From an optimization exercise on the open Yosys and OpenROAD flow, aimed at small area and a short achievable clock period; shortcuts taken in it are not production practice.
Where RTL was checked, it was by simulation tests only, not by an equivalence proof against the original.
The series may have gaps, and a smaller design here may also do less where the tests do not look.
Function not checked in runs 1 and 11: the RTL went through the layout flow alone.
Power and IR drop assume default switching activity.

Figure 1. Top view of the die (run 1).
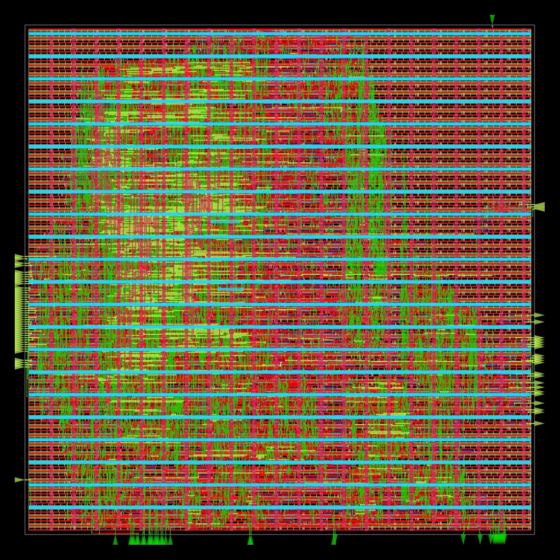
Figure 2. The clock tree on the layout (run 1).
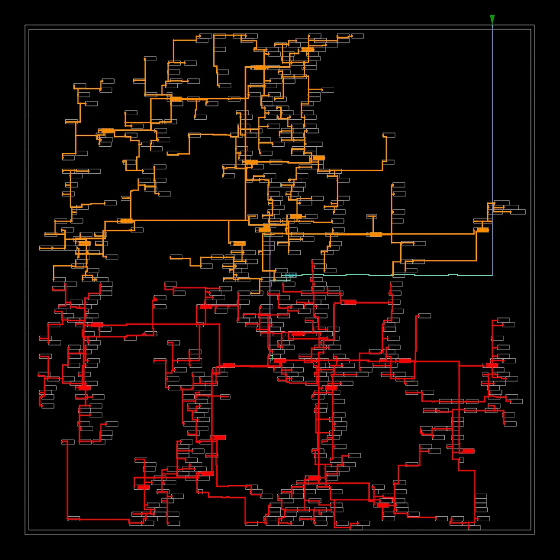
Figure 3. Routed metal per tile (run 1).
Bar = 100 µm. 31 x 31 tiles, from dark purple (low) to yellow (high), scaled to the fullest tile. Values are wire area over tile area, all layers added.
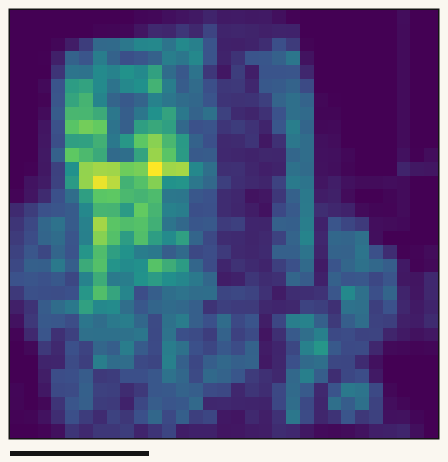
Figure 4. I/O pins on the die edge (run 1).
Pins as bars across the die edge, other pins in gray.
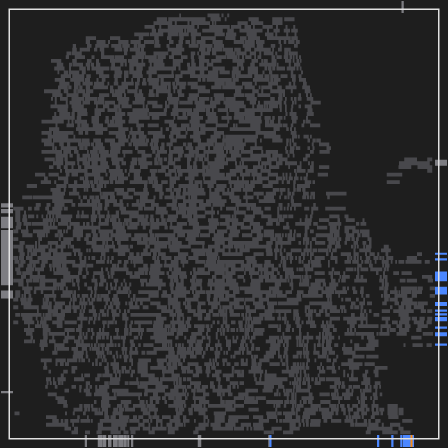
File: flow/design.v
module ALU (
    input             clk,
    input             rst,
    input             i_vld,
    input      [31:0] i_a,
    input      [31:0] i_b,
    input             opcode,
    output reg [31:0] o_res,
    output reg        o_res_vld,
    output reg        overflow
);
reg        vld1, vld2, vld3, vld4;
reg [31:0] a1, b1;
reg        op1;
always @(posedge clk or posedge rst)
    if (rst) begin
        vld1 <= 1'b0; vld2 <= 1'b0; vld3 <= 1'b0; vld4 <= 1'b0; o_res_vld <= 1'b0;
    end else begin
        vld1 <= i_vld; vld2 <= vld1; vld3 <= vld2; vld4 <= vld3; o_res_vld <= vld4;
    end
always @(posedge clk) begin
    a1 <= i_a; b1 <= i_b; op1 <= opcode;
end
wire [25:0] bx = {1'b0, |i_b[30:23], i_b[22:0], 1'b0};    
reg  [35:0] benc1;
integer k;
always @(posedge clk)
    for (k = 0; k < 12; k = k + 1) begin
        benc1[3*k]   <= bx[2*k+2];                                   
        benc1[3*k+1] <= bx[2*k+1] ^ bx[2*k];                         
        benc1[3*k+2] <= (bx[2*k+2] & ~bx[2*k+1] & ~bx[2*k]) |
                        (~bx[2*k+2] & bx[2*k+1] & bx[2*k]);          
    end
wire [8:0]  dab_i = {1'b0, i_a[30:23]} - {1'b0, i_b[30:23]};
wire [7:0]  dba_i = i_b[30:23] - i_a[30:23];
wire [7:0]  dif_i = dab_i[8] ? dba_i : dab_i[7:0];
wire        big_i = (|dif_i[7:5]) | (&dif_i[4:3]);       
reg         a_is_L1, big1;
reg  [4:0]  dif1;
always @(posedge clk) begin
    a_is_L1 <= (i_a[30:0] >= i_b[30:0]);                 
    big1    <= big_i;
    dif1    <= dif_i[4:0];
end
wire        sa = a1[31], sb = b1[31];
wire [7:0]  ea = a1[30:23], eb = b1[30:23];
wire [22:0] fa = a1[22:0], fb = b1[22:0];
wire        ha = |ea, hb = |eb;
wire [23:0] ma1 = {ha, fa};
wire [23:0] mb1 = {hb, fb};
wire        emax_a = &ea, emax_b = &eb;
wire        fz_a = ~|fa, fz_b = ~|fb;
wire        nan_a = emax_a & ~fz_a, nan_b = emax_b & ~fz_b;
wire        inf_a = emax_a & fz_a,  inf_b = emax_b & fz_b;
wire        zero_a = ~ha & fz_a,    zero_b = ~hb & fz_b;
wire add_nan = nan_a | nan_b | (inf_a & inf_b & (sa ^ sb));
wire mul_nan = nan_a | nan_b | (inf_a & zero_b) | (zero_a & inf_b);
wire nan1  = op1 ? mul_nan : add_nan;
wire inf1  = (inf_a | inf_b) & ~nan1;
wire zero1 = op1 ? (zero_a | zero_b) : (zero_a & zero_b);
wire        a_is_L = a_is_L1;
wire [4:0]  sh5 = big1 ? 5'd23 : dif1;                   
wire [23:0] L1 = a_is_L ? ma1 : mb1;
wire [23:0] Sp = a_is_L ? mb1 : ma1;
wire [23:0] sh0 = sh5[0] ? {1'b0, Sp[23:1]} : Sp;
wire [23:0] sh1 = sh5[1] ? {2'b0, sh0[23:2]} : sh0;
wire [23:0] sh2 = sh5[2] ? {4'b0, sh1[23:4]} : sh1;
wire [23:0] sh3 = sh5[3] ? {8'b0, sh2[23:8]} : sh2;
wire [23:0] S1  = sh5[4] ? {16'b0, sh3[23:16]} : sh3;
wire        add_sign = a_is_L ? sa : sb;
wire [7:0]  expL = a_is_L ? ea : eb;
wire        mul_sign = sa ^ sb;
wire [7:0]  exp_raw = ea + eb - 8'd127;
wire pp0_0;
wire pp0_1;
wire pp0_2;
wire pp0_3;
wire pp0_4;
wire pp0_5;
wire pp0_6;
wire pp0_7;
wire pp0_8;
wire pp0_9;
wire pp0_10;
wire pp0_11;
wire pp0_12;
wire pp0_13;
wire pp0_14;
wire pp0_15;
wire pp0_16;
wire pp0_17;
wire pp0_18;
wire pp0_19;
wire pp0_20;
wire pp0_21;
wire pp0_22;
wire pp0_23;
wire pp0_24;
wire pps0;
wire pp1_0;
wire pp1_1;
wire pp1_2;
wire pp1_3;
wire pp1_4;
wire pp1_5;
wire pp1_6;
wire pp1_7;
wire pp1_8;
wire pp1_9;
wire pp1_10;
wire pp1_11;
wire pp1_12;
wire pp1_13;
wire pp1_14;
wire pp1_15;
wire pp1_16;
wire pp1_17;
wire pp1_18;
wire pp1_19;
wire pp1_20;
wire pp1_21;
wire pp1_22;
wire pp1_23;
wire pp1_24;
wire pps1;
wire pp2_0;
wire pp2_1;
wire pp2_2;
wire pp2_3;
wire pp2_4;
wire pp2_5;
wire pp2_6;
wire pp2_7;
wire pp2_8;
wire pp2_9;
wire pp2_10;
wire pp2_11;
wire pp2_12;
wire pp2_13;
wire pp2_14;
wire pp2_15;
wire pp2_16;
wire pp2_17;
wire pp2_18;
wire pp2_19;
wire pp2_20;
wire pp2_21;
wire pp2_22;
wire pp2_23;
wire pp2_24;
wire pps2;
wire pp3_0;
wire pp3_1;
wire pp3_2;
wire pp3_3;
wire pp3_4;
wire pp3_5;
wire pp3_6;
wire pp3_7;
wire pp3_8;
wire pp3_9;
wire pp3_10;
wire pp3_11;
wire pp3_12;
wire pp3_13;
wire pp3_14;
wire pp3_15;
wire pp3_16;
wire pp3_17;
wire pp3_18;
wire pp3_19;
wire pp3_20;
wire pp3_21;
wire pp3_22;
wire pp3_23;
wire pp3_24;
wire pps3;
wire pp4_0;
wire pp4_1;
wire pp4_2;
wire pp4_3;
wire pp4_4;
wire pp4_5;
wire pp4_6;
wire pp4_7;
wire pp4_8;
wire pp4_9;
wire pp4_10;
wire pp4_11;
wire pp4_12;
wire pp4_13;
wire pp4_14;
wire pp4_15;
wire pp4_16;
wire pp4_17;
wire pp4_18;
wire pp4_19;
wire pp4_20;
wire pp4_21;
wire pp4_22;
wire pp4_23;
wire pp4_24;
wire pps4;
wire pp5_0;
wire pp5_1;
wire pp5_2;
wire pp5_3;
wire pp5_4;
wire pp5_5;
wire pp5_6;
wire pp5_7;
wire pp5_8;
wire pp5_9;
wire pp5_10;
wire pp5_11;
wire pp5_12;
wire pp5_13;
wire pp5_14;
wire pp5_15;
wire pp5_16;
wire pp5_17;
wire pp5_18;
wire pp5_19;
wire pp5_20;
wire pp5_21;
wire pp5_22;
wire pp5_23;
wire pp5_24;
wire pps5;
wire pp6_0;
wire pp6_1;
wire pp6_2;
wire pp6_3;
wire pp6_4;
wire pp6_5;
wire pp6_6;
wire pp6_7;
wire pp6_8;
wire pp6_9;
wire pp6_10;
wire pp6_11;
wire pp6_12;
wire pp6_13;
wire pp6_14;
wire pp6_15;
wire pp6_16;
wire pp6_17;
wire pp6_18;
wire pp6_19;
wire pp6_20;
wire pp6_21;
wire pp6_22;
wire pp6_23;
wire pp6_24;
wire pps6;
wire pp7_0;
wire pp7_1;
wire pp7_2;
wire pp7_3;
wire pp7_4;
wire pp7_5;
wire pp7_6;
wire pp7_7;
wire pp7_8;
wire pp7_9;
wire pp7_10;
wire pp7_11;
wire pp7_12;
wire pp7_13;
wire pp7_14;
wire pp7_15;
wire pp7_16;
wire pp7_17;
wire pp7_18;
wire pp7_19;
wire pp7_20;
wire pp7_21;
wire pp7_22;
wire pp7_23;
wire pp7_24;
wire pps7;
wire pp8_0;
wire pp8_1;
wire pp8_2;
wire pp8_3;
wire pp8_4;
wire pp8_5;
wire pp8_6;
wire pp8_7;
wire pp8_8;
wire pp8_9;
wire pp8_10;
wire pp8_11;
wire pp8_12;
wire pp8_13;
wire pp8_14;
wire pp8_15;
wire pp8_16;
wire pp8_17;
wire pp8_18;
wire pp8_19;
wire pp8_20;
wire pp8_21;
wire pp8_22;
wire pp8_23;
wire pp8_24;
wire pps8;
wire pp9_0;
wire pp9_1;
wire pp9_2;
wire pp9_3;
wire pp9_4;
wire pp9_5;
wire pp9_6;
wire pp9_7;
wire pp9_8;
wire pp9_9;
wire pp9_10;
wire pp9_11;
wire pp9_12;
wire pp9_13;
wire pp9_14;
wire pp9_15;
wire pp9_16;
wire pp9_17;
wire pp9_18;
wire pp9_19;
wire pp9_20;
wire pp9_21;
wire pp9_22;
wire pp9_23;
wire pp9_24;
wire pps9;
wire pp10_0;
wire pp10_1;
wire pp10_2;
wire pp10_3;
wire pp10_4;
wire pp10_5;
wire pp10_6;
wire pp10_7;
wire pp10_8;
wire pp10_9;
wire pp10_10;
wire pp10_11;
wire pp10_12;
wire pp10_13;
wire pp10_14;
wire pp10_15;
wire pp10_16;
wire pp10_17;
wire pp10_18;
wire pp10_19;
wire pp10_20;
wire pp10_21;
wire pp10_22;
wire pp10_23;
wire pp10_24;
wire pps10;
wire pp11_0;
wire pp11_1;
wire pp11_2;
wire pp11_3;
wire pp11_4;
wire pp11_5;
wire pp11_6;
wire pp11_7;
wire pp11_8;
wire pp11_9;
wire pp11_10;
wire pp11_11;
wire pp11_12;
wire pp11_13;
wire pp11_14;
wire pp11_15;
wire pp11_16;
wire pp11_17;
wire pp11_18;
wire pp11_19;
wire pp11_20;
wire pp11_21;
wire pp11_22;
wire pp11_23;
wire pp11_24;
wire pps11;
wire pp12_0;
wire pp12_1;
wire pp12_2;
wire pp12_3;
wire pp12_4;
wire pp12_5;
wire pp12_6;
wire pp12_7;
wire pp12_8;
wire pp12_9;
wire pp12_10;
wire pp12_11;
wire pp12_12;
wire pp12_13;
wire pp12_14;
wire pp12_15;
wire pp12_16;
wire pp12_17;
wire pp12_18;
wire pp12_19;
wire pp12_20;
wire pp12_21;
wire pp12_22;
wire pp12_23;
wire s1;
wire c2;
wire s3;
wire c4;
wire s5;
wire c6;
wire s7;
wire c8;
wire s9;
wire c10;
wire s11;
wire c12;
wire s13;
wire c14;
wire s15;
wire c16;
wire s17;
wire c18;
wire s19;
wire c20;
wire s21;
wire c22;
wire s23;
wire c24;
wire s25;
wire c26;
wire s27;
wire c28;
wire s29;
wire c30;
wire s31;
wire c32;
wire s33;
wire c34;
wire s35;
wire c36;
wire s37;
wire c38;
wire s39;
wire c40;
wire s41;
wire c42;
wire s43;
wire c44;
wire s45;
wire c46;
wire s47;
wire c48;
wire s49;
wire c50;
wire s51;
wire c52;
wire s53;
wire c54;
wire s55;
wire c56;
wire s57;
wire c58;
wire s59;
wire c60;
wire s61;
wire c62;
wire s63;
wire c64;
wire s65;
wire c66;
wire s67;
wire c68;
wire s69;
wire c70;
wire s71;
wire c72;
wire s73;
wire c74;
wire s75;
wire c76;
wire s77;
wire c78;
wire s79;
wire c80;
wire s81;
wire c82;
wire s83;
wire c84;
wire s85;
wire c86;
wire s87;
wire c88;
wire s89;
wire c90;
wire s91;
wire c92;
wire s93;
wire c94;
wire s95;
wire c96;
wire s97;
wire c98;
wire s99;
wire c100;
wire s101;
wire c102;
wire s103;
wire c104;
wire s105;
wire c106;
wire s107;
wire c108;
wire s109;
wire c110;
wire s111;
wire c112;
wire s113;
wire c114;
wire s115;
wire c116;
wire s117;
wire c118;
wire s119;
wire c120;
wire s121;
wire c122;
wire s123;
wire c124;
wire s125;
wire c126;
wire s127;
wire c128;
wire s129;
wire c130;
wire s131;
wire c132;
wire s133;
wire c134;
wire s135;
wire c136;
wire s137;
wire c138;
wire s139;
wire c140;
wire s141;
wire c142;
wire s143;
wire c144;
wire s145;
wire c146;
wire s147;
wire c148;
wire s149;
wire c150;
wire s151;
wire c152;
wire s153;
wire c154;
wire s155;
wire c156;
wire s157;
wire c158;
wire s159;
wire c160;
wire s161;
wire c162;
wire s163;
wire c164;
wire s165;
wire c166;
wire s167;
wire c168;
wire s169;
wire c170;
wire s171;
wire c172;
wire s173;
wire c174;
wire s175;
wire c176;
wire s177;
wire c178;
wire s179;
wire c180;
wire s181;
wire c182;
wire s183;
wire c184;
wire s185;
wire c186;
wire s187;
wire c188;
wire s189;
wire c190;
wire s191;
wire c192;
wire s193;
wire c194;
wire s195;
wire c196;
wire s197;
wire c198;
wire s199;
wire c200;
wire s201;
wire c202;
wire s203;
wire c204;
wire s205;
wire c206;
wire s207;
wire c208;
wire s209;
wire c210;
wire s211;
wire c212;
wire s213;
wire c214;
wire s215;
wire c216;
wire s217;
wire c218;
wire s219;
wire c220;
wire s221;
wire c222;
wire s223;
wire c224;
wire s225;
wire c226;
wire s227;
wire c228;
wire s229;
wire c230;
wire s231;
wire c232;
wire s233;
wire c234;
wire s235;
wire c236;
wire s237;
wire c238;
wire s239;
wire c240;
wire s241;
wire c242;
wire s243;
wire c244;
wire s245;
wire c246;
wire s247;
wire c248;
wire s249;
wire c250;
wire s251;
wire c252;
wire s253;
wire c254;
wire s255;
wire c256;
wire s257;
wire c258;
wire s259;
wire c260;
wire s261;
wire c262;
wire s263;
wire c264;
wire s265;
wire c266;
wire s267;
wire c268;
wire s269;
wire c270;
wire s271;
wire c272;
wire s273;
wire c274;
wire s275;
wire c276;
wire s277;
wire c278;
wire s279;
wire c280;
wire s281;
wire c282;
wire s283;
wire c284;
wire s285;
wire c286;
wire s287;
wire c288;
wire s289;
wire c290;
wire s291;
wire c292;
wire s293;
wire c294;
wire s295;
wire c296;
wire s297;
wire c298;
wire s299;
wire c300;
wire s301;
wire c302;
wire s303;
wire c304;
wire s305;
wire c306;
wire s307;
wire c308;
wire s309;
wire c310;
wire s311;
wire c312;
wire s313;
wire c314;
wire s315;
wire c316;
wire s317;
wire c318;
wire s319;
wire c320;
wire s321;
wire c322;
wire s323;
wire c324;
wire s325;
wire c326;
wire s327;
wire c328;
wire s329;
wire c330;
wire s331;
wire c332;
wire s333;
wire c334;
wire s335;
wire c336;
wire s337;
wire c338;
wire s339;
wire c340;
wire s341;
wire c342;
wire s343;
wire c344;
wire s345;
wire c346;
wire s347;
wire c348;
wire s349;
wire c350;
wire s351;
wire c352;
wire s353;
wire c354;
wire s355;
wire c356;
wire s357;
wire c358;
wire s359;
wire c360;
wire s361;
wire c362;
wire s363;
wire c364;
wire s365;
wire c366;
wire s367;
wire c368;
wire s369;
wire c370;
wire s371;
wire c372;
wire s373;
wire c374;
wire s375;
wire c376;
wire s377;
wire c378;
wire s379;
wire c380;
wire s381;
wire c382;
wire s383;
wire c384;
wire s385;
wire c386;
wire s387;
wire c388;
wire s389;
wire c390;
wire s391;
wire c392;
wire s393;
wire c394;
wire s395;
wire c396;
wire s397;
wire c398;
wire s399;
wire c400;
wire s401;
wire c402;
wire s403;
wire c404;
wire s405;
wire c406;
wire s407;
wire c408;
wire s409;
wire c410;
wire s411;
wire c412;
wire s413;
wire c414;
wire s415;
wire c416;
wire s417;
wire c418;
wire s419;
wire c420;
wire s421;
wire c422;
wire s423;
wire c424;
wire s425;
wire c426;
wire s427;
wire c428;
wire s429;
wire c430;
wire s431;
wire c432;
wire s433;
wire c434;
wire s435;
wire c436;
wire s437;
wire c438;
wire s439;
wire c440;
wire s441;
wire c442;
wire s443;
wire c444;
wire s445;
wire c446;
wire s447;
wire c448;
wire s449;
wire c450;
wire s451;
wire c452;
wire s453;
wire c454;
wire s455;
wire c456;
wire s457;
wire c458;
wire s459;
wire c460;
wire s461;
wire c462;
wire s463;
wire c464;
wire s465;
wire c466;
wire s467;
wire c468;
wire s469;
wire c470;
wire s471;
wire c472;
wire s473;
wire c474;
wire s475;
wire c476;
wire s477;
wire c478;
wire s479;
wire c480;
wire s481;
wire c482;
wire s483;
wire c484;
wire s485;
wire c486;
wire s487;
wire c488;
wire s489;
wire c490;
wire s491;
wire c492;
wire s493;
wire c494;
wire s495;
wire c496;
wire s497;
wire c498;
wire s499;
wire c500;
wire s501;
wire c502;
wire s503;
wire c504;
wire s505;
wire c506;
wire s507;
wire c508;
wire s509;
wire c510;
wire s511;
wire c512;
wire s513;
wire c514;
wire s515;
wire c516;
wire s517;
wire c518;
wire s519;
wire c520;
wire s521;
wire c522;
wire s523;
wire c524;
wire s525;
wire c526;
wire s527;
wire c528;
wire s529;
wire c530;
wire s531;
wire c532;
wire s533;
wire c534;
wire s535;
wire c536;
wire s537;
wire c538;
wire s539;
wire c540;
wire s541;
wire c542;
wire s543;
wire c544;
wire s545;
wire c546;
wire s547;
wire c548;
wire s549;
wire c550;
wire s551;
wire c552;
wire s553;
wire c554;
wire s555;
wire c556;
wire s557;
wire c558;
wire s559;
wire c560;
wire s561;
wire c562;
wire s563;
wire c564;
wire s565;
wire c566;
wire s567;
wire c568;
wire s569;
wire c570;
wire s571;
wire c572;
wire s573;
wire c574;
wire s575;
wire c576;
wire s577;
wire c578;
wire s579;
wire c580;
wire s581;
wire c582;
wire s583;
wire c584;
wire s585;
wire c586;
wire s587;
wire c588;
wire s589;
wire c590;
wire s591;
wire c592;
wire s593;
wire c594;
wire s595;
wire c596;
wire s597;
wire c598;
wire s599;
wire c600;
wire s601;
wire c602;
wire s603;
wire c604;
wire s605;
wire c606;
wire s607;
wire c608;
wire s609;
wire c610;
wire s611;
wire c612;
wire s613;
wire c614;
wire s615;
wire c616;
wire s617;
wire c618;
wire s619;
wire c620;
wire s621;
wire c622;
assign pp0_0 = ((benc1[1] & ma1[0]) | (benc1[2] & 1'b0)) ^ benc1[0];
assign pp0_1 = ((benc1[1] & ma1[1]) | (benc1[2] & ma1[0])) ^ benc1[0];
assign pp0_2 = ((benc1[1] & ma1[2]) | (benc1[2] & ma1[1])) ^ benc1[0];
assign pp0_3 = ((benc1[1] & ma1[3]) | (benc1[2] & ma1[2])) ^ benc1[0];
assign pp0_4 = ((benc1[1] & ma1[4]) | (benc1[2] & ma1[3])) ^ benc1[0];
assign pp0_5 = ((benc1[1] & ma1[5]) | (benc1[2] & ma1[4])) ^ benc1[0];
assign pp0_6 = ((benc1[1] & ma1[6]) | (benc1[2] & ma1[5])) ^ benc1[0];
assign pp0_7 = ((benc1[1] & ma1[7]) | (benc1[2] & ma1[6])) ^ benc1[0];
assign pp0_8 = ((benc1[1] & ma1[8]) | (benc1[2] & ma1[7])) ^ benc1[0];
assign pp0_9 = ((benc1[1] & ma1[9]) | (benc1[2] & ma1[8])) ^ benc1[0];
assign pp0_10 = ((benc1[1] & ma1[10]) | (benc1[2] & ma1[9])) ^ benc1[0];
assign pp0_11 = ((benc1[1] & ma1[11]) | (benc1[2] & ma1[10])) ^ benc1[0];
assign pp0_12 = ((benc1[1] & ma1[12]) | (benc1[2] & ma1[11])) ^ benc1[0];
assign pp0_13 = ((benc1[1] & ma1[13]) | (benc1[2] & ma1[12])) ^ benc1[0];
assign pp0_14 = ((benc1[1] & ma1[14]) | (benc1[2] & ma1[13])) ^ benc1[0];
assign pp0_15 = ((benc1[1] & ma1[15]) | (benc1[2] & ma1[14])) ^ benc1[0];
assign pp0_16 = ((benc1[1] & ma1[16]) | (benc1[2] & ma1[15])) ^ benc1[0];
assign pp0_17 = ((benc1[1] & ma1[17]) | (benc1[2] & ma1[16])) ^ benc1[0];
assign pp0_18 = ((benc1[1] & ma1[18]) | (benc1[2] & ma1[17])) ^ benc1[0];
assign pp0_19 = ((benc1[1] & ma1[19]) | (benc1[2] & ma1[18])) ^ benc1[0];
assign pp0_20 = ((benc1[1] & ma1[20]) | (benc1[2] & ma1[19])) ^ benc1[0];
assign pp0_21 = ((benc1[1] & ma1[21]) | (benc1[2] & ma1[20])) ^ benc1[0];
assign pp0_22 = ((benc1[1] & ma1[22]) | (benc1[2] & ma1[21])) ^ benc1[0];
assign pp0_23 = ((benc1[1] & ma1[23]) | (benc1[2] & ma1[22])) ^ benc1[0];
assign pp0_24 = ((benc1[1] & 1'b0) | (benc1[2] & ma1[23])) ^ benc1[0];
assign pps0 = ~benc1[0];
assign pp1_0 = ((benc1[4] & ma1[0]) | (benc1[5] & 1'b0)) ^ benc1[3];
assign pp1_1 = ((benc1[4] & ma1[1]) | (benc1[5] & ma1[0])) ^ benc1[3];
assign pp1_2 = ((benc1[4] & ma1[2]) | (benc1[5] & ma1[1])) ^ benc1[3];
assign pp1_3 = ((benc1[4] & ma1[3]) | (benc1[5] & ma1[2])) ^ benc1[3];
assign pp1_4 = ((benc1[4] & ma1[4]) | (benc1[5] & ma1[3])) ^ benc1[3];
assign pp1_5 = ((benc1[4] & ma1[5]) | (benc1[5] & ma1[4])) ^ benc1[3];
assign pp1_6 = ((benc1[4] & ma1[6]) | (benc1[5] & ma1[5])) ^ benc1[3];
assign pp1_7 = ((benc1[4] & ma1[7]) | (benc1[5] & ma1[6])) ^ benc1[3];
assign pp1_8 = ((benc1[4] & ma1[8]) | (benc1[5] & ma1[7])) ^ benc1[3];
assign pp1_9 = ((benc1[4] & ma1[9]) | (benc1[5] & ma1[8])) ^ benc1[3];
assign pp1_10 = ((benc1[4] & ma1[10]) | (benc1[5] & ma1[9])) ^ benc1[3];
assign pp1_11 = ((benc1[4] & ma1[11]) | (benc1[5] & ma1[10])) ^ benc1[3];
assign pp1_12 = ((benc1[4] & ma1[12]) | (benc1[5] & ma1[11])) ^ benc1[3];
assign pp1_13 = ((benc1[4] & ma1[13]) | (benc1[5] & ma1[12])) ^ benc1[3];
assign pp1_14 = ((benc1[4] & ma1[14]) | (benc1[5] & ma1[13])) ^ benc1[3];
assign pp1_15 = ((benc1[4] & ma1[15]) | (benc1[5] & ma1[14])) ^ benc1[3];
assign pp1_16 = ((benc1[4] & ma1[16]) | (benc1[5] & ma1[15])) ^ benc1[3];
assign pp1_17 = ((benc1[4] & ma1[17]) | (benc1[5] & ma1[16])) ^ benc1[3];
assign pp1_18 = ((benc1[4] & ma1[18]) | (benc1[5] & ma1[17])) ^ benc1[3];
assign pp1_19 = ((benc1[4] & ma1[19]) | (benc1[5] & ma1[18])) ^ benc1[3];
assign pp1_20 = ((benc1[4] & ma1[20]) | (benc1[5] & ma1[19])) ^ benc1[3];
assign pp1_21 = ((benc1[4] & ma1[21]) | (benc1[5] & ma1[20])) ^ benc1[3];
assign pp1_22 = ((benc1[4] & ma1[22]) | (benc1[5] & ma1[21])) ^ benc1[3];
assign pp1_23 = ((benc1[4] & ma1[23]) | (benc1[5] & ma1[22])) ^ benc1[3];
assign pp1_24 = ((benc1[4] & 1'b0) | (benc1[5] & ma1[23])) ^ benc1[3];
assign pps1 = ~benc1[3];
assign pp2_0 = ((benc1[7] & ma1[0]) | (benc1[8] & 1'b0)) ^ benc1[6];
assign pp2_1 = ((benc1[7] & ma1[1]) | (benc1[8] & ma1[0])) ^ benc1[6];
assign pp2_2 = ((benc1[7] & ma1[2]) | (benc1[8] & ma1[1])) ^ benc1[6];
assign pp2_3 = ((benc1[7] & ma1[3]) | (benc1[8] & ma1[2])) ^ benc1[6];
assign pp2_4 = ((benc1[7] & ma1[4]) | (benc1[8] & ma1[3])) ^ benc1[6];
assign pp2_5 = ((benc1[7] & ma1[5]) | (benc1[8] & ma1[4])) ^ benc1[6];
assign pp2_6 = ((benc1[7] & ma1[6]) | (benc1[8] & ma1[5])) ^ benc1[6];
assign pp2_7 = ((benc1[7] & ma1[7]) | (benc1[8] & ma1[6])) ^ benc1[6];
assign pp2_8 = ((benc1[7] & ma1[8]) | (benc1[8] & ma1[7])) ^ benc1[6];
assign pp2_9 = ((benc1[7] & ma1[9]) | (benc1[8] & ma1[8])) ^ benc1[6];
assign pp2_10 = ((benc1[7] & ma1[10]) | (benc1[8] & ma1[9])) ^ benc1[6];
assign pp2_11 = ((benc1[7] & ma1[11]) | (benc1[8] & ma1[10])) ^ benc1[6];
assign pp2_12 = ((benc1[7] & ma1[12]) | (benc1[8] & ma1[11])) ^ benc1[6];
assign pp2_13 = ((benc1[7] & ma1[13]) | (benc1[8] & ma1[12])) ^ benc1[6];
assign pp2_14 = ((benc1[7] & ma1[14]) | (benc1[8] & ma1[13])) ^ benc1[6];
assign pp2_15 = ((benc1[7] & ma1[15]) | (benc1[8] & ma1[14])) ^ benc1[6];
assign pp2_16 = ((benc1[7] & ma1[16]) | (benc1[8] & ma1[15])) ^ benc1[6];
assign pp2_17 = ((benc1[7] & ma1[17]) | (benc1[8] & ma1[16])) ^ benc1[6];
assign pp2_18 = ((benc1[7] & ma1[18]) | (benc1[8] & ma1[17])) ^ benc1[6];
assign pp2_19 = ((benc1[7] & ma1[19]) | (benc1[8] & ma1[18])) ^ benc1[6];
assign pp2_20 = ((benc1[7] & ma1[20]) | (benc1[8] & ma1[19])) ^ benc1[6];
assign pp2_21 = ((benc1[7] & ma1[21]) | (benc1[8] & ma1[20])) ^ benc1[6];
assign pp2_22 = ((benc1[7] & ma1[22]) | (benc1[8] & ma1[21])) ^ benc1[6];
assign pp2_23 = ((benc1[7] & ma1[23]) | (benc1[8] & ma1[22])) ^ benc1[6];
assign pp2_24 = ((benc1[7] & 1'b0) | (benc1[8] & ma1[23])) ^ benc1[6];
assign pps2 = ~benc1[6];
assign pp3_0 = ((benc1[10] & ma1[0]) | (benc1[11] & 1'b0)) ^ benc1[9];
assign pp3_1 = ((benc1[10] & ma1[1]) | (benc1[11] & ma1[0])) ^ benc1[9];
assign pp3_2 = ((benc1[10] & ma1[2]) | (benc1[11] & ma1[1])) ^ benc1[9];
assign pp3_3 = ((benc1[10] & ma1[3]) | (benc1[11] & ma1[2])) ^ benc1[9];
assign pp3_4 = ((benc1[10] & ma1[4]) | (benc1[11] & ma1[3])) ^ benc1[9];
assign pp3_5 = ((benc1[10] & ma1[5]) | (benc1[11] & ma1[4])) ^ benc1[9];
assign pp3_6 = ((benc1[10] & ma1[6]) | (benc1[11] & ma1[5])) ^ benc1[9];
assign pp3_7 = ((benc1[10] & ma1[7]) | (benc1[11] & ma1[6])) ^ benc1[9];
assign pp3_8 = ((benc1[10] & ma1[8]) | (benc1[11] & ma1[7])) ^ benc1[9];
assign pp3_9 = ((benc1[10] & ma1[9]) | (benc1[11] & ma1[8])) ^ benc1[9];
assign pp3_10 = ((benc1[10] & ma1[10]) | (benc1[11] & ma1[9])) ^ benc1[9];
assign pp3_11 = ((benc1[10] & ma1[11]) | (benc1[11] & ma1[10])) ^ benc1[9];
assign pp3_12 = ((benc1[10] & ma1[12]) | (benc1[11] & ma1[11])) ^ benc1[9];
assign pp3_13 = ((benc1[10] & ma1[13]) | (benc1[11] & ma1[12])) ^ benc1[9];
assign pp3_14 = ((benc1[10] & ma1[14]) | (benc1[11] & ma1[13])) ^ benc1[9];
assign pp3_15 = ((benc1[10] & ma1[15]) | (benc1[11] & ma1[14])) ^ benc1[9];
assign pp3_16 = ((benc1[10] & ma1[16]) | (benc1[11] & ma1[15])) ^ benc1[9];
assign pp3_17 = ((benc1[10] & ma1[17]) | (benc1[11] & ma1[16])) ^ benc1[9];
assign pp3_18 = ((benc1[10] & ma1[18]) | (benc1[11] & ma1[17])) ^ benc1[9];
assign pp3_19 = ((benc1[10] & ma1[19]) | (benc1[11] & ma1[18])) ^ benc1[9];
assign pp3_20 = ((benc1[10] & ma1[20]) | (benc1[11] & ma1[19])) ^ benc1[9];
assign pp3_21 = ((benc1[10] & ma1[21]) | (benc1[11] & ma1[20])) ^ benc1[9];
assign pp3_22 = ((benc1[10] & ma1[22]) | (benc1[11] & ma1[21])) ^ benc1[9];
assign pp3_23 = ((benc1[10] & ma1[23]) | (benc1[11] & ma1[22])) ^ benc1[9];
assign pp3_24 = ((benc1[10] & 1'b0) | (benc1[11] & ma1[23])) ^ benc1[9];
assign pps3 = ~benc1[9];
assign pp4_0 = ((benc1[13] & ma1[0]) | (benc1[14] & 1'b0)) ^ benc1[12];
assign pp4_1 = ((benc1[13] & ma1[1]) | (benc1[14] & ma1[0])) ^ benc1[12];
assign pp4_2 = ((benc1[13] & ma1[2]) | (benc1[14] & ma1[1])) ^ benc1[12];
assign pp4_3 = ((benc1[13] & ma1[3]) | (benc1[14] & ma1[2])) ^ benc1[12];
assign pp4_4 = ((benc1[13] & ma1[4]) | (benc1[14] & ma1[3])) ^ benc1[12];
assign pp4_5 = ((benc1[13] & ma1[5]) | (benc1[14] & ma1[4])) ^ benc1[12];
assign pp4_6 = ((benc1[13] & ma1[6]) | (benc1[14] & ma1[5])) ^ benc1[12];
assign pp4_7 = ((benc1[13] & ma1[7]) | (benc1[14] & ma1[6])) ^ benc1[12];
assign pp4_8 = ((benc1[13] & ma1[8]) | (benc1[14] & ma1[7])) ^ benc1[12];
assign pp4_9 = ((benc1[13] & ma1[9]) | (benc1[14] & ma1[8])) ^ benc1[12];
assign pp4_10 = ((benc1[13] & ma1[10]) | (benc1[14] & ma1[9])) ^ benc1[12];
assign pp4_11 = ((benc1[13] & ma1[11]) | (benc1[14] & ma1[10])) ^ benc1[12];
assign pp4_12 = ((benc1[13] & ma1[12]) | (benc1[14] & ma1[11])) ^ benc1[12];
assign pp4_13 = ((benc1[13] & ma1[13]) | (benc1[14] & ma1[12])) ^ benc1[12];
assign pp4_14 = ((benc1[13] & ma1[14]) | (benc1[14] & ma1[13])) ^ benc1[12];
assign pp4_15 = ((benc1[13] & ma1[15]) | (benc1[14] & ma1[14])) ^ benc1[12];
assign pp4_16 = ((benc1[13] & ma1[16]) | (benc1[14] & ma1[15])) ^ benc1[12];
assign pp4_17 = ((benc1[13] & ma1[17]) | (benc1[14] & ma1[16])) ^ benc1[12];
assign pp4_18 = ((benc1[13] & ma1[18]) | (benc1[14] & ma1[17])) ^ benc1[12];
assign pp4_19 = ((benc1[13] & ma1[19]) | (benc1[14] & ma1[18])) ^ benc1[12];
assign pp4_20 = ((benc1[13] & ma1[20]) | (benc1[14] & ma1[19])) ^ benc1[12];
assign pp4_21 = ((benc1[13] & ma1[21]) | (benc1[14] & ma1[20])) ^ benc1[12];
assign pp4_22 = ((benc1[13] & ma1[22]) | (benc1[14] & ma1[21])) ^ benc1[12];
assign pp4_23 = ((benc1[13] & ma1[23]) | (benc1[14] & ma1[22])) ^ benc1[12];
assign pp4_24 = ((benc1[13] & 1'b0) | (benc1[14] & ma1[23])) ^ benc1[12];
assign pps4 = ~benc1[12];
assign pp5_0 = ((benc1[16] & ma1[0]) | (benc1[17] & 1'b0)) ^ benc1[15];
assign pp5_1 = ((benc1[16] & ma1[1]) | (benc1[17] & ma1[0])) ^ benc1[15];
assign pp5_2 = ((benc1[16] & ma1[2]) | (benc1[17] & ma1[1])) ^ benc1[15];
assign pp5_3 = ((benc1[16] & ma1[3]) | (benc1[17] & ma1[2])) ^ benc1[15];
assign pp5_4 = ((benc1[16] & ma1[4]) | (benc1[17] & ma1[3])) ^ benc1[15];
assign pp5_5 = ((benc1[16] & ma1[5]) | (benc1[17] & ma1[4])) ^ benc1[15];
assign pp5_6 = ((benc1[16] & ma1[6]) | (benc1[17] & ma1[5])) ^ benc1[15];
assign pp5_7 = ((benc1[16] & ma1[7]) | (benc1[17] & ma1[6])) ^ benc1[15];
assign pp5_8 = ((benc1[16] & ma1[8]) | (benc1[17] & ma1[7])) ^ benc1[15];
assign pp5_9 = ((benc1[16] & ma1[9]) | (benc1[17] & ma1[8])) ^ benc1[15];
assign pp5_10 = ((benc1[16] & ma1[10]) | (benc1[17] & ma1[9])) ^ benc1[15];
assign pp5_11 = ((benc1[16] & ma1[11]) | (benc1[17] & ma1[10])) ^ benc1[15];
assign pp5_12 = ((benc1[16] & ma1[12]) | (benc1[17] & ma1[11])) ^ benc1[15];
assign pp5_13 = ((benc1[16] & ma1[13]) | (benc1[17] & ma1[12])) ^ benc1[15];
assign pp5_14 = ((benc1[16] & ma1[14]) | (benc1[17] & ma1[13])) ^ benc1[15];
assign pp5_15 = ((benc1[16] & ma1[15]) | (benc1[17] & ma1[14])) ^ benc1[15];
assign pp5_16 = ((benc1[16] & ma1[16]) | (benc1[17] & ma1[15])) ^ benc1[15];
assign pp5_17 = ((benc1[16] & ma1[17]) | (benc1[17] & ma1[16])) ^ benc1[15];
assign pp5_18 = ((benc1[16] & ma1[18]) | (benc1[17] & ma1[17])) ^ benc1[15];
assign pp5_19 = ((benc1[16] & ma1[19]) | (benc1[17] & ma1[18])) ^ benc1[15];
assign pp5_20 = ((benc1[16] & ma1[20]) | (benc1[17] & ma1[19])) ^ benc1[15];
assign pp5_21 = ((benc1[16] & ma1[21]) | (benc1[17] & ma1[20])) ^ benc1[15];
assign pp5_22 = ((benc1[16] & ma1[22]) | (benc1[17] & ma1[21])) ^ benc1[15];
assign pp5_23 = ((benc1[16] & ma1[23]) | (benc1[17] & ma1[22])) ^ benc1[15];
assign pp5_24 = ((benc1[16] & 1'b0) | (benc1[17] & ma1[23])) ^ benc1[15];
assign pps5 = ~benc1[15];
assign pp6_0 = ((benc1[19] & ma1[0]) | (benc1[20] & 1'b0)) ^ benc1[18];
assign pp6_1 = ((benc1[19] & ma1[1]) | (benc1[20] & ma1[0])) ^ benc1[18];
assign pp6_2 = ((benc1[19] & ma1[2]) | (benc1[20] & ma1[1])) ^ benc1[18];
assign pp6_3 = ((benc1[19] & ma1[3]) | (benc1[20] & ma1[2])) ^ benc1[18];
assign pp6_4 = ((benc1[19] & ma1[4]) | (benc1[20] & ma1[3])) ^ benc1[18];
assign pp6_5 = ((benc1[19] & ma1[5]) | (benc1[20] & ma1[4])) ^ benc1[18];
assign pp6_6 = ((benc1[19] & ma1[6]) | (benc1[20] & ma1[5])) ^ benc1[18];
assign pp6_7 = ((benc1[19] & ma1[7]) | (benc1[20] & ma1[6])) ^ benc1[18];
assign pp6_8 = ((benc1[19] & ma1[8]) | (benc1[20] & ma1[7])) ^ benc1[18];
assign pp6_9 = ((benc1[19] & ma1[9]) | (benc1[20] & ma1[8])) ^ benc1[18];
assign pp6_10 = ((benc1[19] & ma1[10]) | (benc1[20] & ma1[9])) ^ benc1[18];
assign pp6_11 = ((benc1[19] & ma1[11]) | (benc1[20] & ma1[10])) ^ benc1[18];
assign pp6_12 = ((benc1[19] & ma1[12]) | (benc1[20] & ma1[11])) ^ benc1[18];
assign pp6_13 = ((benc1[19] & ma1[13]) | (benc1[20] & ma1[12])) ^ benc1[18];
assign pp6_14 = ((benc1[19] & ma1[14]) | (benc1[20] & ma1[13])) ^ benc1[18];
assign pp6_15 = ((benc1[19] & ma1[15]) | (benc1[20] & ma1[14])) ^ benc1[18];
assign pp6_16 = ((benc1[19] & ma1[16]) | (benc1[20] & ma1[15])) ^ benc1[18];
assign pp6_17 = ((benc1[19] & ma1[17]) | (benc1[20] & ma1[16])) ^ benc1[18];
assign pp6_18 = ((benc1[19] & ma1[18]) | (benc1[20] & ma1[17])) ^ benc1[18];
assign pp6_19 = ((benc1[19] & ma1[19]) | (benc1[20] & ma1[18])) ^ benc1[18];
assign pp6_20 = ((benc1[19] & ma1[20]) | (benc1[20] & ma1[19])) ^ benc1[18];
assign pp6_21 = ((benc1[19] & ma1[21]) | (benc1[20] & ma1[20])) ^ benc1[18];
assign pp6_22 = ((benc1[19] & ma1[22]) | (benc1[20] & ma1[21])) ^ benc1[18];
assign pp6_23 = ((benc1[19] & ma1[23]) | (benc1[20] & ma1[22])) ^ benc1[18];
assign pp6_24 = ((benc1[19] & 1'b0) | (benc1[20] & ma1[23])) ^ benc1[18];
assign pps6 = ~benc1[18];
assign pp7_0 = ((benc1[22] & ma1[0]) | (benc1[23] & 1'b0)) ^ benc1[21];
assign pp7_1 = ((benc1[22] & ma1[1]) | (benc1[23] & ma1[0])) ^ benc1[21];
assign pp7_2 = ((benc1[22] & ma1[2]) | (benc1[23] & ma1[1])) ^ benc1[21];
assign pp7_3 = ((benc1[22] & ma1[3]) | (benc1[23] & ma1[2])) ^ benc1[21];
assign pp7_4 = ((benc1[22] & ma1[4]) | (benc1[23] & ma1[3])) ^ benc1[21];
assign pp7_5 = ((benc1[22] & ma1[5]) | (benc1[23] & ma1[4])) ^ benc1[21];
assign pp7_6 = ((benc1[22] & ma1[6]) | (benc1[23] & ma1[5])) ^ benc1[21];
assign pp7_7 = ((benc1[22] & ma1[7]) | (benc1[23] & ma1[6])) ^ benc1[21];
assign pp7_8 = ((benc1[22] & ma1[8]) | (benc1[23] & ma1[7])) ^ benc1[21];
assign pp7_9 = ((benc1[22] & ma1[9]) | (benc1[23] & ma1[8])) ^ benc1[21];
assign pp7_10 = ((benc1[22] & ma1[10]) | (benc1[23] & ma1[9])) ^ benc1[21];
assign pp7_11 = ((benc1[22] & ma1[11]) | (benc1[23] & ma1[10])) ^ benc1[21];
assign pp7_12 = ((benc1[22] & ma1[12]) | (benc1[23] & ma1[11])) ^ benc1[21];
assign pp7_13 = ((benc1[22] & ma1[13]) | (benc1[23] & ma1[12])) ^ benc1[21];
assign pp7_14 = ((benc1[22] & ma1[14]) | (benc1[23] & ma1[13])) ^ benc1[21];
assign pp7_15 = ((benc1[22] & ma1[15]) | (benc1[23] & ma1[14])) ^ benc1[21];
assign pp7_16 = ((benc1[22] & ma1[16]) | (benc1[23] & ma1[15])) ^ benc1[21];
assign pp7_17 = ((benc1[22] & ma1[17]) | (benc1[23] & ma1[16])) ^ benc1[21];
assign pp7_18 = ((benc1[22] & ma1[18]) | (benc1[23] & ma1[17])) ^ benc1[21];
assign pp7_19 = ((benc1[22] & ma1[19]) | (benc1[23] & ma1[18])) ^ benc1[21];
assign pp7_20 = ((benc1[22] & ma1[20]) | (benc1[23] & ma1[19])) ^ benc1[21];
assign pp7_21 = ((benc1[22] & ma1[21]) | (benc1[23] & ma1[20])) ^ benc1[21];
assign pp7_22 = ((benc1[22] & ma1[22]) | (benc1[23] & ma1[21])) ^ benc1[21];
assign pp7_23 = ((benc1[22] & ma1[23]) | (benc1[23] & ma1[22])) ^ benc1[21];
assign pp7_24 = ((benc1[22] & 1'b0) | (benc1[23] & ma1[23])) ^ benc1[21];
assign pps7 = ~benc1[21];
assign pp8_0 = ((benc1[25] & ma1[0]) | (benc1[26] & 1'b0)) ^ benc1[24];
assign pp8_1 = ((benc1[25] & ma1[1]) | (benc1[26] & ma1[0])) ^ benc1[24];
assign pp8_2 = ((benc1[25] & ma1[2]) | (benc1[26] & ma1[1])) ^ benc1[24];
assign pp8_3 = ((benc1[25] & ma1[3]) | (benc1[26] & ma1[2])) ^ benc1[24];
assign pp8_4 = ((benc1[25] & ma1[4]) | (benc1[26] & ma1[3])) ^ benc1[24];
assign pp8_5 = ((benc1[25] & ma1[5]) | (benc1[26] & ma1[4])) ^ benc1[24];
assign pp8_6 = ((benc1[25] & ma1[6]) | (benc1[26] & ma1[5])) ^ benc1[24];
assign pp8_7 = ((benc1[25] & ma1[7]) | (benc1[26] & ma1[6])) ^ benc1[24];
assign pp8_8 = ((benc1[25] & ma1[8]) | (benc1[26] & ma1[7])) ^ benc1[24];
assign pp8_9 = ((benc1[25] & ma1[9]) | (benc1[26] & ma1[8])) ^ benc1[24];
assign pp8_10 = ((benc1[25] & ma1[10]) | (benc1[26] & ma1[9])) ^ benc1[24];
assign pp8_11 = ((benc1[25] & ma1[11]) | (benc1[26] & ma1[10])) ^ benc1[24];
assign pp8_12 = ((benc1[25] & ma1[12]) | (benc1[26] & ma1[11])) ^ benc1[24];
assign pp8_13 = ((benc1[25] & ma1[13]) | (benc1[26] & ma1[12])) ^ benc1[24];
assign pp8_14 = ((benc1[25] & ma1[14]) | (benc1[26] & ma1[13])) ^ benc1[24];
assign pp8_15 = ((benc1[25] & ma1[15]) | (benc1[26] & ma1[14])) ^ benc1[24];
assign pp8_16 = ((benc1[25] & ma1[16]) | (benc1[26] & ma1[15])) ^ benc1[24];
assign pp8_17 = ((benc1[25] & ma1[17]) | (benc1[26] & ma1[16])) ^ benc1[24];
assign pp8_18 = ((benc1[25] & ma1[18]) | (benc1[26] & ma1[17])) ^ benc1[24];
assign pp8_19 = ((benc1[25] & ma1[19]) | (benc1[26] & ma1[18])) ^ benc1[24];
assign pp8_20 = ((benc1[25] & ma1[20]) | (benc1[26] & ma1[19])) ^ benc1[24];
assign pp8_21 = ((benc1[25] & ma1[21]) | (benc1[26] & ma1[20])) ^ benc1[24];
assign pp8_22 = ((benc1[25] & ma1[22]) | (benc1[26] & ma1[21])) ^ benc1[24];
assign pp8_23 = ((benc1[25] & ma1[23]) | (benc1[26] & ma1[22])) ^ benc1[24];
assign pp8_24 = ((benc1[25] & 1'b0) | (benc1[26] & ma1[23])) ^ benc1[24];
assign pps8 = ~benc1[24];
assign pp9_0 = ((benc1[28] & ma1[0]) | (benc1[29] & 1'b0)) ^ benc1[27];
assign pp9_1 = ((benc1[28] & ma1[1]) | (benc1[29] & ma1[0])) ^ benc1[27];
assign pp9_2 = ((benc1[28] & ma1[2]) | (benc1[29] & ma1[1])) ^ benc1[27];
assign pp9_3 = ((benc1[28] & ma1[3]) | (benc1[29] & ma1[2])) ^ benc1[27];
assign pp9_4 = ((benc1[28] & ma1[4]) | (benc1[29] & ma1[3])) ^ benc1[27];
assign pp9_5 = ((benc1[28] & ma1[5]) | (benc1[29] & ma1[4])) ^ benc1[27];
assign pp9_6 = ((benc1[28] & ma1[6]) | (benc1[29] & ma1[5])) ^ benc1[27];
assign pp9_7 = ((benc1[28] & ma1[7]) | (benc1[29] & ma1[6])) ^ benc1[27];
assign pp9_8 = ((benc1[28] & ma1[8]) | (benc1[29] & ma1[7])) ^ benc1[27];
assign pp9_9 = ((benc1[28] & ma1[9]) | (benc1[29] & ma1[8])) ^ benc1[27];
assign pp9_10 = ((benc1[28] & ma1[10]) | (benc1[29] & ma1[9])) ^ benc1[27];
assign pp9_11 = ((benc1[28] & ma1[11]) | (benc1[29] & ma1[10])) ^ benc1[27];
assign pp9_12 = ((benc1[28] & ma1[12]) | (benc1[29] & ma1[11])) ^ benc1[27];
assign pp9_13 = ((benc1[28] & ma1[13]) | (benc1[29] & ma1[12])) ^ benc1[27];
assign pp9_14 = ((benc1[28] & ma1[14]) | (benc1[29] & ma1[13])) ^ benc1[27];
assign pp9_15 = ((benc1[28] & ma1[15]) | (benc1[29] & ma1[14])) ^ benc1[27];
assign pp9_16 = ((benc1[28] & ma1[16]) | (benc1[29] & ma1[15])) ^ benc1[27];
assign pp9_17 = ((benc1[28] & ma1[17]) | (benc1[29] & ma1[16])) ^ benc1[27];
assign pp9_18 = ((benc1[28] & ma1[18]) | (benc1[29] & ma1[17])) ^ benc1[27];
assign pp9_19 = ((benc1[28] & ma1[19]) | (benc1[29] & ma1[18])) ^ benc1[27];
assign pp9_20 = ((benc1[28] & ma1[20]) | (benc1[29] & ma1[19])) ^ benc1[27];
assign pp9_21 = ((benc1[28] & ma1[21]) | (benc1[29] & ma1[20])) ^ benc1[27];
assign pp9_22 = ((benc1[28] & ma1[22]) | (benc1[29] & ma1[21])) ^ benc1[27];
assign pp9_23 = ((benc1[28] & ma1[23]) | (benc1[29] & ma1[22])) ^ benc1[27];
assign pp9_24 = ((benc1[28] & 1'b0) | (benc1[29] & ma1[23])) ^ benc1[27];
assign pps9 = ~benc1[27];
assign pp10_0 = ((benc1[31] & ma1[0]) | (benc1[32] & 1'b0)) ^ benc1[30];
assign pp10_1 = ((benc1[31] & ma1[1]) | (benc1[32] & ma1[0])) ^ benc1[30];
assign pp10_2 = ((benc1[31] & ma1[2]) | (benc1[32] & ma1[1])) ^ benc1[30];
assign pp10_3 = ((benc1[31] & ma1[3]) | (benc1[32] & ma1[2])) ^ benc1[30];
assign pp10_4 = ((benc1[31] & ma1[4]) | (benc1[32] & ma1[3])) ^ benc1[30];
assign pp10_5 = ((benc1[31] & ma1[5]) | (benc1[32] & ma1[4])) ^ benc1[30];
assign pp10_6 = ((benc1[31] & ma1[6]) | (benc1[32] & ma1[5])) ^ benc1[30];
assign pp10_7 = ((benc1[31] & ma1[7]) | (benc1[32] & ma1[6])) ^ benc1[30];
assign pp10_8 = ((benc1[31] & ma1[8]) | (benc1[32] & ma1[7])) ^ benc1[30];
assign pp10_9 = ((benc1[31] & ma1[9]) | (benc1[32] & ma1[8])) ^ benc1[30];
assign pp10_10 = ((benc1[31] & ma1[10]) | (benc1[32] & ma1[9])) ^ benc1[30];
assign pp10_11 = ((benc1[31] & ma1[11]) | (benc1[32] & ma1[10])) ^ benc1[30];
assign pp10_12 = ((benc1[31] & ma1[12]) | (benc1[32] & ma1[11])) ^ benc1[30];
assign pp10_13 = ((benc1[31] & ma1[13]) | (benc1[32] & ma1[12])) ^ benc1[30];
assign pp10_14 = ((benc1[31] & ma1[14]) | (benc1[32] & ma1[13])) ^ benc1[30];
assign pp10_15 = ((benc1[31] & ma1[15]) | (benc1[32] & ma1[14])) ^ benc1[30];
assign pp10_16 = ((benc1[31] & ma1[16]) | (benc1[32] & ma1[15])) ^ benc1[30];
assign pp10_17 = ((benc1[31] & ma1[17]) | (benc1[32] & ma1[16])) ^ benc1[30];
assign pp10_18 = ((benc1[31] & ma1[18]) | (benc1[32] & ma1[17])) ^ benc1[30];
assign pp10_19 = ((benc1[31] & ma1[19]) | (benc1[32] & ma1[18])) ^ benc1[30];
assign pp10_20 = ((benc1[31] & ma1[20]) | (benc1[32] & ma1[19])) ^ benc1[30];
assign pp10_21 = ((benc1[31] & ma1[21]) | (benc1[32] & ma1[20])) ^ benc1[30];
assign pp10_22 = ((benc1[31] & ma1[22]) | (benc1[32] & ma1[21])) ^ benc1[30];
assign pp10_23 = ((benc1[31] & ma1[23]) | (benc1[32] & ma1[22])) ^ benc1[30];
assign pp10_24 = ((benc1[31] & 1'b0) | (benc1[32] & ma1[23])) ^ benc1[30];
assign pps10 = ~benc1[30];
assign pp11_0 = ((benc1[34] & ma1[0]) | (benc1[35] & 1'b0)) ^ benc1[33];
assign pp11_1 = ((benc1[34] & ma1[1]) | (benc1[35] & ma1[0])) ^ benc1[33];
assign pp11_2 = ((benc1[34] & ma1[2]) | (benc1[35] & ma1[1])) ^ benc1[33];
assign pp11_3 = ((benc1[34] & ma1[3]) | (benc1[35] & ma1[2])) ^ benc1[33];
assign pp11_4 = ((benc1[34] & ma1[4]) | (benc1[35] & ma1[3])) ^ benc1[33];
assign pp11_5 = ((benc1[34] & ma1[5]) | (benc1[35] & ma1[4])) ^ benc1[33];
assign pp11_6 = ((benc1[34] & ma1[6]) | (benc1[35] & ma1[5])) ^ benc1[33];
assign pp11_7 = ((benc1[34] & ma1[7]) | (benc1[35] & ma1[6])) ^ benc1[33];
assign pp11_8 = ((benc1[34] & ma1[8]) | (benc1[35] & ma1[7])) ^ benc1[33];
assign pp11_9 = ((benc1[34] & ma1[9]) | (benc1[35] & ma1[8])) ^ benc1[33];
assign pp11_10 = ((benc1[34] & ma1[10]) | (benc1[35] & ma1[9])) ^ benc1[33];
assign pp11_11 = ((benc1[34] & ma1[11]) | (benc1[35] & ma1[10])) ^ benc1[33];
assign pp11_12 = ((benc1[34] & ma1[12]) | (benc1[35] & ma1[11])) ^ benc1[33];
assign pp11_13 = ((benc1[34] & ma1[13]) | (benc1[35] & ma1[12])) ^ benc1[33];
assign pp11_14 = ((benc1[34] & ma1[14]) | (benc1[35] & ma1[13])) ^ benc1[33];
assign pp11_15 = ((benc1[34] & ma1[15]) | (benc1[35] & ma1[14])) ^ benc1[33];
assign pp11_16 = ((benc1[34] & ma1[16]) | (benc1[35] & ma1[15])) ^ benc1[33];
assign pp11_17 = ((benc1[34] & ma1[17]) | (benc1[35] & ma1[16])) ^ benc1[33];
assign pp11_18 = ((benc1[34] & ma1[18]) | (benc1[35] & ma1[17])) ^ benc1[33];
assign pp11_19 = ((benc1[34] & ma1[19]) | (benc1[35] & ma1[18])) ^ benc1[33];
assign pp11_20 = ((benc1[34] & ma1[20]) | (benc1[35] & ma1[19])) ^ benc1[33];
assign pp11_21 = ((benc1[34] & ma1[21]) | (benc1[35] & ma1[20])) ^ benc1[33];
assign pp11_22 = ((benc1[34] & ma1[22]) | (benc1[35] & ma1[21])) ^ benc1[33];
assign pp11_23 = ((benc1[34] & ma1[23]) | (benc1[35] & ma1[22])) ^ benc1[33];
assign pp11_24 = ((benc1[34] & 1'b0) | (benc1[35] & ma1[23])) ^ benc1[33];
assign pps11 = ~benc1[33];
assign pp12_0 = ma1[0] & mb1[23];
assign pp12_1 = ma1[1] & mb1[23];
assign pp12_2 = ma1[2] & mb1[23];
assign pp12_3 = ma1[3] & mb1[23];
assign pp12_4 = ma1[4] & mb1[23];
assign pp12_5 = ma1[5] & mb1[23];
assign pp12_6 = ma1[6] & mb1[23];
assign pp12_7 = ma1[7] & mb1[23];
assign pp12_8 = ma1[8] & mb1[23];
assign pp12_9 = ma1[9] & mb1[23];
assign pp12_10 = ma1[10] & mb1[23];
assign pp12_11 = ma1[11] & mb1[23];
assign pp12_12 = ma1[12] & mb1[23];
assign pp12_13 = ma1[13] & mb1[23];
assign pp12_14 = ma1[14] & mb1[23];
assign pp12_15 = ma1[15] & mb1[23];
assign pp12_16 = ma1[16] & mb1[23];
assign pp12_17 = ma1[17] & mb1[23];
assign pp12_18 = ma1[18] & mb1[23];
assign pp12_19 = ma1[19] & mb1[23];
assign pp12_20 = ma1[20] & mb1[23];
assign pp12_21 = ma1[21] & mb1[23];
assign pp12_22 = ma1[22] & mb1[23];
assign pp12_23 = ma1[23] & mb1[23];
assign s1 = pp0_2 ^ pp1_0 ^ benc1[3];
assign c2 = (pp0_2 & pp1_0) | (pp0_2 & benc1[3]) | (pp1_0 & benc1[3]);
assign s3 = pp0_4 ^ pp1_2 ^ pp2_0;
assign c4 = (pp0_4 & pp1_2) | (pp0_4 & pp2_0) | (pp1_2 & pp2_0);
assign s5 = pp0_5 ^ pp1_3 ^ pp2_1;
assign c6 = (pp0_5 & pp1_3) | (pp0_5 & pp2_1) | (pp1_3 & pp2_1);
assign s7 = pp0_6 ^ pp1_4 ^ pp2_2;
assign c8 = (pp0_6 & pp1_4) | (pp0_6 & pp2_2) | (pp1_4 & pp2_2);
assign s9 = pp0_7 ^ pp1_5 ^ pp2_3;
assign c10 = (pp0_7 & pp1_5) | (pp0_7 & pp2_3) | (pp1_5 & pp2_3);
assign s11 = pp0_8 ^ pp1_6 ^ pp2_4;
assign c12 = (pp0_8 & pp1_6) | (pp0_8 & pp2_4) | (pp1_6 & pp2_4);
assign s13 = pp3_2 ^ pp4_0 ^ benc1[12];
assign c14 = (pp3_2 & pp4_0) | (pp3_2 & benc1[12]) | (pp4_0 & benc1[12]);
assign s15 = pp0_9 ^ pp1_7 ^ pp2_5;
assign c16 = (pp0_9 & pp1_7) | (pp0_9 & pp2_5) | (pp1_7 & pp2_5);
assign s17 = pp0_10 ^ pp1_8 ^ pp2_6;
assign c18 = (pp0_10 & pp1_8) | (pp0_10 & pp2_6) | (pp1_8 & pp2_6);
assign s19 = pp3_4 ^ pp4_2 ^ pp5_0;
assign c20 = (pp3_4 & pp4_2) | (pp3_4 & pp5_0) | (pp4_2 & pp5_0);
assign s21 = pp0_11 ^ pp1_9 ^ pp2_7;
assign c22 = (pp0_11 & pp1_9) | (pp0_11 & pp2_7) | (pp1_9 & pp2_7);
assign s23 = pp3_5 ^ pp4_3 ^ pp5_1;
assign c24 = (pp3_5 & pp4_3) | (pp3_5 & pp5_1) | (pp4_3 & pp5_1);
assign s25 = pp0_12 ^ pp1_10 ^ pp2_8;
assign c26 = (pp0_12 & pp1_10) | (pp0_12 & pp2_8) | (pp1_10 & pp2_8);
assign s27 = pp3_6 ^ pp4_4 ^ pp5_2;
assign c28 = (pp3_6 & pp4_4) | (pp3_6 & pp5_2) | (pp4_4 & pp5_2);
assign s29 = pp0_13 ^ pp1_11 ^ pp2_9;
assign c30 = (pp0_13 & pp1_11) | (pp0_13 & pp2_9) | (pp1_11 & pp2_9);
assign s31 = pp3_7 ^ pp4_5 ^ pp5_3;
assign c32 = (pp3_7 & pp4_5) | (pp3_7 & pp5_3) | (pp4_5 & pp5_3);
assign s33 = pp0_14 ^ pp1_12 ^ pp2_10;
assign c34 = (pp0_14 & pp1_12) | (pp0_14 & pp2_10) | (pp1_12 & pp2_10);
assign s35 = pp3_8 ^ pp4_6 ^ pp5_4;
assign c36 = (pp3_8 & pp4_6) | (pp3_8 & pp5_4) | (pp4_6 & pp5_4);
assign s37 = pp6_2 ^ pp7_0 ^ benc1[21];
assign c38 = (pp6_2 & pp7_0) | (pp6_2 & benc1[21]) | (pp7_0 & benc1[21]);
assign s39 = pp0_15 ^ pp1_13 ^ pp2_11;
assign c40 = (pp0_15 & pp1_13) | (pp0_15 & pp2_11) | (pp1_13 & pp2_11);
assign s41 = pp3_9 ^ pp4_7 ^ pp5_5;
assign c42 = (pp3_9 & pp4_7) | (pp3_9 & pp5_5) | (pp4_7 & pp5_5);
assign s43 = pp0_16 ^ pp1_14 ^ pp2_12;
assign c44 = (pp0_16 & pp1_14) | (pp0_16 & pp2_12) | (pp1_14 & pp2_12);
assign s45 = pp3_10 ^ pp4_8 ^ pp5_6;
assign c46 = (pp3_10 & pp4_8) | (pp3_10 & pp5_6) | (pp4_8 & pp5_6);
assign s47 = pp6_4 ^ pp7_2 ^ pp8_0;
assign c48 = (pp6_4 & pp7_2) | (pp6_4 & pp8_0) | (pp7_2 & pp8_0);
assign s49 = pp0_17 ^ pp1_15 ^ pp2_13;
assign c50 = (pp0_17 & pp1_15) | (pp0_17 & pp2_13) | (pp1_15 & pp2_13);
assign s51 = pp3_11 ^ pp4_9 ^ pp5_7;
assign c52 = (pp3_11 & pp4_9) | (pp3_11 & pp5_7) | (pp4_9 & pp5_7);
assign s53 = pp6_5 ^ pp7_3 ^ pp8_1;
assign c54 = (pp6_5 & pp7_3) | (pp6_5 & pp8_1) | (pp7_3 & pp8_1);
assign s55 = pp0_18 ^ pp1_16;
assign c56 = pp0_18 & pp1_16;
assign s57 = pp2_14 ^ pp3_12 ^ pp4_10;
assign c58 = (pp2_14 & pp3_12) | (pp2_14 & pp4_10) | (pp3_12 & pp4_10);
assign s59 = pp5_8 ^ pp6_6 ^ pp7_4;
assign c60 = (pp5_8 & pp6_6) | (pp5_8 & pp7_4) | (pp6_6 & pp7_4);
assign s61 = pp8_2 ^ pp9_0 ^ benc1[27];
assign c62 = (pp8_2 & pp9_0) | (pp8_2 & benc1[27]) | (pp9_0 & benc1[27]);
assign s63 = pp0_19 ^ pp1_17;
assign c64 = pp0_19 & pp1_17;
assign s65 = pp2_15 ^ pp3_13 ^ pp4_11;
assign c66 = (pp2_15 & pp3_13) | (pp2_15 & pp4_11) | (pp3_13 & pp4_11);
assign s67 = pp5_9 ^ pp6_7 ^ pp7_5;
assign c68 = (pp5_9 & pp6_7) | (pp5_9 & pp7_5) | (pp6_7 & pp7_5);
assign s69 = pp0_20 ^ pp1_18 ^ pp2_16;
assign c70 = (pp0_20 & pp1_18) | (pp0_20 & pp2_16) | (pp1_18 & pp2_16);
assign s71 = pp3_14 ^ pp4_12 ^ pp5_10;
assign c72 = (pp3_14 & pp4_12) | (pp3_14 & pp5_10) | (pp4_12 & pp5_10);
assign s73 = pp6_8 ^ pp7_6 ^ pp8_4;
assign c74 = (pp6_8 & pp7_6) | (pp6_8 & pp8_4) | (pp7_6 & pp8_4);
assign s75 = pp9_2 ^ pp10_0 ^ benc1[30];
assign c76 = (pp9_2 & pp10_0) | (pp9_2 & benc1[30]) | (pp10_0 & benc1[30]);
assign s77 = pp0_21 ^ pp1_19 ^ pp2_17;
assign c78 = (pp0_21 & pp1_19) | (pp0_21 & pp2_17) | (pp1_19 & pp2_17);
assign s79 = pp3_15 ^ pp4_13 ^ pp5_11;
assign c80 = (pp3_15 & pp4_13) | (pp3_15 & pp5_11) | (pp4_13 & pp5_11);
assign s81 = pp6_9 ^ pp7_7 ^ pp8_5;
assign c82 = (pp6_9 & pp7_7) | (pp6_9 & pp8_5) | (pp7_7 & pp8_5);
assign s83 = pp0_22 ^ pp1_20 ^ pp2_18;
assign c84 = (pp0_22 & pp1_20) | (pp0_22 & pp2_18) | (pp1_20 & pp2_18);
assign s85 = pp3_16 ^ pp4_14;
assign c86 = pp3_16 & pp4_14;
assign s87 = pp5_12 ^ pp6_10 ^ pp7_8;
assign c88 = (pp5_12 & pp6_10) | (pp5_12 & pp7_8) | (pp6_10 & pp7_8);
assign s89 = pp8_6 ^ pp9_4 ^ pp10_2;
assign c90 = (pp8_6 & pp9_4) | (pp8_6 & pp10_2) | (pp9_4 & pp10_2);
assign s91 = pp0_23 ^ pp1_21 ^ pp2_19;
assign c92 = (pp0_23 & pp1_21) | (pp0_23 & pp2_19) | (pp1_21 & pp2_19);
assign s93 = pp3_17 ^ pp4_15;
assign c94 = pp3_17 & pp4_15;
assign s95 = pp5_13 ^ pp6_11 ^ pp7_9;
assign c96 = (pp5_13 & pp6_11) | (pp5_13 & pp7_9) | (pp6_11 & pp7_9);
assign s97 = pp8_7 ^ pp9_5 ^ pp10_3;
assign c98 = (pp8_7 & pp9_5) | (pp8_7 & pp10_3) | (pp9_5 & pp10_3);
assign s99 = pp0_24 ^ pp1_22 ^ pp2_20;
assign c100 = (pp0_24 & pp1_22) | (pp0_24 & pp2_20) | (pp1_22 & pp2_20);
assign s101 = pp3_18 ^ pp4_16 ^ pp5_14;
assign c102 = (pp3_18 & pp4_16) | (pp3_18 & pp5_14) | (pp4_16 & pp5_14);
assign s103 = pp6_12 ^ pp7_10 ^ pp8_8;
assign c104 = (pp6_12 & pp7_10) | (pp6_12 & pp8_8) | (pp7_10 & pp8_8);
assign s105 = pp9_6 ^ pp10_4 ^ pp11_2;
assign c106 = (pp9_6 & pp10_4) | (pp9_6 & pp11_2) | (pp10_4 & pp11_2);
assign s107 = 1'b1 ^ pps0 ^ pp1_23;
assign c108 = (1'b1 & pps0) | (1'b1 & pp1_23) | (pps0 & pp1_23);
assign s109 = pp2_21 ^ pp3_19 ^ pp4_17;
assign c110 = (pp2_21 & pp3_19) | (pp2_21 & pp4_17) | (pp3_19 & pp4_17);
assign s111 = pp5_15 ^ pp6_13;
assign c112 = pp5_15 & pp6_13;
assign s113 = pp7_11 ^ pp8_9 ^ pp9_7;
assign c114 = (pp7_11 & pp8_9) | (pp7_11 & pp9_7) | (pp8_9 & pp9_7);
assign s115 = pp10_5 ^ pp11_3 ^ pp12_1;
assign c116 = (pp10_5 & pp11_3) | (pp10_5 & pp12_1) | (pp11_3 & pp12_1);
assign s117 = 1'b1 ^ pp1_24 ^ pp2_22;
assign c118 = (1'b1 & pp1_24) | (1'b1 & pp2_22) | (pp1_24 & pp2_22);
assign s119 = pp3_20 ^ pp4_18 ^ pp5_16;
assign c120 = (pp3_20 & pp4_18) | (pp3_20 & pp5_16) | (pp4_18 & pp5_16);
assign s121 = pp6_14 ^ pp7_12;
assign c122 = pp6_14 & pp7_12;
assign s123 = pp8_10 ^ pp9_8 ^ pp10_6;
assign c124 = (pp8_10 & pp9_8) | (pp8_10 & pp10_6) | (pp9_8 & pp10_6);
assign s125 = pps1 ^ pp2_23 ^ pp3_21;
assign c126 = (pps1 & pp2_23) | (pps1 & pp3_21) | (pp2_23 & pp3_21);
assign s127 = pp4_19 ^ pp5_17;
assign c128 = pp4_19 & pp5_17;
assign s129 = pp6_15 ^ pp7_13 ^ pp8_11;
assign c130 = (pp6_15 & pp7_13) | (pp6_15 & pp8_11) | (pp7_13 & pp8_11);
assign s131 = pp9_9 ^ pp10_7 ^ pp11_5;
assign c132 = (pp9_9 & pp10_7) | (pp9_9 & pp11_5) | (pp10_7 & pp11_5);
assign s133 = 1'b1 ^ pp2_24 ^ pp3_22;
assign c134 = (1'b1 & pp2_24) | (1'b1 & pp3_22) | (pp2_24 & pp3_22);
assign s135 = pp4_20 ^ pp5_18;
assign c136 = pp4_20 & pp5_18;
assign s137 = pp6_16 ^ pp7_14 ^ pp8_12;
assign c138 = (pp6_16 & pp7_14) | (pp6_16 & pp8_12) | (pp7_14 & pp8_12);
assign s139 = pp9_10 ^ pp10_8 ^ pp11_6;
assign c140 = (pp9_10 & pp10_8) | (pp9_10 & pp11_6) | (pp10_8 & pp11_6);
assign s141 = pps2 ^ pp3_23 ^ pp4_21;
assign c142 = (pps2 & pp3_23) | (pps2 & pp4_21) | (pp3_23 & pp4_21);
assign s143 = pp5_19 ^ pp6_17 ^ pp7_15;
assign c144 = (pp5_19 & pp6_17) | (pp5_19 & pp7_15) | (pp6_17 & pp7_15);
assign s145 = pp8_13 ^ pp9_11 ^ pp10_9;
assign c146 = (pp8_13 & pp9_11) | (pp8_13 & pp10_9) | (pp9_11 & pp10_9);
assign s147 = 1'b1 ^ pp3_24;
assign c148 = 1'b1 & pp3_24;
assign s149 = pp4_22 ^ pp5_20 ^ pp6_18;
assign c150 = (pp4_22 & pp5_20) | (pp4_22 & pp6_18) | (pp5_20 & pp6_18);
assign s151 = pp7_16 ^ pp8_14 ^ pp9_12;
assign c152 = (pp7_16 & pp8_14) | (pp7_16 & pp9_12) | (pp8_14 & pp9_12);
assign s153 = pp10_10 ^ pp11_8 ^ pp12_6;
assign c154 = (pp10_10 & pp11_8) | (pp10_10 & pp12_6) | (pp11_8 & pp12_6);
assign s155 = pps3 ^ pp4_23;
assign c156 = pps3 & pp4_23;
assign s157 = pp5_21 ^ pp6_19 ^ pp7_17;
assign c158 = (pp5_21 & pp6_19) | (pp5_21 & pp7_17) | (pp6_19 & pp7_17);
assign s159 = pp8_15 ^ pp9_13 ^ pp10_11;
assign c160 = (pp8_15 & pp9_13) | (pp8_15 & pp10_11) | (pp9_13 & pp10_11);
assign s161 = 1'b1 ^ pp4_24 ^ pp5_22;
assign c162 = (1'b1 & pp4_24) | (1'b1 & pp5_22) | (pp4_24 & pp5_22);
assign s163 = pp6_20 ^ pp7_18 ^ pp8_16;
assign c164 = (pp6_20 & pp7_18) | (pp6_20 & pp8_16) | (pp7_18 & pp8_16);
assign s165 = pp9_14 ^ pp10_12 ^ pp11_10;
assign c166 = (pp9_14 & pp10_12) | (pp9_14 & pp11_10) | (pp10_12 & pp11_10);
assign s167 = pps4 ^ pp5_23 ^ pp6_21;
assign c168 = (pps4 & pp5_23) | (pps4 & pp6_21) | (pp5_23 & pp6_21);
assign s169 = pp7_19 ^ pp8_17 ^ pp9_15;
assign c170 = (pp7_19 & pp8_17) | (pp7_19 & pp9_15) | (pp8_17 & pp9_15);
assign s171 = pp10_13 ^ pp11_11 ^ pp12_9;
assign c172 = (pp10_13 & pp11_11) | (pp10_13 & pp12_9) | (pp11_11 & pp12_9);
assign s173 = 1'b1 ^ pp5_24 ^ pp6_22;
assign c174 = (1'b1 & pp5_24) | (1'b1 & pp6_22) | (pp5_24 & pp6_22);
assign s175 = pp7_20 ^ pp8_18 ^ pp9_16;
assign c176 = (pp7_20 & pp8_18) | (pp7_20 & pp9_16) | (pp8_18 & pp9_16);
assign s177 = pp10_14 ^ pp11_12 ^ pp12_10;
assign c178 = (pp10_14 & pp11_12) | (pp10_14 & pp12_10) | (pp11_12 & pp12_10);
assign s179 = pps5 ^ pp6_23 ^ pp7_21;
assign c180 = (pps5 & pp6_23) | (pps5 & pp7_21) | (pp6_23 & pp7_21);
assign s181 = pp8_19 ^ pp9_17 ^ pp10_15;
assign c182 = (pp8_19 & pp9_17) | (pp8_19 & pp10_15) | (pp9_17 & pp10_15);
assign s183 = 1'b1 ^ pp6_24 ^ pp7_22;
assign c184 = (1'b1 & pp6_24) | (1'b1 & pp7_22) | (pp6_24 & pp7_22);
assign s185 = pp8_20 ^ pp9_18 ^ pp10_16;
assign c186 = (pp8_20 & pp9_18) | (pp8_20 & pp10_16) | (pp9_18 & pp10_16);
assign s187 = pps6 ^ pp7_23 ^ pp8_21;
assign c188 = (pps6 & pp7_23) | (pps6 & pp8_21) | (pp7_23 & pp8_21);
assign s189 = pp9_19 ^ pp10_17 ^ pp11_15;
assign c190 = (pp9_19 & pp10_17) | (pp9_19 & pp11_15) | (pp10_17 & pp11_15);
assign s191 = 1'b1 ^ pp7_24 ^ pp8_22;
assign c192 = (1'b1 & pp7_24) | (1'b1 & pp8_22) | (pp7_24 & pp8_22);
assign s193 = pp9_20 ^ pp10_18 ^ pp11_16;
assign c194 = (pp9_20 & pp10_18) | (pp9_20 & pp11_16) | (pp10_18 & pp11_16);
assign s195 = pps7 ^ pp8_23 ^ pp9_21;
assign c196 = (pps7 & pp8_23) | (pps7 & pp9_21) | (pp8_23 & pp9_21);
assign s197 = pp10_19 ^ pp11_17 ^ pp12_15;
assign c198 = (pp10_19 & pp11_17) | (pp10_19 & pp12_15) | (pp11_17 & pp12_15);
assign s199 = 1'b1 ^ pp8_24 ^ pp9_22;
assign c200 = (1'b1 & pp8_24) | (1'b1 & pp9_22) | (pp8_24 & pp9_22);
assign s201 = pp10_20 ^ pp11_18 ^ pp12_16;
assign c202 = (pp10_20 & pp11_18) | (pp10_20 & pp12_16) | (pp11_18 & pp12_16);
assign s203 = pps8 ^ pp9_23 ^ pp10_21;
assign c204 = (pps8 & pp9_23) | (pps8 & pp10_21) | (pp9_23 & pp10_21);
assign s205 = 1'b1 ^ pp9_24 ^ pp10_22;
assign c206 = (1'b1 & pp9_24) | (1'b1 & pp10_22) | (pp9_24 & pp10_22);
assign s207 = pps9 ^ pp10_23 ^ pp11_21;
assign c208 = (pps9 & pp10_23) | (pps9 & pp11_21) | (pp10_23 & pp11_21);
assign s209 = 1'b1 ^ pp10_24 ^ pp11_22;
assign c210 = (1'b1 & pp10_24) | (1'b1 & pp11_22) | (pp10_24 & pp11_22);
assign s211 = pps10 ^ pp11_23 ^ pp12_21;
assign c212 = (pps10 & pp11_23) | (pps10 & pp12_21) | (pp11_23 & pp12_21);
assign s213 = 1'b1 ^ pp11_24 ^ pp12_22;
assign c214 = (1'b1 & pp11_24) | (1'b1 & pp12_22) | (pp11_24 & pp12_22);
assign s215 = c2 ^ pp0_3 ^ pp1_1;
assign c216 = (c2 & pp0_3) | (c2 & pp1_1) | (pp0_3 & pp1_1);
assign s217 = c6 ^ s7 ^ pp3_0;
assign c218 = (c6 & s7) | (c6 & pp3_0) | (s7 & pp3_0);
assign s219 = c8 ^ s9 ^ pp3_1;
assign c220 = (c8 & s9) | (c8 & pp3_1) | (s9 & pp3_1);
assign s221 = c10 ^ s11 ^ s13;
assign c222 = (c10 & s11) | (c10 & s13) | (s11 & s13);
assign s223 = c12 ^ c14 ^ s15;
assign c224 = (c12 & c14) | (c12 & s15) | (c14 & s15);
assign s225 = c16 ^ s17 ^ s19;
assign c226 = (c16 & s17) | (c16 & s19) | (s17 & s19);
assign s227 = c18 ^ c20 ^ s21;
assign c228 = (c18 & c20) | (c18 & s21) | (c20 & s21);
assign s229 = c22 ^ c24 ^ s25;
assign c230 = (c22 & c24) | (c22 & s25) | (c24 & s25);
assign s231 = s27 ^ pp6_0 ^ benc1[18];
assign c232 = (s27 & pp6_0) | (s27 & benc1[18]) | (pp6_0 & benc1[18]);
assign s233 = c26 ^ c28 ^ s29;
assign c234 = (c26 & c28) | (c26 & s29) | (c28 & s29);
assign s235 = c30 ^ c32 ^ s33;
assign c236 = (c30 & c32) | (c30 & s33) | (c32 & s33);
assign s237 = c34 ^ c36 ^ c38;
assign c238 = (c34 & c36) | (c34 & c38) | (c36 & c38);
assign s239 = s39 ^ s41 ^ pp6_3;
assign c240 = (s39 & s41) | (s39 & pp6_3) | (s41 & pp6_3);
assign s241 = c40 ^ c42 ^ s43;
assign c242 = (c40 & c42) | (c40 & s43) | (c42 & s43);
assign s243 = s45 ^ s47 ^ benc1[24];
assign c244 = (s45 & s47) | (s45 & benc1[24]) | (s47 & benc1[24]);
assign s245 = c44 ^ c46 ^ c48;
assign c246 = (c44 & c46) | (c44 & c48) | (c46 & c48);
assign s247 = s49 ^ s51 ^ s53;
assign c248 = (s49 & s51) | (s49 & s53) | (s51 & s53);
assign s249 = c50 ^ c52 ^ c54;
assign c250 = (c50 & c52) | (c50 & c54) | (c52 & c54);
assign s251 = s55 ^ s57 ^ s59;
assign c252 = (s55 & s57) | (s55 & s59) | (s57 & s59);
assign s253 = c56 ^ c58 ^ c60;
assign c254 = (c56 & c58) | (c56 & c60) | (c58 & c60);
assign s255 = c62 ^ s63 ^ s65;
assign c256 = (c62 & s63) | (c62 & s65) | (s63 & s65);
assign s257 = s67 ^ pp8_3 ^ pp9_1;
assign c258 = (s67 & pp8_3) | (s67 & pp9_1) | (pp8_3 & pp9_1);
assign s259 = c64 ^ c66;
assign c260 = c64 & c66;
assign s261 = c68 ^ s69 ^ s71;
assign c262 = (c68 & s69) | (c68 & s71) | (s69 & s71);
assign s263 = c70 ^ c72 ^ c74;
assign c264 = (c70 & c72) | (c70 & c74) | (c72 & c74);
assign s265 = c76 ^ s77 ^ s79;
assign c266 = (c76 & s77) | (c76 & s79) | (s77 & s79);
assign s267 = s81 ^ pp9_3 ^ pp10_1;
assign c268 = (s81 & pp9_3) | (s81 & pp10_1) | (pp9_3 & pp10_1);
assign s269 = c78 ^ c80 ^ c82;
assign c270 = (c78 & c80) | (c78 & c82) | (c80 & c82);
assign s271 = s83 ^ s85;
assign c272 = s83 & s85;
assign s273 = s87 ^ s89 ^ pp11_0;
assign c274 = (s87 & s89) | (s87 & pp11_0) | (s89 & pp11_0);
assign s275 = c84 ^ c86 ^ c88;
assign c276 = (c84 & c86) | (c84 & c88) | (c86 & c88);
assign s277 = c90 ^ s91;
assign c278 = c90 & s91;
assign s279 = s93 ^ s95 ^ s97;
assign c280 = (s93 & s95) | (s93 & s97) | (s95 & s97);
assign s281 = c92 ^ c94 ^ c96;
assign c282 = (c92 & c94) | (c92 & c96) | (c94 & c96);
assign s283 = c98 ^ s99;
assign c284 = c98 & s99;
assign s285 = s101 ^ s103 ^ s105;
assign c286 = (s101 & s103) | (s101 & s105) | (s103 & s105);
assign s287 = c100 ^ c102 ^ c104;
assign c288 = (c100 & c102) | (c100 & c104) | (c102 & c104);
assign s289 = c106 ^ s107;
assign c290 = c106 & s107;
assign s291 = s109 ^ s111 ^ s113;
assign c292 = (s109 & s111) | (s109 & s113) | (s111 & s113);
assign s293 = c108 ^ c110 ^ c112;
assign c294 = (c108 & c110) | (c108 & c112) | (c110 & c112);
assign s295 = c114 ^ c116 ^ s117;
assign c296 = (c114 & c116) | (c114 & s117) | (c116 & s117);
assign s297 = s119 ^ s121;
assign c298 = s119 & s121;
assign s299 = s123 ^ pp11_4 ^ pp12_2;
assign c300 = (s123 & pp11_4) | (s123 & pp12_2) | (pp11_4 & pp12_2);
assign s301 = c118 ^ c120 ^ c122;
assign c302 = (c118 & c120) | (c118 & c122) | (c120 & c122);
assign s303 = c124 ^ s125 ^ s127;
assign c304 = (c124 & s125) | (c124 & s127) | (s125 & s127);
assign s305 = s129 ^ s131 ^ pp12_3;
assign c306 = (s129 & s131) | (s129 & pp12_3) | (s131 & pp12_3);
assign s307 = c126 ^ c128 ^ c130;
assign c308 = (c126 & c128) | (c126 & c130) | (c128 & c130);
assign s309 = c132 ^ s133;
assign c310 = c132 & s133;
assign s311 = s135 ^ s137 ^ s139;
assign c312 = (s135 & s137) | (s135 & s139) | (s137 & s139);
assign s313 = c134 ^ c136 ^ c138;
assign c314 = (c134 & c136) | (c134 & c138) | (c136 & c138);
assign s315 = c140 ^ s141;
assign c316 = c140 & s141;
assign s317 = s143 ^ s145 ^ pp11_7;
assign c318 = (s143 & s145) | (s143 & pp11_7) | (s145 & pp11_7);
assign s319 = c142 ^ c144;
assign c320 = c142 & c144;
assign s321 = c146 ^ s147 ^ s149;
assign c322 = (c146 & s147) | (c146 & s149) | (s147 & s149);
assign s323 = c148 ^ c150 ^ c152;
assign c324 = (c148 & c150) | (c148 & c152) | (c150 & c152);
assign s325 = c154 ^ s155 ^ s157;
assign c326 = (c154 & s155) | (c154 & s157) | (s155 & s157);
assign s327 = s159 ^ pp11_9 ^ pp12_7;
assign c328 = (s159 & pp11_9) | (s159 & pp12_7) | (pp11_9 & pp12_7);
assign s329 = c156 ^ c158;
assign c330 = c156 & c158;
assign s331 = c160 ^ s161 ^ s163;
assign c332 = (c160 & s161) | (c160 & s163) | (s161 & s163);
assign s333 = c162 ^ c164 ^ c166;
assign c334 = (c162 & c164) | (c162 & c166) | (c164 & c166);
assign s335 = s167 ^ s169 ^ s171;
assign c336 = (s167 & s169) | (s167 & s171) | (s169 & s171);
assign s337 = c168 ^ c170 ^ c172;
assign c338 = (c168 & c170) | (c168 & c172) | (c170 & c172);
assign s339 = s173 ^ s175 ^ s177;
assign c340 = (s173 & s175) | (s173 & s177) | (s175 & s177);
assign s341 = c174 ^ c176 ^ c178;
assign c342 = (c174 & c176) | (c174 & c178) | (c176 & c178);
assign s343 = s179 ^ s181 ^ pp11_13;
assign c344 = (s179 & s181) | (s179 & pp11_13) | (s181 & pp11_13);
assign s345 = c180 ^ c182 ^ s183;
assign c346 = (c180 & c182) | (c180 & s183) | (c182 & s183);
assign s347 = s185 ^ pp11_14 ^ pp12_12;
assign c348 = (s185 & pp11_14) | (s185 & pp12_12) | (pp11_14 & pp12_12);
assign s349 = c184 ^ c186 ^ s187;
assign c350 = (c184 & c186) | (c184 & s187) | (c186 & s187);
assign s351 = c188 ^ c190 ^ s191;
assign c352 = (c188 & c190) | (c188 & s191) | (c190 & s191);
assign s353 = c192 ^ c194 ^ s195;
assign c354 = (c192 & c194) | (c192 & s195) | (c194 & s195);
assign s355 = c196 ^ c198 ^ s199;
assign c356 = (c196 & c198) | (c196 & s199) | (c198 & s199);
assign s357 = c200 ^ c202 ^ s203;
assign c358 = (c200 & c202) | (c200 & s203) | (c202 & s203);
assign s359 = c204 ^ s205 ^ pp11_20;
assign c360 = (c204 & s205) | (c204 & pp11_20) | (s205 & pp11_20);
assign s361 = c206 ^ s207 ^ pp12_19;
assign c362 = (c206 & s207) | (c206 & pp12_19) | (s207 & pp12_19);
assign s363 = c208 ^ s209 ^ pp12_20;
assign c364 = (c208 & s209) | (c208 & pp12_20) | (s209 & pp12_20);
assign s365 = c214 ^ pps11 ^ pp12_23;
assign c366 = (c214 & pps11) | (c214 & pp12_23) | (pps11 & pp12_23);
reg        op2, sign2, nan2, inf2, zero2, sub2;
reg [23:0] L2, S2;
reg [7:0]  exp2;      
reg [195:0] t2;
always @(posedge clk) begin
    op2 <= op1; nan2 <= nan1; inf2 <= inf1; zero2 <= zero1;
    sign2 <= op1 ? mul_sign : add_sign;
    sub2 <= sa ^ sb;
    L2 <= L1; S2 <= S1; exp2 <= op1 ? exp_raw : expL;
    t2 <= {s365, s213, c212, s211, c210, c364, s363, c362, s361, c360, pp12_18, s359, c358, pp12_17, pp11_19, s357, c356, s201, s355, c354, s197, s353, c352, pp12_14, s193, s351, c350, pp12_13, s189, s349, c348, c346, s347, s345, c344, c342, pp12_11, s343, s341, c340, c338, s339, s337, c336, c334, s335, s333, c332, c330, pp12_8, s165, s331, s329, c328, c326, c324, s327, s325, s323, c322, c320, s153, s151, s321, s319, c318, c316, c314, pp12_5, s317, s315, s313, c312, c310, c308, pp12_4, s311, s309, s307, c306, c304, c302, s305, s303, s301, c300, c298, c296, c294, s299, s297, s295, s293, c292, c290, c288, s115, s291, s289, s287, c286, c284, c282, pp12_0, s285, s283, s281, c280, c278, c276, pp11_1, s279, s277, s275, c274, c272, c270, benc1[33], s273, s271, s269, c268, c266, c264, s267, s265, s263, c262, c260, s75, s73, s261, s259, c258, c256, c254, s257, s255, s253, c252, c250, s61, s251, s249, c248, c246, s247, s245, c244, c242, s243, s241, c240, c238, pp7_1, s239, s237, c236, s37, s35, s235, c234, pp6_1, s31, s233, c232, c230, s231, s229, c228, s23, s227, c226, benc1[15], s225, c224, pp4_1, pp3_3, s223, c222, s221, c220, s219, c218, benc1[9], s217, s5, c4, benc1[6], s3, c216, s215, s1, pp0_1, benc1[0], pp0_0};
end
wire t2_0_0 = t2[0];
wire t2_0_1 = t2[1];
wire t2_1_0 = t2[2];
wire t2_2_0 = t2[3];
wire t2_3_0 = t2[4];
wire t2_4_0 = t2[5];
wire t2_4_1 = t2[6];
wire t2_4_2 = t2[7];
wire t2_5_0 = t2[8];
wire t2_5_1 = t2[9];
wire t2_6_0 = t2[10];
wire t2_6_1 = t2[11];
wire t2_7_0 = t2[12];
wire t2_7_1 = t2[13];
wire t2_8_0 = t2[14];
wire t2_8_1 = t2[15];
wire t2_9_0 = t2[16];
wire t2_9_1 = t2[17];
wire t2_9_2 = t2[18];
wire t2_9_3 = t2[19];
wire t2_10_0 = t2[20];
wire t2_10_1 = t2[21];
wire t2_10_2 = t2[22];
wire t2_11_0 = t2[23];
wire t2_11_1 = t2[24];
wire t2_11_2 = t2[25];
wire t2_12_0 = t2[26];
wire t2_12_1 = t2[27];
wire t2_12_2 = t2[28];
wire t2_13_0 = t2[29];
wire t2_13_1 = t2[30];
wire t2_13_2 = t2[31];
wire t2_13_3 = t2[32];
wire t2_13_4 = t2[33];
wire t2_14_0 = t2[34];
wire t2_14_1 = t2[35];
wire t2_14_2 = t2[36];
wire t2_14_3 = t2[37];
wire t2_15_0 = t2[38];
wire t2_15_1 = t2[39];
wire t2_15_2 = t2[40];
wire t2_15_3 = t2[41];
wire t2_16_0 = t2[42];
wire t2_16_1 = t2[43];
wire t2_16_2 = t2[44];
wire t2_16_3 = t2[45];
wire t2_17_0 = t2[46];
wire t2_17_1 = t2[47];
wire t2_17_2 = t2[48];
wire t2_17_3 = t2[49];
wire t2_18_0 = t2[50];
wire t2_18_1 = t2[51];
wire t2_18_2 = t2[52];
wire t2_18_3 = t2[53];
wire t2_18_4 = t2[54];
wire t2_19_0 = t2[55];
wire t2_19_1 = t2[56];
wire t2_19_2 = t2[57];
wire t2_19_3 = t2[58];
wire t2_19_4 = t2[59];
wire t2_20_0 = t2[60];
wire t2_20_1 = t2[61];
wire t2_20_2 = t2[62];
wire t2_20_3 = t2[63];
wire t2_20_4 = t2[64];
wire t2_20_5 = t2[65];
wire t2_20_6 = t2[66];
wire t2_21_0 = t2[67];
wire t2_21_1 = t2[68];
wire t2_21_2 = t2[69];
wire t2_21_3 = t2[70];
wire t2_21_4 = t2[71];
wire t2_22_0 = t2[72];
wire t2_22_1 = t2[73];
wire t2_22_2 = t2[74];
wire t2_22_3 = t2[75];
wire t2_22_4 = t2[76];
wire t2_22_5 = t2[77];
wire t2_22_6 = t2[78];
wire t2_23_0 = t2[79];
wire t2_23_1 = t2[80];
wire t2_23_2 = t2[81];
wire t2_23_3 = t2[82];
wire t2_23_4 = t2[83];
wire t2_23_5 = t2[84];
wire t2_23_6 = t2[85];
wire t2_24_0 = t2[86];
wire t2_24_1 = t2[87];
wire t2_24_2 = t2[88];
wire t2_24_3 = t2[89];
wire t2_24_4 = t2[90];
wire t2_24_5 = t2[91];
wire t2_24_6 = t2[92];
wire t2_25_0 = t2[93];
wire t2_25_1 = t2[94];
wire t2_25_2 = t2[95];
wire t2_25_3 = t2[96];
wire t2_25_4 = t2[97];
wire t2_25_5 = t2[98];
wire t2_25_6 = t2[99];
wire t2_26_0 = t2[100];
wire t2_26_1 = t2[101];
wire t2_26_2 = t2[102];
wire t2_26_3 = t2[103];
wire t2_26_4 = t2[104];
wire t2_26_5 = t2[105];
wire t2_26_6 = t2[106];
wire t2_27_0 = t2[107];
wire t2_27_1 = t2[108];
wire t2_27_2 = t2[109];
wire t2_27_3 = t2[110];
wire t2_27_4 = t2[111];
wire t2_27_5 = t2[112];
wire t2_27_6 = t2[113];
wire t2_28_0 = t2[114];
wire t2_28_1 = t2[115];
wire t2_28_2 = t2[116];
wire t2_28_3 = t2[117];
wire t2_28_4 = t2[118];
wire t2_28_5 = t2[119];
wire t2_28_6 = t2[120];
wire t2_29_0 = t2[121];
wire t2_29_1 = t2[122];
wire t2_29_2 = t2[123];
wire t2_29_3 = t2[124];
wire t2_29_4 = t2[125];
wire t2_29_5 = t2[126];
wire t2_29_6 = t2[127];
wire t2_30_0 = t2[128];
wire t2_30_1 = t2[129];
wire t2_30_2 = t2[130];
wire t2_30_3 = t2[131];
wire t2_30_4 = t2[132];
wire t2_30_5 = t2[133];
wire t2_30_6 = t2[134];
wire t2_31_0 = t2[135];
wire t2_31_1 = t2[136];
wire t2_31_2 = t2[137];
wire t2_31_3 = t2[138];
wire t2_31_4 = t2[139];
wire t2_32_0 = t2[140];
wire t2_32_1 = t2[141];
wire t2_32_2 = t2[142];
wire t2_32_3 = t2[143];
wire t2_32_4 = t2[144];
wire t2_32_5 = t2[145];
wire t2_32_6 = t2[146];
wire t2_33_0 = t2[147];
wire t2_33_1 = t2[148];
wire t2_33_2 = t2[149];
wire t2_33_3 = t2[150];
wire t2_34_0 = t2[151];
wire t2_34_1 = t2[152];
wire t2_34_2 = t2[153];
wire t2_34_3 = t2[154];
wire t2_35_0 = t2[155];
wire t2_35_1 = t2[156];
wire t2_35_2 = t2[157];
wire t2_35_3 = t2[158];
wire t2_35_4 = t2[159];
wire t2_36_0 = t2[160];
wire t2_36_1 = t2[161];
wire t2_36_2 = t2[162];
wire t2_36_3 = t2[163];
wire t2_37_0 = t2[164];
wire t2_37_1 = t2[165];
wire t2_37_2 = t2[166];
wire t2_37_3 = t2[167];
wire t2_37_4 = t2[168];
wire t2_38_0 = t2[169];
wire t2_38_1 = t2[170];
wire t2_38_2 = t2[171];
wire t2_38_3 = t2[172];
wire t2_39_0 = t2[173];
wire t2_39_1 = t2[174];
wire t2_39_2 = t2[175];
wire t2_40_0 = t2[176];
wire t2_40_1 = t2[177];
wire t2_40_2 = t2[178];
wire t2_41_0 = t2[179];
wire t2_41_1 = t2[180];
wire t2_41_2 = t2[181];
wire t2_41_3 = t2[182];
wire t2_42_0 = t2[183];
wire t2_42_1 = t2[184];
wire t2_42_2 = t2[185];
wire t2_43_0 = t2[186];
wire t2_43_1 = t2[187];
wire t2_44_0 = t2[188];
wire t2_44_1 = t2[189];
wire t2_45_0 = t2[190];
wire t2_45_1 = t2[191];
wire t2_45_2 = t2[192];
wire t2_46_0 = t2[193];
wire t2_46_1 = t2[194];
wire t2_47_0 = t2[195];
assign s367 = t2_20_0 ^ t2_20_1;
assign c368 = t2_20_0 & t2_20_1;
assign s369 = t2_22_0 ^ t2_22_1;
assign c370 = t2_22_0 & t2_22_1;
assign s371 = t2_23_0 ^ t2_23_1 ^ t2_23_2;
assign c372 = (t2_23_0 & t2_23_1) | (t2_23_0 & t2_23_2) | (t2_23_1 & t2_23_2);
assign s373 = t2_24_0 ^ t2_24_1 ^ t2_24_2;
assign c374 = (t2_24_0 & t2_24_1) | (t2_24_0 & t2_24_2) | (t2_24_1 & t2_24_2);
assign s375 = t2_25_0 ^ t2_25_1 ^ t2_25_2;
assign c376 = (t2_25_0 & t2_25_1) | (t2_25_0 & t2_25_2) | (t2_25_1 & t2_25_2);
assign s377 = t2_26_0 ^ t2_26_1 ^ t2_26_2;
assign c378 = (t2_26_0 & t2_26_1) | (t2_26_0 & t2_26_2) | (t2_26_1 & t2_26_2);
assign s379 = t2_27_0 ^ t2_27_1 ^ t2_27_2;
assign c380 = (t2_27_0 & t2_27_1) | (t2_27_0 & t2_27_2) | (t2_27_1 & t2_27_2);
assign s381 = t2_28_0 ^ t2_28_1 ^ t2_28_2;
assign c382 = (t2_28_0 & t2_28_1) | (t2_28_0 & t2_28_2) | (t2_28_1 & t2_28_2);
assign s383 = t2_29_0 ^ t2_29_1 ^ t2_29_2;
assign c384 = (t2_29_0 & t2_29_1) | (t2_29_0 & t2_29_2) | (t2_29_1 & t2_29_2);
assign s385 = t2_30_0 ^ t2_30_1 ^ t2_30_2;
assign c386 = (t2_30_0 & t2_30_1) | (t2_30_0 & t2_30_2) | (t2_30_1 & t2_30_2);
assign s387 = t2_32_0 ^ t2_32_1;
assign c388 = t2_32_0 & t2_32_1;
assign s389 = t2_13_0 ^ t2_13_1;
assign c390 = t2_13_0 & t2_13_1;
assign s391 = t2_14_0 ^ t2_14_1;
assign c392 = t2_14_0 & t2_14_1;
assign s393 = t2_15_0 ^ t2_15_1;
assign c394 = t2_15_0 & t2_15_1;
assign s395 = t2_16_0 ^ t2_16_1;
assign c396 = t2_16_0 & t2_16_1;
assign s397 = t2_17_0 ^ t2_17_1;
assign c398 = t2_17_0 & t2_17_1;
assign s399 = t2_18_0 ^ t2_18_1 ^ t2_18_2;
assign c400 = (t2_18_0 & t2_18_1) | (t2_18_0 & t2_18_2) | (t2_18_1 & t2_18_2);
assign s401 = t2_19_0 ^ t2_19_1 ^ t2_19_2;
assign c402 = (t2_19_0 & t2_19_1) | (t2_19_0 & t2_19_2) | (t2_19_1 & t2_19_2);
assign s403 = s367 ^ t2_20_2 ^ t2_20_3;
assign c404 = (s367 & t2_20_2) | (s367 & t2_20_3) | (t2_20_2 & t2_20_3);
assign s405 = t2_20_4 ^ t2_20_5;
assign c406 = t2_20_4 & t2_20_5;
assign s407 = c368 ^ t2_21_0 ^ t2_21_1;
assign c408 = (c368 & t2_21_0) | (c368 & t2_21_1) | (t2_21_0 & t2_21_1);
assign s409 = t2_21_2 ^ t2_21_3 ^ t2_21_4;
assign c410 = (t2_21_2 & t2_21_3) | (t2_21_2 & t2_21_4) | (t2_21_3 & t2_21_4);
assign s411 = s369 ^ t2_22_2 ^ t2_22_3;
assign c412 = (s369 & t2_22_2) | (s369 & t2_22_3) | (t2_22_2 & t2_22_3);
assign s413 = t2_22_4 ^ t2_22_5 ^ t2_22_6;
assign c414 = (t2_22_4 & t2_22_5) | (t2_22_4 & t2_22_6) | (t2_22_5 & t2_22_6);
assign s415 = c370 ^ s371 ^ t2_23_3;
assign c416 = (c370 & s371) | (c370 & t2_23_3) | (s371 & t2_23_3);
assign s417 = t2_23_4 ^ t2_23_5 ^ t2_23_6;
assign c418 = (t2_23_4 & t2_23_5) | (t2_23_4 & t2_23_6) | (t2_23_5 & t2_23_6);
assign s419 = c372 ^ s373 ^ t2_24_3;
assign c420 = (c372 & s373) | (c372 & t2_24_3) | (s373 & t2_24_3);
assign s421 = t2_24_4 ^ t2_24_5 ^ t2_24_6;
assign c422 = (t2_24_4 & t2_24_5) | (t2_24_4 & t2_24_6) | (t2_24_5 & t2_24_6);
assign s423 = c374 ^ s375 ^ t2_25_3;
assign c424 = (c374 & s375) | (c374 & t2_25_3) | (s375 & t2_25_3);
assign s425 = t2_25_4 ^ t2_25_5 ^ t2_25_6;
assign c426 = (t2_25_4 & t2_25_5) | (t2_25_4 & t2_25_6) | (t2_25_5 & t2_25_6);
assign s427 = c376 ^ s377 ^ t2_26_3;
assign c428 = (c376 & s377) | (c376 & t2_26_3) | (s377 & t2_26_3);
assign s429 = t2_26_4 ^ t2_26_5 ^ t2_26_6;
assign c430 = (t2_26_4 & t2_26_5) | (t2_26_4 & t2_26_6) | (t2_26_5 & t2_26_6);
assign s431 = c378 ^ s379 ^ t2_27_3;
assign c432 = (c378 & s379) | (c378 & t2_27_3) | (s379 & t2_27_3);
assign s433 = t2_27_4 ^ t2_27_5 ^ t2_27_6;
assign c434 = (t2_27_4 & t2_27_5) | (t2_27_4 & t2_27_6) | (t2_27_5 & t2_27_6);
assign s435 = c380 ^ s381 ^ t2_28_3;
assign c436 = (c380 & s381) | (c380 & t2_28_3) | (s381 & t2_28_3);
assign s437 = t2_28_4 ^ t2_28_5 ^ t2_28_6;
assign c438 = (t2_28_4 & t2_28_5) | (t2_28_4 & t2_28_6) | (t2_28_5 & t2_28_6);
assign s439 = c382 ^ s383 ^ t2_29_3;
assign c440 = (c382 & s383) | (c382 & t2_29_3) | (s383 & t2_29_3);
assign s441 = t2_29_4 ^ t2_29_5 ^ t2_29_6;
assign c442 = (t2_29_4 & t2_29_5) | (t2_29_4 & t2_29_6) | (t2_29_5 & t2_29_6);
assign s443 = c384 ^ s385 ^ t2_30_3;
assign c444 = (c384 & s385) | (c384 & t2_30_3) | (s385 & t2_30_3);
assign s445 = t2_30_4 ^ t2_30_5 ^ t2_30_6;
assign c446 = (t2_30_4 & t2_30_5) | (t2_30_4 & t2_30_6) | (t2_30_5 & t2_30_6);
assign s447 = c386 ^ t2_31_0 ^ t2_31_1;
assign c448 = (c386 & t2_31_0) | (c386 & t2_31_1) | (t2_31_0 & t2_31_1);
assign s449 = t2_31_2 ^ t2_31_3 ^ t2_31_4;
assign c450 = (t2_31_2 & t2_31_3) | (t2_31_2 & t2_31_4) | (t2_31_3 & t2_31_4);
assign s451 = s387 ^ t2_32_2 ^ t2_32_3;
assign c452 = (s387 & t2_32_2) | (s387 & t2_32_3) | (t2_32_2 & t2_32_3);
assign s453 = t2_32_4 ^ t2_32_5 ^ t2_32_6;
assign c454 = (t2_32_4 & t2_32_5) | (t2_32_4 & t2_32_6) | (t2_32_5 & t2_32_6);
assign s455 = c388 ^ t2_33_0 ^ t2_33_1;
assign c456 = (c388 & t2_33_0) | (c388 & t2_33_1) | (t2_33_0 & t2_33_1);
assign s457 = t2_33_2 ^ t2_33_3;
assign c458 = t2_33_2 & t2_33_3;
assign s459 = t2_34_0 ^ t2_34_1 ^ t2_34_2;
assign c460 = (t2_34_0 & t2_34_1) | (t2_34_0 & t2_34_2) | (t2_34_1 & t2_34_2);
assign s461 = t2_35_0 ^ t2_35_1 ^ t2_35_2;
assign c462 = (t2_35_0 & t2_35_1) | (t2_35_0 & t2_35_2) | (t2_35_1 & t2_35_2);
assign s463 = t2_36_0 ^ t2_36_1;
assign c464 = t2_36_0 & t2_36_1;
assign s465 = t2_37_0 ^ t2_37_1 ^ t2_37_2;
assign c466 = (t2_37_0 & t2_37_1) | (t2_37_0 & t2_37_2) | (t2_37_1 & t2_37_2);
assign s467 = t2_38_0 ^ t2_38_1;
assign c468 = t2_38_0 & t2_38_1;
assign s469 = t2_9_0 ^ t2_9_1;
assign c470 = t2_9_0 & t2_9_1;
assign s471 = t2_10_0 ^ t2_10_1;
assign c472 = t2_10_0 & t2_10_1;
assign s473 = t2_11_0 ^ t2_11_1;
assign c474 = t2_11_0 & t2_11_1;
assign s475 = t2_12_0 ^ t2_12_1;
assign c476 = t2_12_0 & t2_12_1;
assign s477 = s389 ^ t2_13_2 ^ t2_13_3;
assign c478 = (s389 & t2_13_2) | (s389 & t2_13_3) | (t2_13_2 & t2_13_3);
assign s479 = c390 ^ s391 ^ t2_14_2;
assign c480 = (c390 & s391) | (c390 & t2_14_2) | (s391 & t2_14_2);
assign s481 = c392 ^ s393 ^ t2_15_2;
assign c482 = (c392 & s393) | (c392 & t2_15_2) | (s393 & t2_15_2);
assign s483 = c394 ^ s395 ^ t2_16_2;
assign c484 = (c394 & s395) | (c394 & t2_16_2) | (s395 & t2_16_2);
assign s485 = c396 ^ s397 ^ t2_17_2;
assign c486 = (c396 & s397) | (c396 & t2_17_2) | (s397 & t2_17_2);
assign s487 = c398 ^ s399 ^ t2_18_3;
assign c488 = (c398 & s399) | (c398 & t2_18_3) | (s399 & t2_18_3);
assign s489 = c400 ^ s401 ^ t2_19_3;
assign c490 = (c400 & s401) | (c400 & t2_19_3) | (s401 & t2_19_3);
assign s491 = c402 ^ s403 ^ s405;
assign c492 = (c402 & s403) | (c402 & s405) | (s403 & s405);
assign s493 = c404 ^ c406 ^ s407;
assign c494 = (c404 & c406) | (c404 & s407) | (c406 & s407);
assign s495 = c408 ^ c410 ^ s411;
assign c496 = (c408 & c410) | (c408 & s411) | (c410 & s411);
assign s497 = c412 ^ c414 ^ s415;
assign c498 = (c412 & c414) | (c412 & s415) | (c414 & s415);
assign s499 = c416 ^ c418 ^ s419;
assign c500 = (c416 & c418) | (c416 & s419) | (c418 & s419);
assign s501 = c420 ^ c422 ^ s423;
assign c502 = (c420 & c422) | (c420 & s423) | (c422 & s423);
assign s503 = c424 ^ c426 ^ s427;
assign c504 = (c424 & c426) | (c424 & s427) | (c426 & s427);
assign s505 = c428 ^ c430 ^ s431;
assign c506 = (c428 & c430) | (c428 & s431) | (c430 & s431);
assign s507 = c432 ^ c434 ^ s435;
assign c508 = (c432 & c434) | (c432 & s435) | (c434 & s435);
assign s509 = c436 ^ c438 ^ s439;
assign c510 = (c436 & c438) | (c436 & s439) | (c438 & s439);
assign s511 = c440 ^ c442 ^ s443;
assign c512 = (c440 & c442) | (c440 & s443) | (c442 & s443);
assign s513 = c444 ^ c446 ^ s447;
assign c514 = (c444 & c446) | (c444 & s447) | (c446 & s447);
assign s515 = c448 ^ c450 ^ s451;
assign c516 = (c448 & c450) | (c448 & s451) | (c450 & s451);
assign s517 = c452 ^ c454 ^ s455;
assign c518 = (c452 & c454) | (c452 & s455) | (c454 & s455);
assign s519 = c456 ^ c458 ^ s459;
assign c520 = (c456 & c458) | (c456 & s459) | (c458 & s459);
assign s521 = c460 ^ s461 ^ t2_35_3;
assign c522 = (c460 & s461) | (c460 & t2_35_3) | (s461 & t2_35_3);
assign s523 = c462 ^ s463 ^ t2_36_2;
assign c524 = (c462 & s463) | (c462 & t2_36_2) | (s463 & t2_36_2);
assign s525 = c464 ^ s465 ^ t2_37_3;
assign c526 = (c464 & s465) | (c464 & t2_37_3) | (s465 & t2_37_3);
assign s527 = c466 ^ s467 ^ t2_38_2;
assign c528 = (c466 & s467) | (c466 & t2_38_2) | (s467 & t2_38_2);
assign s529 = c468 ^ t2_39_0 ^ t2_39_1;
assign c530 = (c468 & t2_39_0) | (c468 & t2_39_1) | (t2_39_0 & t2_39_1);
assign s531 = t2_40_0 ^ t2_40_1;
assign c532 = t2_40_0 & t2_40_1;
assign s533 = t2_41_0 ^ t2_41_1 ^ t2_41_2;
assign c534 = (t2_41_0 & t2_41_1) | (t2_41_0 & t2_41_2) | (t2_41_1 & t2_41_2);
assign s535 = t2_42_0 ^ t2_42_1;
assign c536 = t2_42_0 & t2_42_1;
assign s537 = t2_4_0 ^ t2_4_1;
assign c538 = t2_4_0 & t2_4_1;
assign s539 = t2_5_0 ^ t2_5_1;
assign c540 = t2_5_0 & t2_5_1;
assign s541 = t2_6_0 ^ t2_6_1;
assign c542 = t2_6_0 & t2_6_1;
assign s543 = t2_7_0 ^ t2_7_1;
assign c544 = t2_7_0 & t2_7_1;
assign s545 = t2_8_0 ^ t2_8_1;
assign c546 = t2_8_0 & t2_8_1;
assign s547 = s469 ^ t2_9_2 ^ t2_9_3;
assign c548 = (s469 & t2_9_2) | (s469 & t2_9_3) | (t2_9_2 & t2_9_3);
assign s549 = c470 ^ s471 ^ t2_10_2;
assign c550 = (c470 & s471) | (c470 & t2_10_2) | (s471 & t2_10_2);
assign s551 = c472 ^ s473 ^ t2_11_2;
assign c552 = (c472 & s473) | (c472 & t2_11_2) | (s473 & t2_11_2);
assign s553 = c474 ^ s475 ^ t2_12_2;
assign c554 = (c474 & s475) | (c474 & t2_12_2) | (s475 & t2_12_2);
assign s555 = c476 ^ s477 ^ t2_13_4;
assign c556 = (c476 & s477) | (c476 & t2_13_4) | (s477 & t2_13_4);
assign s557 = c478 ^ s479 ^ t2_14_3;
assign c558 = (c478 & s479) | (c478 & t2_14_3) | (s479 & t2_14_3);
assign s559 = c480 ^ s481 ^ t2_15_3;
assign c560 = (c480 & s481) | (c480 & t2_15_3) | (s481 & t2_15_3);
assign s561 = c482 ^ s483 ^ t2_16_3;
assign c562 = (c482 & s483) | (c482 & t2_16_3) | (s483 & t2_16_3);
assign s563 = c484 ^ s485 ^ t2_17_3;
assign c564 = (c484 & s485) | (c484 & t2_17_3) | (s485 & t2_17_3);
assign s565 = c486 ^ s487 ^ t2_18_4;
assign c566 = (c486 & s487) | (c486 & t2_18_4) | (s487 & t2_18_4);
assign s567 = c488 ^ s489 ^ t2_19_4;
assign c568 = (c488 & s489) | (c488 & t2_19_4) | (s489 & t2_19_4);
assign s569 = c490 ^ s491 ^ t2_20_6;
assign c570 = (c490 & s491) | (c490 & t2_20_6) | (s491 & t2_20_6);
assign s571 = c492 ^ s493 ^ s409;
assign c572 = (c492 & s493) | (c492 & s409) | (s493 & s409);
assign s573 = c494 ^ s495 ^ s413;
assign c574 = (c494 & s495) | (c494 & s413) | (s495 & s413);
assign s575 = c496 ^ s497 ^ s417;
assign c576 = (c496 & s497) | (c496 & s417) | (s497 & s417);
assign s577 = c498 ^ s499 ^ s421;
assign c578 = (c498 & s499) | (c498 & s421) | (s499 & s421);
assign s579 = c500 ^ s501 ^ s425;
assign c580 = (c500 & s501) | (c500 & s425) | (s501 & s425);
assign s581 = c502 ^ s503 ^ s429;
assign c582 = (c502 & s503) | (c502 & s429) | (s503 & s429);
assign s583 = c504 ^ s505 ^ s433;
assign c584 = (c504 & s505) | (c504 & s433) | (s505 & s433);
assign s585 = c506 ^ s507 ^ s437;
assign c586 = (c506 & s507) | (c506 & s437) | (s507 & s437);
assign s587 = c508 ^ s509 ^ s441;
assign c588 = (c508 & s509) | (c508 & s441) | (s509 & s441);
assign s589 = c510 ^ s511 ^ s445;
assign c590 = (c510 & s511) | (c510 & s445) | (s511 & s445);
assign s591 = c512 ^ s513 ^ s449;
assign c592 = (c512 & s513) | (c512 & s449) | (s513 & s449);
assign s593 = c514 ^ s515 ^ s453;
assign c594 = (c514 & s515) | (c514 & s453) | (s515 & s453);
assign s595 = c516 ^ s517 ^ s457;
assign c596 = (c516 & s517) | (c516 & s457) | (s517 & s457);
assign s597 = c518 ^ s519 ^ t2_34_3;
assign c598 = (c518 & s519) | (c518 & t2_34_3) | (s519 & t2_34_3);
assign s599 = c520 ^ s521 ^ t2_35_4;
assign c600 = (c520 & s521) | (c520 & t2_35_4) | (s521 & t2_35_4);
assign s601 = c522 ^ s523 ^ t2_36_3;
assign c602 = (c522 & s523) | (c522 & t2_36_3) | (s523 & t2_36_3);
assign s603 = c524 ^ s525 ^ t2_37_4;
assign c604 = (c524 & s525) | (c524 & t2_37_4) | (s525 & t2_37_4);
assign s605 = c526 ^ s527 ^ t2_38_3;
assign c606 = (c526 & s527) | (c526 & t2_38_3) | (s527 & t2_38_3);
assign s607 = c528 ^ s529 ^ t2_39_2;
assign c608 = (c528 & s529) | (c528 & t2_39_2) | (s529 & t2_39_2);
assign s609 = c530 ^ s531 ^ t2_40_2;
assign c610 = (c530 & s531) | (c530 & t2_40_2) | (s531 & t2_40_2);
assign s611 = c532 ^ s533 ^ t2_41_3;
assign c612 = (c532 & s533) | (c532 & t2_41_3) | (s533 & t2_41_3);
assign s613 = c534 ^ s535 ^ t2_42_2;
assign c614 = (c534 & s535) | (c534 & t2_42_2) | (s535 & t2_42_2);
assign s615 = c536 ^ t2_43_0 ^ t2_43_1;
assign c616 = (c536 & t2_43_0) | (c536 & t2_43_1) | (t2_43_0 & t2_43_1);
assign s617 = t2_44_0 ^ t2_44_1;
assign c618 = t2_44_0 & t2_44_1;
assign s619 = t2_45_0 ^ t2_45_1 ^ t2_45_2;
assign c620 = (t2_45_0 & t2_45_1) | (t2_45_0 & t2_45_2) | (t2_45_1 & t2_45_2);
assign s621 = t2_46_0 ^ t2_46_1;
assign c622 = t2_46_0 & t2_46_1;
wire [24:0] sum = {1'b0, L2} + ({1'b0, S2} ^ {25{sub2}}) + {24'b0, sub2};
wire        sz  = sub2 ? (L2 == S2) : ~|(L2 | S2);    
reg  [2:0]  lz;
always @(*) begin
    if      (sum[22]) lz = 3'd1;
    else if (sum[21]) lz = 3'd2;
    else if (sum[20]) lz = 3'd3;
    else if (sum[19]) lz = 3'd4;
    else if (sum[18]) lz = 3'd5;
    else if (sum[17]) lz = 3'd6;
    else              lz = 3'd7;
end
reg        op3, sign3, nan3, inf3, zero3;
reg [7:0]  exp3;
reg [24:0] sum3;
reg        sz3;
reg [2:0]  lz3;
reg [92:0] t3;
always @(posedge clk) begin
    op3 <= op2; sign3 <= sign2; nan3 <= nan2; inf3 <= inf2; zero3 <= zero2;
    exp3 <= exp2; sum3 <= sum; sz3 <= sz; lz3 <= lz;
    t3 <= {t2_47_0, c622, s621, c620, s619, c618, s617, c616, s615, c614, s613, c612, s611, c610, s609, c608, s607, c606, s605, c604, s603, c602, s601, c600, s599, c598, s597, c596, s595, c594, s593, c592, s591, c590, s589, c588, s587, c586, s585, c584, s583, c582, s581, c580, s579, c578, s577, c576, s575, c574, s573, c572, s571, c570, s569, c568, s567, c566, s565, c564, s563, c562, s561, c560, s559, c558, s557, c556, s555, c554, s553, c552, s551, c550, s549, c548, s547, c546, s545, c544, s543, c542, s541, c540, s539, c538, t2_4_2, s537, t2_3_0, t2_2_0, t2_1_0, t2_0_1, t2_0_0};
end
wire x3_0 = t3[0];
wire y3_0 = t3[1];
wire x3_1 = t3[2];
wire x3_2 = t3[3];
wire x3_3 = t3[4];
wire x3_4 = t3[5];
wire y3_4 = t3[6];
wire x3_5 = t3[7];
wire y3_5 = t3[8];
wire x3_6 = t3[9];
wire y3_6 = t3[10];
wire x3_7 = t3[11];
wire y3_7 = t3[12];
wire x3_8 = t3[13];
wire y3_8 = t3[14];
wire x3_9 = t3[15];
wire y3_9 = t3[16];
wire x3_10 = t3[17];
wire y3_10 = t3[18];
wire x3_11 = t3[19];
wire y3_11 = t3[20];
wire x3_12 = t3[21];
wire y3_12 = t3[22];
wire x3_13 = t3[23];
wire y3_13 = t3[24];
wire x3_14 = t3[25];
wire y3_14 = t3[26];
wire x3_15 = t3[27];
wire y3_15 = t3[28];
wire x3_16 = t3[29];
wire y3_16 = t3[30];
wire x3_17 = t3[31];
wire y3_17 = t3[32];
wire x3_18 = t3[33];
wire y3_18 = t3[34];
wire x3_19 = t3[35];
wire y3_19 = t3[36];
wire x3_20 = t3[37];
wire y3_20 = t3[38];
wire x3_21 = t3[39];
wire y3_21 = t3[40];
wire x3_22 = t3[41];
wire y3_22 = t3[42];
wire x3_23 = t3[43];
wire y3_23 = t3[44];
wire x3_24 = t3[45];
wire y3_24 = t3[46];
wire x3_25 = t3[47];
wire y3_25 = t3[48];
wire x3_26 = t3[49];
wire y3_26 = t3[50];
wire x3_27 = t3[51];
wire y3_27 = t3[52];
wire x3_28 = t3[53];
wire y3_28 = t3[54];
wire x3_29 = t3[55];
wire y3_29 = t3[56];
wire x3_30 = t3[57];
wire y3_30 = t3[58];
wire x3_31 = t3[59];
wire y3_31 = t3[60];
wire x3_32 = t3[61];
wire y3_32 = t3[62];
wire x3_33 = t3[63];
wire y3_33 = t3[64];
wire x3_34 = t3[65];
wire y3_34 = t3[66];
wire x3_35 = t3[67];
wire y3_35 = t3[68];
wire x3_36 = t3[69];
wire y3_36 = t3[70];
wire x3_37 = t3[71];
wire y3_37 = t3[72];
wire x3_38 = t3[73];
wire y3_38 = t3[74];
wire x3_39 = t3[75];
wire y3_39 = t3[76];
wire x3_40 = t3[77];
wire y3_40 = t3[78];
wire x3_41 = t3[79];
wire y3_41 = t3[80];
wire x3_42 = t3[81];
wire y3_42 = t3[82];
wire x3_43 = t3[83];
wire y3_43 = t3[84];
wire x3_44 = t3[85];
wire y3_44 = t3[86];
wire x3_45 = t3[87];
wire y3_45 = t3[88];
wire x3_46 = t3[89];
wire y3_46 = t3[90];
wire x3_47 = t3[91];
wire y3_47 = t3[92];
wire [47:0] X = {x3_47, x3_46, x3_45, x3_44, x3_43, x3_42, x3_41, x3_40, x3_39, x3_38, x3_37, x3_36, x3_35, x3_34, x3_33, x3_32, x3_31, x3_30, x3_29, x3_28, x3_27, x3_26, x3_25, x3_24, x3_23, x3_22, x3_21, x3_20, x3_19, x3_18, x3_17, x3_16, x3_15, x3_14, x3_13, x3_12, x3_11, x3_10, x3_9, x3_8, x3_7, x3_6, x3_5, x3_4, x3_3, x3_2, x3_1, x3_0};
wire [47:0] Y = {y3_47, y3_46, y3_45, y3_44, y3_43, y3_42, y3_41, y3_40, y3_39, y3_38, y3_37, y3_36, y3_35, y3_34, y3_33, y3_32, y3_31, y3_30, y3_29, y3_28, y3_27, y3_26, y3_25, y3_24, y3_23, y3_22, y3_21, y3_20, y3_19, y3_18, y3_17, y3_16, y3_15, y3_14, y3_13, y3_12, y3_11, y3_10, y3_9, y3_8, y3_7, y3_6, y3_5, y3_4, 1'b0, 1'b0, 1'b0, y3_0};
wire [47:0] prod = X + Y;
wire [47:0] zc = {X[46:1] | Y[46:1], X[0] & Y[0], 1'b0};
wire [47:0] zt = X ^ Y ^ zc;
wire        st0 = |zt[22:0];    
wire        st1 = |zt[23:1];    
reg  [22:0] aman;
reg  [7:0]  aexp;
always @(*) begin
    if (sz3) begin
        aman = 23'b0; aexp = 8'b0;
    end else if (sum3[24]) begin
        aman = sum3[23:1]; aexp = exp3 + 8'd1;
    end else if (sum3[23]) begin
        aman = sum3[22:0]; aexp = exp3;
    end else begin
        aman = sum3[22:0] << lz3; aexp = exp3 - {5'b0, lz3};
    end
end
reg        op4, sign4, nan4, inf4, zero4;
reg [24:0] p4;           
reg        st0_4, st1_4;
reg [7:0]  exp4;         
reg [22:0] aman4;
always @(posedge clk) begin
    op4 <= op3; sign4 <= sign3; nan4 <= nan3; inf4 <= inf3; zero4 <= zero3;
    p4 <= prod[47:23]; st0_4 <= st0; st1_4 <= st1;
    exp4 <= op3 ? exp3 : aexp;
    aman4 <= aman;
end
wire        msb = p4[24];
wire [22:0] T0 = p4[23:1], T1 = p4[24:2];
wire        ru0 = p4[0] & (st0_4 | p4[1]);
wire        ru1 = p4[1] & (st1_4 | p4[2]);
wire [22:0] A0, A1;
genvar gi;
generate for (gi = 0; gi < 23; gi = gi + 1) begin : incr
    if (gi == 0) begin : lsb
        assign A0[gi] = 1'b1;
        assign A1[gi] = 1'b1;
    end else begin : upper
        assign A0[gi] = &T0[gi-1:0];
        assign A1[gi] = &T1[gi-1:0];
    end
end endgenerate
wire [22:0] I0 = T0 ^ A0, I1 = T1 ^ A1;
wire        c0 = ru0 & (&T0), c1 = ru1 & (&T1);
wire [22:0] M0 = ru0 ? (c0 ? 23'h400000 : I0) : T0;
wire [22:0] M1 = ru1 ? (c1 ? 23'h400000 : I1) : T1;
wire [22:0] mman = msb ? M1 : M0;
wire        crnd = msb ? c1 : c0;
wire [7:0]  e1 = exp4 + 8'd1, e2 = exp4 + 8'd2;
wire [7:0]  mexp = (msb & crnd) ? e2 : (msb | crnd) ? e1 : exp4;
wire        movf = (&mexp) | (&exp4);
wire [22:0] rman = op4 ? mman : aman4;
wire [7:0]  rexp = op4 ? mexp : exp4;
wire        rovf = op4 ? movf : (&exp4);
always @(posedge clk) begin
    if (nan4) begin
        o_res <= 32'h7FC0_0000; overflow <= 1'b1;
    end else if (inf4) begin
        o_res <= {sign4, 8'hFF, 23'b0}; overflow <= 1'b1;
    end else if (zero4) begin
        o_res <= {sign4, 31'b0}; overflow <= 1'b0;
    end else if (rovf) begin
        o_res <= {sign4, 8'hFF, 23'b0}; overflow <= 1'b1;
    end else begin
        o_res <= {sign4, rexp, rman}; overflow <= 1'b0;
    end
end
endmodule
File: flow/run.sh
#!/bin/bash
# synth_recipe.tcl (not shown) runs the flow's synth.tcl, then flattens the netlist and writes it again
# the make line also repeats each setting of config.mk as NAME=value (left out here)
make -C /OpenROAD-flow-scripts/flow DESIGN_CONFIG=/design/flow/config.mk WORK_HOME=/design/flow/orfs CLKGATE_MAP_FILE= SYNTH_SCRIPT=/design/flow/synth_recipe.tcl finish
File: flow/config.mk
export PLATFORM = sky130hd
export DESIGN_NAME = ALU
export DESIGN_NICKNAME = ALU
export VERILOG_FILES = /design/flow/design.v
export SDC_FILE = /design/flow/constraint.sdc
export NUM_CORES = 4
export LEC_CHECK = 0
export ABC_AREA = 1
export CAP_MARGIN = 20
export CORE_MARGIN = 2
export CORE_UTILIZATION = 40
export CTS_CLUSTER_DIAMETER = 100
export CTS_CLUSTER_SIZE = 30
export PLACE_DENSITY = 0.6
export SETUP_SLACK_MARGIN = 5
export SLEW_MARGIN = 20
File: flow/constraint.sdc
create_clock -name core_clock -period 9.0 [get_ports {clk}]
set_input_delay 1.8000 -clock core_clock [delete_from_list [all_inputs] [get_ports {clk}]]
set_output_delay 1.8000 -clock core_clock [all_outputs]
set_load 0.01 [all_outputs]
==> qor.yml, run 1 <==
vdd_drop_max_uv: 200
grt_overflow: 0
via_per_inst: 5.35
min_period_ns: 3.62
cts_tree: "built"
yosys_warnings: 1
syn_to_final_growth_pct: 8.46
maxClockFrequency_mhz: 276
status: "finished clean"
internal_power_uw: 7130
grt_pass1_vias: 28700
finalNetCount: 4844
rsz0062_at_grt: "no"
worst-path-max-fanout: 9
worst_slew_pin_slew_ns: 1.23
synth_largest_area_cell: "dfxtp_1"
rows: 111
syn_avg_cell_area_um2: 8.50
core_um2: 91400
worstSkewPairLatency_ns: 0.65
postCtsSetupRepairBufs: 0
power.net_switching_uw: 6120
synth_mux_area_share_pct: 0.466
cp_slowest_cell: "clkdlybuf4s50_1"
synth_xor_area_share_pct: 9.79
crit_type: "in2reg"
synth-edff-count: 0
ys_ff_latch: 590
final_common_cell: "inv_1"
slew_headroom_pct: 17.6
setup_violations: 0
drv_slew: 0
fin_total_pwr_uw: 13200
seqPwrFrac_pct: 31.9
hold_viol_final: 0
drive_above_1_share_pct: 3.81
die-area_um2: 94400
hpwl_um: 81700
wl_per_cell_um: 20.2
async_flop_share_pct: 0.847
synth_compound_area_share_pct: 13.3
worstPathCellList: "clkdlybuf4s50_1 > inv_1 > ha_1 > a21oi_1 > nor2_1 > a211oi_4 > nand2_2 > mux2i_1 > inv_1 > nand2_1 > nand2_1 > nand2_1 > nand2_1"
initial_core_util_pct: 40.2
fin_crit_sh_pct: 40.3
hold_path.class: "reg2reg"
yosysSeqAreaShare_pct: 32.2
final_cell_mix: "inv_1 (607), dfxtp_1 (584), nand2_1 (580), xor2_1 (385), o22ai_1 (288)"
pwr-share-clk_pct: 12.8
synthTopCellsByArea: "dfxtp_1 (32%), fa_1 (14%), xor2_1 (9.2%)"
track_usage_pct: 23.2
antenna_found_initial: 3
## Picture notes: Figure 1
die extent in x: 307 µm
final cell count without fillers: 5495
Util after Layout: 43.6%

## Picture notes: Figure 2
H-tree levels: 1
CTS Buf Count: 30
seq_cells: 590

## Picture notes: Figure 3
The emptiest ninth of the die: top right. 20% of the tiles are nearly empty. The densest ninth of the die: left middle. The mean over all tiles is 0.20. The fullest tile reaches 0.89.

## Picture notes: Figure 4
Key: orange = overflow [pins 1, direction output, edge bottom]; blue = o_res [pins 32, direction output, edge 21 right, 11 bottom]
All pins by edge: 44 left, 33 bottom, 24 right, 1 top.

run 1: Yosys cell counts, types with 9 or more instances:
library cell and n:
nor2_4 27, ha_1 235, nand4_1 44, clkinv_1 29, o211ai_1 34, nand3_1 154, buf_1 41, inv_2 10
nor2_1 224, o221ai_1 9, o22ai_1 288, inv_1 607, nor3_1 20, mux2i_1 16, nand2_1 580, xor2_1 385
xnor2_1 26, nor4_1 30, fa_1 253, clkbuf_1 159, a21o_1 12, nand2_2 9, a31oi_1 15, or2_2 9
dfxtp_1 585, o21ai_0 241, a21oi_1 190
run 1: power by group through the flow:
| stage | Clock, µW | Sequential (µW) | Combinational, µW |
|---|---|---|---|
| after detailed placement | 0 | 4310 | 7230 |
| after CTS | 1740 | 4240 | 7260 |
| after global placement | 0 | 4300 | 7170 |
| final | 1690 | 4230 | 7330 |
| after global routing | 1830 | 4330 | 8310 |
| after floorplan | 0 | 4080 | 4880 |
run 1: per-layer routing:
layer  share of wire [%]  wire, µm  track usage [%]  vias to the layer above
met5               0.026        29                0                        -
met3                 8.7      9630             3.94                      301
met2                  42     47000             35.2                     1373
met1                  45     50200             33.4                    13700
li1                    -         -                -                    14000
met4                 3.8      4200             7.65                        4
run 1: cell type report:
type / count / area [µm²] / share of cell area (%)
inverter: 646 / 2420 / 6.08
sequential: 590 / 11800 / 29.7
timing repair buffer: 139 / 1390 / 3.48
multi-input combinational: 2881 / 21700 / 54.4
antenna: 1 / 2.50 / 0.00627
clock buffer: 31 / 754 / 1.89
clock inverter: 21 / 305 / 0.765
tap: 1186 / 1480 / 3.72
run 1: critical path, delay by kind of cell:
family          cells  cell delay (ns)
mux                 1             0.23
simple gates        6             0.51
buf+inv             3             0.64
compound gates      2             0.57
fa+ha+maj           1             0.41
run 1: what timing repair did:
action,CTS,global route
gates resized for setup,1,2
endpoints found under the setup margin,1,1
hold buffers,0,0
run 1: cells by family (layout without fill, tap and decap cells):
kind of cell,count (synthesis),count (layout)
AOI/OAI and AO/OA,840,840
adders and majority gates,488,488
xor gates and xnor gates,411,411
buffers and inverters,855,837
and+or+nand+nor,1125,1125
other,0,1
muxes,17,17
DFF,590,590
run 1: worst paths after layout:
check / start / end / slack, ns / cells after the start
worst max-delay path: i_a[28] / big1$_DFF_P_ / 5.38 / 13
worst min-delay path: t2[195]$_DFF_P_ / t3[92]$_DFF_P_ / 0.34 / 0
worst max register to register: b1[15]$_DFF_P_ / t2[144]$_DFF_P_ / 5.68 / 5
worst min register to register: t2[195]$_DFF_P_ / t3[92]$_DFF_P_ / 0.34 / 0
max in group asynchronous: rst / vld1$_DFF_PP0_ / 7.47 / 2
min in group asynchronous: rst / o_res_vld$_DFF_PP0_ / 1.37 / 2
run 1: metrics by stage:
step	cell area, µm²	std cells	setup slack [ns]
finish	39900	5495	5.38
global route	39900	5494	5.07
CTS	39800	5489	5.30
detailed placement	38700	5437	4.26
global placement	38700	5436	4.23
floorplan	36800	4326	5.31
run 1: flip-flops by register name, summed over array words and instances (netlist names), 25 cells and up:
| register | count |
|---|---|
| t2 | 196 |
| t3 | 93 |
| a1 | 32 |
| b1 | 32 |
| o_res | 32 |
| p4 | 25 |
| sum3 | 25 |
==> run 2, diff against run 1 <==
--- a/flow/design.v
+++ b/flow/design.v
@@ -32,14 +32,11 @@
                         (~bx[2*k+2] & bx[2*k+1] & bx[2*k]);          
     end
-wire [8:0]  dab_i = {1'b0, i_a[30:23]} - {1'b0, i_b[30:23]};
-wire [7:0]  dba_i = i_b[30:23] - i_a[30:23];
-wire [7:0]  dif_i = dab_i[8] ? dba_i : dab_i[7:0];
-wire        big_i = (|dif_i[7:5]) | (&dif_i[4:3]);       
-reg         a_is_L1, big1;
-reg  [4:0]  dif1;
+reg  [8:0]  dab1;        
+reg  [7:0]  dba1;        
+reg         fge1;        
 always @(posedge clk) begin
-    a_is_L1 <= (i_a[30:0] >= i_b[30:0]);                 
-    big1    <= big_i;
-    dif1    <= dif_i[4:0];
+    dab1 <= {1'b0, i_a[30:23]} - {1'b0, i_b[30:23]};
+    dba1 <= i_b[30:23] - i_a[30:23];
+    fge1 <= (i_a[22:0] >= i_b[22:0]);
 end
 wire        sa = a1[31], sb = b1[31];
@@ -59,13 +56,17 @@
 wire inf1  = (inf_a | inf_b) & ~nan1;
 wire zero1 = op1 ? (zero_a | zero_b) : (zero_a & zero_b);
-wire        a_is_L = a_is_L1;
-wire [4:0]  sh5 = big1 ? 5'd23 : dif1;                   
+wire        eqe = ~|dab1[7:0];
+wire        a_is_L = (~dab1[8] & ~eqe) | (eqe & fge1);
+wire [7:0]  dif = dab1[8] ? dba1 : dab1[7:0];
+wire        big = (|dif[7:5]) | (&dif[4:3]);
 wire [23:0] L1 = a_is_L ? ma1 : mb1;
 wire [23:0] Sp = a_is_L ? mb1 : ma1;
+wire [4:0]  sh5 = dif[4:0];
 wire [23:0] sh0 = sh5[0] ? {1'b0, Sp[23:1]} : Sp;
 wire [23:0] sh1 = sh5[1] ? {2'b0, sh0[23:2]} : sh0;
 wire [23:0] sh2 = sh5[2] ? {4'b0, sh1[23:4]} : sh1;
 wire [23:0] sh3 = sh5[3] ? {8'b0, sh2[23:8]} : sh2;
-wire [23:0] S1  = sh5[4] ? {16'b0, sh3[23:16]} : sh3;
+wire [23:0] sh4 = sh5[4] ? {16'b0, sh3[23:16]} : sh3;
+wire [23:0] S1  = big ? {23'b0, Sp[23]} : sh4;
 wire        add_sign = a_is_L ? sa : sb;
 wire [7:0]  expL = a_is_L ? ea : eb;
==> qor.yml, run 2 <==
cp_slowest_cell: "clkdlybuf4s50_1"
numCtsBuffers: 29
min_period_ns: 3.36
drive_above_1_share_pct: 3.28
drv_slew: 0
syn_avg_cell_area_um2: 8.39
internal_power_uw: 7100
h-tree-depth: 1
cts_tree: "built"
worstPathCellList: "clkdlybuf4s50_1"
antenna_found_initial: 6
rsz0062_at_grt: "no"
worst_slew_pin_slew_ns: 1.20
initial_core_util_pct: 40.3
track_usage_pct: 23.9
regMostFlops: "t2"
setup_violations: 0
die_x_um: 308
status: "finished clean"
wl_per_cell_um: 20.5
async_flop_share_pct: 0.833
grt_pass1_vias: 30200
top_regs: "t2 (196), t3 (93)"
seqPwrFrac_pct: 32.7
crit_type: "reg2out"
yosys_warnings: 1
finalNetCount: 4934
vdd_drop_max_uv: 181
syn_to_final_growth_pct: 8.20
final_cell_mix: "nand2_1 (623), inv_1 (611), dfxtp_1 (595), xor2_1 (386), o22ai_1 (285)"
via_per_inst: 5.40
synth-edff-count: 0
maxClockFrequency_mhz: 298
hold_viol_final: 0
fin_total_pwr_uw: 13200
cts_hold_buf: 0
yosysMostFrequentCell: "nand2_1"
==> run 2: worst reg2reg max path, cell delays in order (launching register included) <==
cell and delay, ns:
dfxtp_1 0.33, buf_4 0.38, clkinv_1 0.88, xor2_1 0.44, fa_1 0.57, inv_1 0.06
fa_1 0.43
==> run 2: area by class of cell <==
| cell class | instances | area (µm²) | share of cell area (%) |
|---|---|---|---|
| Multi-Input combinational cell | 2952 | 21700 | 54.2 |
| Inverter | 648 | 2430 | 6.08 |
| Tap cell | 1186 | 1480 | 3.71 |
| Sequential cell | 600 | 12000 | 30.1 |
| Clock buffer | 31 | 743 | 1.86 |
| Antenna cell | 3 | 7.51 | 0.0188 |
| Timing Repair Buffer | 147 | 1380 | 3.44 |
| Clock inverter | 16 | 246 | 0.616 |
==> run 2: path summary, 6_finish.rpt <==
kind | to | cells after the start
setup / recovery | o_res[3] | 1
hold / removal | exp3[7]$_DFF_P_ | 0
setup reg to reg | t2[158]$_DFF_P_ | 6
hold reg to reg | exp3[7]$_DFF_P_ | 0
max in group asynchronous | vld1$_DFF_PP0_ | 2
min in group asynchronous | o_res_vld$_DFF_PP0_ | 2
==> run 2: power groups by stage <==
stage	logic [µW]	clock network [µW]	registers, µW
floorplan	4830	0	4120
global placement	7060	0	4370
detailed placement	7140	0	4380
CTS	7160	1690	4310
global route	8210	1770	4410
finish	7240	1640	4310
==> run 2: layer usage <==
| layer | up-vias | part of all wire (%) | track usage [%] |
|---|---|---|---|
| li1 | 14200 | - | - |
| met1 | 14200 | 44 | 32.9 |
| met2 | 1436 | 43 | 36.9 |
| met3 | 319 | 9.3 | 4.75 |
| met4 | 0 | 4.4 | 9.53 |
| met5 | - | 0 | 0 |
==> run 2: kinds of logic after synthesis <==
group | Yosys count | share of synthesized area [%]
AO/OA/AOI/OAI | 773 | 12.2
adder cells (fa/ha/maj) | 488 | 21.7
buffers and inverters | 855 | 8.83
XOR/XNOR | 420 | 9.95
AND/OR/NAND/NOR | 1266 | 14.6
multiplexers | 5 | 0.139
flip-flops | 600 | 32.6
==> run 2: through the flow <==
stage / setup WS, ns / cells / utilization, % / cell area [µm²]
4_1_cts: 5.57 / 5579 / 43.6 / 40000
6_report: 5.64 / 5583 / 43.6 / 40000
5_1_grt: 5.57 / 5582 / 43.6 / 40000
3_5_place_dp: 5.07 / 5532 / 42.5 / 39000
3_3_place_gp: 5.10 / 5532 / 42.5 / 39000
2_1_floorplan: 5.77 / 4407 / - / 37000
Figure 5. Top view of the die (run 2).
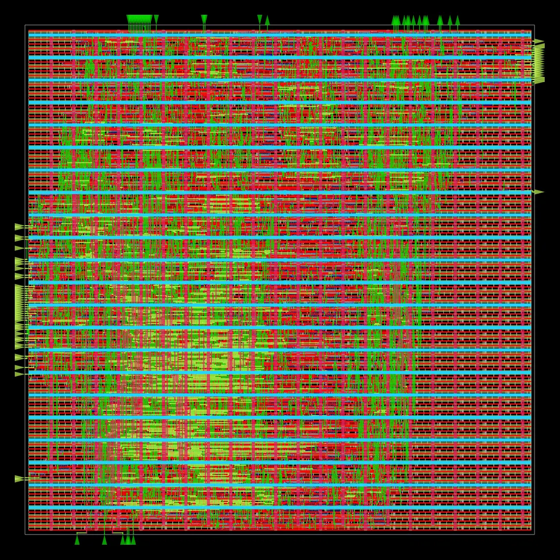
final instance area: 40000 µm²
die area: 94900 µm²

Figure 6. M2 wires (run 2).
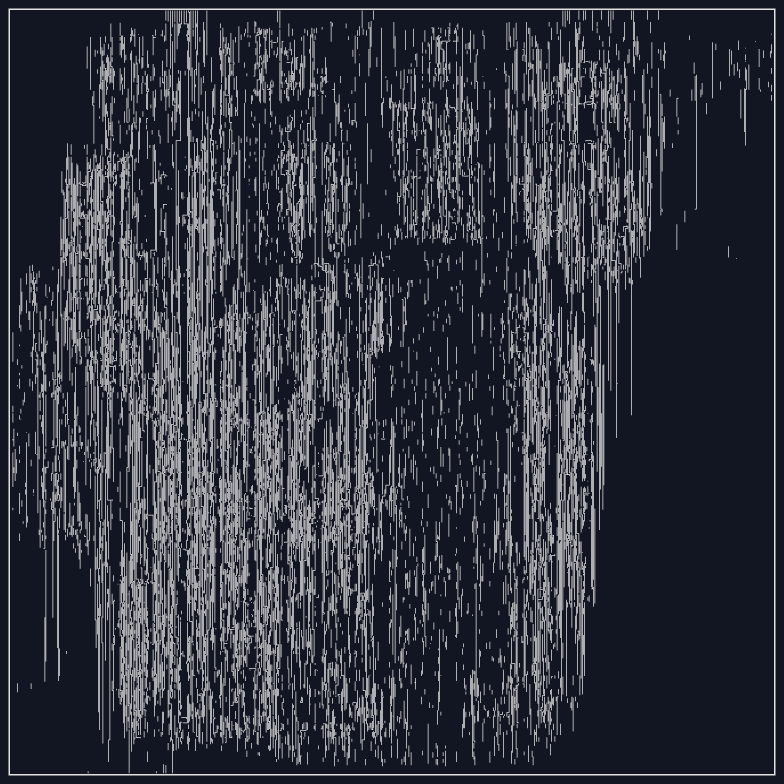
The layer carries 48.7 mm of wire. The longest straight run is 81.9 µm. The layer holds 43% of the routed length.

Figure 7. Routed metal per tile (run 2).
Bar = 100 µm. 31 x 31 tiles, from dark purple (low) to yellow (high), scaled to the fullest tile. Values are wire area over tile area, all layers added.
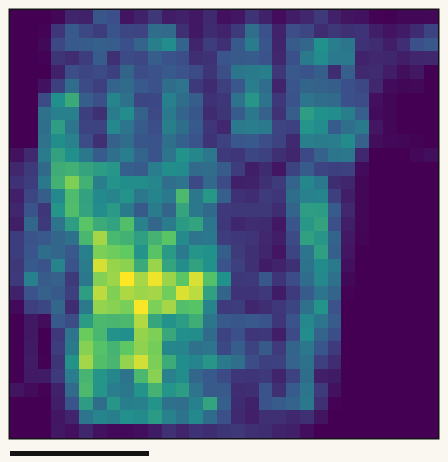
The densest ninth of the die: left middle. 14% of the tiles are over half the peak. The emptiest ninth of the die: bottom right. 21% of the tiles are nearly empty. The fullest tile reaches 0.79.

==> run 3, diff against run 2 <==
==> flow/flow/run.sh (new file) <==
#!/bin/bash
# Standard ORFS layout, with timing repair aiming for a shorter period than
# the clock constraint: repair_timing's setup margin is raised so that the
# resizer keeps working on paths that already meet the 9 ns clock.
set -euo pipefail
MARGIN=$(cat flow/margin.txt)
bash standard.sh synth > synth.log 2>&1
bash standard.sh SETUP_SLACK_MARGIN=$MARGIN finish > layout.log 2>&1
==> flow/flow/margin.txt (new file) <==
6.2
==> flow/standard.sh (new file) <==
#!/bin/bash
# synth_recipe.tcl (not shown) runs the flow's synth.tcl, then flattens the netlist and writes it again
# the make line also repeats each setting of config.mk as NAME=value (left out here)
make -C /OpenROAD-flow-scripts/flow DESIGN_CONFIG=/design/flow/config.mk WORK_HOME=/design/flow/orfs CLKGATE_MAP_FILE= SYNTH_SCRIPT=/design/flow/synth_recipe.tcl "${@:-finish}"
--- a/flow/config.mk
+++ b/flow/config.mk
@@ -13,4 +13,3 @@
 export CTS_CLUSTER_SIZE = 30
 export PLACE_DENSITY = 0.6
-export SETUP_SLACK_MARGIN = 5
 export SLEW_MARGIN = 20
removed: flow/run.sh
==> qor.yml, run 3 <==
die-area_um2: 94900
h-tree-depth: 1
syn_avg_cell_area_um2: 8.39
async_flop_share_pct: 0.833
vdd_drop_max_uv: 170
final_common_cell: "nand2_1"
seqPwrFrac_pct: 32.6
crit_type: "reg2out"
status: "finished clean"
wl_per_cell_um: 21.0
internal_power_uw: 7130
fin_crit_sh_pct: 32.6
core_um2: 91700
grt_pass1_vias: 30000
synthTopCellsByArea: "dfxtp_1 (32%), fa_1 (14%), xor2_1 (9.1%)"
hold_path.class: "reg2reg"
top_regs: "t2 (196), t3 (93)"
grt_overflow: 0
slew_headroom_pct: 22.1
critical_path.top_delay_family: "flip-flops"
yosysSeqAreaShare_pct: 32.6
yosys_warnings: 1
drv_slew: 0
syn_to_final_growth_pct: 10.0
yosysMostFrequentCell: "nand2_1"
setup_ws_ns: 6.06
ys_top_cells_by_count: "nand2_1 (624), inv_1 (611), dfxtp_1 (595)"
hold_viol_final: 0
final_cell_mix: "nand2_1 (620), inv_1 (596), dfxtp_1 (565), xor2_1 (385), o22ai_1 (285)"
cp_slowest_cell: "dfrtp_1"
cts_tree: "built"
drive_above_1_share_pct: 7.10
die_x_um: 308
post-place-ws_ns: 5.14
maxClockFrequency_mhz: 340
multi_input_comb_area_um2: 22100
min_period_ns: 2.94
worst-path-max-fanout: 1
seq_area_um2: 12100
worst_slew_pin_slew_ns: 1.17
via_per_inst: 5.43
regMostFlops: "t2"
finalNetCount: 4961
track_usage_pct: 24.3
-- run 3: final cells by class --
| cell class | count | share of cell area, % |
|---|---|---|
| multi-input combinational | 2955 | 54.2 |
| tap | 1186 | 3.65 |
| inverter | 648 | 6.18 |
| sequential | 600 | 29.7 |
| antenna | 2 | 0.0123 |
| clock buffer | 31 | 1.91 |
| timing repair buffer | 164 | 3.59 |
| clock inverter | 16 | 0.628 |
| timing repair inverter | 6 | 0.105 |
-- run 3: metrics by stage --
stage          hold slack (ns)  std cells  power (µW)  instance area, µm²  utilization (%)
2_1_floorplan            0.310       4407        8960               37100                -
3_3_place_gp             0.311       5531       11500               39100             42.6
3_5_place_dp             0.312       5531       11500               39100             42.6
4_1_cts                  0.327       5589       13200               40200             43.9
5_1_grt                  0.342       5608       14500               40700             44.4
6_report                 0.328       5608       13300               40700             44.4
-- run 3: timing repair --
action                                  4_1_cts  5_1_grt
buffers inserted                             10        7
hold buffers                                  0        0
hold endpoints to repair                      0        0
endpoints found under the setup margin      190      158
pin swaps                                    18       15
cloned                                        1        9
gates resized for setup                     241       96
-- run 3: worst paths after layout --
| check | start | endpoint | slack, ns | depth (start not counted) |
|---|---|---|---|---|
| setup / recovery | o_res_vld$_DFF_PP0_ | o_res_vld | 6.06 | 1 |
| hold / removal | exp2[4]$_DFF_P_ | exp3[4]$_DFF_P_ | 0.33 | 0 |
| setup reg to reg | benc1[19]$_DFF_P_ | t2[45]$_DFF_P_ | 6.18 | 6 |
| hold reg to reg | exp2[4]$_DFF_P_ | exp3[4]$_DFF_P_ | 0.33 | 0 |
| max in group asynchronous | rst | vld4$_DFF_PP0_ | 7.49 | 2 |
| min in group asynchronous | rst | vld3$_DFF_PP0_ | 1.34 | 2 |
-- run 3: power by group through the flow --
stage,Sequential (µW),Combinational (µW),Clock (µW)
floorplan,4120,4840,0
global placement,4370,7080,0
detailed placement,4380,7160,0
CTS,4320,7170,1720
global route,4440,8290,1810
finish,4340,7290,1680
-- run 3: logic make-up (layout without fill, tap and decap cells) --
kind of cell / count (synthesis) / after routing / synth area share [%]
compound gates: 773 / 773 / 12.2
flops: 600 / 600 / 32.6
mux: 5 / 5 / 0.139
xor+xnor: 420 / 420 / 9.95
other cells: 0 / 2 / 0
simple gates: 1266 / 1269 / 14.6
fa+ha+maj: 488 / 488 / 21.7
buf+inv: 855 / 865 / 8.83
-- run 3: per-layer routing --
layer  vias up  track usage, %  wire length (µm)
met2      1481            37.0             50100
met3       333            5.09             11200
li1      14300               -                 -
met5         -               0                10
met1     14300            33.1             51100
met4         2            10.6              5480
Figure 8. Routed metal per tile (run 3).
Bar = 100 µm. 31 x 31 tiles, from dark purple (low) to yellow (high), scaled to the fullest tile. Values are wire area over tile area, all layers added.
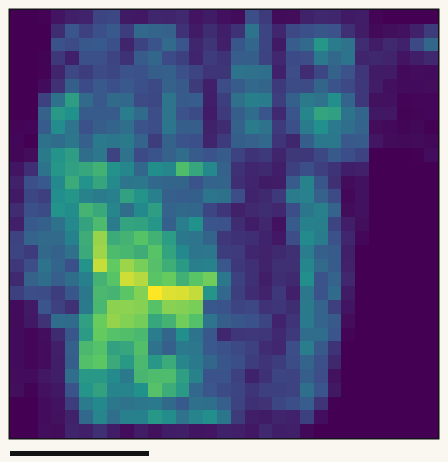
19% of the tiles are nearly empty. 12% of the tiles are over half the peak. The fullest tile reaches 0.87. The emptiest ninth of the die: bottom right. The densest ninth of the die: left middle. The mean over all tiles is 0.21.

Figure 9. Placement density heat map (run 3).
31 x 31 tiles, from dark purple (low) to yellow (high), 0 to 100% covered.
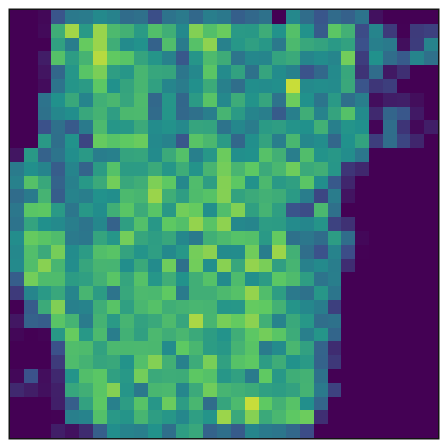
21% of the tiles are nearly empty. The emptiest ninth of the die: bottom right. 6.7% of the tiles are over 75% full. The mean over all tiles is 41%. The fullest tile reaches 92%.

Figure 10. M2 wires (run 3).
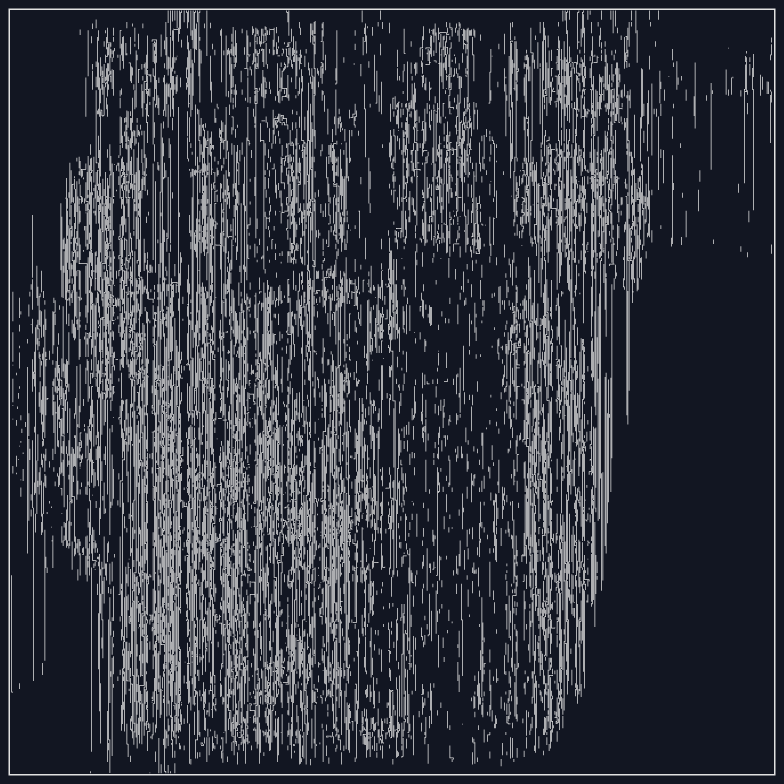
3923 nets have wire on it. The longest straight run is 98.9 µm.

==> run 4, diff against run 3 <==
==> flow/flow/margin.txt (replaced) <==
5.8
==> qor.yml, run 4 <==
antenna_found_initial: 2
placed_cells: 5530
slew_headroom_pct: 19.4
layout.cells.non_filler: 5574
grt_overflow: 0
setup_violations: 0
drive_above_1_share_pct: 3.42
hpwl_um: 84000
ys_ff_latch: 600
via_per_inst: 5.43
wl_per_cell_um: 20.8
yosys_warnings: 1
initial_core_util_pct: 40.3
largest_reg_flops: 196
finalNetCount: 4930
syn_avg_cell_area_um2: 8.39
synth_largest_area_cell: "dfxtp_1"
core_um2: 91700
post-place-ws_ns: 5.16
grt_pass1_vias: 30100
regMostFlops: "t2"
worst-path-max-fanout: 17
use_met3_pct: 4.84
status: "finished clean"
rows: 111
post-route-util_pct: 43.6
cts_tree: "built"
final_area_um2: 39900
vdd_drop_max_uv: 169
rsz0062_at_grt: "no"
worst_slew_pin_slew_ns: 1.21
worstSkewPairLatency_ns: 0.65
fin_crit_sh_pct: 35.0
track_usage_pct: 24.1
synth_fa_ha_area_share_pct: 21.7
die_x_um: 308
ys_top_cells_by_count: "nand2_1 (624), inv_1 (611), dfxtp_1 (595)"
synth_compound_area_share_pct: 12.2
antenna_cells: 0
grt_use_met1_pct: 33.2
hold_path.class: "reg2reg"
synth_mux_area_share_pct: 0.139
final_common_cell: "nand2_1"
h-tree-depth: 1
async_flop_share_pct: 0.833
min_period_ns: 3.15
synthTopCellsByArea: "dfxtp_1 (32%), fa_1 (14%), xor2_1 (9.1%)"
placed_area_um2: 39000
postCtsSetupRepairBufs: 0
crit_type: "reg2reg"
grtUsageMet2_pct: 36.8
grt-busiest-layer: "met2"
==> run 4: changes by cell type in the layout (fill, tap and decap cells not counted), moves of 14 or more <==
cell,before,now
buf_2,15,0
dfxtp_2,30,2
buf_4,57,39
inv_1,596,610
clkdlybuf4s50_1,28,67
dfxtp_1,565,593
buf_6,22,1
==> run 4: what timing repair did <==
item / 4_1_cts / 5_1_grt
endpoints found under the setup margin: 34 / 74
hold endpoints to repair: 0 / 0
pin swaps: 0 / 1
resized for setup: 34 / 15
==> run 4: final timing paths <==
path | startpoint | to | slack, ns | depth (start not counted)
max in group asynchronous | rst | vld4$_DFF_PP0_ | 7.48 | 2
worst max-delay path | b1[11]$_DFF_P_ | t2[84]$_DFF_P_ | 5.85 | 6
worst max register to register | b1[11]$_DFF_P_ | t2[84]$_DFF_P_ | 5.85 | 6
worst min-delay path | exp2[7]$_DFF_P_ | exp3[7]$_DFF_P_ | 0.33 | 0
min in group asynchronous | rst | vld1$_DFF_PP0_ | 1.36 | 2
worst min register to register | exp2[7]$_DFF_P_ | exp3[7]$_DFF_P_ | 0.33 | 0
==> run 4: routing by layer <==
metal	part of all wire (%)	vias up	wire length [µm]
li1	-	14200	-
met1	44	14300	50900
met2	42	1441	49000
met3	9.1	342	10500
met4	4.6	2	5340
met5	0.011	-	13
==> run 4: logic make-up after synthesis <==
| logic type | after synthesis |
|---|---|
| DFF | 600 |
| muxes | 5 |
| buffers and inverters | 855 |
| xor gates and xnor gates | 420 |
| AOI/OAI and AO/OA | 773 |
| and+or+nand+nor | 1266 |
| adders and majority gates | 488 |
==> run 4: critical path, stage by stage (launching register included) <==
cell      delay (ns)
dfxtp_1         0.32
buf_4           0.35
clkinv_1        0.85
xor2_1          0.43
fa_1            0.56
inv_1           0.05
fa_1            0.47
==> run 4: final cells by class <==
cell class	instances	area, µm²
well taps	1186	1480
repair buffers	144	1320
inverters	648	2450
clock buffers	30	729
multi-input cells	2952	21700
clock inverters	14	236
fillers	9152	51700
flip-flops and latches	600	12000
==> run 4: power by group <==
group          internal [µW]  leakage, µW  switching (µW)
Combinational           2720       0.0129            4510
Sequential              3670      0.00506             647
Clock                    683     0.000470             955
==> run 4: through the flow <==
step | hold WS [ns] | total power [µW]
floorplan | 0.310 | 8950
global placement | 0.312 | 11500
detailed placement | 0.313 | 11500
CTS | 0.327 | 13100
global route | 0.333 | 14400
finish | 0.329 | 13200
Figure 11. Routed metal per tile (run 4).
Bar = 100 µm. 31 x 31 tiles, from dark purple (low) to yellow (high), scaled to the fullest tile. Values are wire area over tile area, all layers added.
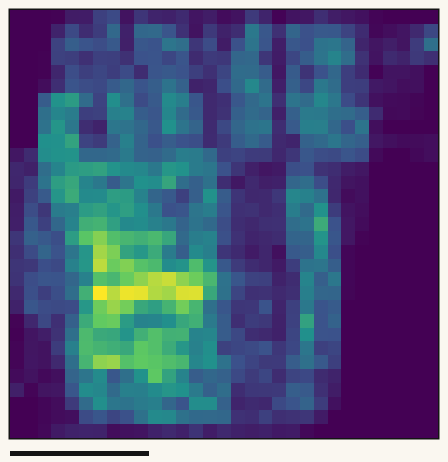
The mean over all tiles is 0.21. The emptiest ninth of the die: bottom right. 12% of the tiles are over half the peak.

Figure 12. M2 wires (run 4).
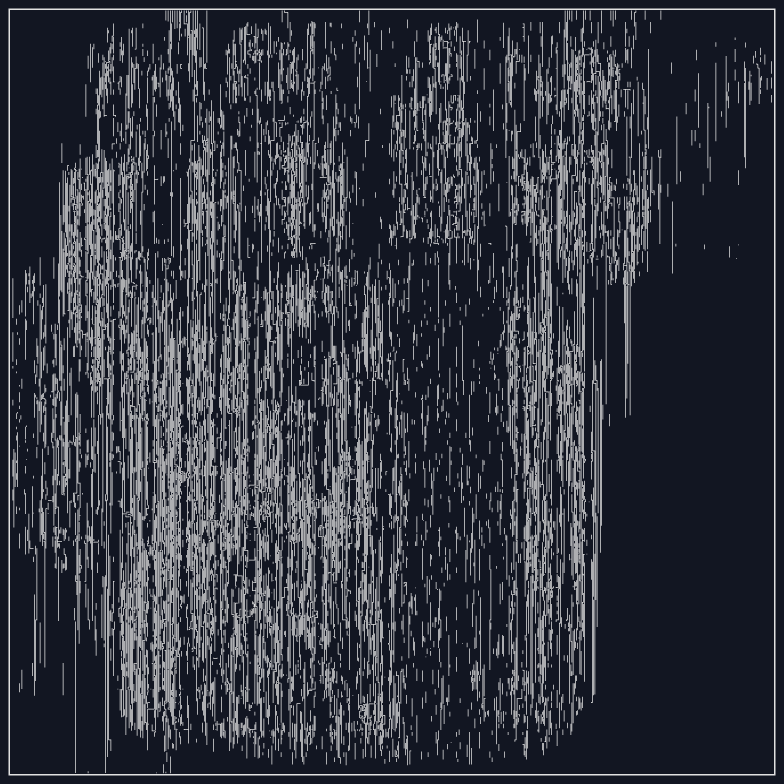
The layer holds 42% of the routed length. The longest straight run is 86.4 µm. 3876 nets have wire on it.

Figure 13. Placement density heat map (run 4).
31 x 31 tiles, from dark purple (low) to yellow (high), 0 to 100% covered.
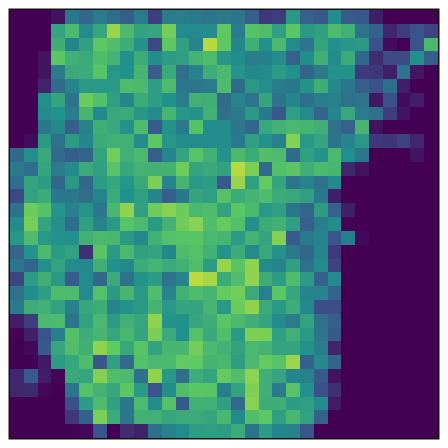
The fullest tile reaches 89%. The mean over all tiles is 41%. 21% of the tiles are nearly empty.

==> run 5, diff against run 4 <==
==> flow/flow/margin.txt (replaced) <==
6.1
==> qor.yml, run 5 <==
h-tree-depth: 1
maxClockFrequency_mhz: 342
post-route-util_pct: 44.1
crit_type: "reg2out"
synth-edff-count: 0
yosysSeqAreaShare_pct: 32.6
ys_ff_latch: 600
worstSkewPairLatency_ns: 0.67
worst-path-buf-inv: 1
synthTopCellsByArea: "dfxtp_1 (32%), fa_1 (14%), xor2_1 (9.1%)"
drive_above_1_share_pct: 5.92
fin_total_pwr_uw: 13200
fillers: 9191
synth_compound_area_share_pct: 12.2
rsz0062_at_grt: "yes"
cts.sinks: 600
worstPathCellList: "buf_2"
core_um2: 91700
slew_headroom_pct: 20.5
rows: 111
syn_to_final_growth_pct: 9.46
cpPeakStageDelay_ns: 0.36
setup_violations: 0
die-area_um2: 94900
placed_area_um2: 39100
final_cell_mix: "nand2_1 (622), inv_1 (605), dfxtp_1 (570), xor2_1 (386), o22ai_1 (285)"
numCtsBuffers: 29
critical_path.top_delay_family: "flip-flops"
initial_core_util_pct: 40.3
via_per_inst: 5.41
wl_per_cell_um: 20.8
startpoint_type: "register"
worst_slew_pin_slew_ns: 1.19
synth_largest_area_cell: "dfxtp_1"
synth_fa_ha_area_share_pct: 21.7
track_usage_pct: 24.3
synth_xor_area_share_pct: 9.95
status: "finished clean"
yosys.area_share.simple_pct: 14.6
fin_crit_sh_pct: 32.4
antenna_found_initial: 9
die_x_um: 308
largest_reg_flops: 196
hold_viol_final: 0
grt_overflow: 0
synth_mux_area_share_pct: 0.139
final_area_um2: 40500
cts_hold_buf: 0
layout.cells.non_filler: 5596
ys_top_cells_by_count: "nand2_1 (624), inv_1 (611), dfxtp_1 (595)"
top_regs: "t2 (196), t3 (93)"
async_flop_share_pct: 0.833
min_period_ns: 2.92
cts_tree: "built"
hpwl_um: 84200
grt_max_degree: 58
grt_pass1_vias: 30100
hold_path.class: "reg2reg"
syn_avg_cell_area_um2: 8.39
-- run 5: cell types whose count changed in the layout (fill, tap and decap cells not counted), moves of 5 or more --
cell,before,now
clkdlybuf4s50_1,67,30
dfxtp_1,593,570
dfxtp_2,2,25
buf_6,1,23
dlygate4sd2_1,34,12
dlymetal6s2s_1,0,20
buf_4,39,52
buf_2,0,12
ha_1,235,223
ha_4,0,10
clkinv_2,2,7
inv_1,610,605
-- run 5: worst register-to-register path: stages (launching register included) --
cell and delay [ns]:
dfxtp_1 0.41, inv_1 0.85, o22ai_1 0.27, xor2_1 0.23, fa_1 0.59, fa_1 0.43
-- run 5: worst paths after layout --
kind | from | to | slack, ns | cells past startpoint
hold reg to reg | op2$_DFF_P_ | op3$_DFF_P_ | 0.34 | 0
max in group asynchronous | rst | vld3$_DFF_PP0_ | 7.47 | 2
hold / removal | op2$_DFF_P_ | op3$_DFF_P_ | 0.34 | 0
setup reg to reg | b1[0]$_DFF_P_ | t2[64]$_DFF_P_ | 6.12 | 5
setup / recovery | o_res_vld$_DFF_PP0_ | o_res_vld | 6.08 | 1
min in group asynchronous | rst | vld2$_DFF_PP0_ | 1.36 | 2
-- run 5: per-layer routing --
layer | track usage (%) | wire, µm | vias to the layer above
li1 | - | - | 14300
met1 | 33.1 | 50900 | 14300
met2 | 37.6 | 50300 | 1404
met3 | 4.87 | 10600 | 287
met4 | 9.64 | 4710 | 0
met5 | 0 | 0 | -
-- run 5: area by class of cell --
cell class,instances,area (µm²),area share [%]
Antenna cell,4,10.0,0.0247
Clock buffer,31,743,1.84
Clock inverter,15,210,0.520
Inverter,648,2480,6.12
Multi-Input combinational cell,2953,22000,54.3
Sequential cell,600,12100,29.8
Tap cell,1186,1480,3.67
Timing Repair Buffer,158,1500,3.71
Timing Repair inverter,1,5.00,0.0124
-- run 5: cell families (layout without fill, tap and decap cells) --
kind of cell	after synthesis	after routing
adders and majority gates	488	488
and+or+nand+nor	1266	1267
xor gates and xnor gates	420	420
AOI/OAI and AO/OA	773	773
DFF	600	600
muxes	5	5
other	0	4
buffers and inverters	855	853
-- run 5: per-stage QoR --
| step | hold slack (ns) | setup WS, ns |
|---|---|---|
| after floorplan | 0.310 | 5.96 |
| after global placement | 0.310 | 5.15 |
| after detailed placement | 0.312 | 5.15 |
| after CTS | 0.335 | 6.01 |
| after global routing | 0.332 | 6.02 |
| final | 0.336 | 6.08 |
-- run 5: what timing repair did --
| item | CTS | global route |
|---|---|---|
| pin swaps | 8 | 12 |
| gates resized for setup | 203 | 80 |
| cloned | 0 | 2 |
| setup endpoints to repair | 142 | 118 |
| setup buffers | 4 | 5 |
-- run 5: where the power goes --
group	internal [µW]	switching (µW)	total [µW]	leakage (µW)
clock	643	977	1620	0.000462
sequential	3680	658	4340	0.00506
combinational	2770	4520	7280	0.0132
total	7090	6150	13200	0.0187
Figure 14. Routed metal per tile (run 5).
Bar = 100 µm. 31 x 31 tiles, from dark purple (low) to yellow (high), scaled to the fullest tile. Values are wire area over tile area, all layers added.
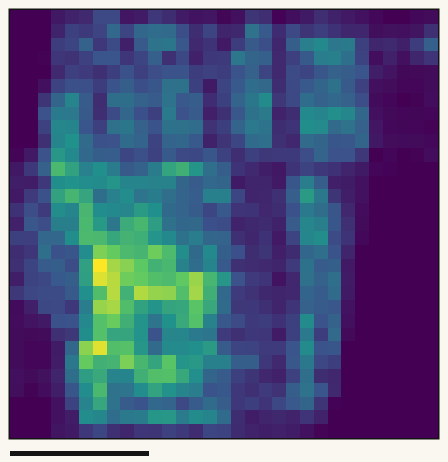
The mean over all tiles is 0.21. The fullest tile reaches 0.86. 11% of the tiles are over half the peak.

Figure 15. I/O pins on the die edge (run 5).
Pins as bars across the die edge, other pins in gray.
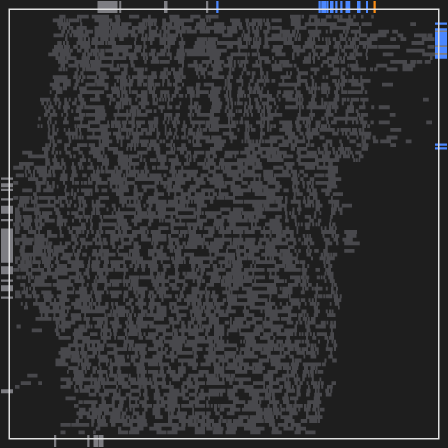
Key: blue = o_res [pins 32, direction output, edge 16 right, 16 top]; orange = overflow [pins 1, direction output, edge top]
All pins by edge: 39 left, 36 top, 19 right, 8 bottom.

Figure 16. M2 wires (run 5).
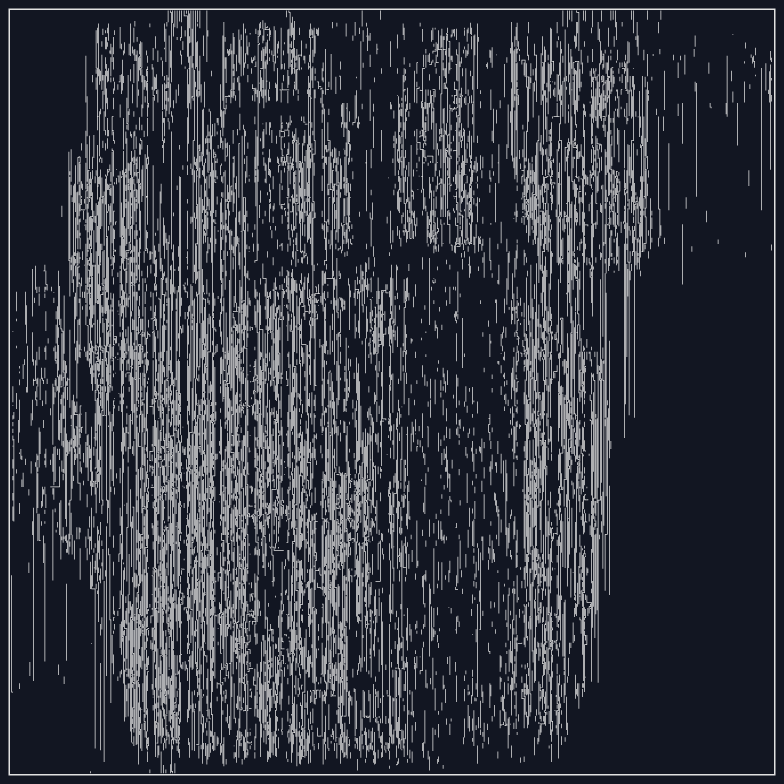
The longest straight run is 85.2 µm. The layer carries 50.3 mm of wire.

==> run 6, diff against run 5 <==
--- a/flow/design.v
+++ b/flow/design.v
@@ -2210,12 +2210,10 @@
 reg        op3, sign3, nan3, inf3, zero3;
 reg [7:0]  exp3;
-reg [24:0] sum3;
-reg        sz3;
-reg [2:0]  lz3;
+wire [28:0] addv = {sz, lz, sum};
 reg [92:0] t3;
 always @(posedge clk) begin
     op3 <= op2; sign3 <= sign2; nan3 <= nan2; inf3 <= inf2; zero3 <= zero2;
-    exp3 <= exp2; sum3 <= sum; sz3 <= sz; lz3 <= lz;
-    t3 <= {t2_47_0, c622, s621, c620, s619, c618, s617, c616, s615, c614, s613, c612, s611, c610, s609, c608, s607, c606, s605, c604, s603, c602, s601, c600, s599, c598, s597, c596, s595, c594, s593, c592, s591, c590, s589, c588, s587, c586, s585, c584, s583, c582, s581, c580, s579, c578, s577, c576, s575, c574, s573, c572, s571, c570, s569, c568, s567, c566, s565, c564, s563, c562, s561, c560, s559, c558, s557, c556, s555, c554, s553, c552, s551, c550, s549, c548, s547, c546, s545, c544, s543, c542, s541, c540, s539, c538, t2_4_2, s537, t2_3_0, t2_2_0, t2_1_0, t2_0_1, t2_0_0};
+    exp3 <= exp2;
+    t3 <= {t2_47_0, c622, s621, c620, s619, c618, s617, c616, s615, c614, s613, c612, s611, c610, s609, c608, s607, c606, s605, c604, s603, c602, s601, c600, s599, c598, s597, c596, s595, c594, s593, c592, s591, c590, s589, c588, s587, c586, s585, c584, s583, c582, s581, c580, s579, c578, s577, c576, s575, c574, s573, c572, s571, c570, s569, c568, s567, c566, s565, c564, s563, c562, s561, c560, (op2 ? s559 : addv[28]), (op2 ? c558 : addv[27]), (op2 ? s557 : addv[26]), (op2 ? c556 : addv[25]), (op2 ? s555 : addv[24]), (op2 ? c554 : addv[23]), (op2 ? s553 : addv[22]), (op2 ? c552 : addv[21]), (op2 ? s551 : addv[20]), (op2 ? c550 : addv[19]), (op2 ? s549 : addv[18]), (op2 ? c548 : addv[17]), (op2 ? s547 : addv[16]), (op2 ? c546 : addv[15]), (op2 ? s545 : addv[14]), (op2 ? c544 : addv[13]), (op2 ? s543 : addv[12]), (op2 ? c542 : addv[11]), (op2 ? s541 : addv[10]), (op2 ? c540 : addv[9]), (op2 ? s539 : addv[8]), (op2 ? c538 : addv[7]), (op2 ? t2_4_2 : addv[6]), (op2 ? s537 : addv[5]), (op2 ? t2_3_0 : addv[4]), (op2 ? t2_2_0 : addv[3]), (op2 ? t2_1_0 : addv[2]), (op2 ? t2_0_1 : addv[1]), (op2 ? t2_0_0 : addv[0])};
 end
 wire x3_0 = t3[0];
@@ -2312,4 +2310,7 @@
 wire x3_47 = t3[91];
 wire y3_47 = t3[92];
+wire [24:0] sum3 = t3[24:0];
+wire [2:0]  lz3 = t3[27:25];
+wire        sz3 = t3[28];
 wire [47:0] X = {x3_47, x3_46, x3_45, x3_44, x3_43, x3_42, x3_41, x3_40, x3_39, x3_38, x3_37, x3_36, x3_35, x3_34, x3_33, x3_32, x3_31, x3_30, x3_29, x3_28, x3_27, x3_26, x3_25, x3_24, x3_23, x3_22, x3_21, x3_20, x3_19, x3_18, x3_17, x3_16, x3_15, x3_14, x3_13, x3_12, x3_11, x3_10, x3_9, x3_8, x3_7, x3_6, x3_5, x3_4, x3_3, x3_2, x3_1, x3_0};
 wire [47:0] Y = {y3_47, y3_46, y3_45, y3_44, y3_43, y3_42, y3_41, y3_40, y3_39, y3_38, y3_37, y3_36, y3_35, y3_34, y3_33, y3_32, y3_31, y3_30, y3_29, y3_28, y3_27, y3_26, y3_25, y3_24, y3_23, y3_22, y3_21, y3_20, y3_19, y3_18, y3_17, y3_16, y3_15, y3_14, y3_13, y3_12, y3_11, y3_10, y3_9, y3_8, y3_7, y3_6, y3_5, y3_4, 1'b0, 1'b0, 1'b0, y3_0};
@@ -2336,10 +2337,9 @@
 reg        st0_4, st1_4;
 reg [7:0]  exp4;         
-reg [22:0] aman4;
 always @(posedge clk) begin
     op4 <= op3; sign4 <= sign3; nan4 <= nan3; inf4 <= inf3; zero4 <= zero3;
-    p4 <= prod[47:23]; st0_4 <= st0; st1_4 <= st1;
+    p4 <= op3 ? prod[47:23] : {2'b00, aman};    
+    st0_4 <= st0; st1_4 <= st1;
     exp4 <= op3 ? exp3 : aexp;
-    aman4 <= aman;
 end
 wire        msb = p4[24];
@@ -2367,5 +2367,5 @@
 wire [7:0]  mexp = (msb & crnd) ? e2 : (msb | crnd) ? e1 : exp4;
 wire        movf = (&mexp) | (&exp4);
-wire [22:0] rman = op4 ? mman : aman4;
+wire [22:0] rman = op4 ? mman : p4[22:0];
 wire [7:0]  rexp = op4 ? mexp : exp4;
 wire        rovf = op4 ? movf : (&exp4);
--- a/flow/config.mk
+++ b/flow/config.mk
@@ -10,6 +10,6 @@
 export CORE_MARGIN = 2
 export CORE_UTILIZATION = 40
-export CTS_CLUSTER_DIAMETER = 100
-export CTS_CLUSTER_SIZE = 30
+export CTS_CLUSTER_DIAMETER = 60
+export CTS_CLUSTER_SIZE = 20
 export PLACE_DENSITY = 0.6
 export SLEW_MARGIN = 20
==> qor.yml, run 6 <==
status: "finished clean"
drv_slew: 0
grt_pass1_vias: 30400
cts_tree: "built"
vdd_drop_max_uv: 236
hpwl_um: 84800
cp_slowest_cell: "dfrtp_1"
slew_headroom_pct: 18.7
syn_avg_cell_area_um2: 8.20
critical_path.top_delay_family: "flip-flops"
top_regs: "t2 (196), t3 (93)"
via_per_inst: 5.45
grt_max_degree: 69
antenna_cells: 0
rows: 110
wl_per_cell_um: 20.7
yosysMostFrequentCell: "nand2_1"
grt-busiest-layer: "met2"
track_usage_pct: 24.7
syn_to_final_growth_pct: 12.9
drive_above_1_share_pct: 8.34
worst-path-max-fanout: 1
ys_top_cells_by_count: "nand2_1 (645), inv_1 (610), dfxtp_1 (543)"
yosysSeqAreaShare_pct: 30.2
placed_area_um2: 38600
ys_ff_latch: 548
grtUsageMet2_pct: 39.6
cts_hold_buf: 0
worst_slew_pin_slew_ns: 1.22
min_period_ns: 2.91
==> run 6: kinds of logic after synthesis <==
group	after synthesis	share of synthesized area, %
simple gates	1306	15.4
buf+inv	865	9.09
compound gates	846	13.9
flops	548	30.2
fa+ha+maj	488	22.0
xor+xnor	385	9.26
mux	5	0.141
==> run 6: path summary, 6_finish.rpt <==
check | end | cells past startpoint | startpoint
setup / recovery | o_res_vld | 1 | o_res_vld$_DFF_PP0_
hold / removal | inf4$_DFF_P_ | 0 | inf3$_DFF_P_
setup reg to reg | inf2$_DFF_P_ | 11 | b1[17]$_DFF_P_
hold reg to reg | inf4$_DFF_P_ | 0 | inf3$_DFF_P_
max in group asynchronous | vld4$_DFF_PP0_ | 2 | rst
min in group asynchronous | vld3$_DFF_PP0_ | 2 | rst
==> run 6: report_power, final <==
group	switching, µW	internal [µW]
sequential	523	3300
combinational	4860	2860
clock	1250	1400
total	6630	7550
==> run 6: repair_timing <==
item	in CTS	in global routing
resized for setup	192	74
setup buffers	4	15
pin swaps	6	6
gates cloned	3	2
endpoints found under the hold margin	0	0
endpoints found under the setup margin	218	120
==> run 6: layer usage <==
layer	up-vias	share of wire [%]
met4	4	4.8
met5	-	0.023
met3	370	8.8
met1	14500	42
li1	14600	-
met2	1527	44
==> run 6: area by class of cell <==
class	instances	area share, %
Tap cell	1176	3.58
Clock buffer	61	3.63
Timing Repair Buffer	167	3.64
Clock inverter	47	1.64
Sequential cell	548	26.8
Multi-Input combinational cell	3031	54.6
Inverter	649	6.12
Timing Repair inverter	4	0.0548
==> run 6: stage by stage <==
stage          power (µW)  setup slack [ns]  std cells
6_report            14200              6.09       5683
5_1_grt             15300              6.06       5683
4_1_cts             14000              6.05       5666
3_5_place_dp        11400              5.08       5551
3_3_place_gp        11300              5.09       5547
2_1_floorplan        8500              5.87       4443
Figure 17. M2 wires (run 6).
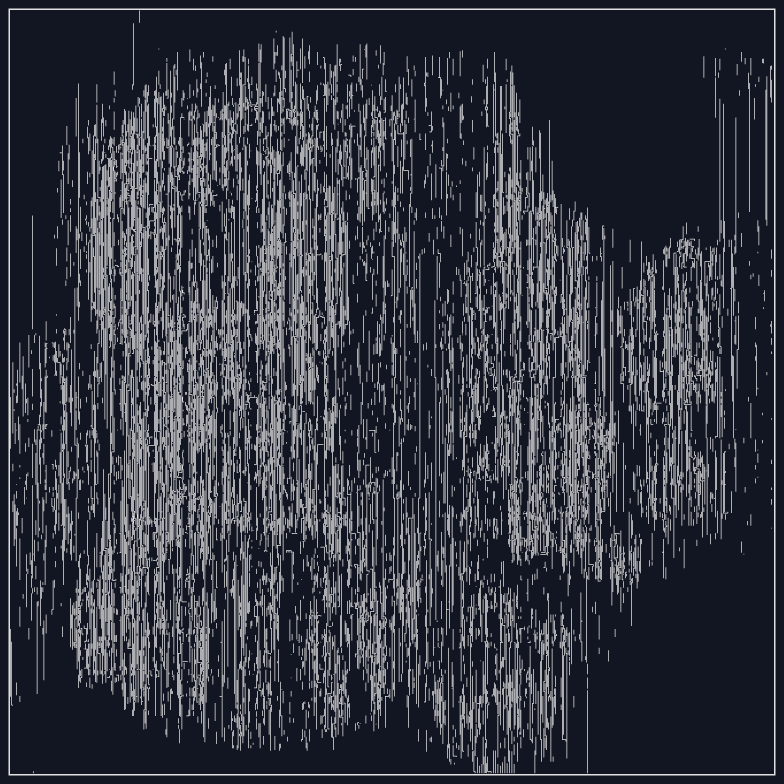
The layer holds 44% of the routed length. The longest straight run is 101 µm. The wires run mostly vertical. 3906 nets have wire on it.

Figure 18. Top view of the die (run 6).
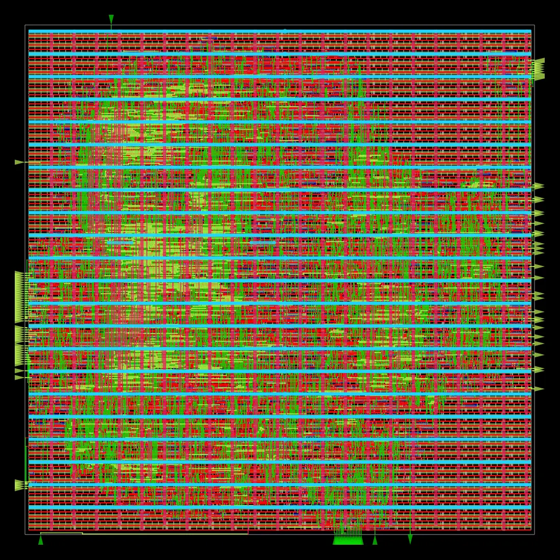
die extent in x: 306 µm
final instance area: 41100 µm²
die area: 93500 µm²
DIE HEIGHT: 306 µm
Util after Layout: 45.6%

Figure 19. I/O pins on the die edge (run 6).
Pins as bars across the die edge, other pins in gray.
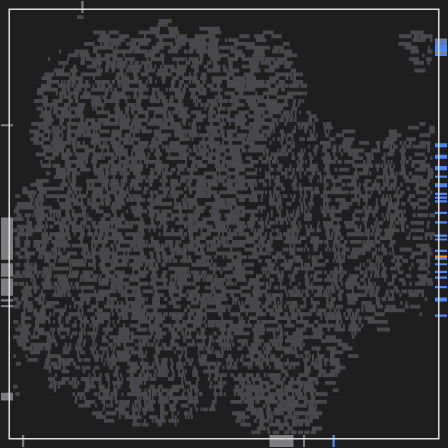
Key: orange = overflow [pins 1, direction output, edge right]; blue = o_res [pins 32, direction output, edge 31 right, 1 bottom]
All pins by edge: 45 left, 35 right, 21 bottom, 1 top.

==> run 7, diff against run 6 <==
--- a/flow/config.mk
+++ b/flow/config.mk
@@ -10,6 +10,6 @@
 export CORE_MARGIN = 2
 export CORE_UTILIZATION = 40
-export CTS_CLUSTER_DIAMETER = 60
-export CTS_CLUSTER_SIZE = 20
+export CTS_CLUSTER_DIAMETER = 90
+export CTS_CLUSTER_SIZE = 26
 export PLACE_DENSITY = 0.6
 export SLEW_MARGIN = 20
==> qor.yml, run 7 <==
placed_cells: 5551
top_regs: "t2 (196), t3 (93)"
antenna_found_initial: 4
largest_reg_flops: 196
r2r_setup_slack_ns: 6.16
yosysMostFrequentCell: "nand2_1"
yosys_warnings: 1
synthTopCellsByArea: "dfxtp_1 (30%), fa_1 (14%), xor2_1 (8.8%)"
hold_slack_ns: 0.329
cts.sinks: 548
fin_crit_sh_pct: 32.2
regMostFlops: "t2"
grt_overflow: 0
layout.cells.non_filler: 5629
syn_avg_cell_area_um2: 8.20
cp-startpoint: "i_a[27]"
post-route-util_pct: 44.5
ys_ff_latch: 548
reg2reg_from: "a1[9]$_DFF_P_"
rsz0062_at_grt: "yes"
rows: 110
crit_type: "in2reg"
fillers: 8857
via_per_inst: 5.47
worstSkewPairLatency_ns: 0.61
track_usage_pct: 24.6
final_cell_mix: "nand2_1 (643), inv_1 (600), dfxtp_1 (541), xor2_1 (362), o22ai_1 (284)"
core_um2: 90100
syn_to_final_growth_pct: 10.1
wl_per_cell_um: 20.9
synth_largest_area_cell: "dfxtp_1"
initial_core_util_pct: 40.4
finalNetCount: 4986
die_h_um: 306
min_period_ns: 2.90
drv_slew: 0
synth-edff-count: 0
yosysSeqAreaShare_pct: 30.2
status: "finished clean"
vias: 30800
vdd_drop_max_uv: 238
worst-path-max-fanout: 5
die_x_um: 306
ys_top_cells_by_count: "nand2_1 (645), inv_1 (610), dfxtp_1 (543)"
h-tree-depth: 2
hpwl_um: 84800
grt_max_degree: 69
antenna_cells: 0
startpoint_type: "primary input"
grt_pass1_vias: 30200
hold_viol_final: 0
async_flop_share_pct: 0.912
setup_violations: 0
worst_slew_pin_slew_ns: 1.21
cts_tree: "built"
slew_headroom_pct: 19.3
numCtsBuffers: 35
hold_path.class: "reg2reg"
[run 7: cell count changes in the layout (fill, tap and decap cells not counted), moves of 8 or more]
| cell | previous run | this run |
|---|---|---|
| buf_2 | 23 | 34 |
| buf_4 | 56 | 48 |
| buf_6 | 13 | 3 |
| clkbuf_16 | 58 | 36 |
| clkinv_8 | 14 | 4 |
| dfxtp_1 | 529 | 541 |
| dfxtp_2 | 13 | 2 |
[run 7: final cells by class]
cell class	instances	area, µm²	share of cell area [%]
clock buffers	38	897	2.24
flip-flops and latches	548	11000	27.4
well taps	1176	1470	3.67
repair inverters	4	22.5	0.0562
repair buffers	161	1410	3.50
clock inverters	22	329	0.821
inverters	649	2520	6.29
multi-input cells	3031	22400	56.0
[run 7: final timing paths]
kind | depth (start not counted) | end
hold / removal | 0 | inf3$_DFF_P_
setup reg to reg | 6 | t2[77]$_DFF_P_
hold reg to reg | 0 | inf3$_DFF_P_
min in group asynchronous | 2 | vld4$_DFF_PP0_
max in group asynchronous | 2 | vld3$_DFF_PP0_
setup / recovery | 9 | dba1[7]$_DFF_P_
[run 7: critical path: stages]
cell,delay (ns)
clkdlybuf4s50_1,0.51
inv_1,0.06
ha_2,0.37
inv_1,0.09
o21bai_2,0.17
a21oi_1,0.09
nor2_1,0.12
nor2_1,0.07
xnor2_1,0.11
[run 7: power by group]
part	switching (µW)	internal [µW]
Clock	1010	821
Combinational	4860	2820
Sequential	521	3290
[run 7: layer usage]
layer / track usage (%) / vias up / share of wire (%) / wire length [µm]
met5: 0 / - / 0.021 / 25
met4: 9.85 / 4 / 4.5 / 5330
met3: 4.49 / 356 / 8.5 / 9960
met2: 39.5 / 1509 / 44 / 52200
met1: 32.7 / 14400 / 43 / 50000
li1: - / 14500 / - / -
[run 7: cell families (layout without fill, tap and decap cells)]
group | count (synthesis) | in the layout | share of synthesized area (%)
compound gates | 846 | 846 | 13.9
xor+xnor | 385 | 385 | 9.26
fa+ha+maj | 488 | 488 | 22.0
buf+inv | 865 | 874 | 9.09
flops | 548 | 548 | 30.2
mux | 5 | 5 | 0.141
simple gates | 1306 | 1307 | 15.4
[run 7: per-stage QoR]
stage	worst slack, ns	total power, µW	area [µm²]
after floorplan	5.87	8500	36600
after global placement	5.09	11300	38500
after detailed placement	5.08	11400	38600
after CTS	6.10	13200	39800
after global routing	6.04	14400	40100
final	6.10	13300	40100
[run 7: what timing repair did]
item | 4_1_cts | 5_1_grt
resized for setup | 187 | 64
setup endpoints to repair | 225 | 106
gates cloned | 3 | 3
setup buffers | 6 | 6
pin swaps | 6 | 5
hold buffers | 0 | 0
Figure 20. Placement density heat map (run 7).
31 x 31 tiles, from dark purple (low) to yellow (high), 0 to 100% covered.
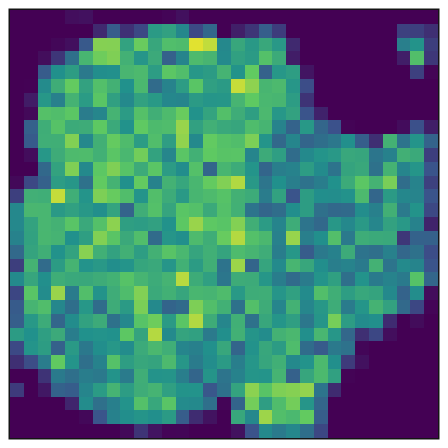
6.1% of the tiles are over 75% full. The mean over all tiles is 41%. 20% of the tiles are nearly empty. The emptiest ninth of the die: top right. The fullest tile reaches 96%.

Figure 21. Top view of the die (run 7).
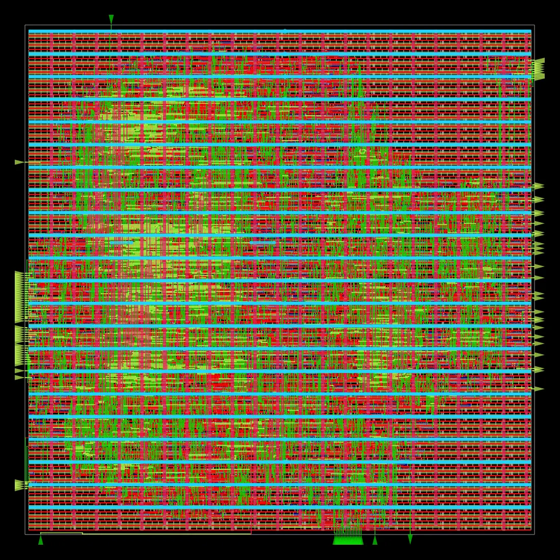
Ports: 102
final instance area: 40100 µm²

Figure 22. M2 wires (run 7).
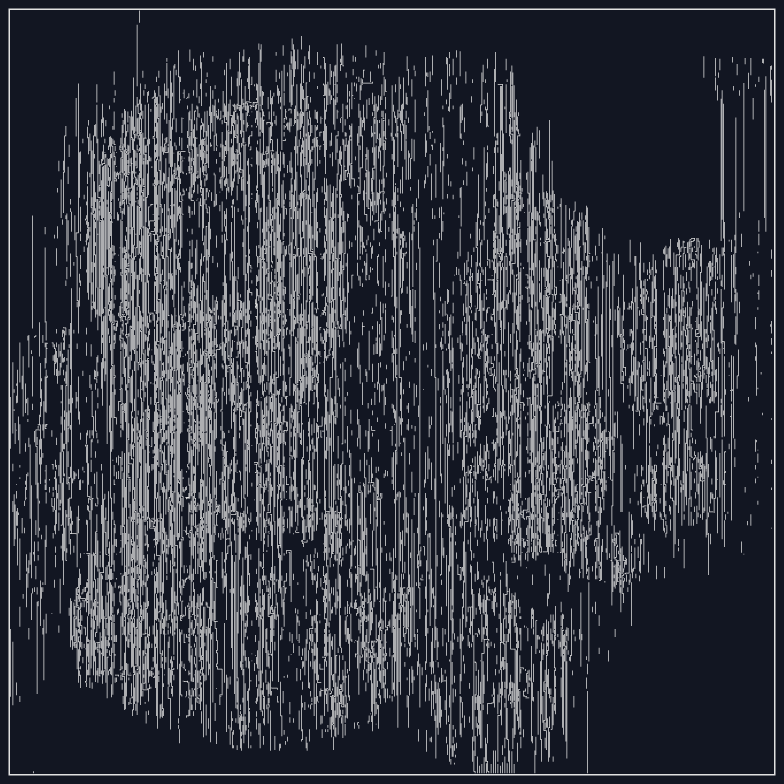
The wires run mostly vertical. The layer carries 52.2 mm of wire. The longest straight run is 119 µm.

==> run 8, diff against run 7 <==
==> flow/flow/run.sh (replaced) <==
#!/bin/bash
# Standard ORFS layout with two additions:
#  - after the standard synthesis, flow/invopt.py rewrites the netlist's
#    inverter/full-adder polarities (full adders are self-dual), removing
#    inverters; registers, ports and every other cell are unchanged;
#  - timing repair aims for a shorter period than the 9 ns clock (raised
#    setup margin), so the resizer keeps working on paths that meet 9 ns.
set -euo pipefail
MARGIN=$(cat flow/margin.txt)
bash standard.sh synth > synth.log 2>&1
R=orfs/results/sky130hd/ALU/base
cp $R/1_2_yosys.v $R/1_2_yosys.orig.v
python3 flow/invopt.py $R/1_2_yosys.orig.v $R/1_2_yosys.v > invopt.log 2>&1
rm -f $R/1_synth.odb $R/1_synth.sdc
bash standard.sh synth > synth2.log 2>&1
bash standard.sh SETUP_SLACK_MARGIN=$MARGIN finish > layout.log 2>&1
==> flow/flow/invopt.py (new file) <==
#!/usr/bin/env python3
"""Polarity optimisation of a flat sky130 netlist written by Yosys.

Yosys's full-adder extraction often leaves inverters between full adders
(and between flip-flops and full adders).  A full adder is self-dual:
FA(~a,~b,~c) = (~sum, ~cout), so each full adder may instead be built on the
complements of its inputs, producing complemented outputs.  This script picks,
for every full adder, whether to do so, so that as few nets as possible need
an inverter, then rewrites the netlist: all plain inverters are removed and
one inverter is added for each net whose complement is still needed.
Flip-flops, ports and every other cell keep their function and names.

usage: invopt.py in.v out.v
"""
import re
import sys
from collections import defaultdict

src = open(sys.argv[1]).read()

m = re.search(r'^module\s+(\w+)\s*\((.*?)\);', src, re.S | re.M)
hdr_end = m.end()
end = src.rindex('endmodule')

CELL_RE = re.compile(r'^(\s*)(sky130_fd_sc_hd__\w+)\s+(\S+)\s*\((.*?)\);[ \t]*\n', re.S | re.M)
PIN_RE = re.compile(r'\.(\w+)\(\s*(.*?)\s*\)(?=\s*[,)]|\s*$)', re.S)
OUTPINS = {'X', 'Y', 'Q', 'Q_N', 'SUM', 'COUT', 'HI', 'LO'}

cells = []
first = None
last = None
for cm in CELL_RE.finditer(src, hdr_end, end):
    if first is None:
        first = cm.start()
    last = cm.end()
    body = cm.group(4)
    pins = []
    for pm in re.finditer(r'\.(\w+)\(([^()]*)\)', body):
        net = pm.group(2).strip()
        # keep the trailing space of escaped identifiers
        if net.startswith('\\'):
            net = net + ' '
        pins.append([pm.group(1), net])
    cells.append({'type': cm.group(2), 'name': cm.group(3), 'pins': pins, 'indent': cm.group(1)})

pre = src[:first]
post = src[last:]

# port bits
ports = set()
for d in re.finditer(r'^\s*(input|output)\s+(\[(\d+):(\d+)\]\s+)?(\w+)\s*;', src[:first], re.M):
    if d.group(2):
        hi, lo = int(d.group(3)), int(d.group(4))
        for i in range(min(hi, lo), max(hi, lo) + 1):
            ports.add('%s[%d]' % (d.group(5), i))
    else:
        ports.add(d.group(5))


def key(n):
    return n.strip()


def is_inv(t):
    return re.match(r'sky130_fd_sc_hd__(clk)?inv_\d+$', t) is not None


def is_fa(t):
    return re.match(r'sky130_fd_sc_hd__fa_\d+$', t) is not None


driver = {}
for i, c in enumerate(cells):
    for p, n in c['pins']:
        if p in OUTPINS:
            driver[key(n)] = (i, p)

removable = set()
for i, c in enumerate(cells):
    if is_inv(c['type']):
        pd = dict(c['pins'])
        if key(pd['Y']) in ports:
            continue
        removable.add(i)

netname = {}
for c in cells:
    for p, n in c['pins']:
        netname.setdefault(key(n), n)


def resolve(n):
    par = 0
    k = key(n)
    seen = 0
    while k in driver and driver[k][0] in removable and seen < 100:
        ci = driver[k][0]
        k = key(dict(cells[ci]['pins'])['A'])
        par ^= 1
        seen += 1
    return k, par


# loads: (cell index, pin index, base, parity)
loads = []
loads_of = defaultdict(list)
fa_loads = defaultdict(list)
for i, c in enumerate(cells):
    if i in removable:
        continue
    for j, (p, n) in enumerate(c['pins']):
        if p in OUTPINS:
            continue
        b, par = resolve(n)
        li = len(loads)
        loads.append((i, j, b, par))
        loads_of[b].append(li)
        if is_fa(c['type']):
            fa_loads[i].append(li)

x = defaultdict(int)          # flip of each full adder
fixed = set()
fa_out = defaultdict(list)    # fa index -> base nets it drives
for i, c in enumerate(cells):
    if is_fa(c['type']):
        for p, n in c['pins']:
            if p in OUTPINS:
                fa_out[i].append(key(n))
                if key(n) in ports:
                    fixed.add(i)


def avail(b):
    d = driver.get(b)
    if d is None:
        return 0
    ci = d[0]
    return x[ci] if is_fa(cells[ci]['type']) else 0


def need(li):
    ci, j, b, par = loads[li]
    return par ^ (x[ci] if is_fa(cells[ci]['type']) else 0)


def mism(b):
    a = avail(b)
    return sum(1 for li in loads_of[b] if need(li) != a)


def cost_nets(nets):
    return sum(1 for b in nets if mism(b) > 0)


fas = [i for i, c in enumerate(cells) if is_fa(c['type']) and i not in fixed]
before = sum(1 for b in loads_of if mism(b) > 0)
improved = True
rounds = 0
while improved and rounds < 50:
    improved = False
    rounds += 1
    for f in fas:
        nets = set(fa_out[f]) | {loads[li][2] for li in fa_loads[f]}
        c0 = cost_nets(nets)
        x[f] ^= 1
        c1 = cost_nets(nets)
        if c1 < c0:
            improved = True
        else:
            x[f] ^= 1
after = sum(1 for b in loads_of if mism(b) > 0)

# rewrite
inv_net = {}
newcells = []
k = 0
for b in sorted(loads_of):
    if mism(b) > 0:
        k += 1
        nn = '_invopt_%d_' % k
        inv_net[b] = nn
        newcells.append({'type': 'sky130_fd_sc_hd__inv_1', 'name': '_invopt_cell_%d_' % k,
                         'pins': [['A', netname.get(b, b)], ['Y', nn]], 'indent': '  '})
for li, (ci, j, b, par) in enumerate(loads):
    a = avail(b)
    cells[ci]['pins'][j][1] = netname.get(b, b) if need(li) == a else inv_net[b]

# full adders whose inputs changed polarity keep the same pins; their outputs
# now carry the complement, which the loads above already account for.
decl = ''.join('  wire %s;\n' % c['pins'][1][1] for c in newcells)
body = []
for i, c in enumerate(cells):
    if i in removable:
        continue
    body.append(c)
body += newcells
txt = []
for c in body:
    pins = ',\n'.join('    .%s(%s)' % (p, n) for p, n in c['pins'])
    txt.append('  %s %s (\n%s\n  );\n' % (c['type'], c['name'], pins))
res = pre + decl + ''.join(txt) + post
open(sys.argv[2], 'w').write(res)
nflip = sum(1 for f in fas if x[f])
sys.stderr.write('invopt: %d inverters removed, %d added; nets needing complement %d -> %d; '
                 '%d of %d full adders flipped\n' % (len(removable), len(newcells), before, after,
                                                      nflip, len(fas)))
==> qor.yml, run 8 <==
startpoint_type: "register"
vdd_drop_max_uv: 218
yosys_warnings: 1
fin_total_pwr_uw: 13400
h-tree-depth: 2
hpwl_um: 84700
worstSkewPairLatency_ns: 0.61
antenna_found_initial: 2
largest_reg_flops: 196
swShare_pct: 47.2
rows: 110
reg2reg_from: "benc1[8]$_DFF_P_"
syn_to_final_growth_pct: 10.9
syn_avg_cell_area_um2: 8.31
final_common_cell: "nand2_1"
cpPeakStageDelay_ns: 0.37
combPwrFrac_pct: 57.8
placed_cells: 5453
hold_viol_final: 0
worst_slew_pin_slew_ns: 1.27
internal_power_uw: 7050
drive_above_1_share_pct: 7.54
maxClockFrequency_mhz: 347
hold_path.class: "reg2reg"
final_cell_mix: "nand2_1 (641), dfxtp_1 (532), inv_1 (525), xor2_1 (364), o22ai_1 (284)"
post-route-util_pct: 44.6
status: "finished clean"
top_regs: "t2 (196), t3 (93)"
die_x_um: 304
fin_crit_sh_pct: 32.1
setup_violations: 0
routed-wl-met2_um: 51100
track_usage_pct: 24.6
seqPwrFrac_pct: 28.6
boundaryPins: 102
hp-start: "inf2$_DFF_P_"
critical_path.top_delay_family: "flip-flops"
power.net_switching_uw: 6300
regMostFlops: "t2"
cp_slowest_cell: "dfrtp_1"
die_h_um: 304
worst-path-max-fanout: 1
grt_max_degree: 59
rsz0062_at_grt: "yes"
cts_tree: "built"
grt_pass1_vias: 29800
cts_hold_buf: 0
-- run 8: power groups by stage --
| stage | Combinational (µW) | Clock [µW] | Sequential [µW] |
|---|---|---|---|
| final | 7720 | 1810 | 3830 |
| after global routing | 8580 | 1940 | 3910 |
| after CTS | 7520 | 1850 | 3820 |
| after detailed placement | 7530 | 0 | 3880 |
| after global placement | 7430 | 0 | 3870 |
| after floorplan | 4720 | 0 | 3720 |
-- run 8: timing repair --
item                                    CTS  global route
gates resized for setup                 178            65
pin swaps                                 6             9
endpoints found under the setup margin  120           103
buffers inserted                         10            25
gates cloned                              2             6
-- run 8: worst paths after layout --
check                      cells after the start  slack [ns]                  end
max                                            1        6.12            o_res_vld
min                                            0        0.31         inf3$_DFF_P_
max reg2reg                                    6        6.14       t2[53]$_DFF_P_
min reg2reg                                    0        0.31         inf3$_DFF_P_
max in group asynchronous                      2        7.43       vld3$_DFF_PP0_
min in group asynchronous                      2        1.41  o_res_vld$_DFF_PP0_
-- run 8: layer usage --
metal	up-vias	GRT usage (%)
li1	14300	-
met1	14300	32.7
met2	1482	38.7
met3	351	5.64
met4	0	9.56
met5	-	0
-- run 8: cell type report --
cell class	count	area, µm²	area share [%]
multi-input cells	3032	22500	56.2
flip-flops and latches	548	11000	27.6
inverters	539	2090	5.24
repair buffers	197	1680	4.19
well taps	1176	1470	3.68
clock buffers	37	893	2.24
clock inverters	18	309	0.774
repair inverters	5	30.0	0.0752
diodes	1	2.50	0.00627
-- run 8: per-stage QoR --
step / instance area [µm²] / setup slack, ns
2_1_floorplan: 36200 / 5.87
3_3_place_gp: 38200 / 5.11
3_5_place_dp: 38200 / 5.11
4_1_cts: 39500 / 5.92
5_1_grt: 39900 / 6.04
6_report: 39900 / 6.12
Figure 23. Top view of the die (run 8).
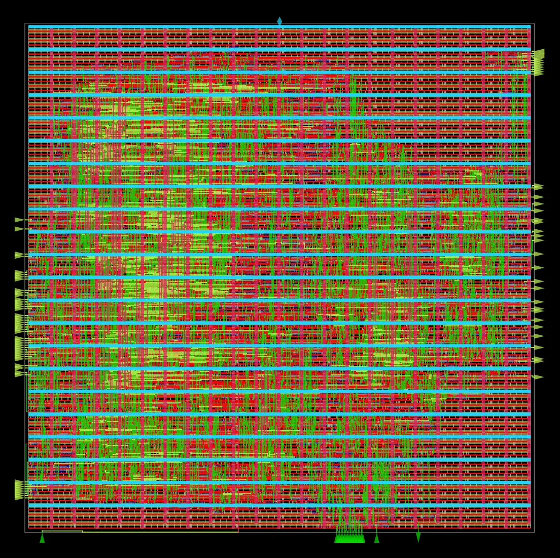
final cell count without fillers: 5553
total wire length: 117000 µm

Figure 24. M2 wires (run 8).
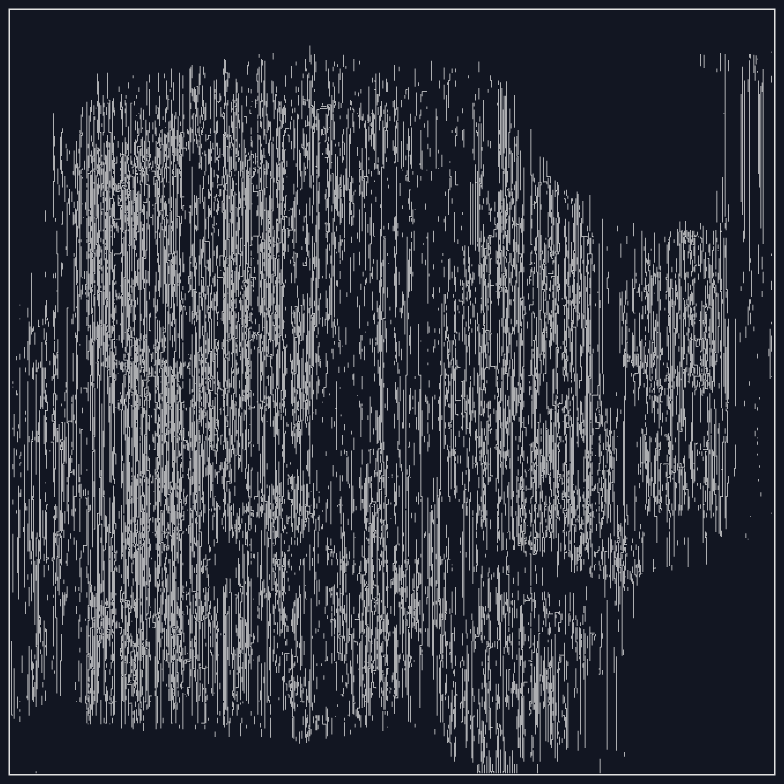
The wires run mostly vertical. 3841 nets have wire on it. The longest straight run is 87.4 µm. The layer holds 44% of the routed length.

Figure 25. I/O pins on the die edge (run 8).
Pins as bars across the die edge, other pins in gray.
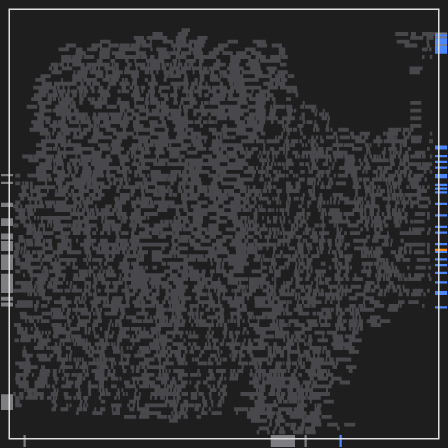
Key: orange = overflow [pins 1, direction output, edge right]; blue = o_res [pins 32, direction output, edge 31 right, 1 bottom]

--- run 9: outline of the changes from run 8 ---
flow/design.v: 2385 -> 2327 lines; modules unchanged: 0
  ALU: edited, 2385 -> 2327 lines
==> flow/run.sh (new file) <==
#!/bin/bash
# synth_recipe.tcl (not shown) runs the flow's synth.tcl, then flattens the netlist and writes it again
# the make line also repeats each setting of config.mk as NAME=value (left out here)
make -C /OpenROAD-flow-scripts/flow DESIGN_CONFIG=/design/flow/config.mk WORK_HOME=/design/flow/orfs CLKGATE_MAP_FILE= SYNTH_SCRIPT=/design/flow/synth_recipe.tcl finish
--- a/flow/config.mk
+++ b/flow/config.mk
@@ -10,6 +10,5 @@
 export CORE_MARGIN = 2
 export CORE_UTILIZATION = 40
-export CTS_CLUSTER_DIAMETER = 90
-export CTS_CLUSTER_SIZE = 26
 export PLACE_DENSITY = 0.6
+export SETUP_SLACK_MARGIN = 5
 export SLEW_MARGIN = 20
removed: flow/flow/run.sh
removed: flow/flow/invopt.py
removed: flow/flow/margin.txt
removed: flow/standard.sh
==> qor.yml, run 9 <==
status: "finished clean"
yosysSeqAreaShare_pct: 23.7
ys_ff_latch: 376
maxClockFrequency_mhz: 253
seq_area_um2: 7560
cts_tree: "built"
drv_slew: 0
core_um2: 79000
hpwl_um: 78400
final_area_um2: 36400
syn_to_final_growth_pct: 14.1
synthTopCellsByArea: "dfxtp_1 (23%), fa_1 (16%), xor2_1 (10%)"
boundaryPins: 102
vias: 28700
setup_ws_ns: 5.05
crit_type: "reg2reg"
rows: 103
largest_reg_flops: 127
async_flop_share_pct: 1.06
worst-path-max-fanout: 22
antenna_found_initial: 2
setup_violations: 0
fillers: 7835
track_usage_pct: 26.7
min_period_ns: 3.95
yosysMostFrequentCell: "nand2_1"
worst_slew_pin_slew_ns: 1.03
root_buffer: "clkbuf_16"
synth_largest_area_cell: "dfxtp_1"
rsz0062_at_grt: "no"
via_per_inst: 5.55
hold_path.class: "reg2reg"
synth-edff-count: 0
multi_input_comb_area_um2: 21700
h-tree-depth: 2
fin_crit_sh_pct: 43.9
final_common_cell: "nand2_1"
placed_area_um2: 33800
hold_viol_final: 0
post-route-util_pct: 46.1
cts_hold_buf: 0
syn_avg_cell_area_um2: 7.92
wl_per_cell_um: 21.1
startpoint_type: "register"
final_cell_mix: "nand2_1 (604), inv_1 (512), xor2_1 (369), dfxtp_1 (365), o22ai_1 (282)"
ys_top_cells_by_count: "nand2_1 (611), inv_1 (525), dfxtp_1 (372)"
vdd_drop_max_uv: 555
grt_overflow: 0
grt_pass1_vias: 28900
clk_pin_slew_ns: 0.06
drive_above_1_share_pct: 8.97
initial_core_util_pct: 40.4
worstSkewPairLatency_ns: 0.61
yosys_warnings: 1
regMostFlops: "t2"
finalNetCount: 4632
cts.sinks: 376
post-place-ws_ns: 4.32
antenna_cells: 0
grt_max_degree: 79
[run 9: metal layers]
layer / GRT usage, % / up-vias / wire (µm) / part of all wire, %
li1: - / 13300 / - / -
met1: 33.2 / 13600 / 43800 / 40
met5: 0 / - / 11 / 0.010
met3: 5.60 / 390 / 9590 / 8.8
met2: 43.1 / 1421 / 49200 / 45
met4: 14.6 / 2 / 6480 / 5.9
[run 9: cell type report]
| type | count | area share (%) |
|---|---|---|
| Clock inverter | 27 | 0.873 |
| Timing Repair inverter | 10 | 0.199 |
| Inverter | 568 | 6.09 |
| Sequential cell | 376 | 20.8 |
| Timing Repair Buffer | 217 | 5.55 |
| Tap cell | 1050 | 3.61 |
| Clock buffer | 53 | 3.31 |
| Multi-Input combinational cell | 2874 | 59.6 |
[run 9: what timing repair did]
action                                  4_1_cts  5_1_grt
resized for setup                            80       79
cloned                                       11        1
endpoints found under the setup margin      136       99
buffers inserted                             29       22
pin swaps                                     2        7
[run 9: cells by family after synthesis]
group | Yosys count | synth area share (%)
buffers and inverters | 778 | 9.52
AND/OR/NAND/NOR | 1224 | 16.5
multiplexers | 6 | 0.200
flip-flops | 376 | 23.7
XOR/XNOR | 409 | 11.2
adder cells (fa/ha/maj) | 473 | 24.6
AO/OA/AOI/OAI | 761 | 14.3
[run 9: path summary, 6_finish.rpt]
kind                                        from             endpoint  slack [ns]  cells past startpoint
worst max-delay path               b1[5]$_DFF_P_       t2[27]$_DFF_P_        5.05                     12
worst min register to register  expm2[2]$_DFF_P_     expm3[2]$_DFF_P_        0.32                      0
worst max register to register     b1[5]$_DFF_P_       t2[27]$_DFF_P_        5.05                     12
worst min-delay path            expm2[2]$_DFF_P_     expm3[2]$_DFF_P_        0.32                      0
max in group asynchronous                    rst  o_res_vld$_DFF_PP0_        7.47                      2
min in group asynchronous                    rst       vld1$_DFF_PP0_        1.38                      2
[run 9: report_power, final]
part	leakage, µW	internal (µW)	switching, µW
registers	0.00317	2330	358
clock network	0.000741	1090	790
logic	0.0128	3640	6240
[run 9: worst max-delay path: stages (launching register included)]
cell and delay, ns:
dfxtp_1 0.36, buf_12 0.23, nor2_1 0.17, nor2_4 0.28, clkinvlp_4 0.14, buf_4 0.22
o22ai_1 0.20, xor2_1 0.22, fa_1 0.44, fa_1 0.48, fa_1 0.52, inv_1 0.07
fa_1 0.46
[run 9: stage by stage]
step           hold slack, ns  instances  power [µW]
6_report                0.321       5175       14400
5_1_grt                 0.331       5175       15800
4_1_cts                 0.325       5152       14200
3_5_place_dp            0.312       5032       12200
3_3_place_gp            0.310       5032       12100
2_1_floorplan           0.310       4027        9180
Figure 26. Top view of the die (run 9).
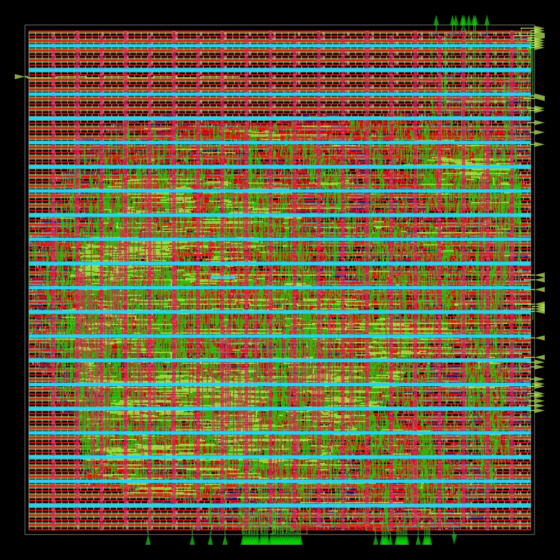
die area: 82000 µm²
die extent in x: 286 µm
DIE HEIGHT: 286 µm
total wire length: 109000 µm

Figure 27. M2 wires (run 9).
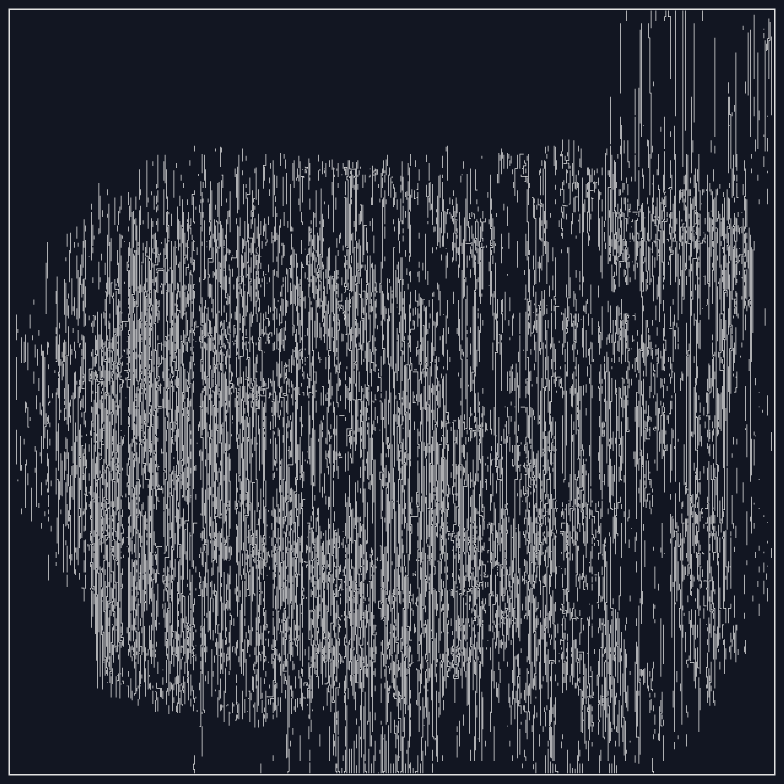
The wires run mostly vertical. 3742 nets have wire on it. The layer holds 45% of the routed length.

Figure 28. Placement density heat map (run 9).
29 x 29 tiles, from dark purple (low) to yellow (high), 0 to 100% covered.
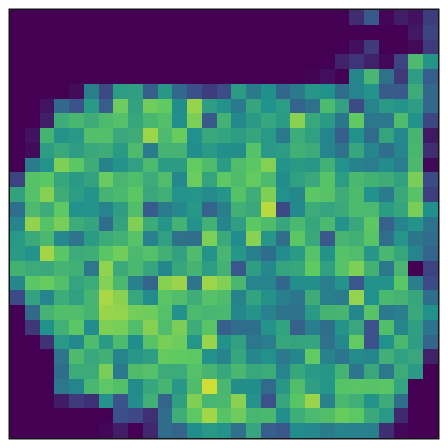
The emptiest ninth of the die: top left. The mean over all tiles is 43%. 7.4% of the tiles are over 75% full. 21% of the tiles are nearly empty. The fullest tile reaches 93%.

==> run 10, diff against run 9 <==
--- a/flow/config.mk
+++ b/flow/config.mk
@@ -10,4 +10,6 @@
 export CORE_MARGIN = 2
 export CORE_UTILIZATION = 40
+export CTS_CLUSTER_DIAMETER = 100
+export CTS_CLUSTER_SIZE = 30
 export PLACE_DENSITY = 0.6
 export SETUP_SLACK_MARGIN = 5
==> qor.yml, run 10 <==
finalNetCount: 4600
grt-busiest-layer: "met2"
via_per_inst: 5.59
synth-edff-count: 0
grt_use_met1_pct: 33.2
yosysSeqAreaShare_pct: 23.7
wl_per_cell_um: 21.2
h-tree-depth: 1
die-area_um2: 82000
initial_core_util_pct: 40.4
vias: 28600
status: "finished clean"
hpwl_um: 78400
syn_to_final_growth_pct: 11.7
die_h_um: 286
ys_top_cells_by_count: "nand2_1 (611), inv_1 (525), dfxtp_1 (372)"
startpoint_type: "register"
final_cell_mix: "nand2_1 (604), inv_1 (513), xor2_1 (369), dfxtp_1 (363), o22ai_1 (282)"
track_usage_pct: 26.3
hold_path.class: "reg2reg"
wl_um: 108000
internal_power_uw: 6490
synthTopCellsByArea: "dfxtp_1 (23%), fa_1 (16%), xor2_1 (10%)"
async_flop_share_pct: 1.06
pwr-share-clk_pct: 8.6
power.net_switching_uw: 7250
ys_ff_latch: 376
drv_slew: 0
regMostFlops: "t2"
worst_slew_pin_slew_ns: 1.03
worstSkewPairLatency_ns: 0.60
grt_pass1_vias: 28600
grt_overflow: 0
final_common_cell: "nand2_1"
boundaryPins: 102
rows: 103
seqPwrFrac_pct: 19.5
die_x_um: 286
[run 10: kinds of logic after synthesis]
group                    count (synthesis)
AO/OA/AOI/OAI                          761
XOR/XNOR                               409
adder cells (fa/ha/maj)                473
buffers and inverters                  778
flip-flops                             376
multiplexers                             6
AND/OR/NAND/NOR                       1224
[run 10: through the flow]
stage / instance area, µm² / hold WS [ns] / worst slack, ns / util [%] / std cells
2_1_floorplan: 31900 / 0.310 / 5.28 / - / 4027
3_3_place_gp: 33800 / 0.310 / 4.39 / 42.8 / 5032
3_5_place_dp: 33800 / 0.312 / 4.32 / 42.8 / 5032
4_1_cts: 35200 / 0.339 / 5.00 / 44.5 / 5107
5_1_grt: 35600 / 0.343 / 4.96 / 45.1 / 5122
6_report: 35600 / 0.338 / 5.08 / 45.1 / 5122
[run 10: worst max-delay path, stage by stage, from the launching register on]
cell	delay (ns)
dfxtp_1	0.35
buf_12	0.17
nor2_1	0.42
nor2_4	0.14
clkinvlp_4	0.09
buf_4	0.26
o22ai_1	0.13
xor2_1	0.18
fa_1	0.49
inv_1	0.05
fa_1	0.46
fa_1	0.51
inv_1	0.05
fa_1	0.45
[run 10: path summary, 6_finish.rpt]
check | start | end | slack (ns) | cells after the start
max in group asynchronous | rst | o_res_vld$_DFF_PP0_ | 7.48 | 2
max | b1[19]$_DFF_P_ | t2[115]$_DFF_P_ | 5.08 | 13
max reg2reg | b1[19]$_DFF_P_ | t2[115]$_DFF_P_ | 5.08 | 13
min in group asynchronous | rst | vld1$_DFF_PP0_ | 1.37 | 2
min | expm2[2]$_DFF_P_ | expm3[2]$_DFF_P_ | 0.34 | 0
min reg2reg | expm2[2]$_DFF_P_ | expm3[2]$_DFF_P_ | 0.34 | 0
[run 10: layer usage]
metal	wire (µm)	part of all wire (%)
met2	48900	45
met3	9410	8.7
met5	12	0.011
met4	6810	6.3
met1	43300	40
[run 10: power groups by stage]
stage | logic, µW | registers, µW | clock network, µW
finish | 9880 | 2680 | 1180
global route | 11100 | 2740 | 1280
CTS | 9600 | 2680 | 1220
detailed placement | 9470 | 2720 | 0
global placement | 9430 | 2710 | 0
floorplan | 6580 | 2590 | 0
[run 10: layout make-up]
type / instances / area (µm²)
timing repair inverter: 10 / 72.6
fill: 7897 / 43400
sequential: 376 / 7560
inverter: 568 / 2210
tap: 1050 / 1310
multi-input combinational: 2875 / 21700
clock buffer: 26 / 608
clock inverter: 11 / 175
timing repair buffer: 206 / 1960
[run 10: repair_timing]
action	CTS	global route
gates resized for setup	79	88
hold buffers	0	0
gates cloned	11	3
pin swaps	2	6
setup buffers	27	12
endpoints found under the setup margin	135	103
Figure 29. Placement density heat map (run 10).
29 x 29 tiles, from dark purple (low) to yellow (high), 0 to 100% covered.
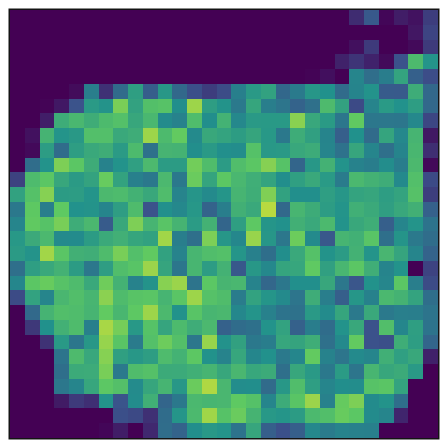
The emptiest ninth of the die: top left. 21% of the tiles are nearly empty. The mean over all tiles is 42%. 6.1% of the tiles are over 75% full. The fullest tile reaches 89%.

Figure 30. The clock tree on the layout (run 10).
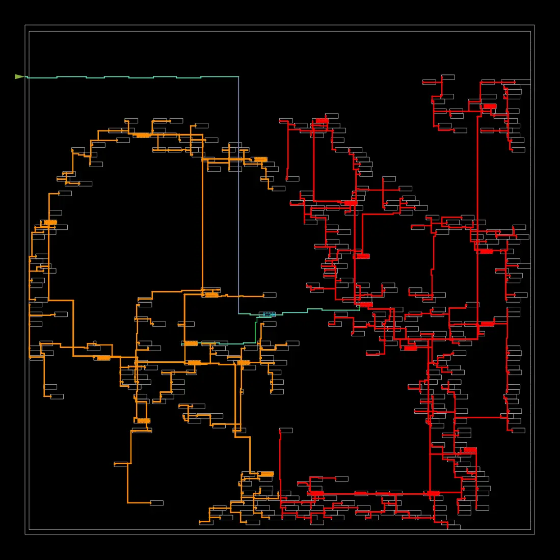
CTS Buf Count: 22
seq_cells: 376

Figure 31. M2 wires (run 10).
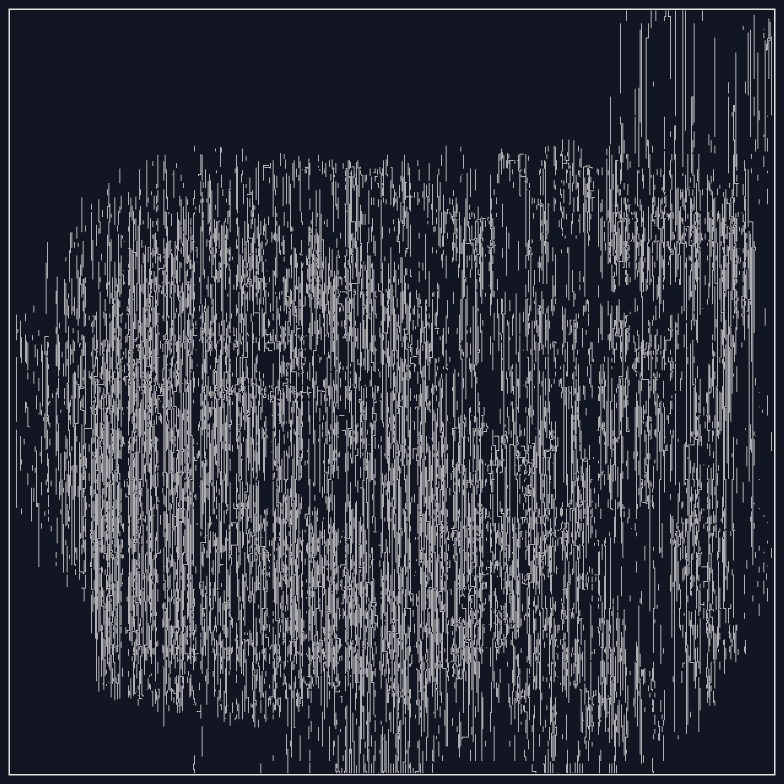
3726 nets have wire on it. The wires run mostly vertical.

==> run 11, diff against run 10 <==
--- a/flow/design.v
+++ b/flow/design.v
@@ -22,4 +22,14 @@
     a1 <= i_a; b1 <= i_b; op1 <= opcode;
 end
+wire [8:0]  dab_i = {1'b0, i_a[30:23]} - {1'b0, i_b[30:23]};
+wire [7:0]  dba_i = i_b[30:23] - i_a[30:23];
+wire [7:0]  dif_i = dab_i[8] ? dba_i : dab_i[7:0];
+wire        big_i = (|dif_i[7:5]) | (&dif_i[4:3]);       
+reg         a_is_L1;
+reg  [4:0]  sh5;
+always @(posedge clk) begin
+    a_is_L1 <= (i_a[30:0] >= i_b[30:0]);
+    sh5     <= big_i ? 5'd23 : dif_i[4:0];
+end
 wire        sa = a1[31], sb = b1[31];
 wire [7:0]  ea = a1[30:23], eb = b1[30:23];
@@ -38,25 +48,14 @@
 wire inf1  = (inf_a | inf_b) & ~nan1;
 wire zero1 = op1 ? (zero_a | zero_b) : (zero_a & zero_b);
-wire [8:0]  dab = {1'b0, ea} - {1'b0, eb};
-wire [7:0]  dba = eb - ea;
-wire        gt  = ~dab[8] & (|dab[7:0]);         
-wire        eqe = ~|dab[7:0];
-wire [7:0]  diff = dab[8] ? dba : dab[7:0];
-wire        big = (|diff[7:5]) | (&diff[4:3]);
-wire [23:0] Lp = gt ? ma1 : mb1;
-wire [23:0] Sp = gt ? mb1 : ma1;
-wire [23:0] sh0 = diff[0] ? {1'b0, Sp[23:1]} : Sp;
-wire [23:0] sh1 = diff[1] ? {2'b0, sh0[23:2]} : sh0;
-wire [23:0] sh2 = diff[2] ? {4'b0, sh1[23:4]} : sh1;
-wire [23:0] sh3 = diff[3] ? {8'b0, sh2[23:8]} : sh2;
-wire [23:0] sh4 = diff[4] ? {16'b0, sh3[23:16]} : sh3;
-wire [23:0] Sal = big ? {23'b0, Sp[23]} : sh4;
-wire        fge = (fa >= fb);
-wire        swp = eqe & fge;
-wire [23:0] L1 = swp ? Sal : Lp;
-wire [23:0] S1 = swp ? Lp : Sal;
-wire        a_is_L = gt | swp;
+wire        a_is_L = a_is_L1;
+wire [23:0] L1 = a_is_L ? ma1 : mb1;
+wire [23:0] Sp = a_is_L ? mb1 : ma1;
+wire [23:0] sh0 = sh5[0] ? {1'b0, Sp[23:1]} : Sp;
+wire [23:0] sh1 = sh5[1] ? {2'b0, sh0[23:2]} : sh0;
+wire [23:0] sh2 = sh5[2] ? {4'b0, sh1[23:4]} : sh1;
+wire [23:0] sh3 = sh5[3] ? {8'b0, sh2[23:8]} : sh2;
+wire [23:0] S1  = sh5[4] ? {16'b0, sh3[23:16]} : sh3;
 wire        add_sign = a_is_L ? sa : sb;
-wire [7:0]  expL = gt ? ea : eb;
+wire [7:0]  expL = a_is_L ? ea : eb;
 wire        mul_sign = sa ^ sb;
 wire [7:0]  exp_raw = ea + eb - 8'd127;
@@ -2005,5 +2004,6 @@
 reg        op2, sign2, nan2, inf2, zero2, sub2;
 reg [23:0] L2, S2;
-reg [7:0]  expL2, expm2;
+reg [7:0]  exp2;       
+wire [7:0] expL2 = exp2, expm2 = exp2;
 reg [126:0] t2;
 always @(posedge clk) begin
@@ -2011,5 +2011,5 @@
     sign2 <= op1 ? mul_sign : add_sign;
     sub2 <= sa ^ sb;
-    L2 <= L1; S2 <= S1; expL2 <= expL; expm2 <= exp_raw;
+    L2 <= L1; S2 <= S1; exp2 <= op1 ? exp_raw : expL;
     t2 <= {s365, c544, s543, s463, s363, c362, c542, s541, s461, c460, c540, s539, s457, c456, s455, c454, c538, s537, c536, pp12_13, s189, s535, c534, s533, c532, pp12_11, s343, s531, c530, s529, c528, s335, s527, c526, c524, pp12_8, s525, s523, c522, s437, s521, c520, c518, s519, s517, c516, c514, s515, s513, c512, c510, s511, s509, c508, c506, s507, s505, c504, c502, s503, s501, c500, c498, s499, s497, c496, c494, s495, s493, c492, c490, s491, s489, c488, c486, bneg11, s487, s485, c484, s397, s395, s483, c482, s75, s393, s481, c480, s257, s255, s479, c478, s61, s251, s477, c476, s475, c474, s473, c472, s471, c470, s469, c468, pp6_1, s467, s375, c374, s373, c372, s371, c370, pp4_1, s369, s221, c220, s219, c218, bneg3, s217, c466, s465, s367, s215, s1, pp0_1, bneg0, pp0_0};
 end
@@ -2258,6 +2258,6 @@
 wire        st0 = |zt[22:0];    
 wire        st1 = |zt[23:1];    
-wire [24:0] sum = sub2 ? ({1'b0, L2} - {1'b0, S2}) : ({1'b0, L2} + {1'b0, S2});
-wire        sz  = ~|sum;
+wire [24:0] sum = {1'b0, L2} + ({1'b0, S2} ^ {25{sub2}}) + {24'b0, sub2};
+wire        sz  = sub2 ? (L2 == S2) : ~|(L2 | S2);    
 reg  [2:0]  lz;
 always @(*) begin
@@ -2273,13 +2273,14 @@
 reg [24:0] p3;           
 reg        st0_3, st1_3;
-reg [7:0]  expm3;
+reg [7:0]  exp3;
+wire [7:0] expm3 = exp3;
 reg [24:0] sum3;
 reg        sz3;
 reg [2:0]  lz3;
-reg [7:0]  expL3;
+wire [7:0] expL3 = exp3;
 always @(posedge clk) begin
     op3 <= op2; sign3 <= sign2; nan3 <= nan2; inf3 <= inf2; zero3 <= zero2;
-    p3 <= prod[47:23]; st0_3 <= st0; st1_3 <= st1; expm3 <= expm2;
-    sum3 <= sum; sz3 <= sz; lz3 <= lz; expL3 <= expL2;
+    p3 <= prod[47:23]; st0_3 <= st0; st1_3 <= st1; exp3 <= exp2;
+    sum3 <= sum; sz3 <= sz; lz3 <= lz;
 end
 wire        msb   = p3[24];
--- a/flow/config.mk
+++ b/flow/config.mk
@@ -10,6 +10,4 @@
 export CORE_MARGIN = 2
 export CORE_UTILIZATION = 40
-export CTS_CLUSTER_DIAMETER = 100
-export CTS_CLUSTER_SIZE = 30
 export PLACE_DENSITY = 0.6
 export SETUP_SLACK_MARGIN = 5
==> qor.yml, run 11 <==
placed_area_um2: 33700
hold_viol_final: 0
track_usage_pct: 26.1
vdd_drop_max_uv: 299
drv_slew: 0
internal_power_uw: 6910
die_h_um: 286
async_flop_share_pct: 1.09
status: "finished clean"
crit_cells: 13
synthTopCellsByArea: "dfxtp_1 (23%), fa_1 (16%), xor2_1 (10%)"
largest_reg_flops: 127
rsz0062_at_grt: "no"
crit_type: "reg2reg"
reg2reg_from: "b1[13]$_DFF_P_"
min_period_ns: 3.93
final_cell_mix: "inv_1 (622), nand2_1 (620), xor2_1 (373), dfxtp_1 (359), o22ai_1 (279)"
top_layer: "met5"
drive_above_1_share_pct: 6.27
grt_pass1_vias: 27700
hold_path.class: "reg2reg"
initial_core_util_pct: 40.3
syn_avg_cell_area_um2: 7.83
yosys_warnings: 1
worst-path-max-fanout: 12
setup_ws_ns: 5.07
setup_violations: 0
finalNetCount: 4675
critical_path.top_delay_family: "adder cells"
cpPeakStageDelay_ns: 0.52
ys_top_cells_by_count: "inv_1 (634), nand2_1 (623), xor2_1 (374)"
swShare_pct: 50.4
worstRegToRegCells: 13
==> run 11: changes by cell type after synthesis, moves of 10 or more <==
cell / change
a21oi_1: +27
buf_2: -14
clkbuf_1: +23
dfxtp_1: -10
ha_1: +20
inv_1: +109
mux2i_1: +11
nand2_1: +12
nand3_1: -140
nor2_2: -15
o21ai_0: +88
o21ai_1: -21
xnor2_1: -13
==> run 11: final cells by class <==
type,instances,area [µm²]
repair inverters,10,75.1
fillers,7790,42700
flip-flops and latches,366,7360
clock buffers,54,1160
multi-input cells,2822,21300
inverters,669,2630
well taps,1050,1310
clock inverters,24,375
diodes,1,2.50
repair buffers,203,1960
==> run 11: how the worst min path moves through the flow <==
stage,from,to,slack (ns),depth (start not counted)
final,exp2[0]$_DFF_P_,exp3[0]$_DFF_P_,0.32,0
after global routing,exp2[0]$_DFF_P_,exp3[0]$_DFF_P_,0.33,0
after CTS,exp2[0]$_DFF_P_,exp3[0]$_DFF_P_,0.32,0
after detailed placement,exp2[5]$_DFF_P_,exp3[5]$_DFF_P_,0.31,0
after global placement,sign2$_DFF_P_,sign3$_DFF_P_,0.31,0
after floorplan,exp2[0]$_DFF_P_,exp3[0]$_DFF_P_,0.31,0
==> run 11: power groups by stage <==
stage                     clock network [µW]  logic [µW]  registers [µW]
after global placement                     0        9060            2680
after global routing                    2000       10600            2710
final                                   1900        9380            2660
after detailed placement                   0        9160            2680
after CTS                               1940        9260            2650
after floorplan                            0        6590            2530
==> run 11: routing by layer <==
layer | vias up | global-route usage (%)
met5 | - | 0
met4 | 4 | 13.1
met3 | 404 | 5.87
met2 | 1631 | 38.8
met1 | 13200 | 35.6
li1 | 13300 | -
==> run 11: worst reg2reg max path, delay by kind of cell, from the launching register on <==
| kind | cells | cell delay (ns) |
|---|---|---|
| AO/OA/AOI/OAI | 1 | 0.19 |
| XOR/XNOR | 1 | 0.34 |
| buffers and inverters | 5 | 0.55 |
| adder cells (fa/ha/maj) | 4 | 1.92 |
| flip-flops | 1 | 0.52 |
| AND/OR/NAND/NOR | 2 | 0.31 |
==> run 11: metrics by stage <==
stage	instances	utilization (%)
final	5199	45.8
after global routing	5198	45.8
after CTS	5176	45.4
after detailed placement	5057	42.7
after global placement	5056	42.7
after floorplan	4065	-
==> run 11: cell families (layout without fill, tap and decap cells) <==
family | Yosys count | after routing | share of synthesized area [%]
compound gates | 843 | 844 | 15.5
xor+xnor | 400 | 400 | 11.0
fa+ha+maj | 493 | 493 | 25.4
buf+inv | 878 | 960 | 10.5
flops | 366 | 366 | 23.1
mux | 16 | 16 | 0.503
other cells | 0 | 1 | 0
simple gates | 1069 | 1069 | 13.9
==> run 11: timing repair <==
item | 4_1_cts | 5_1_grt
setup endpoints to repair | 99 | 54
gates cloned | 10 | 2
gates resized for setup | 68 | 40
setup buffers | 31 | 20
pin swaps | 2 | 7
Figure 32. The clock tree on the layout (run 11).
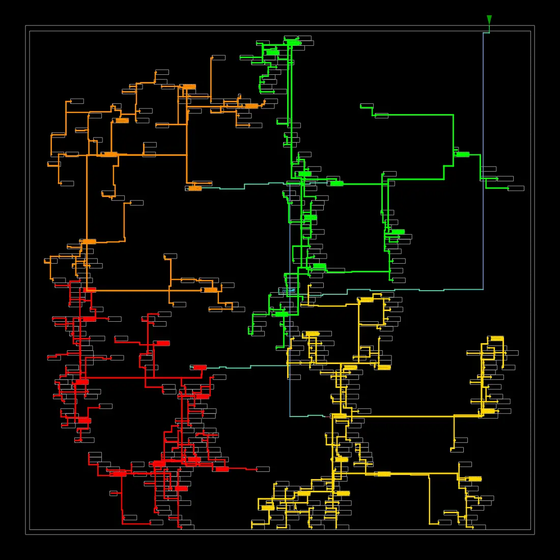
CTS Buf Count: 42
H-tree levels: 2
seq_cells: 366
root buf cell: clkbuf_16

Figure 33. Top view of the die (run 11).
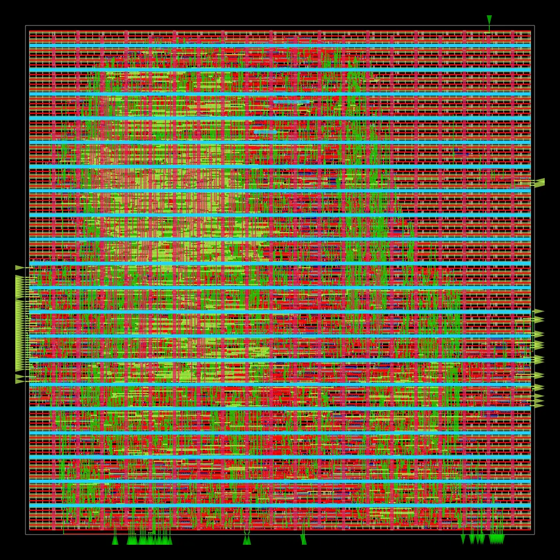
Util after Layout: 45.8%
total wire length: 109000 µm
die area: 81800 µm²
final instance area: 36100 µm²
final cell count without fillers: 5199

Figure 34. M2 wires (run 11).
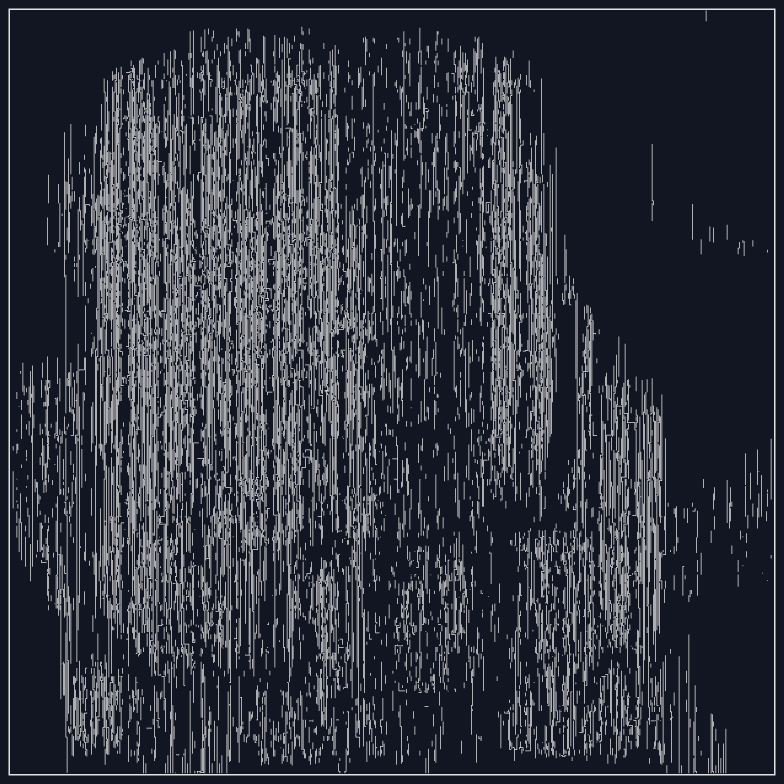
The layer holds 41% of the routed length. The layer carries 44.9 mm of wire. 3702 nets have wire on it. The wires run mostly vertical.


==> notes/layouts.md <==
Pictures saved along the way, in no particular order.

Top view of the die.
image #1
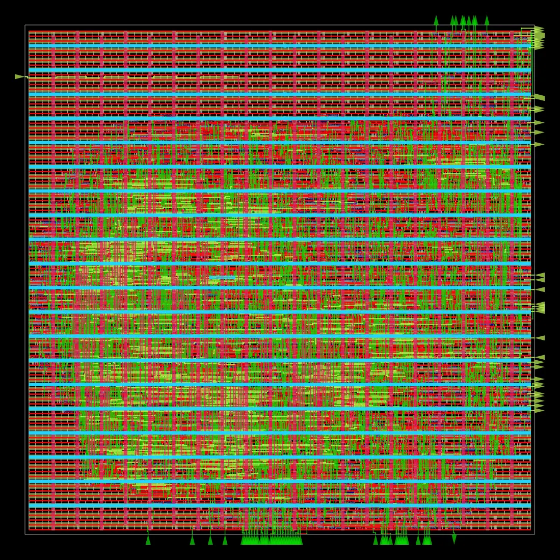
image #2
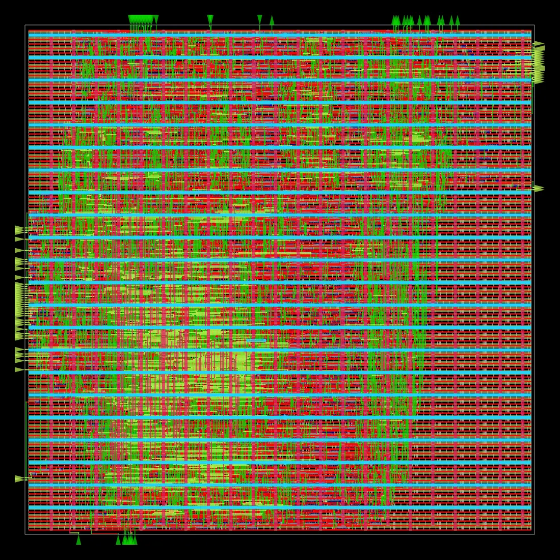
Image #1 comes from run 10.
Image #2 comes from run 3.

separate check: timing with driven ports:
The results above use ideal ports. As a check the final layouts listed here were re-extracted and re-timed, cells and wires unchanged. Step 1 (the two cells are an assumption about what drives the block):
set clk [get_ports {clk}]
set_driving_cell -lib_cell sky130_fd_sc_hd__clkbuf_16 $clk
set_driving_cell -lib_cell sky130_fd_sc_hd__buf_2 [delete_from_list [all_inputs] $clk]
Step 2 also shifts input and output timing later by t, the mid clock arrival at the registers, as if the neighbouring blocks saw the same clock. Slacks: ideal ports / drivers / drivers and shift; pairs: ideal ports / drivers.
| run | t, ns | setup slack, ns | latest minus earliest clock arrival (ns) | slew at the worst register clock pin (ns) | pins driven straight from the clock port |
|---|---|---|---|---|---|
| run 1 | 0.699 | 5.377 / 5.415 / 4.717 | 0.047 / 0.047 | 0.11 / 0.11 | 1 |
| run 2 | 0.702 | 5.641 / 5.567 / 5.068 | 0.036 / 0.037 | 0.12 / 0.12 | 1 |
| run 3 | 0.716 | 6.063 / 5.991 / 5.530 | 0.060 / 0.060 | 0.12 / 0.12 | 1 |
| run 4 | 0.705 | 5.846 / 5.846 / 5.212 | 0.027 / 0.028 | 0.12 / 0.12 | 1 |
| run 5 | 0.705 | 6.080 / 6.022 / 5.485 | 0.048 / 0.048 | 0.12 / 0.12 | 1 |
| run 6 | 0.704 | 6.091 / 6.026 / 5.481 | 0.041 / 0.040 | 0.08 / 0.08 | 1 |
| run 7 | 0.656 | 6.103 / 6.063 / 5.487 | 0.047 / 0.046 | 0.11 / 0.11 | 1 |
| run 8 | 0.657 | 6.115 / 6.049 / 5.552 | 0.044 / 0.044 | 0.11 / 0.11 | 1 |
| run 9 | 0.663 | 5.053 / 5.053 / 5.053 | 0.024 / 0.024 | 0.07 / 0.07 | 1 |
| run 10 | 0.646 | 5.084 / 5.084 / 5.084 | 0.030 / 0.030 | 0.12 / 0.12 | 1 |
| run 11 | 0.649 | 5.071 / 5.071 / 4.581 | 0.020 / 0.019 | 0.07 / 0.07 | 1 |
After both steps setup and hold are still met in every run listed. The setup slack of run 1, which loses most, moves by +0.038 ns with the drivers and by -0.660 ns with both steps.
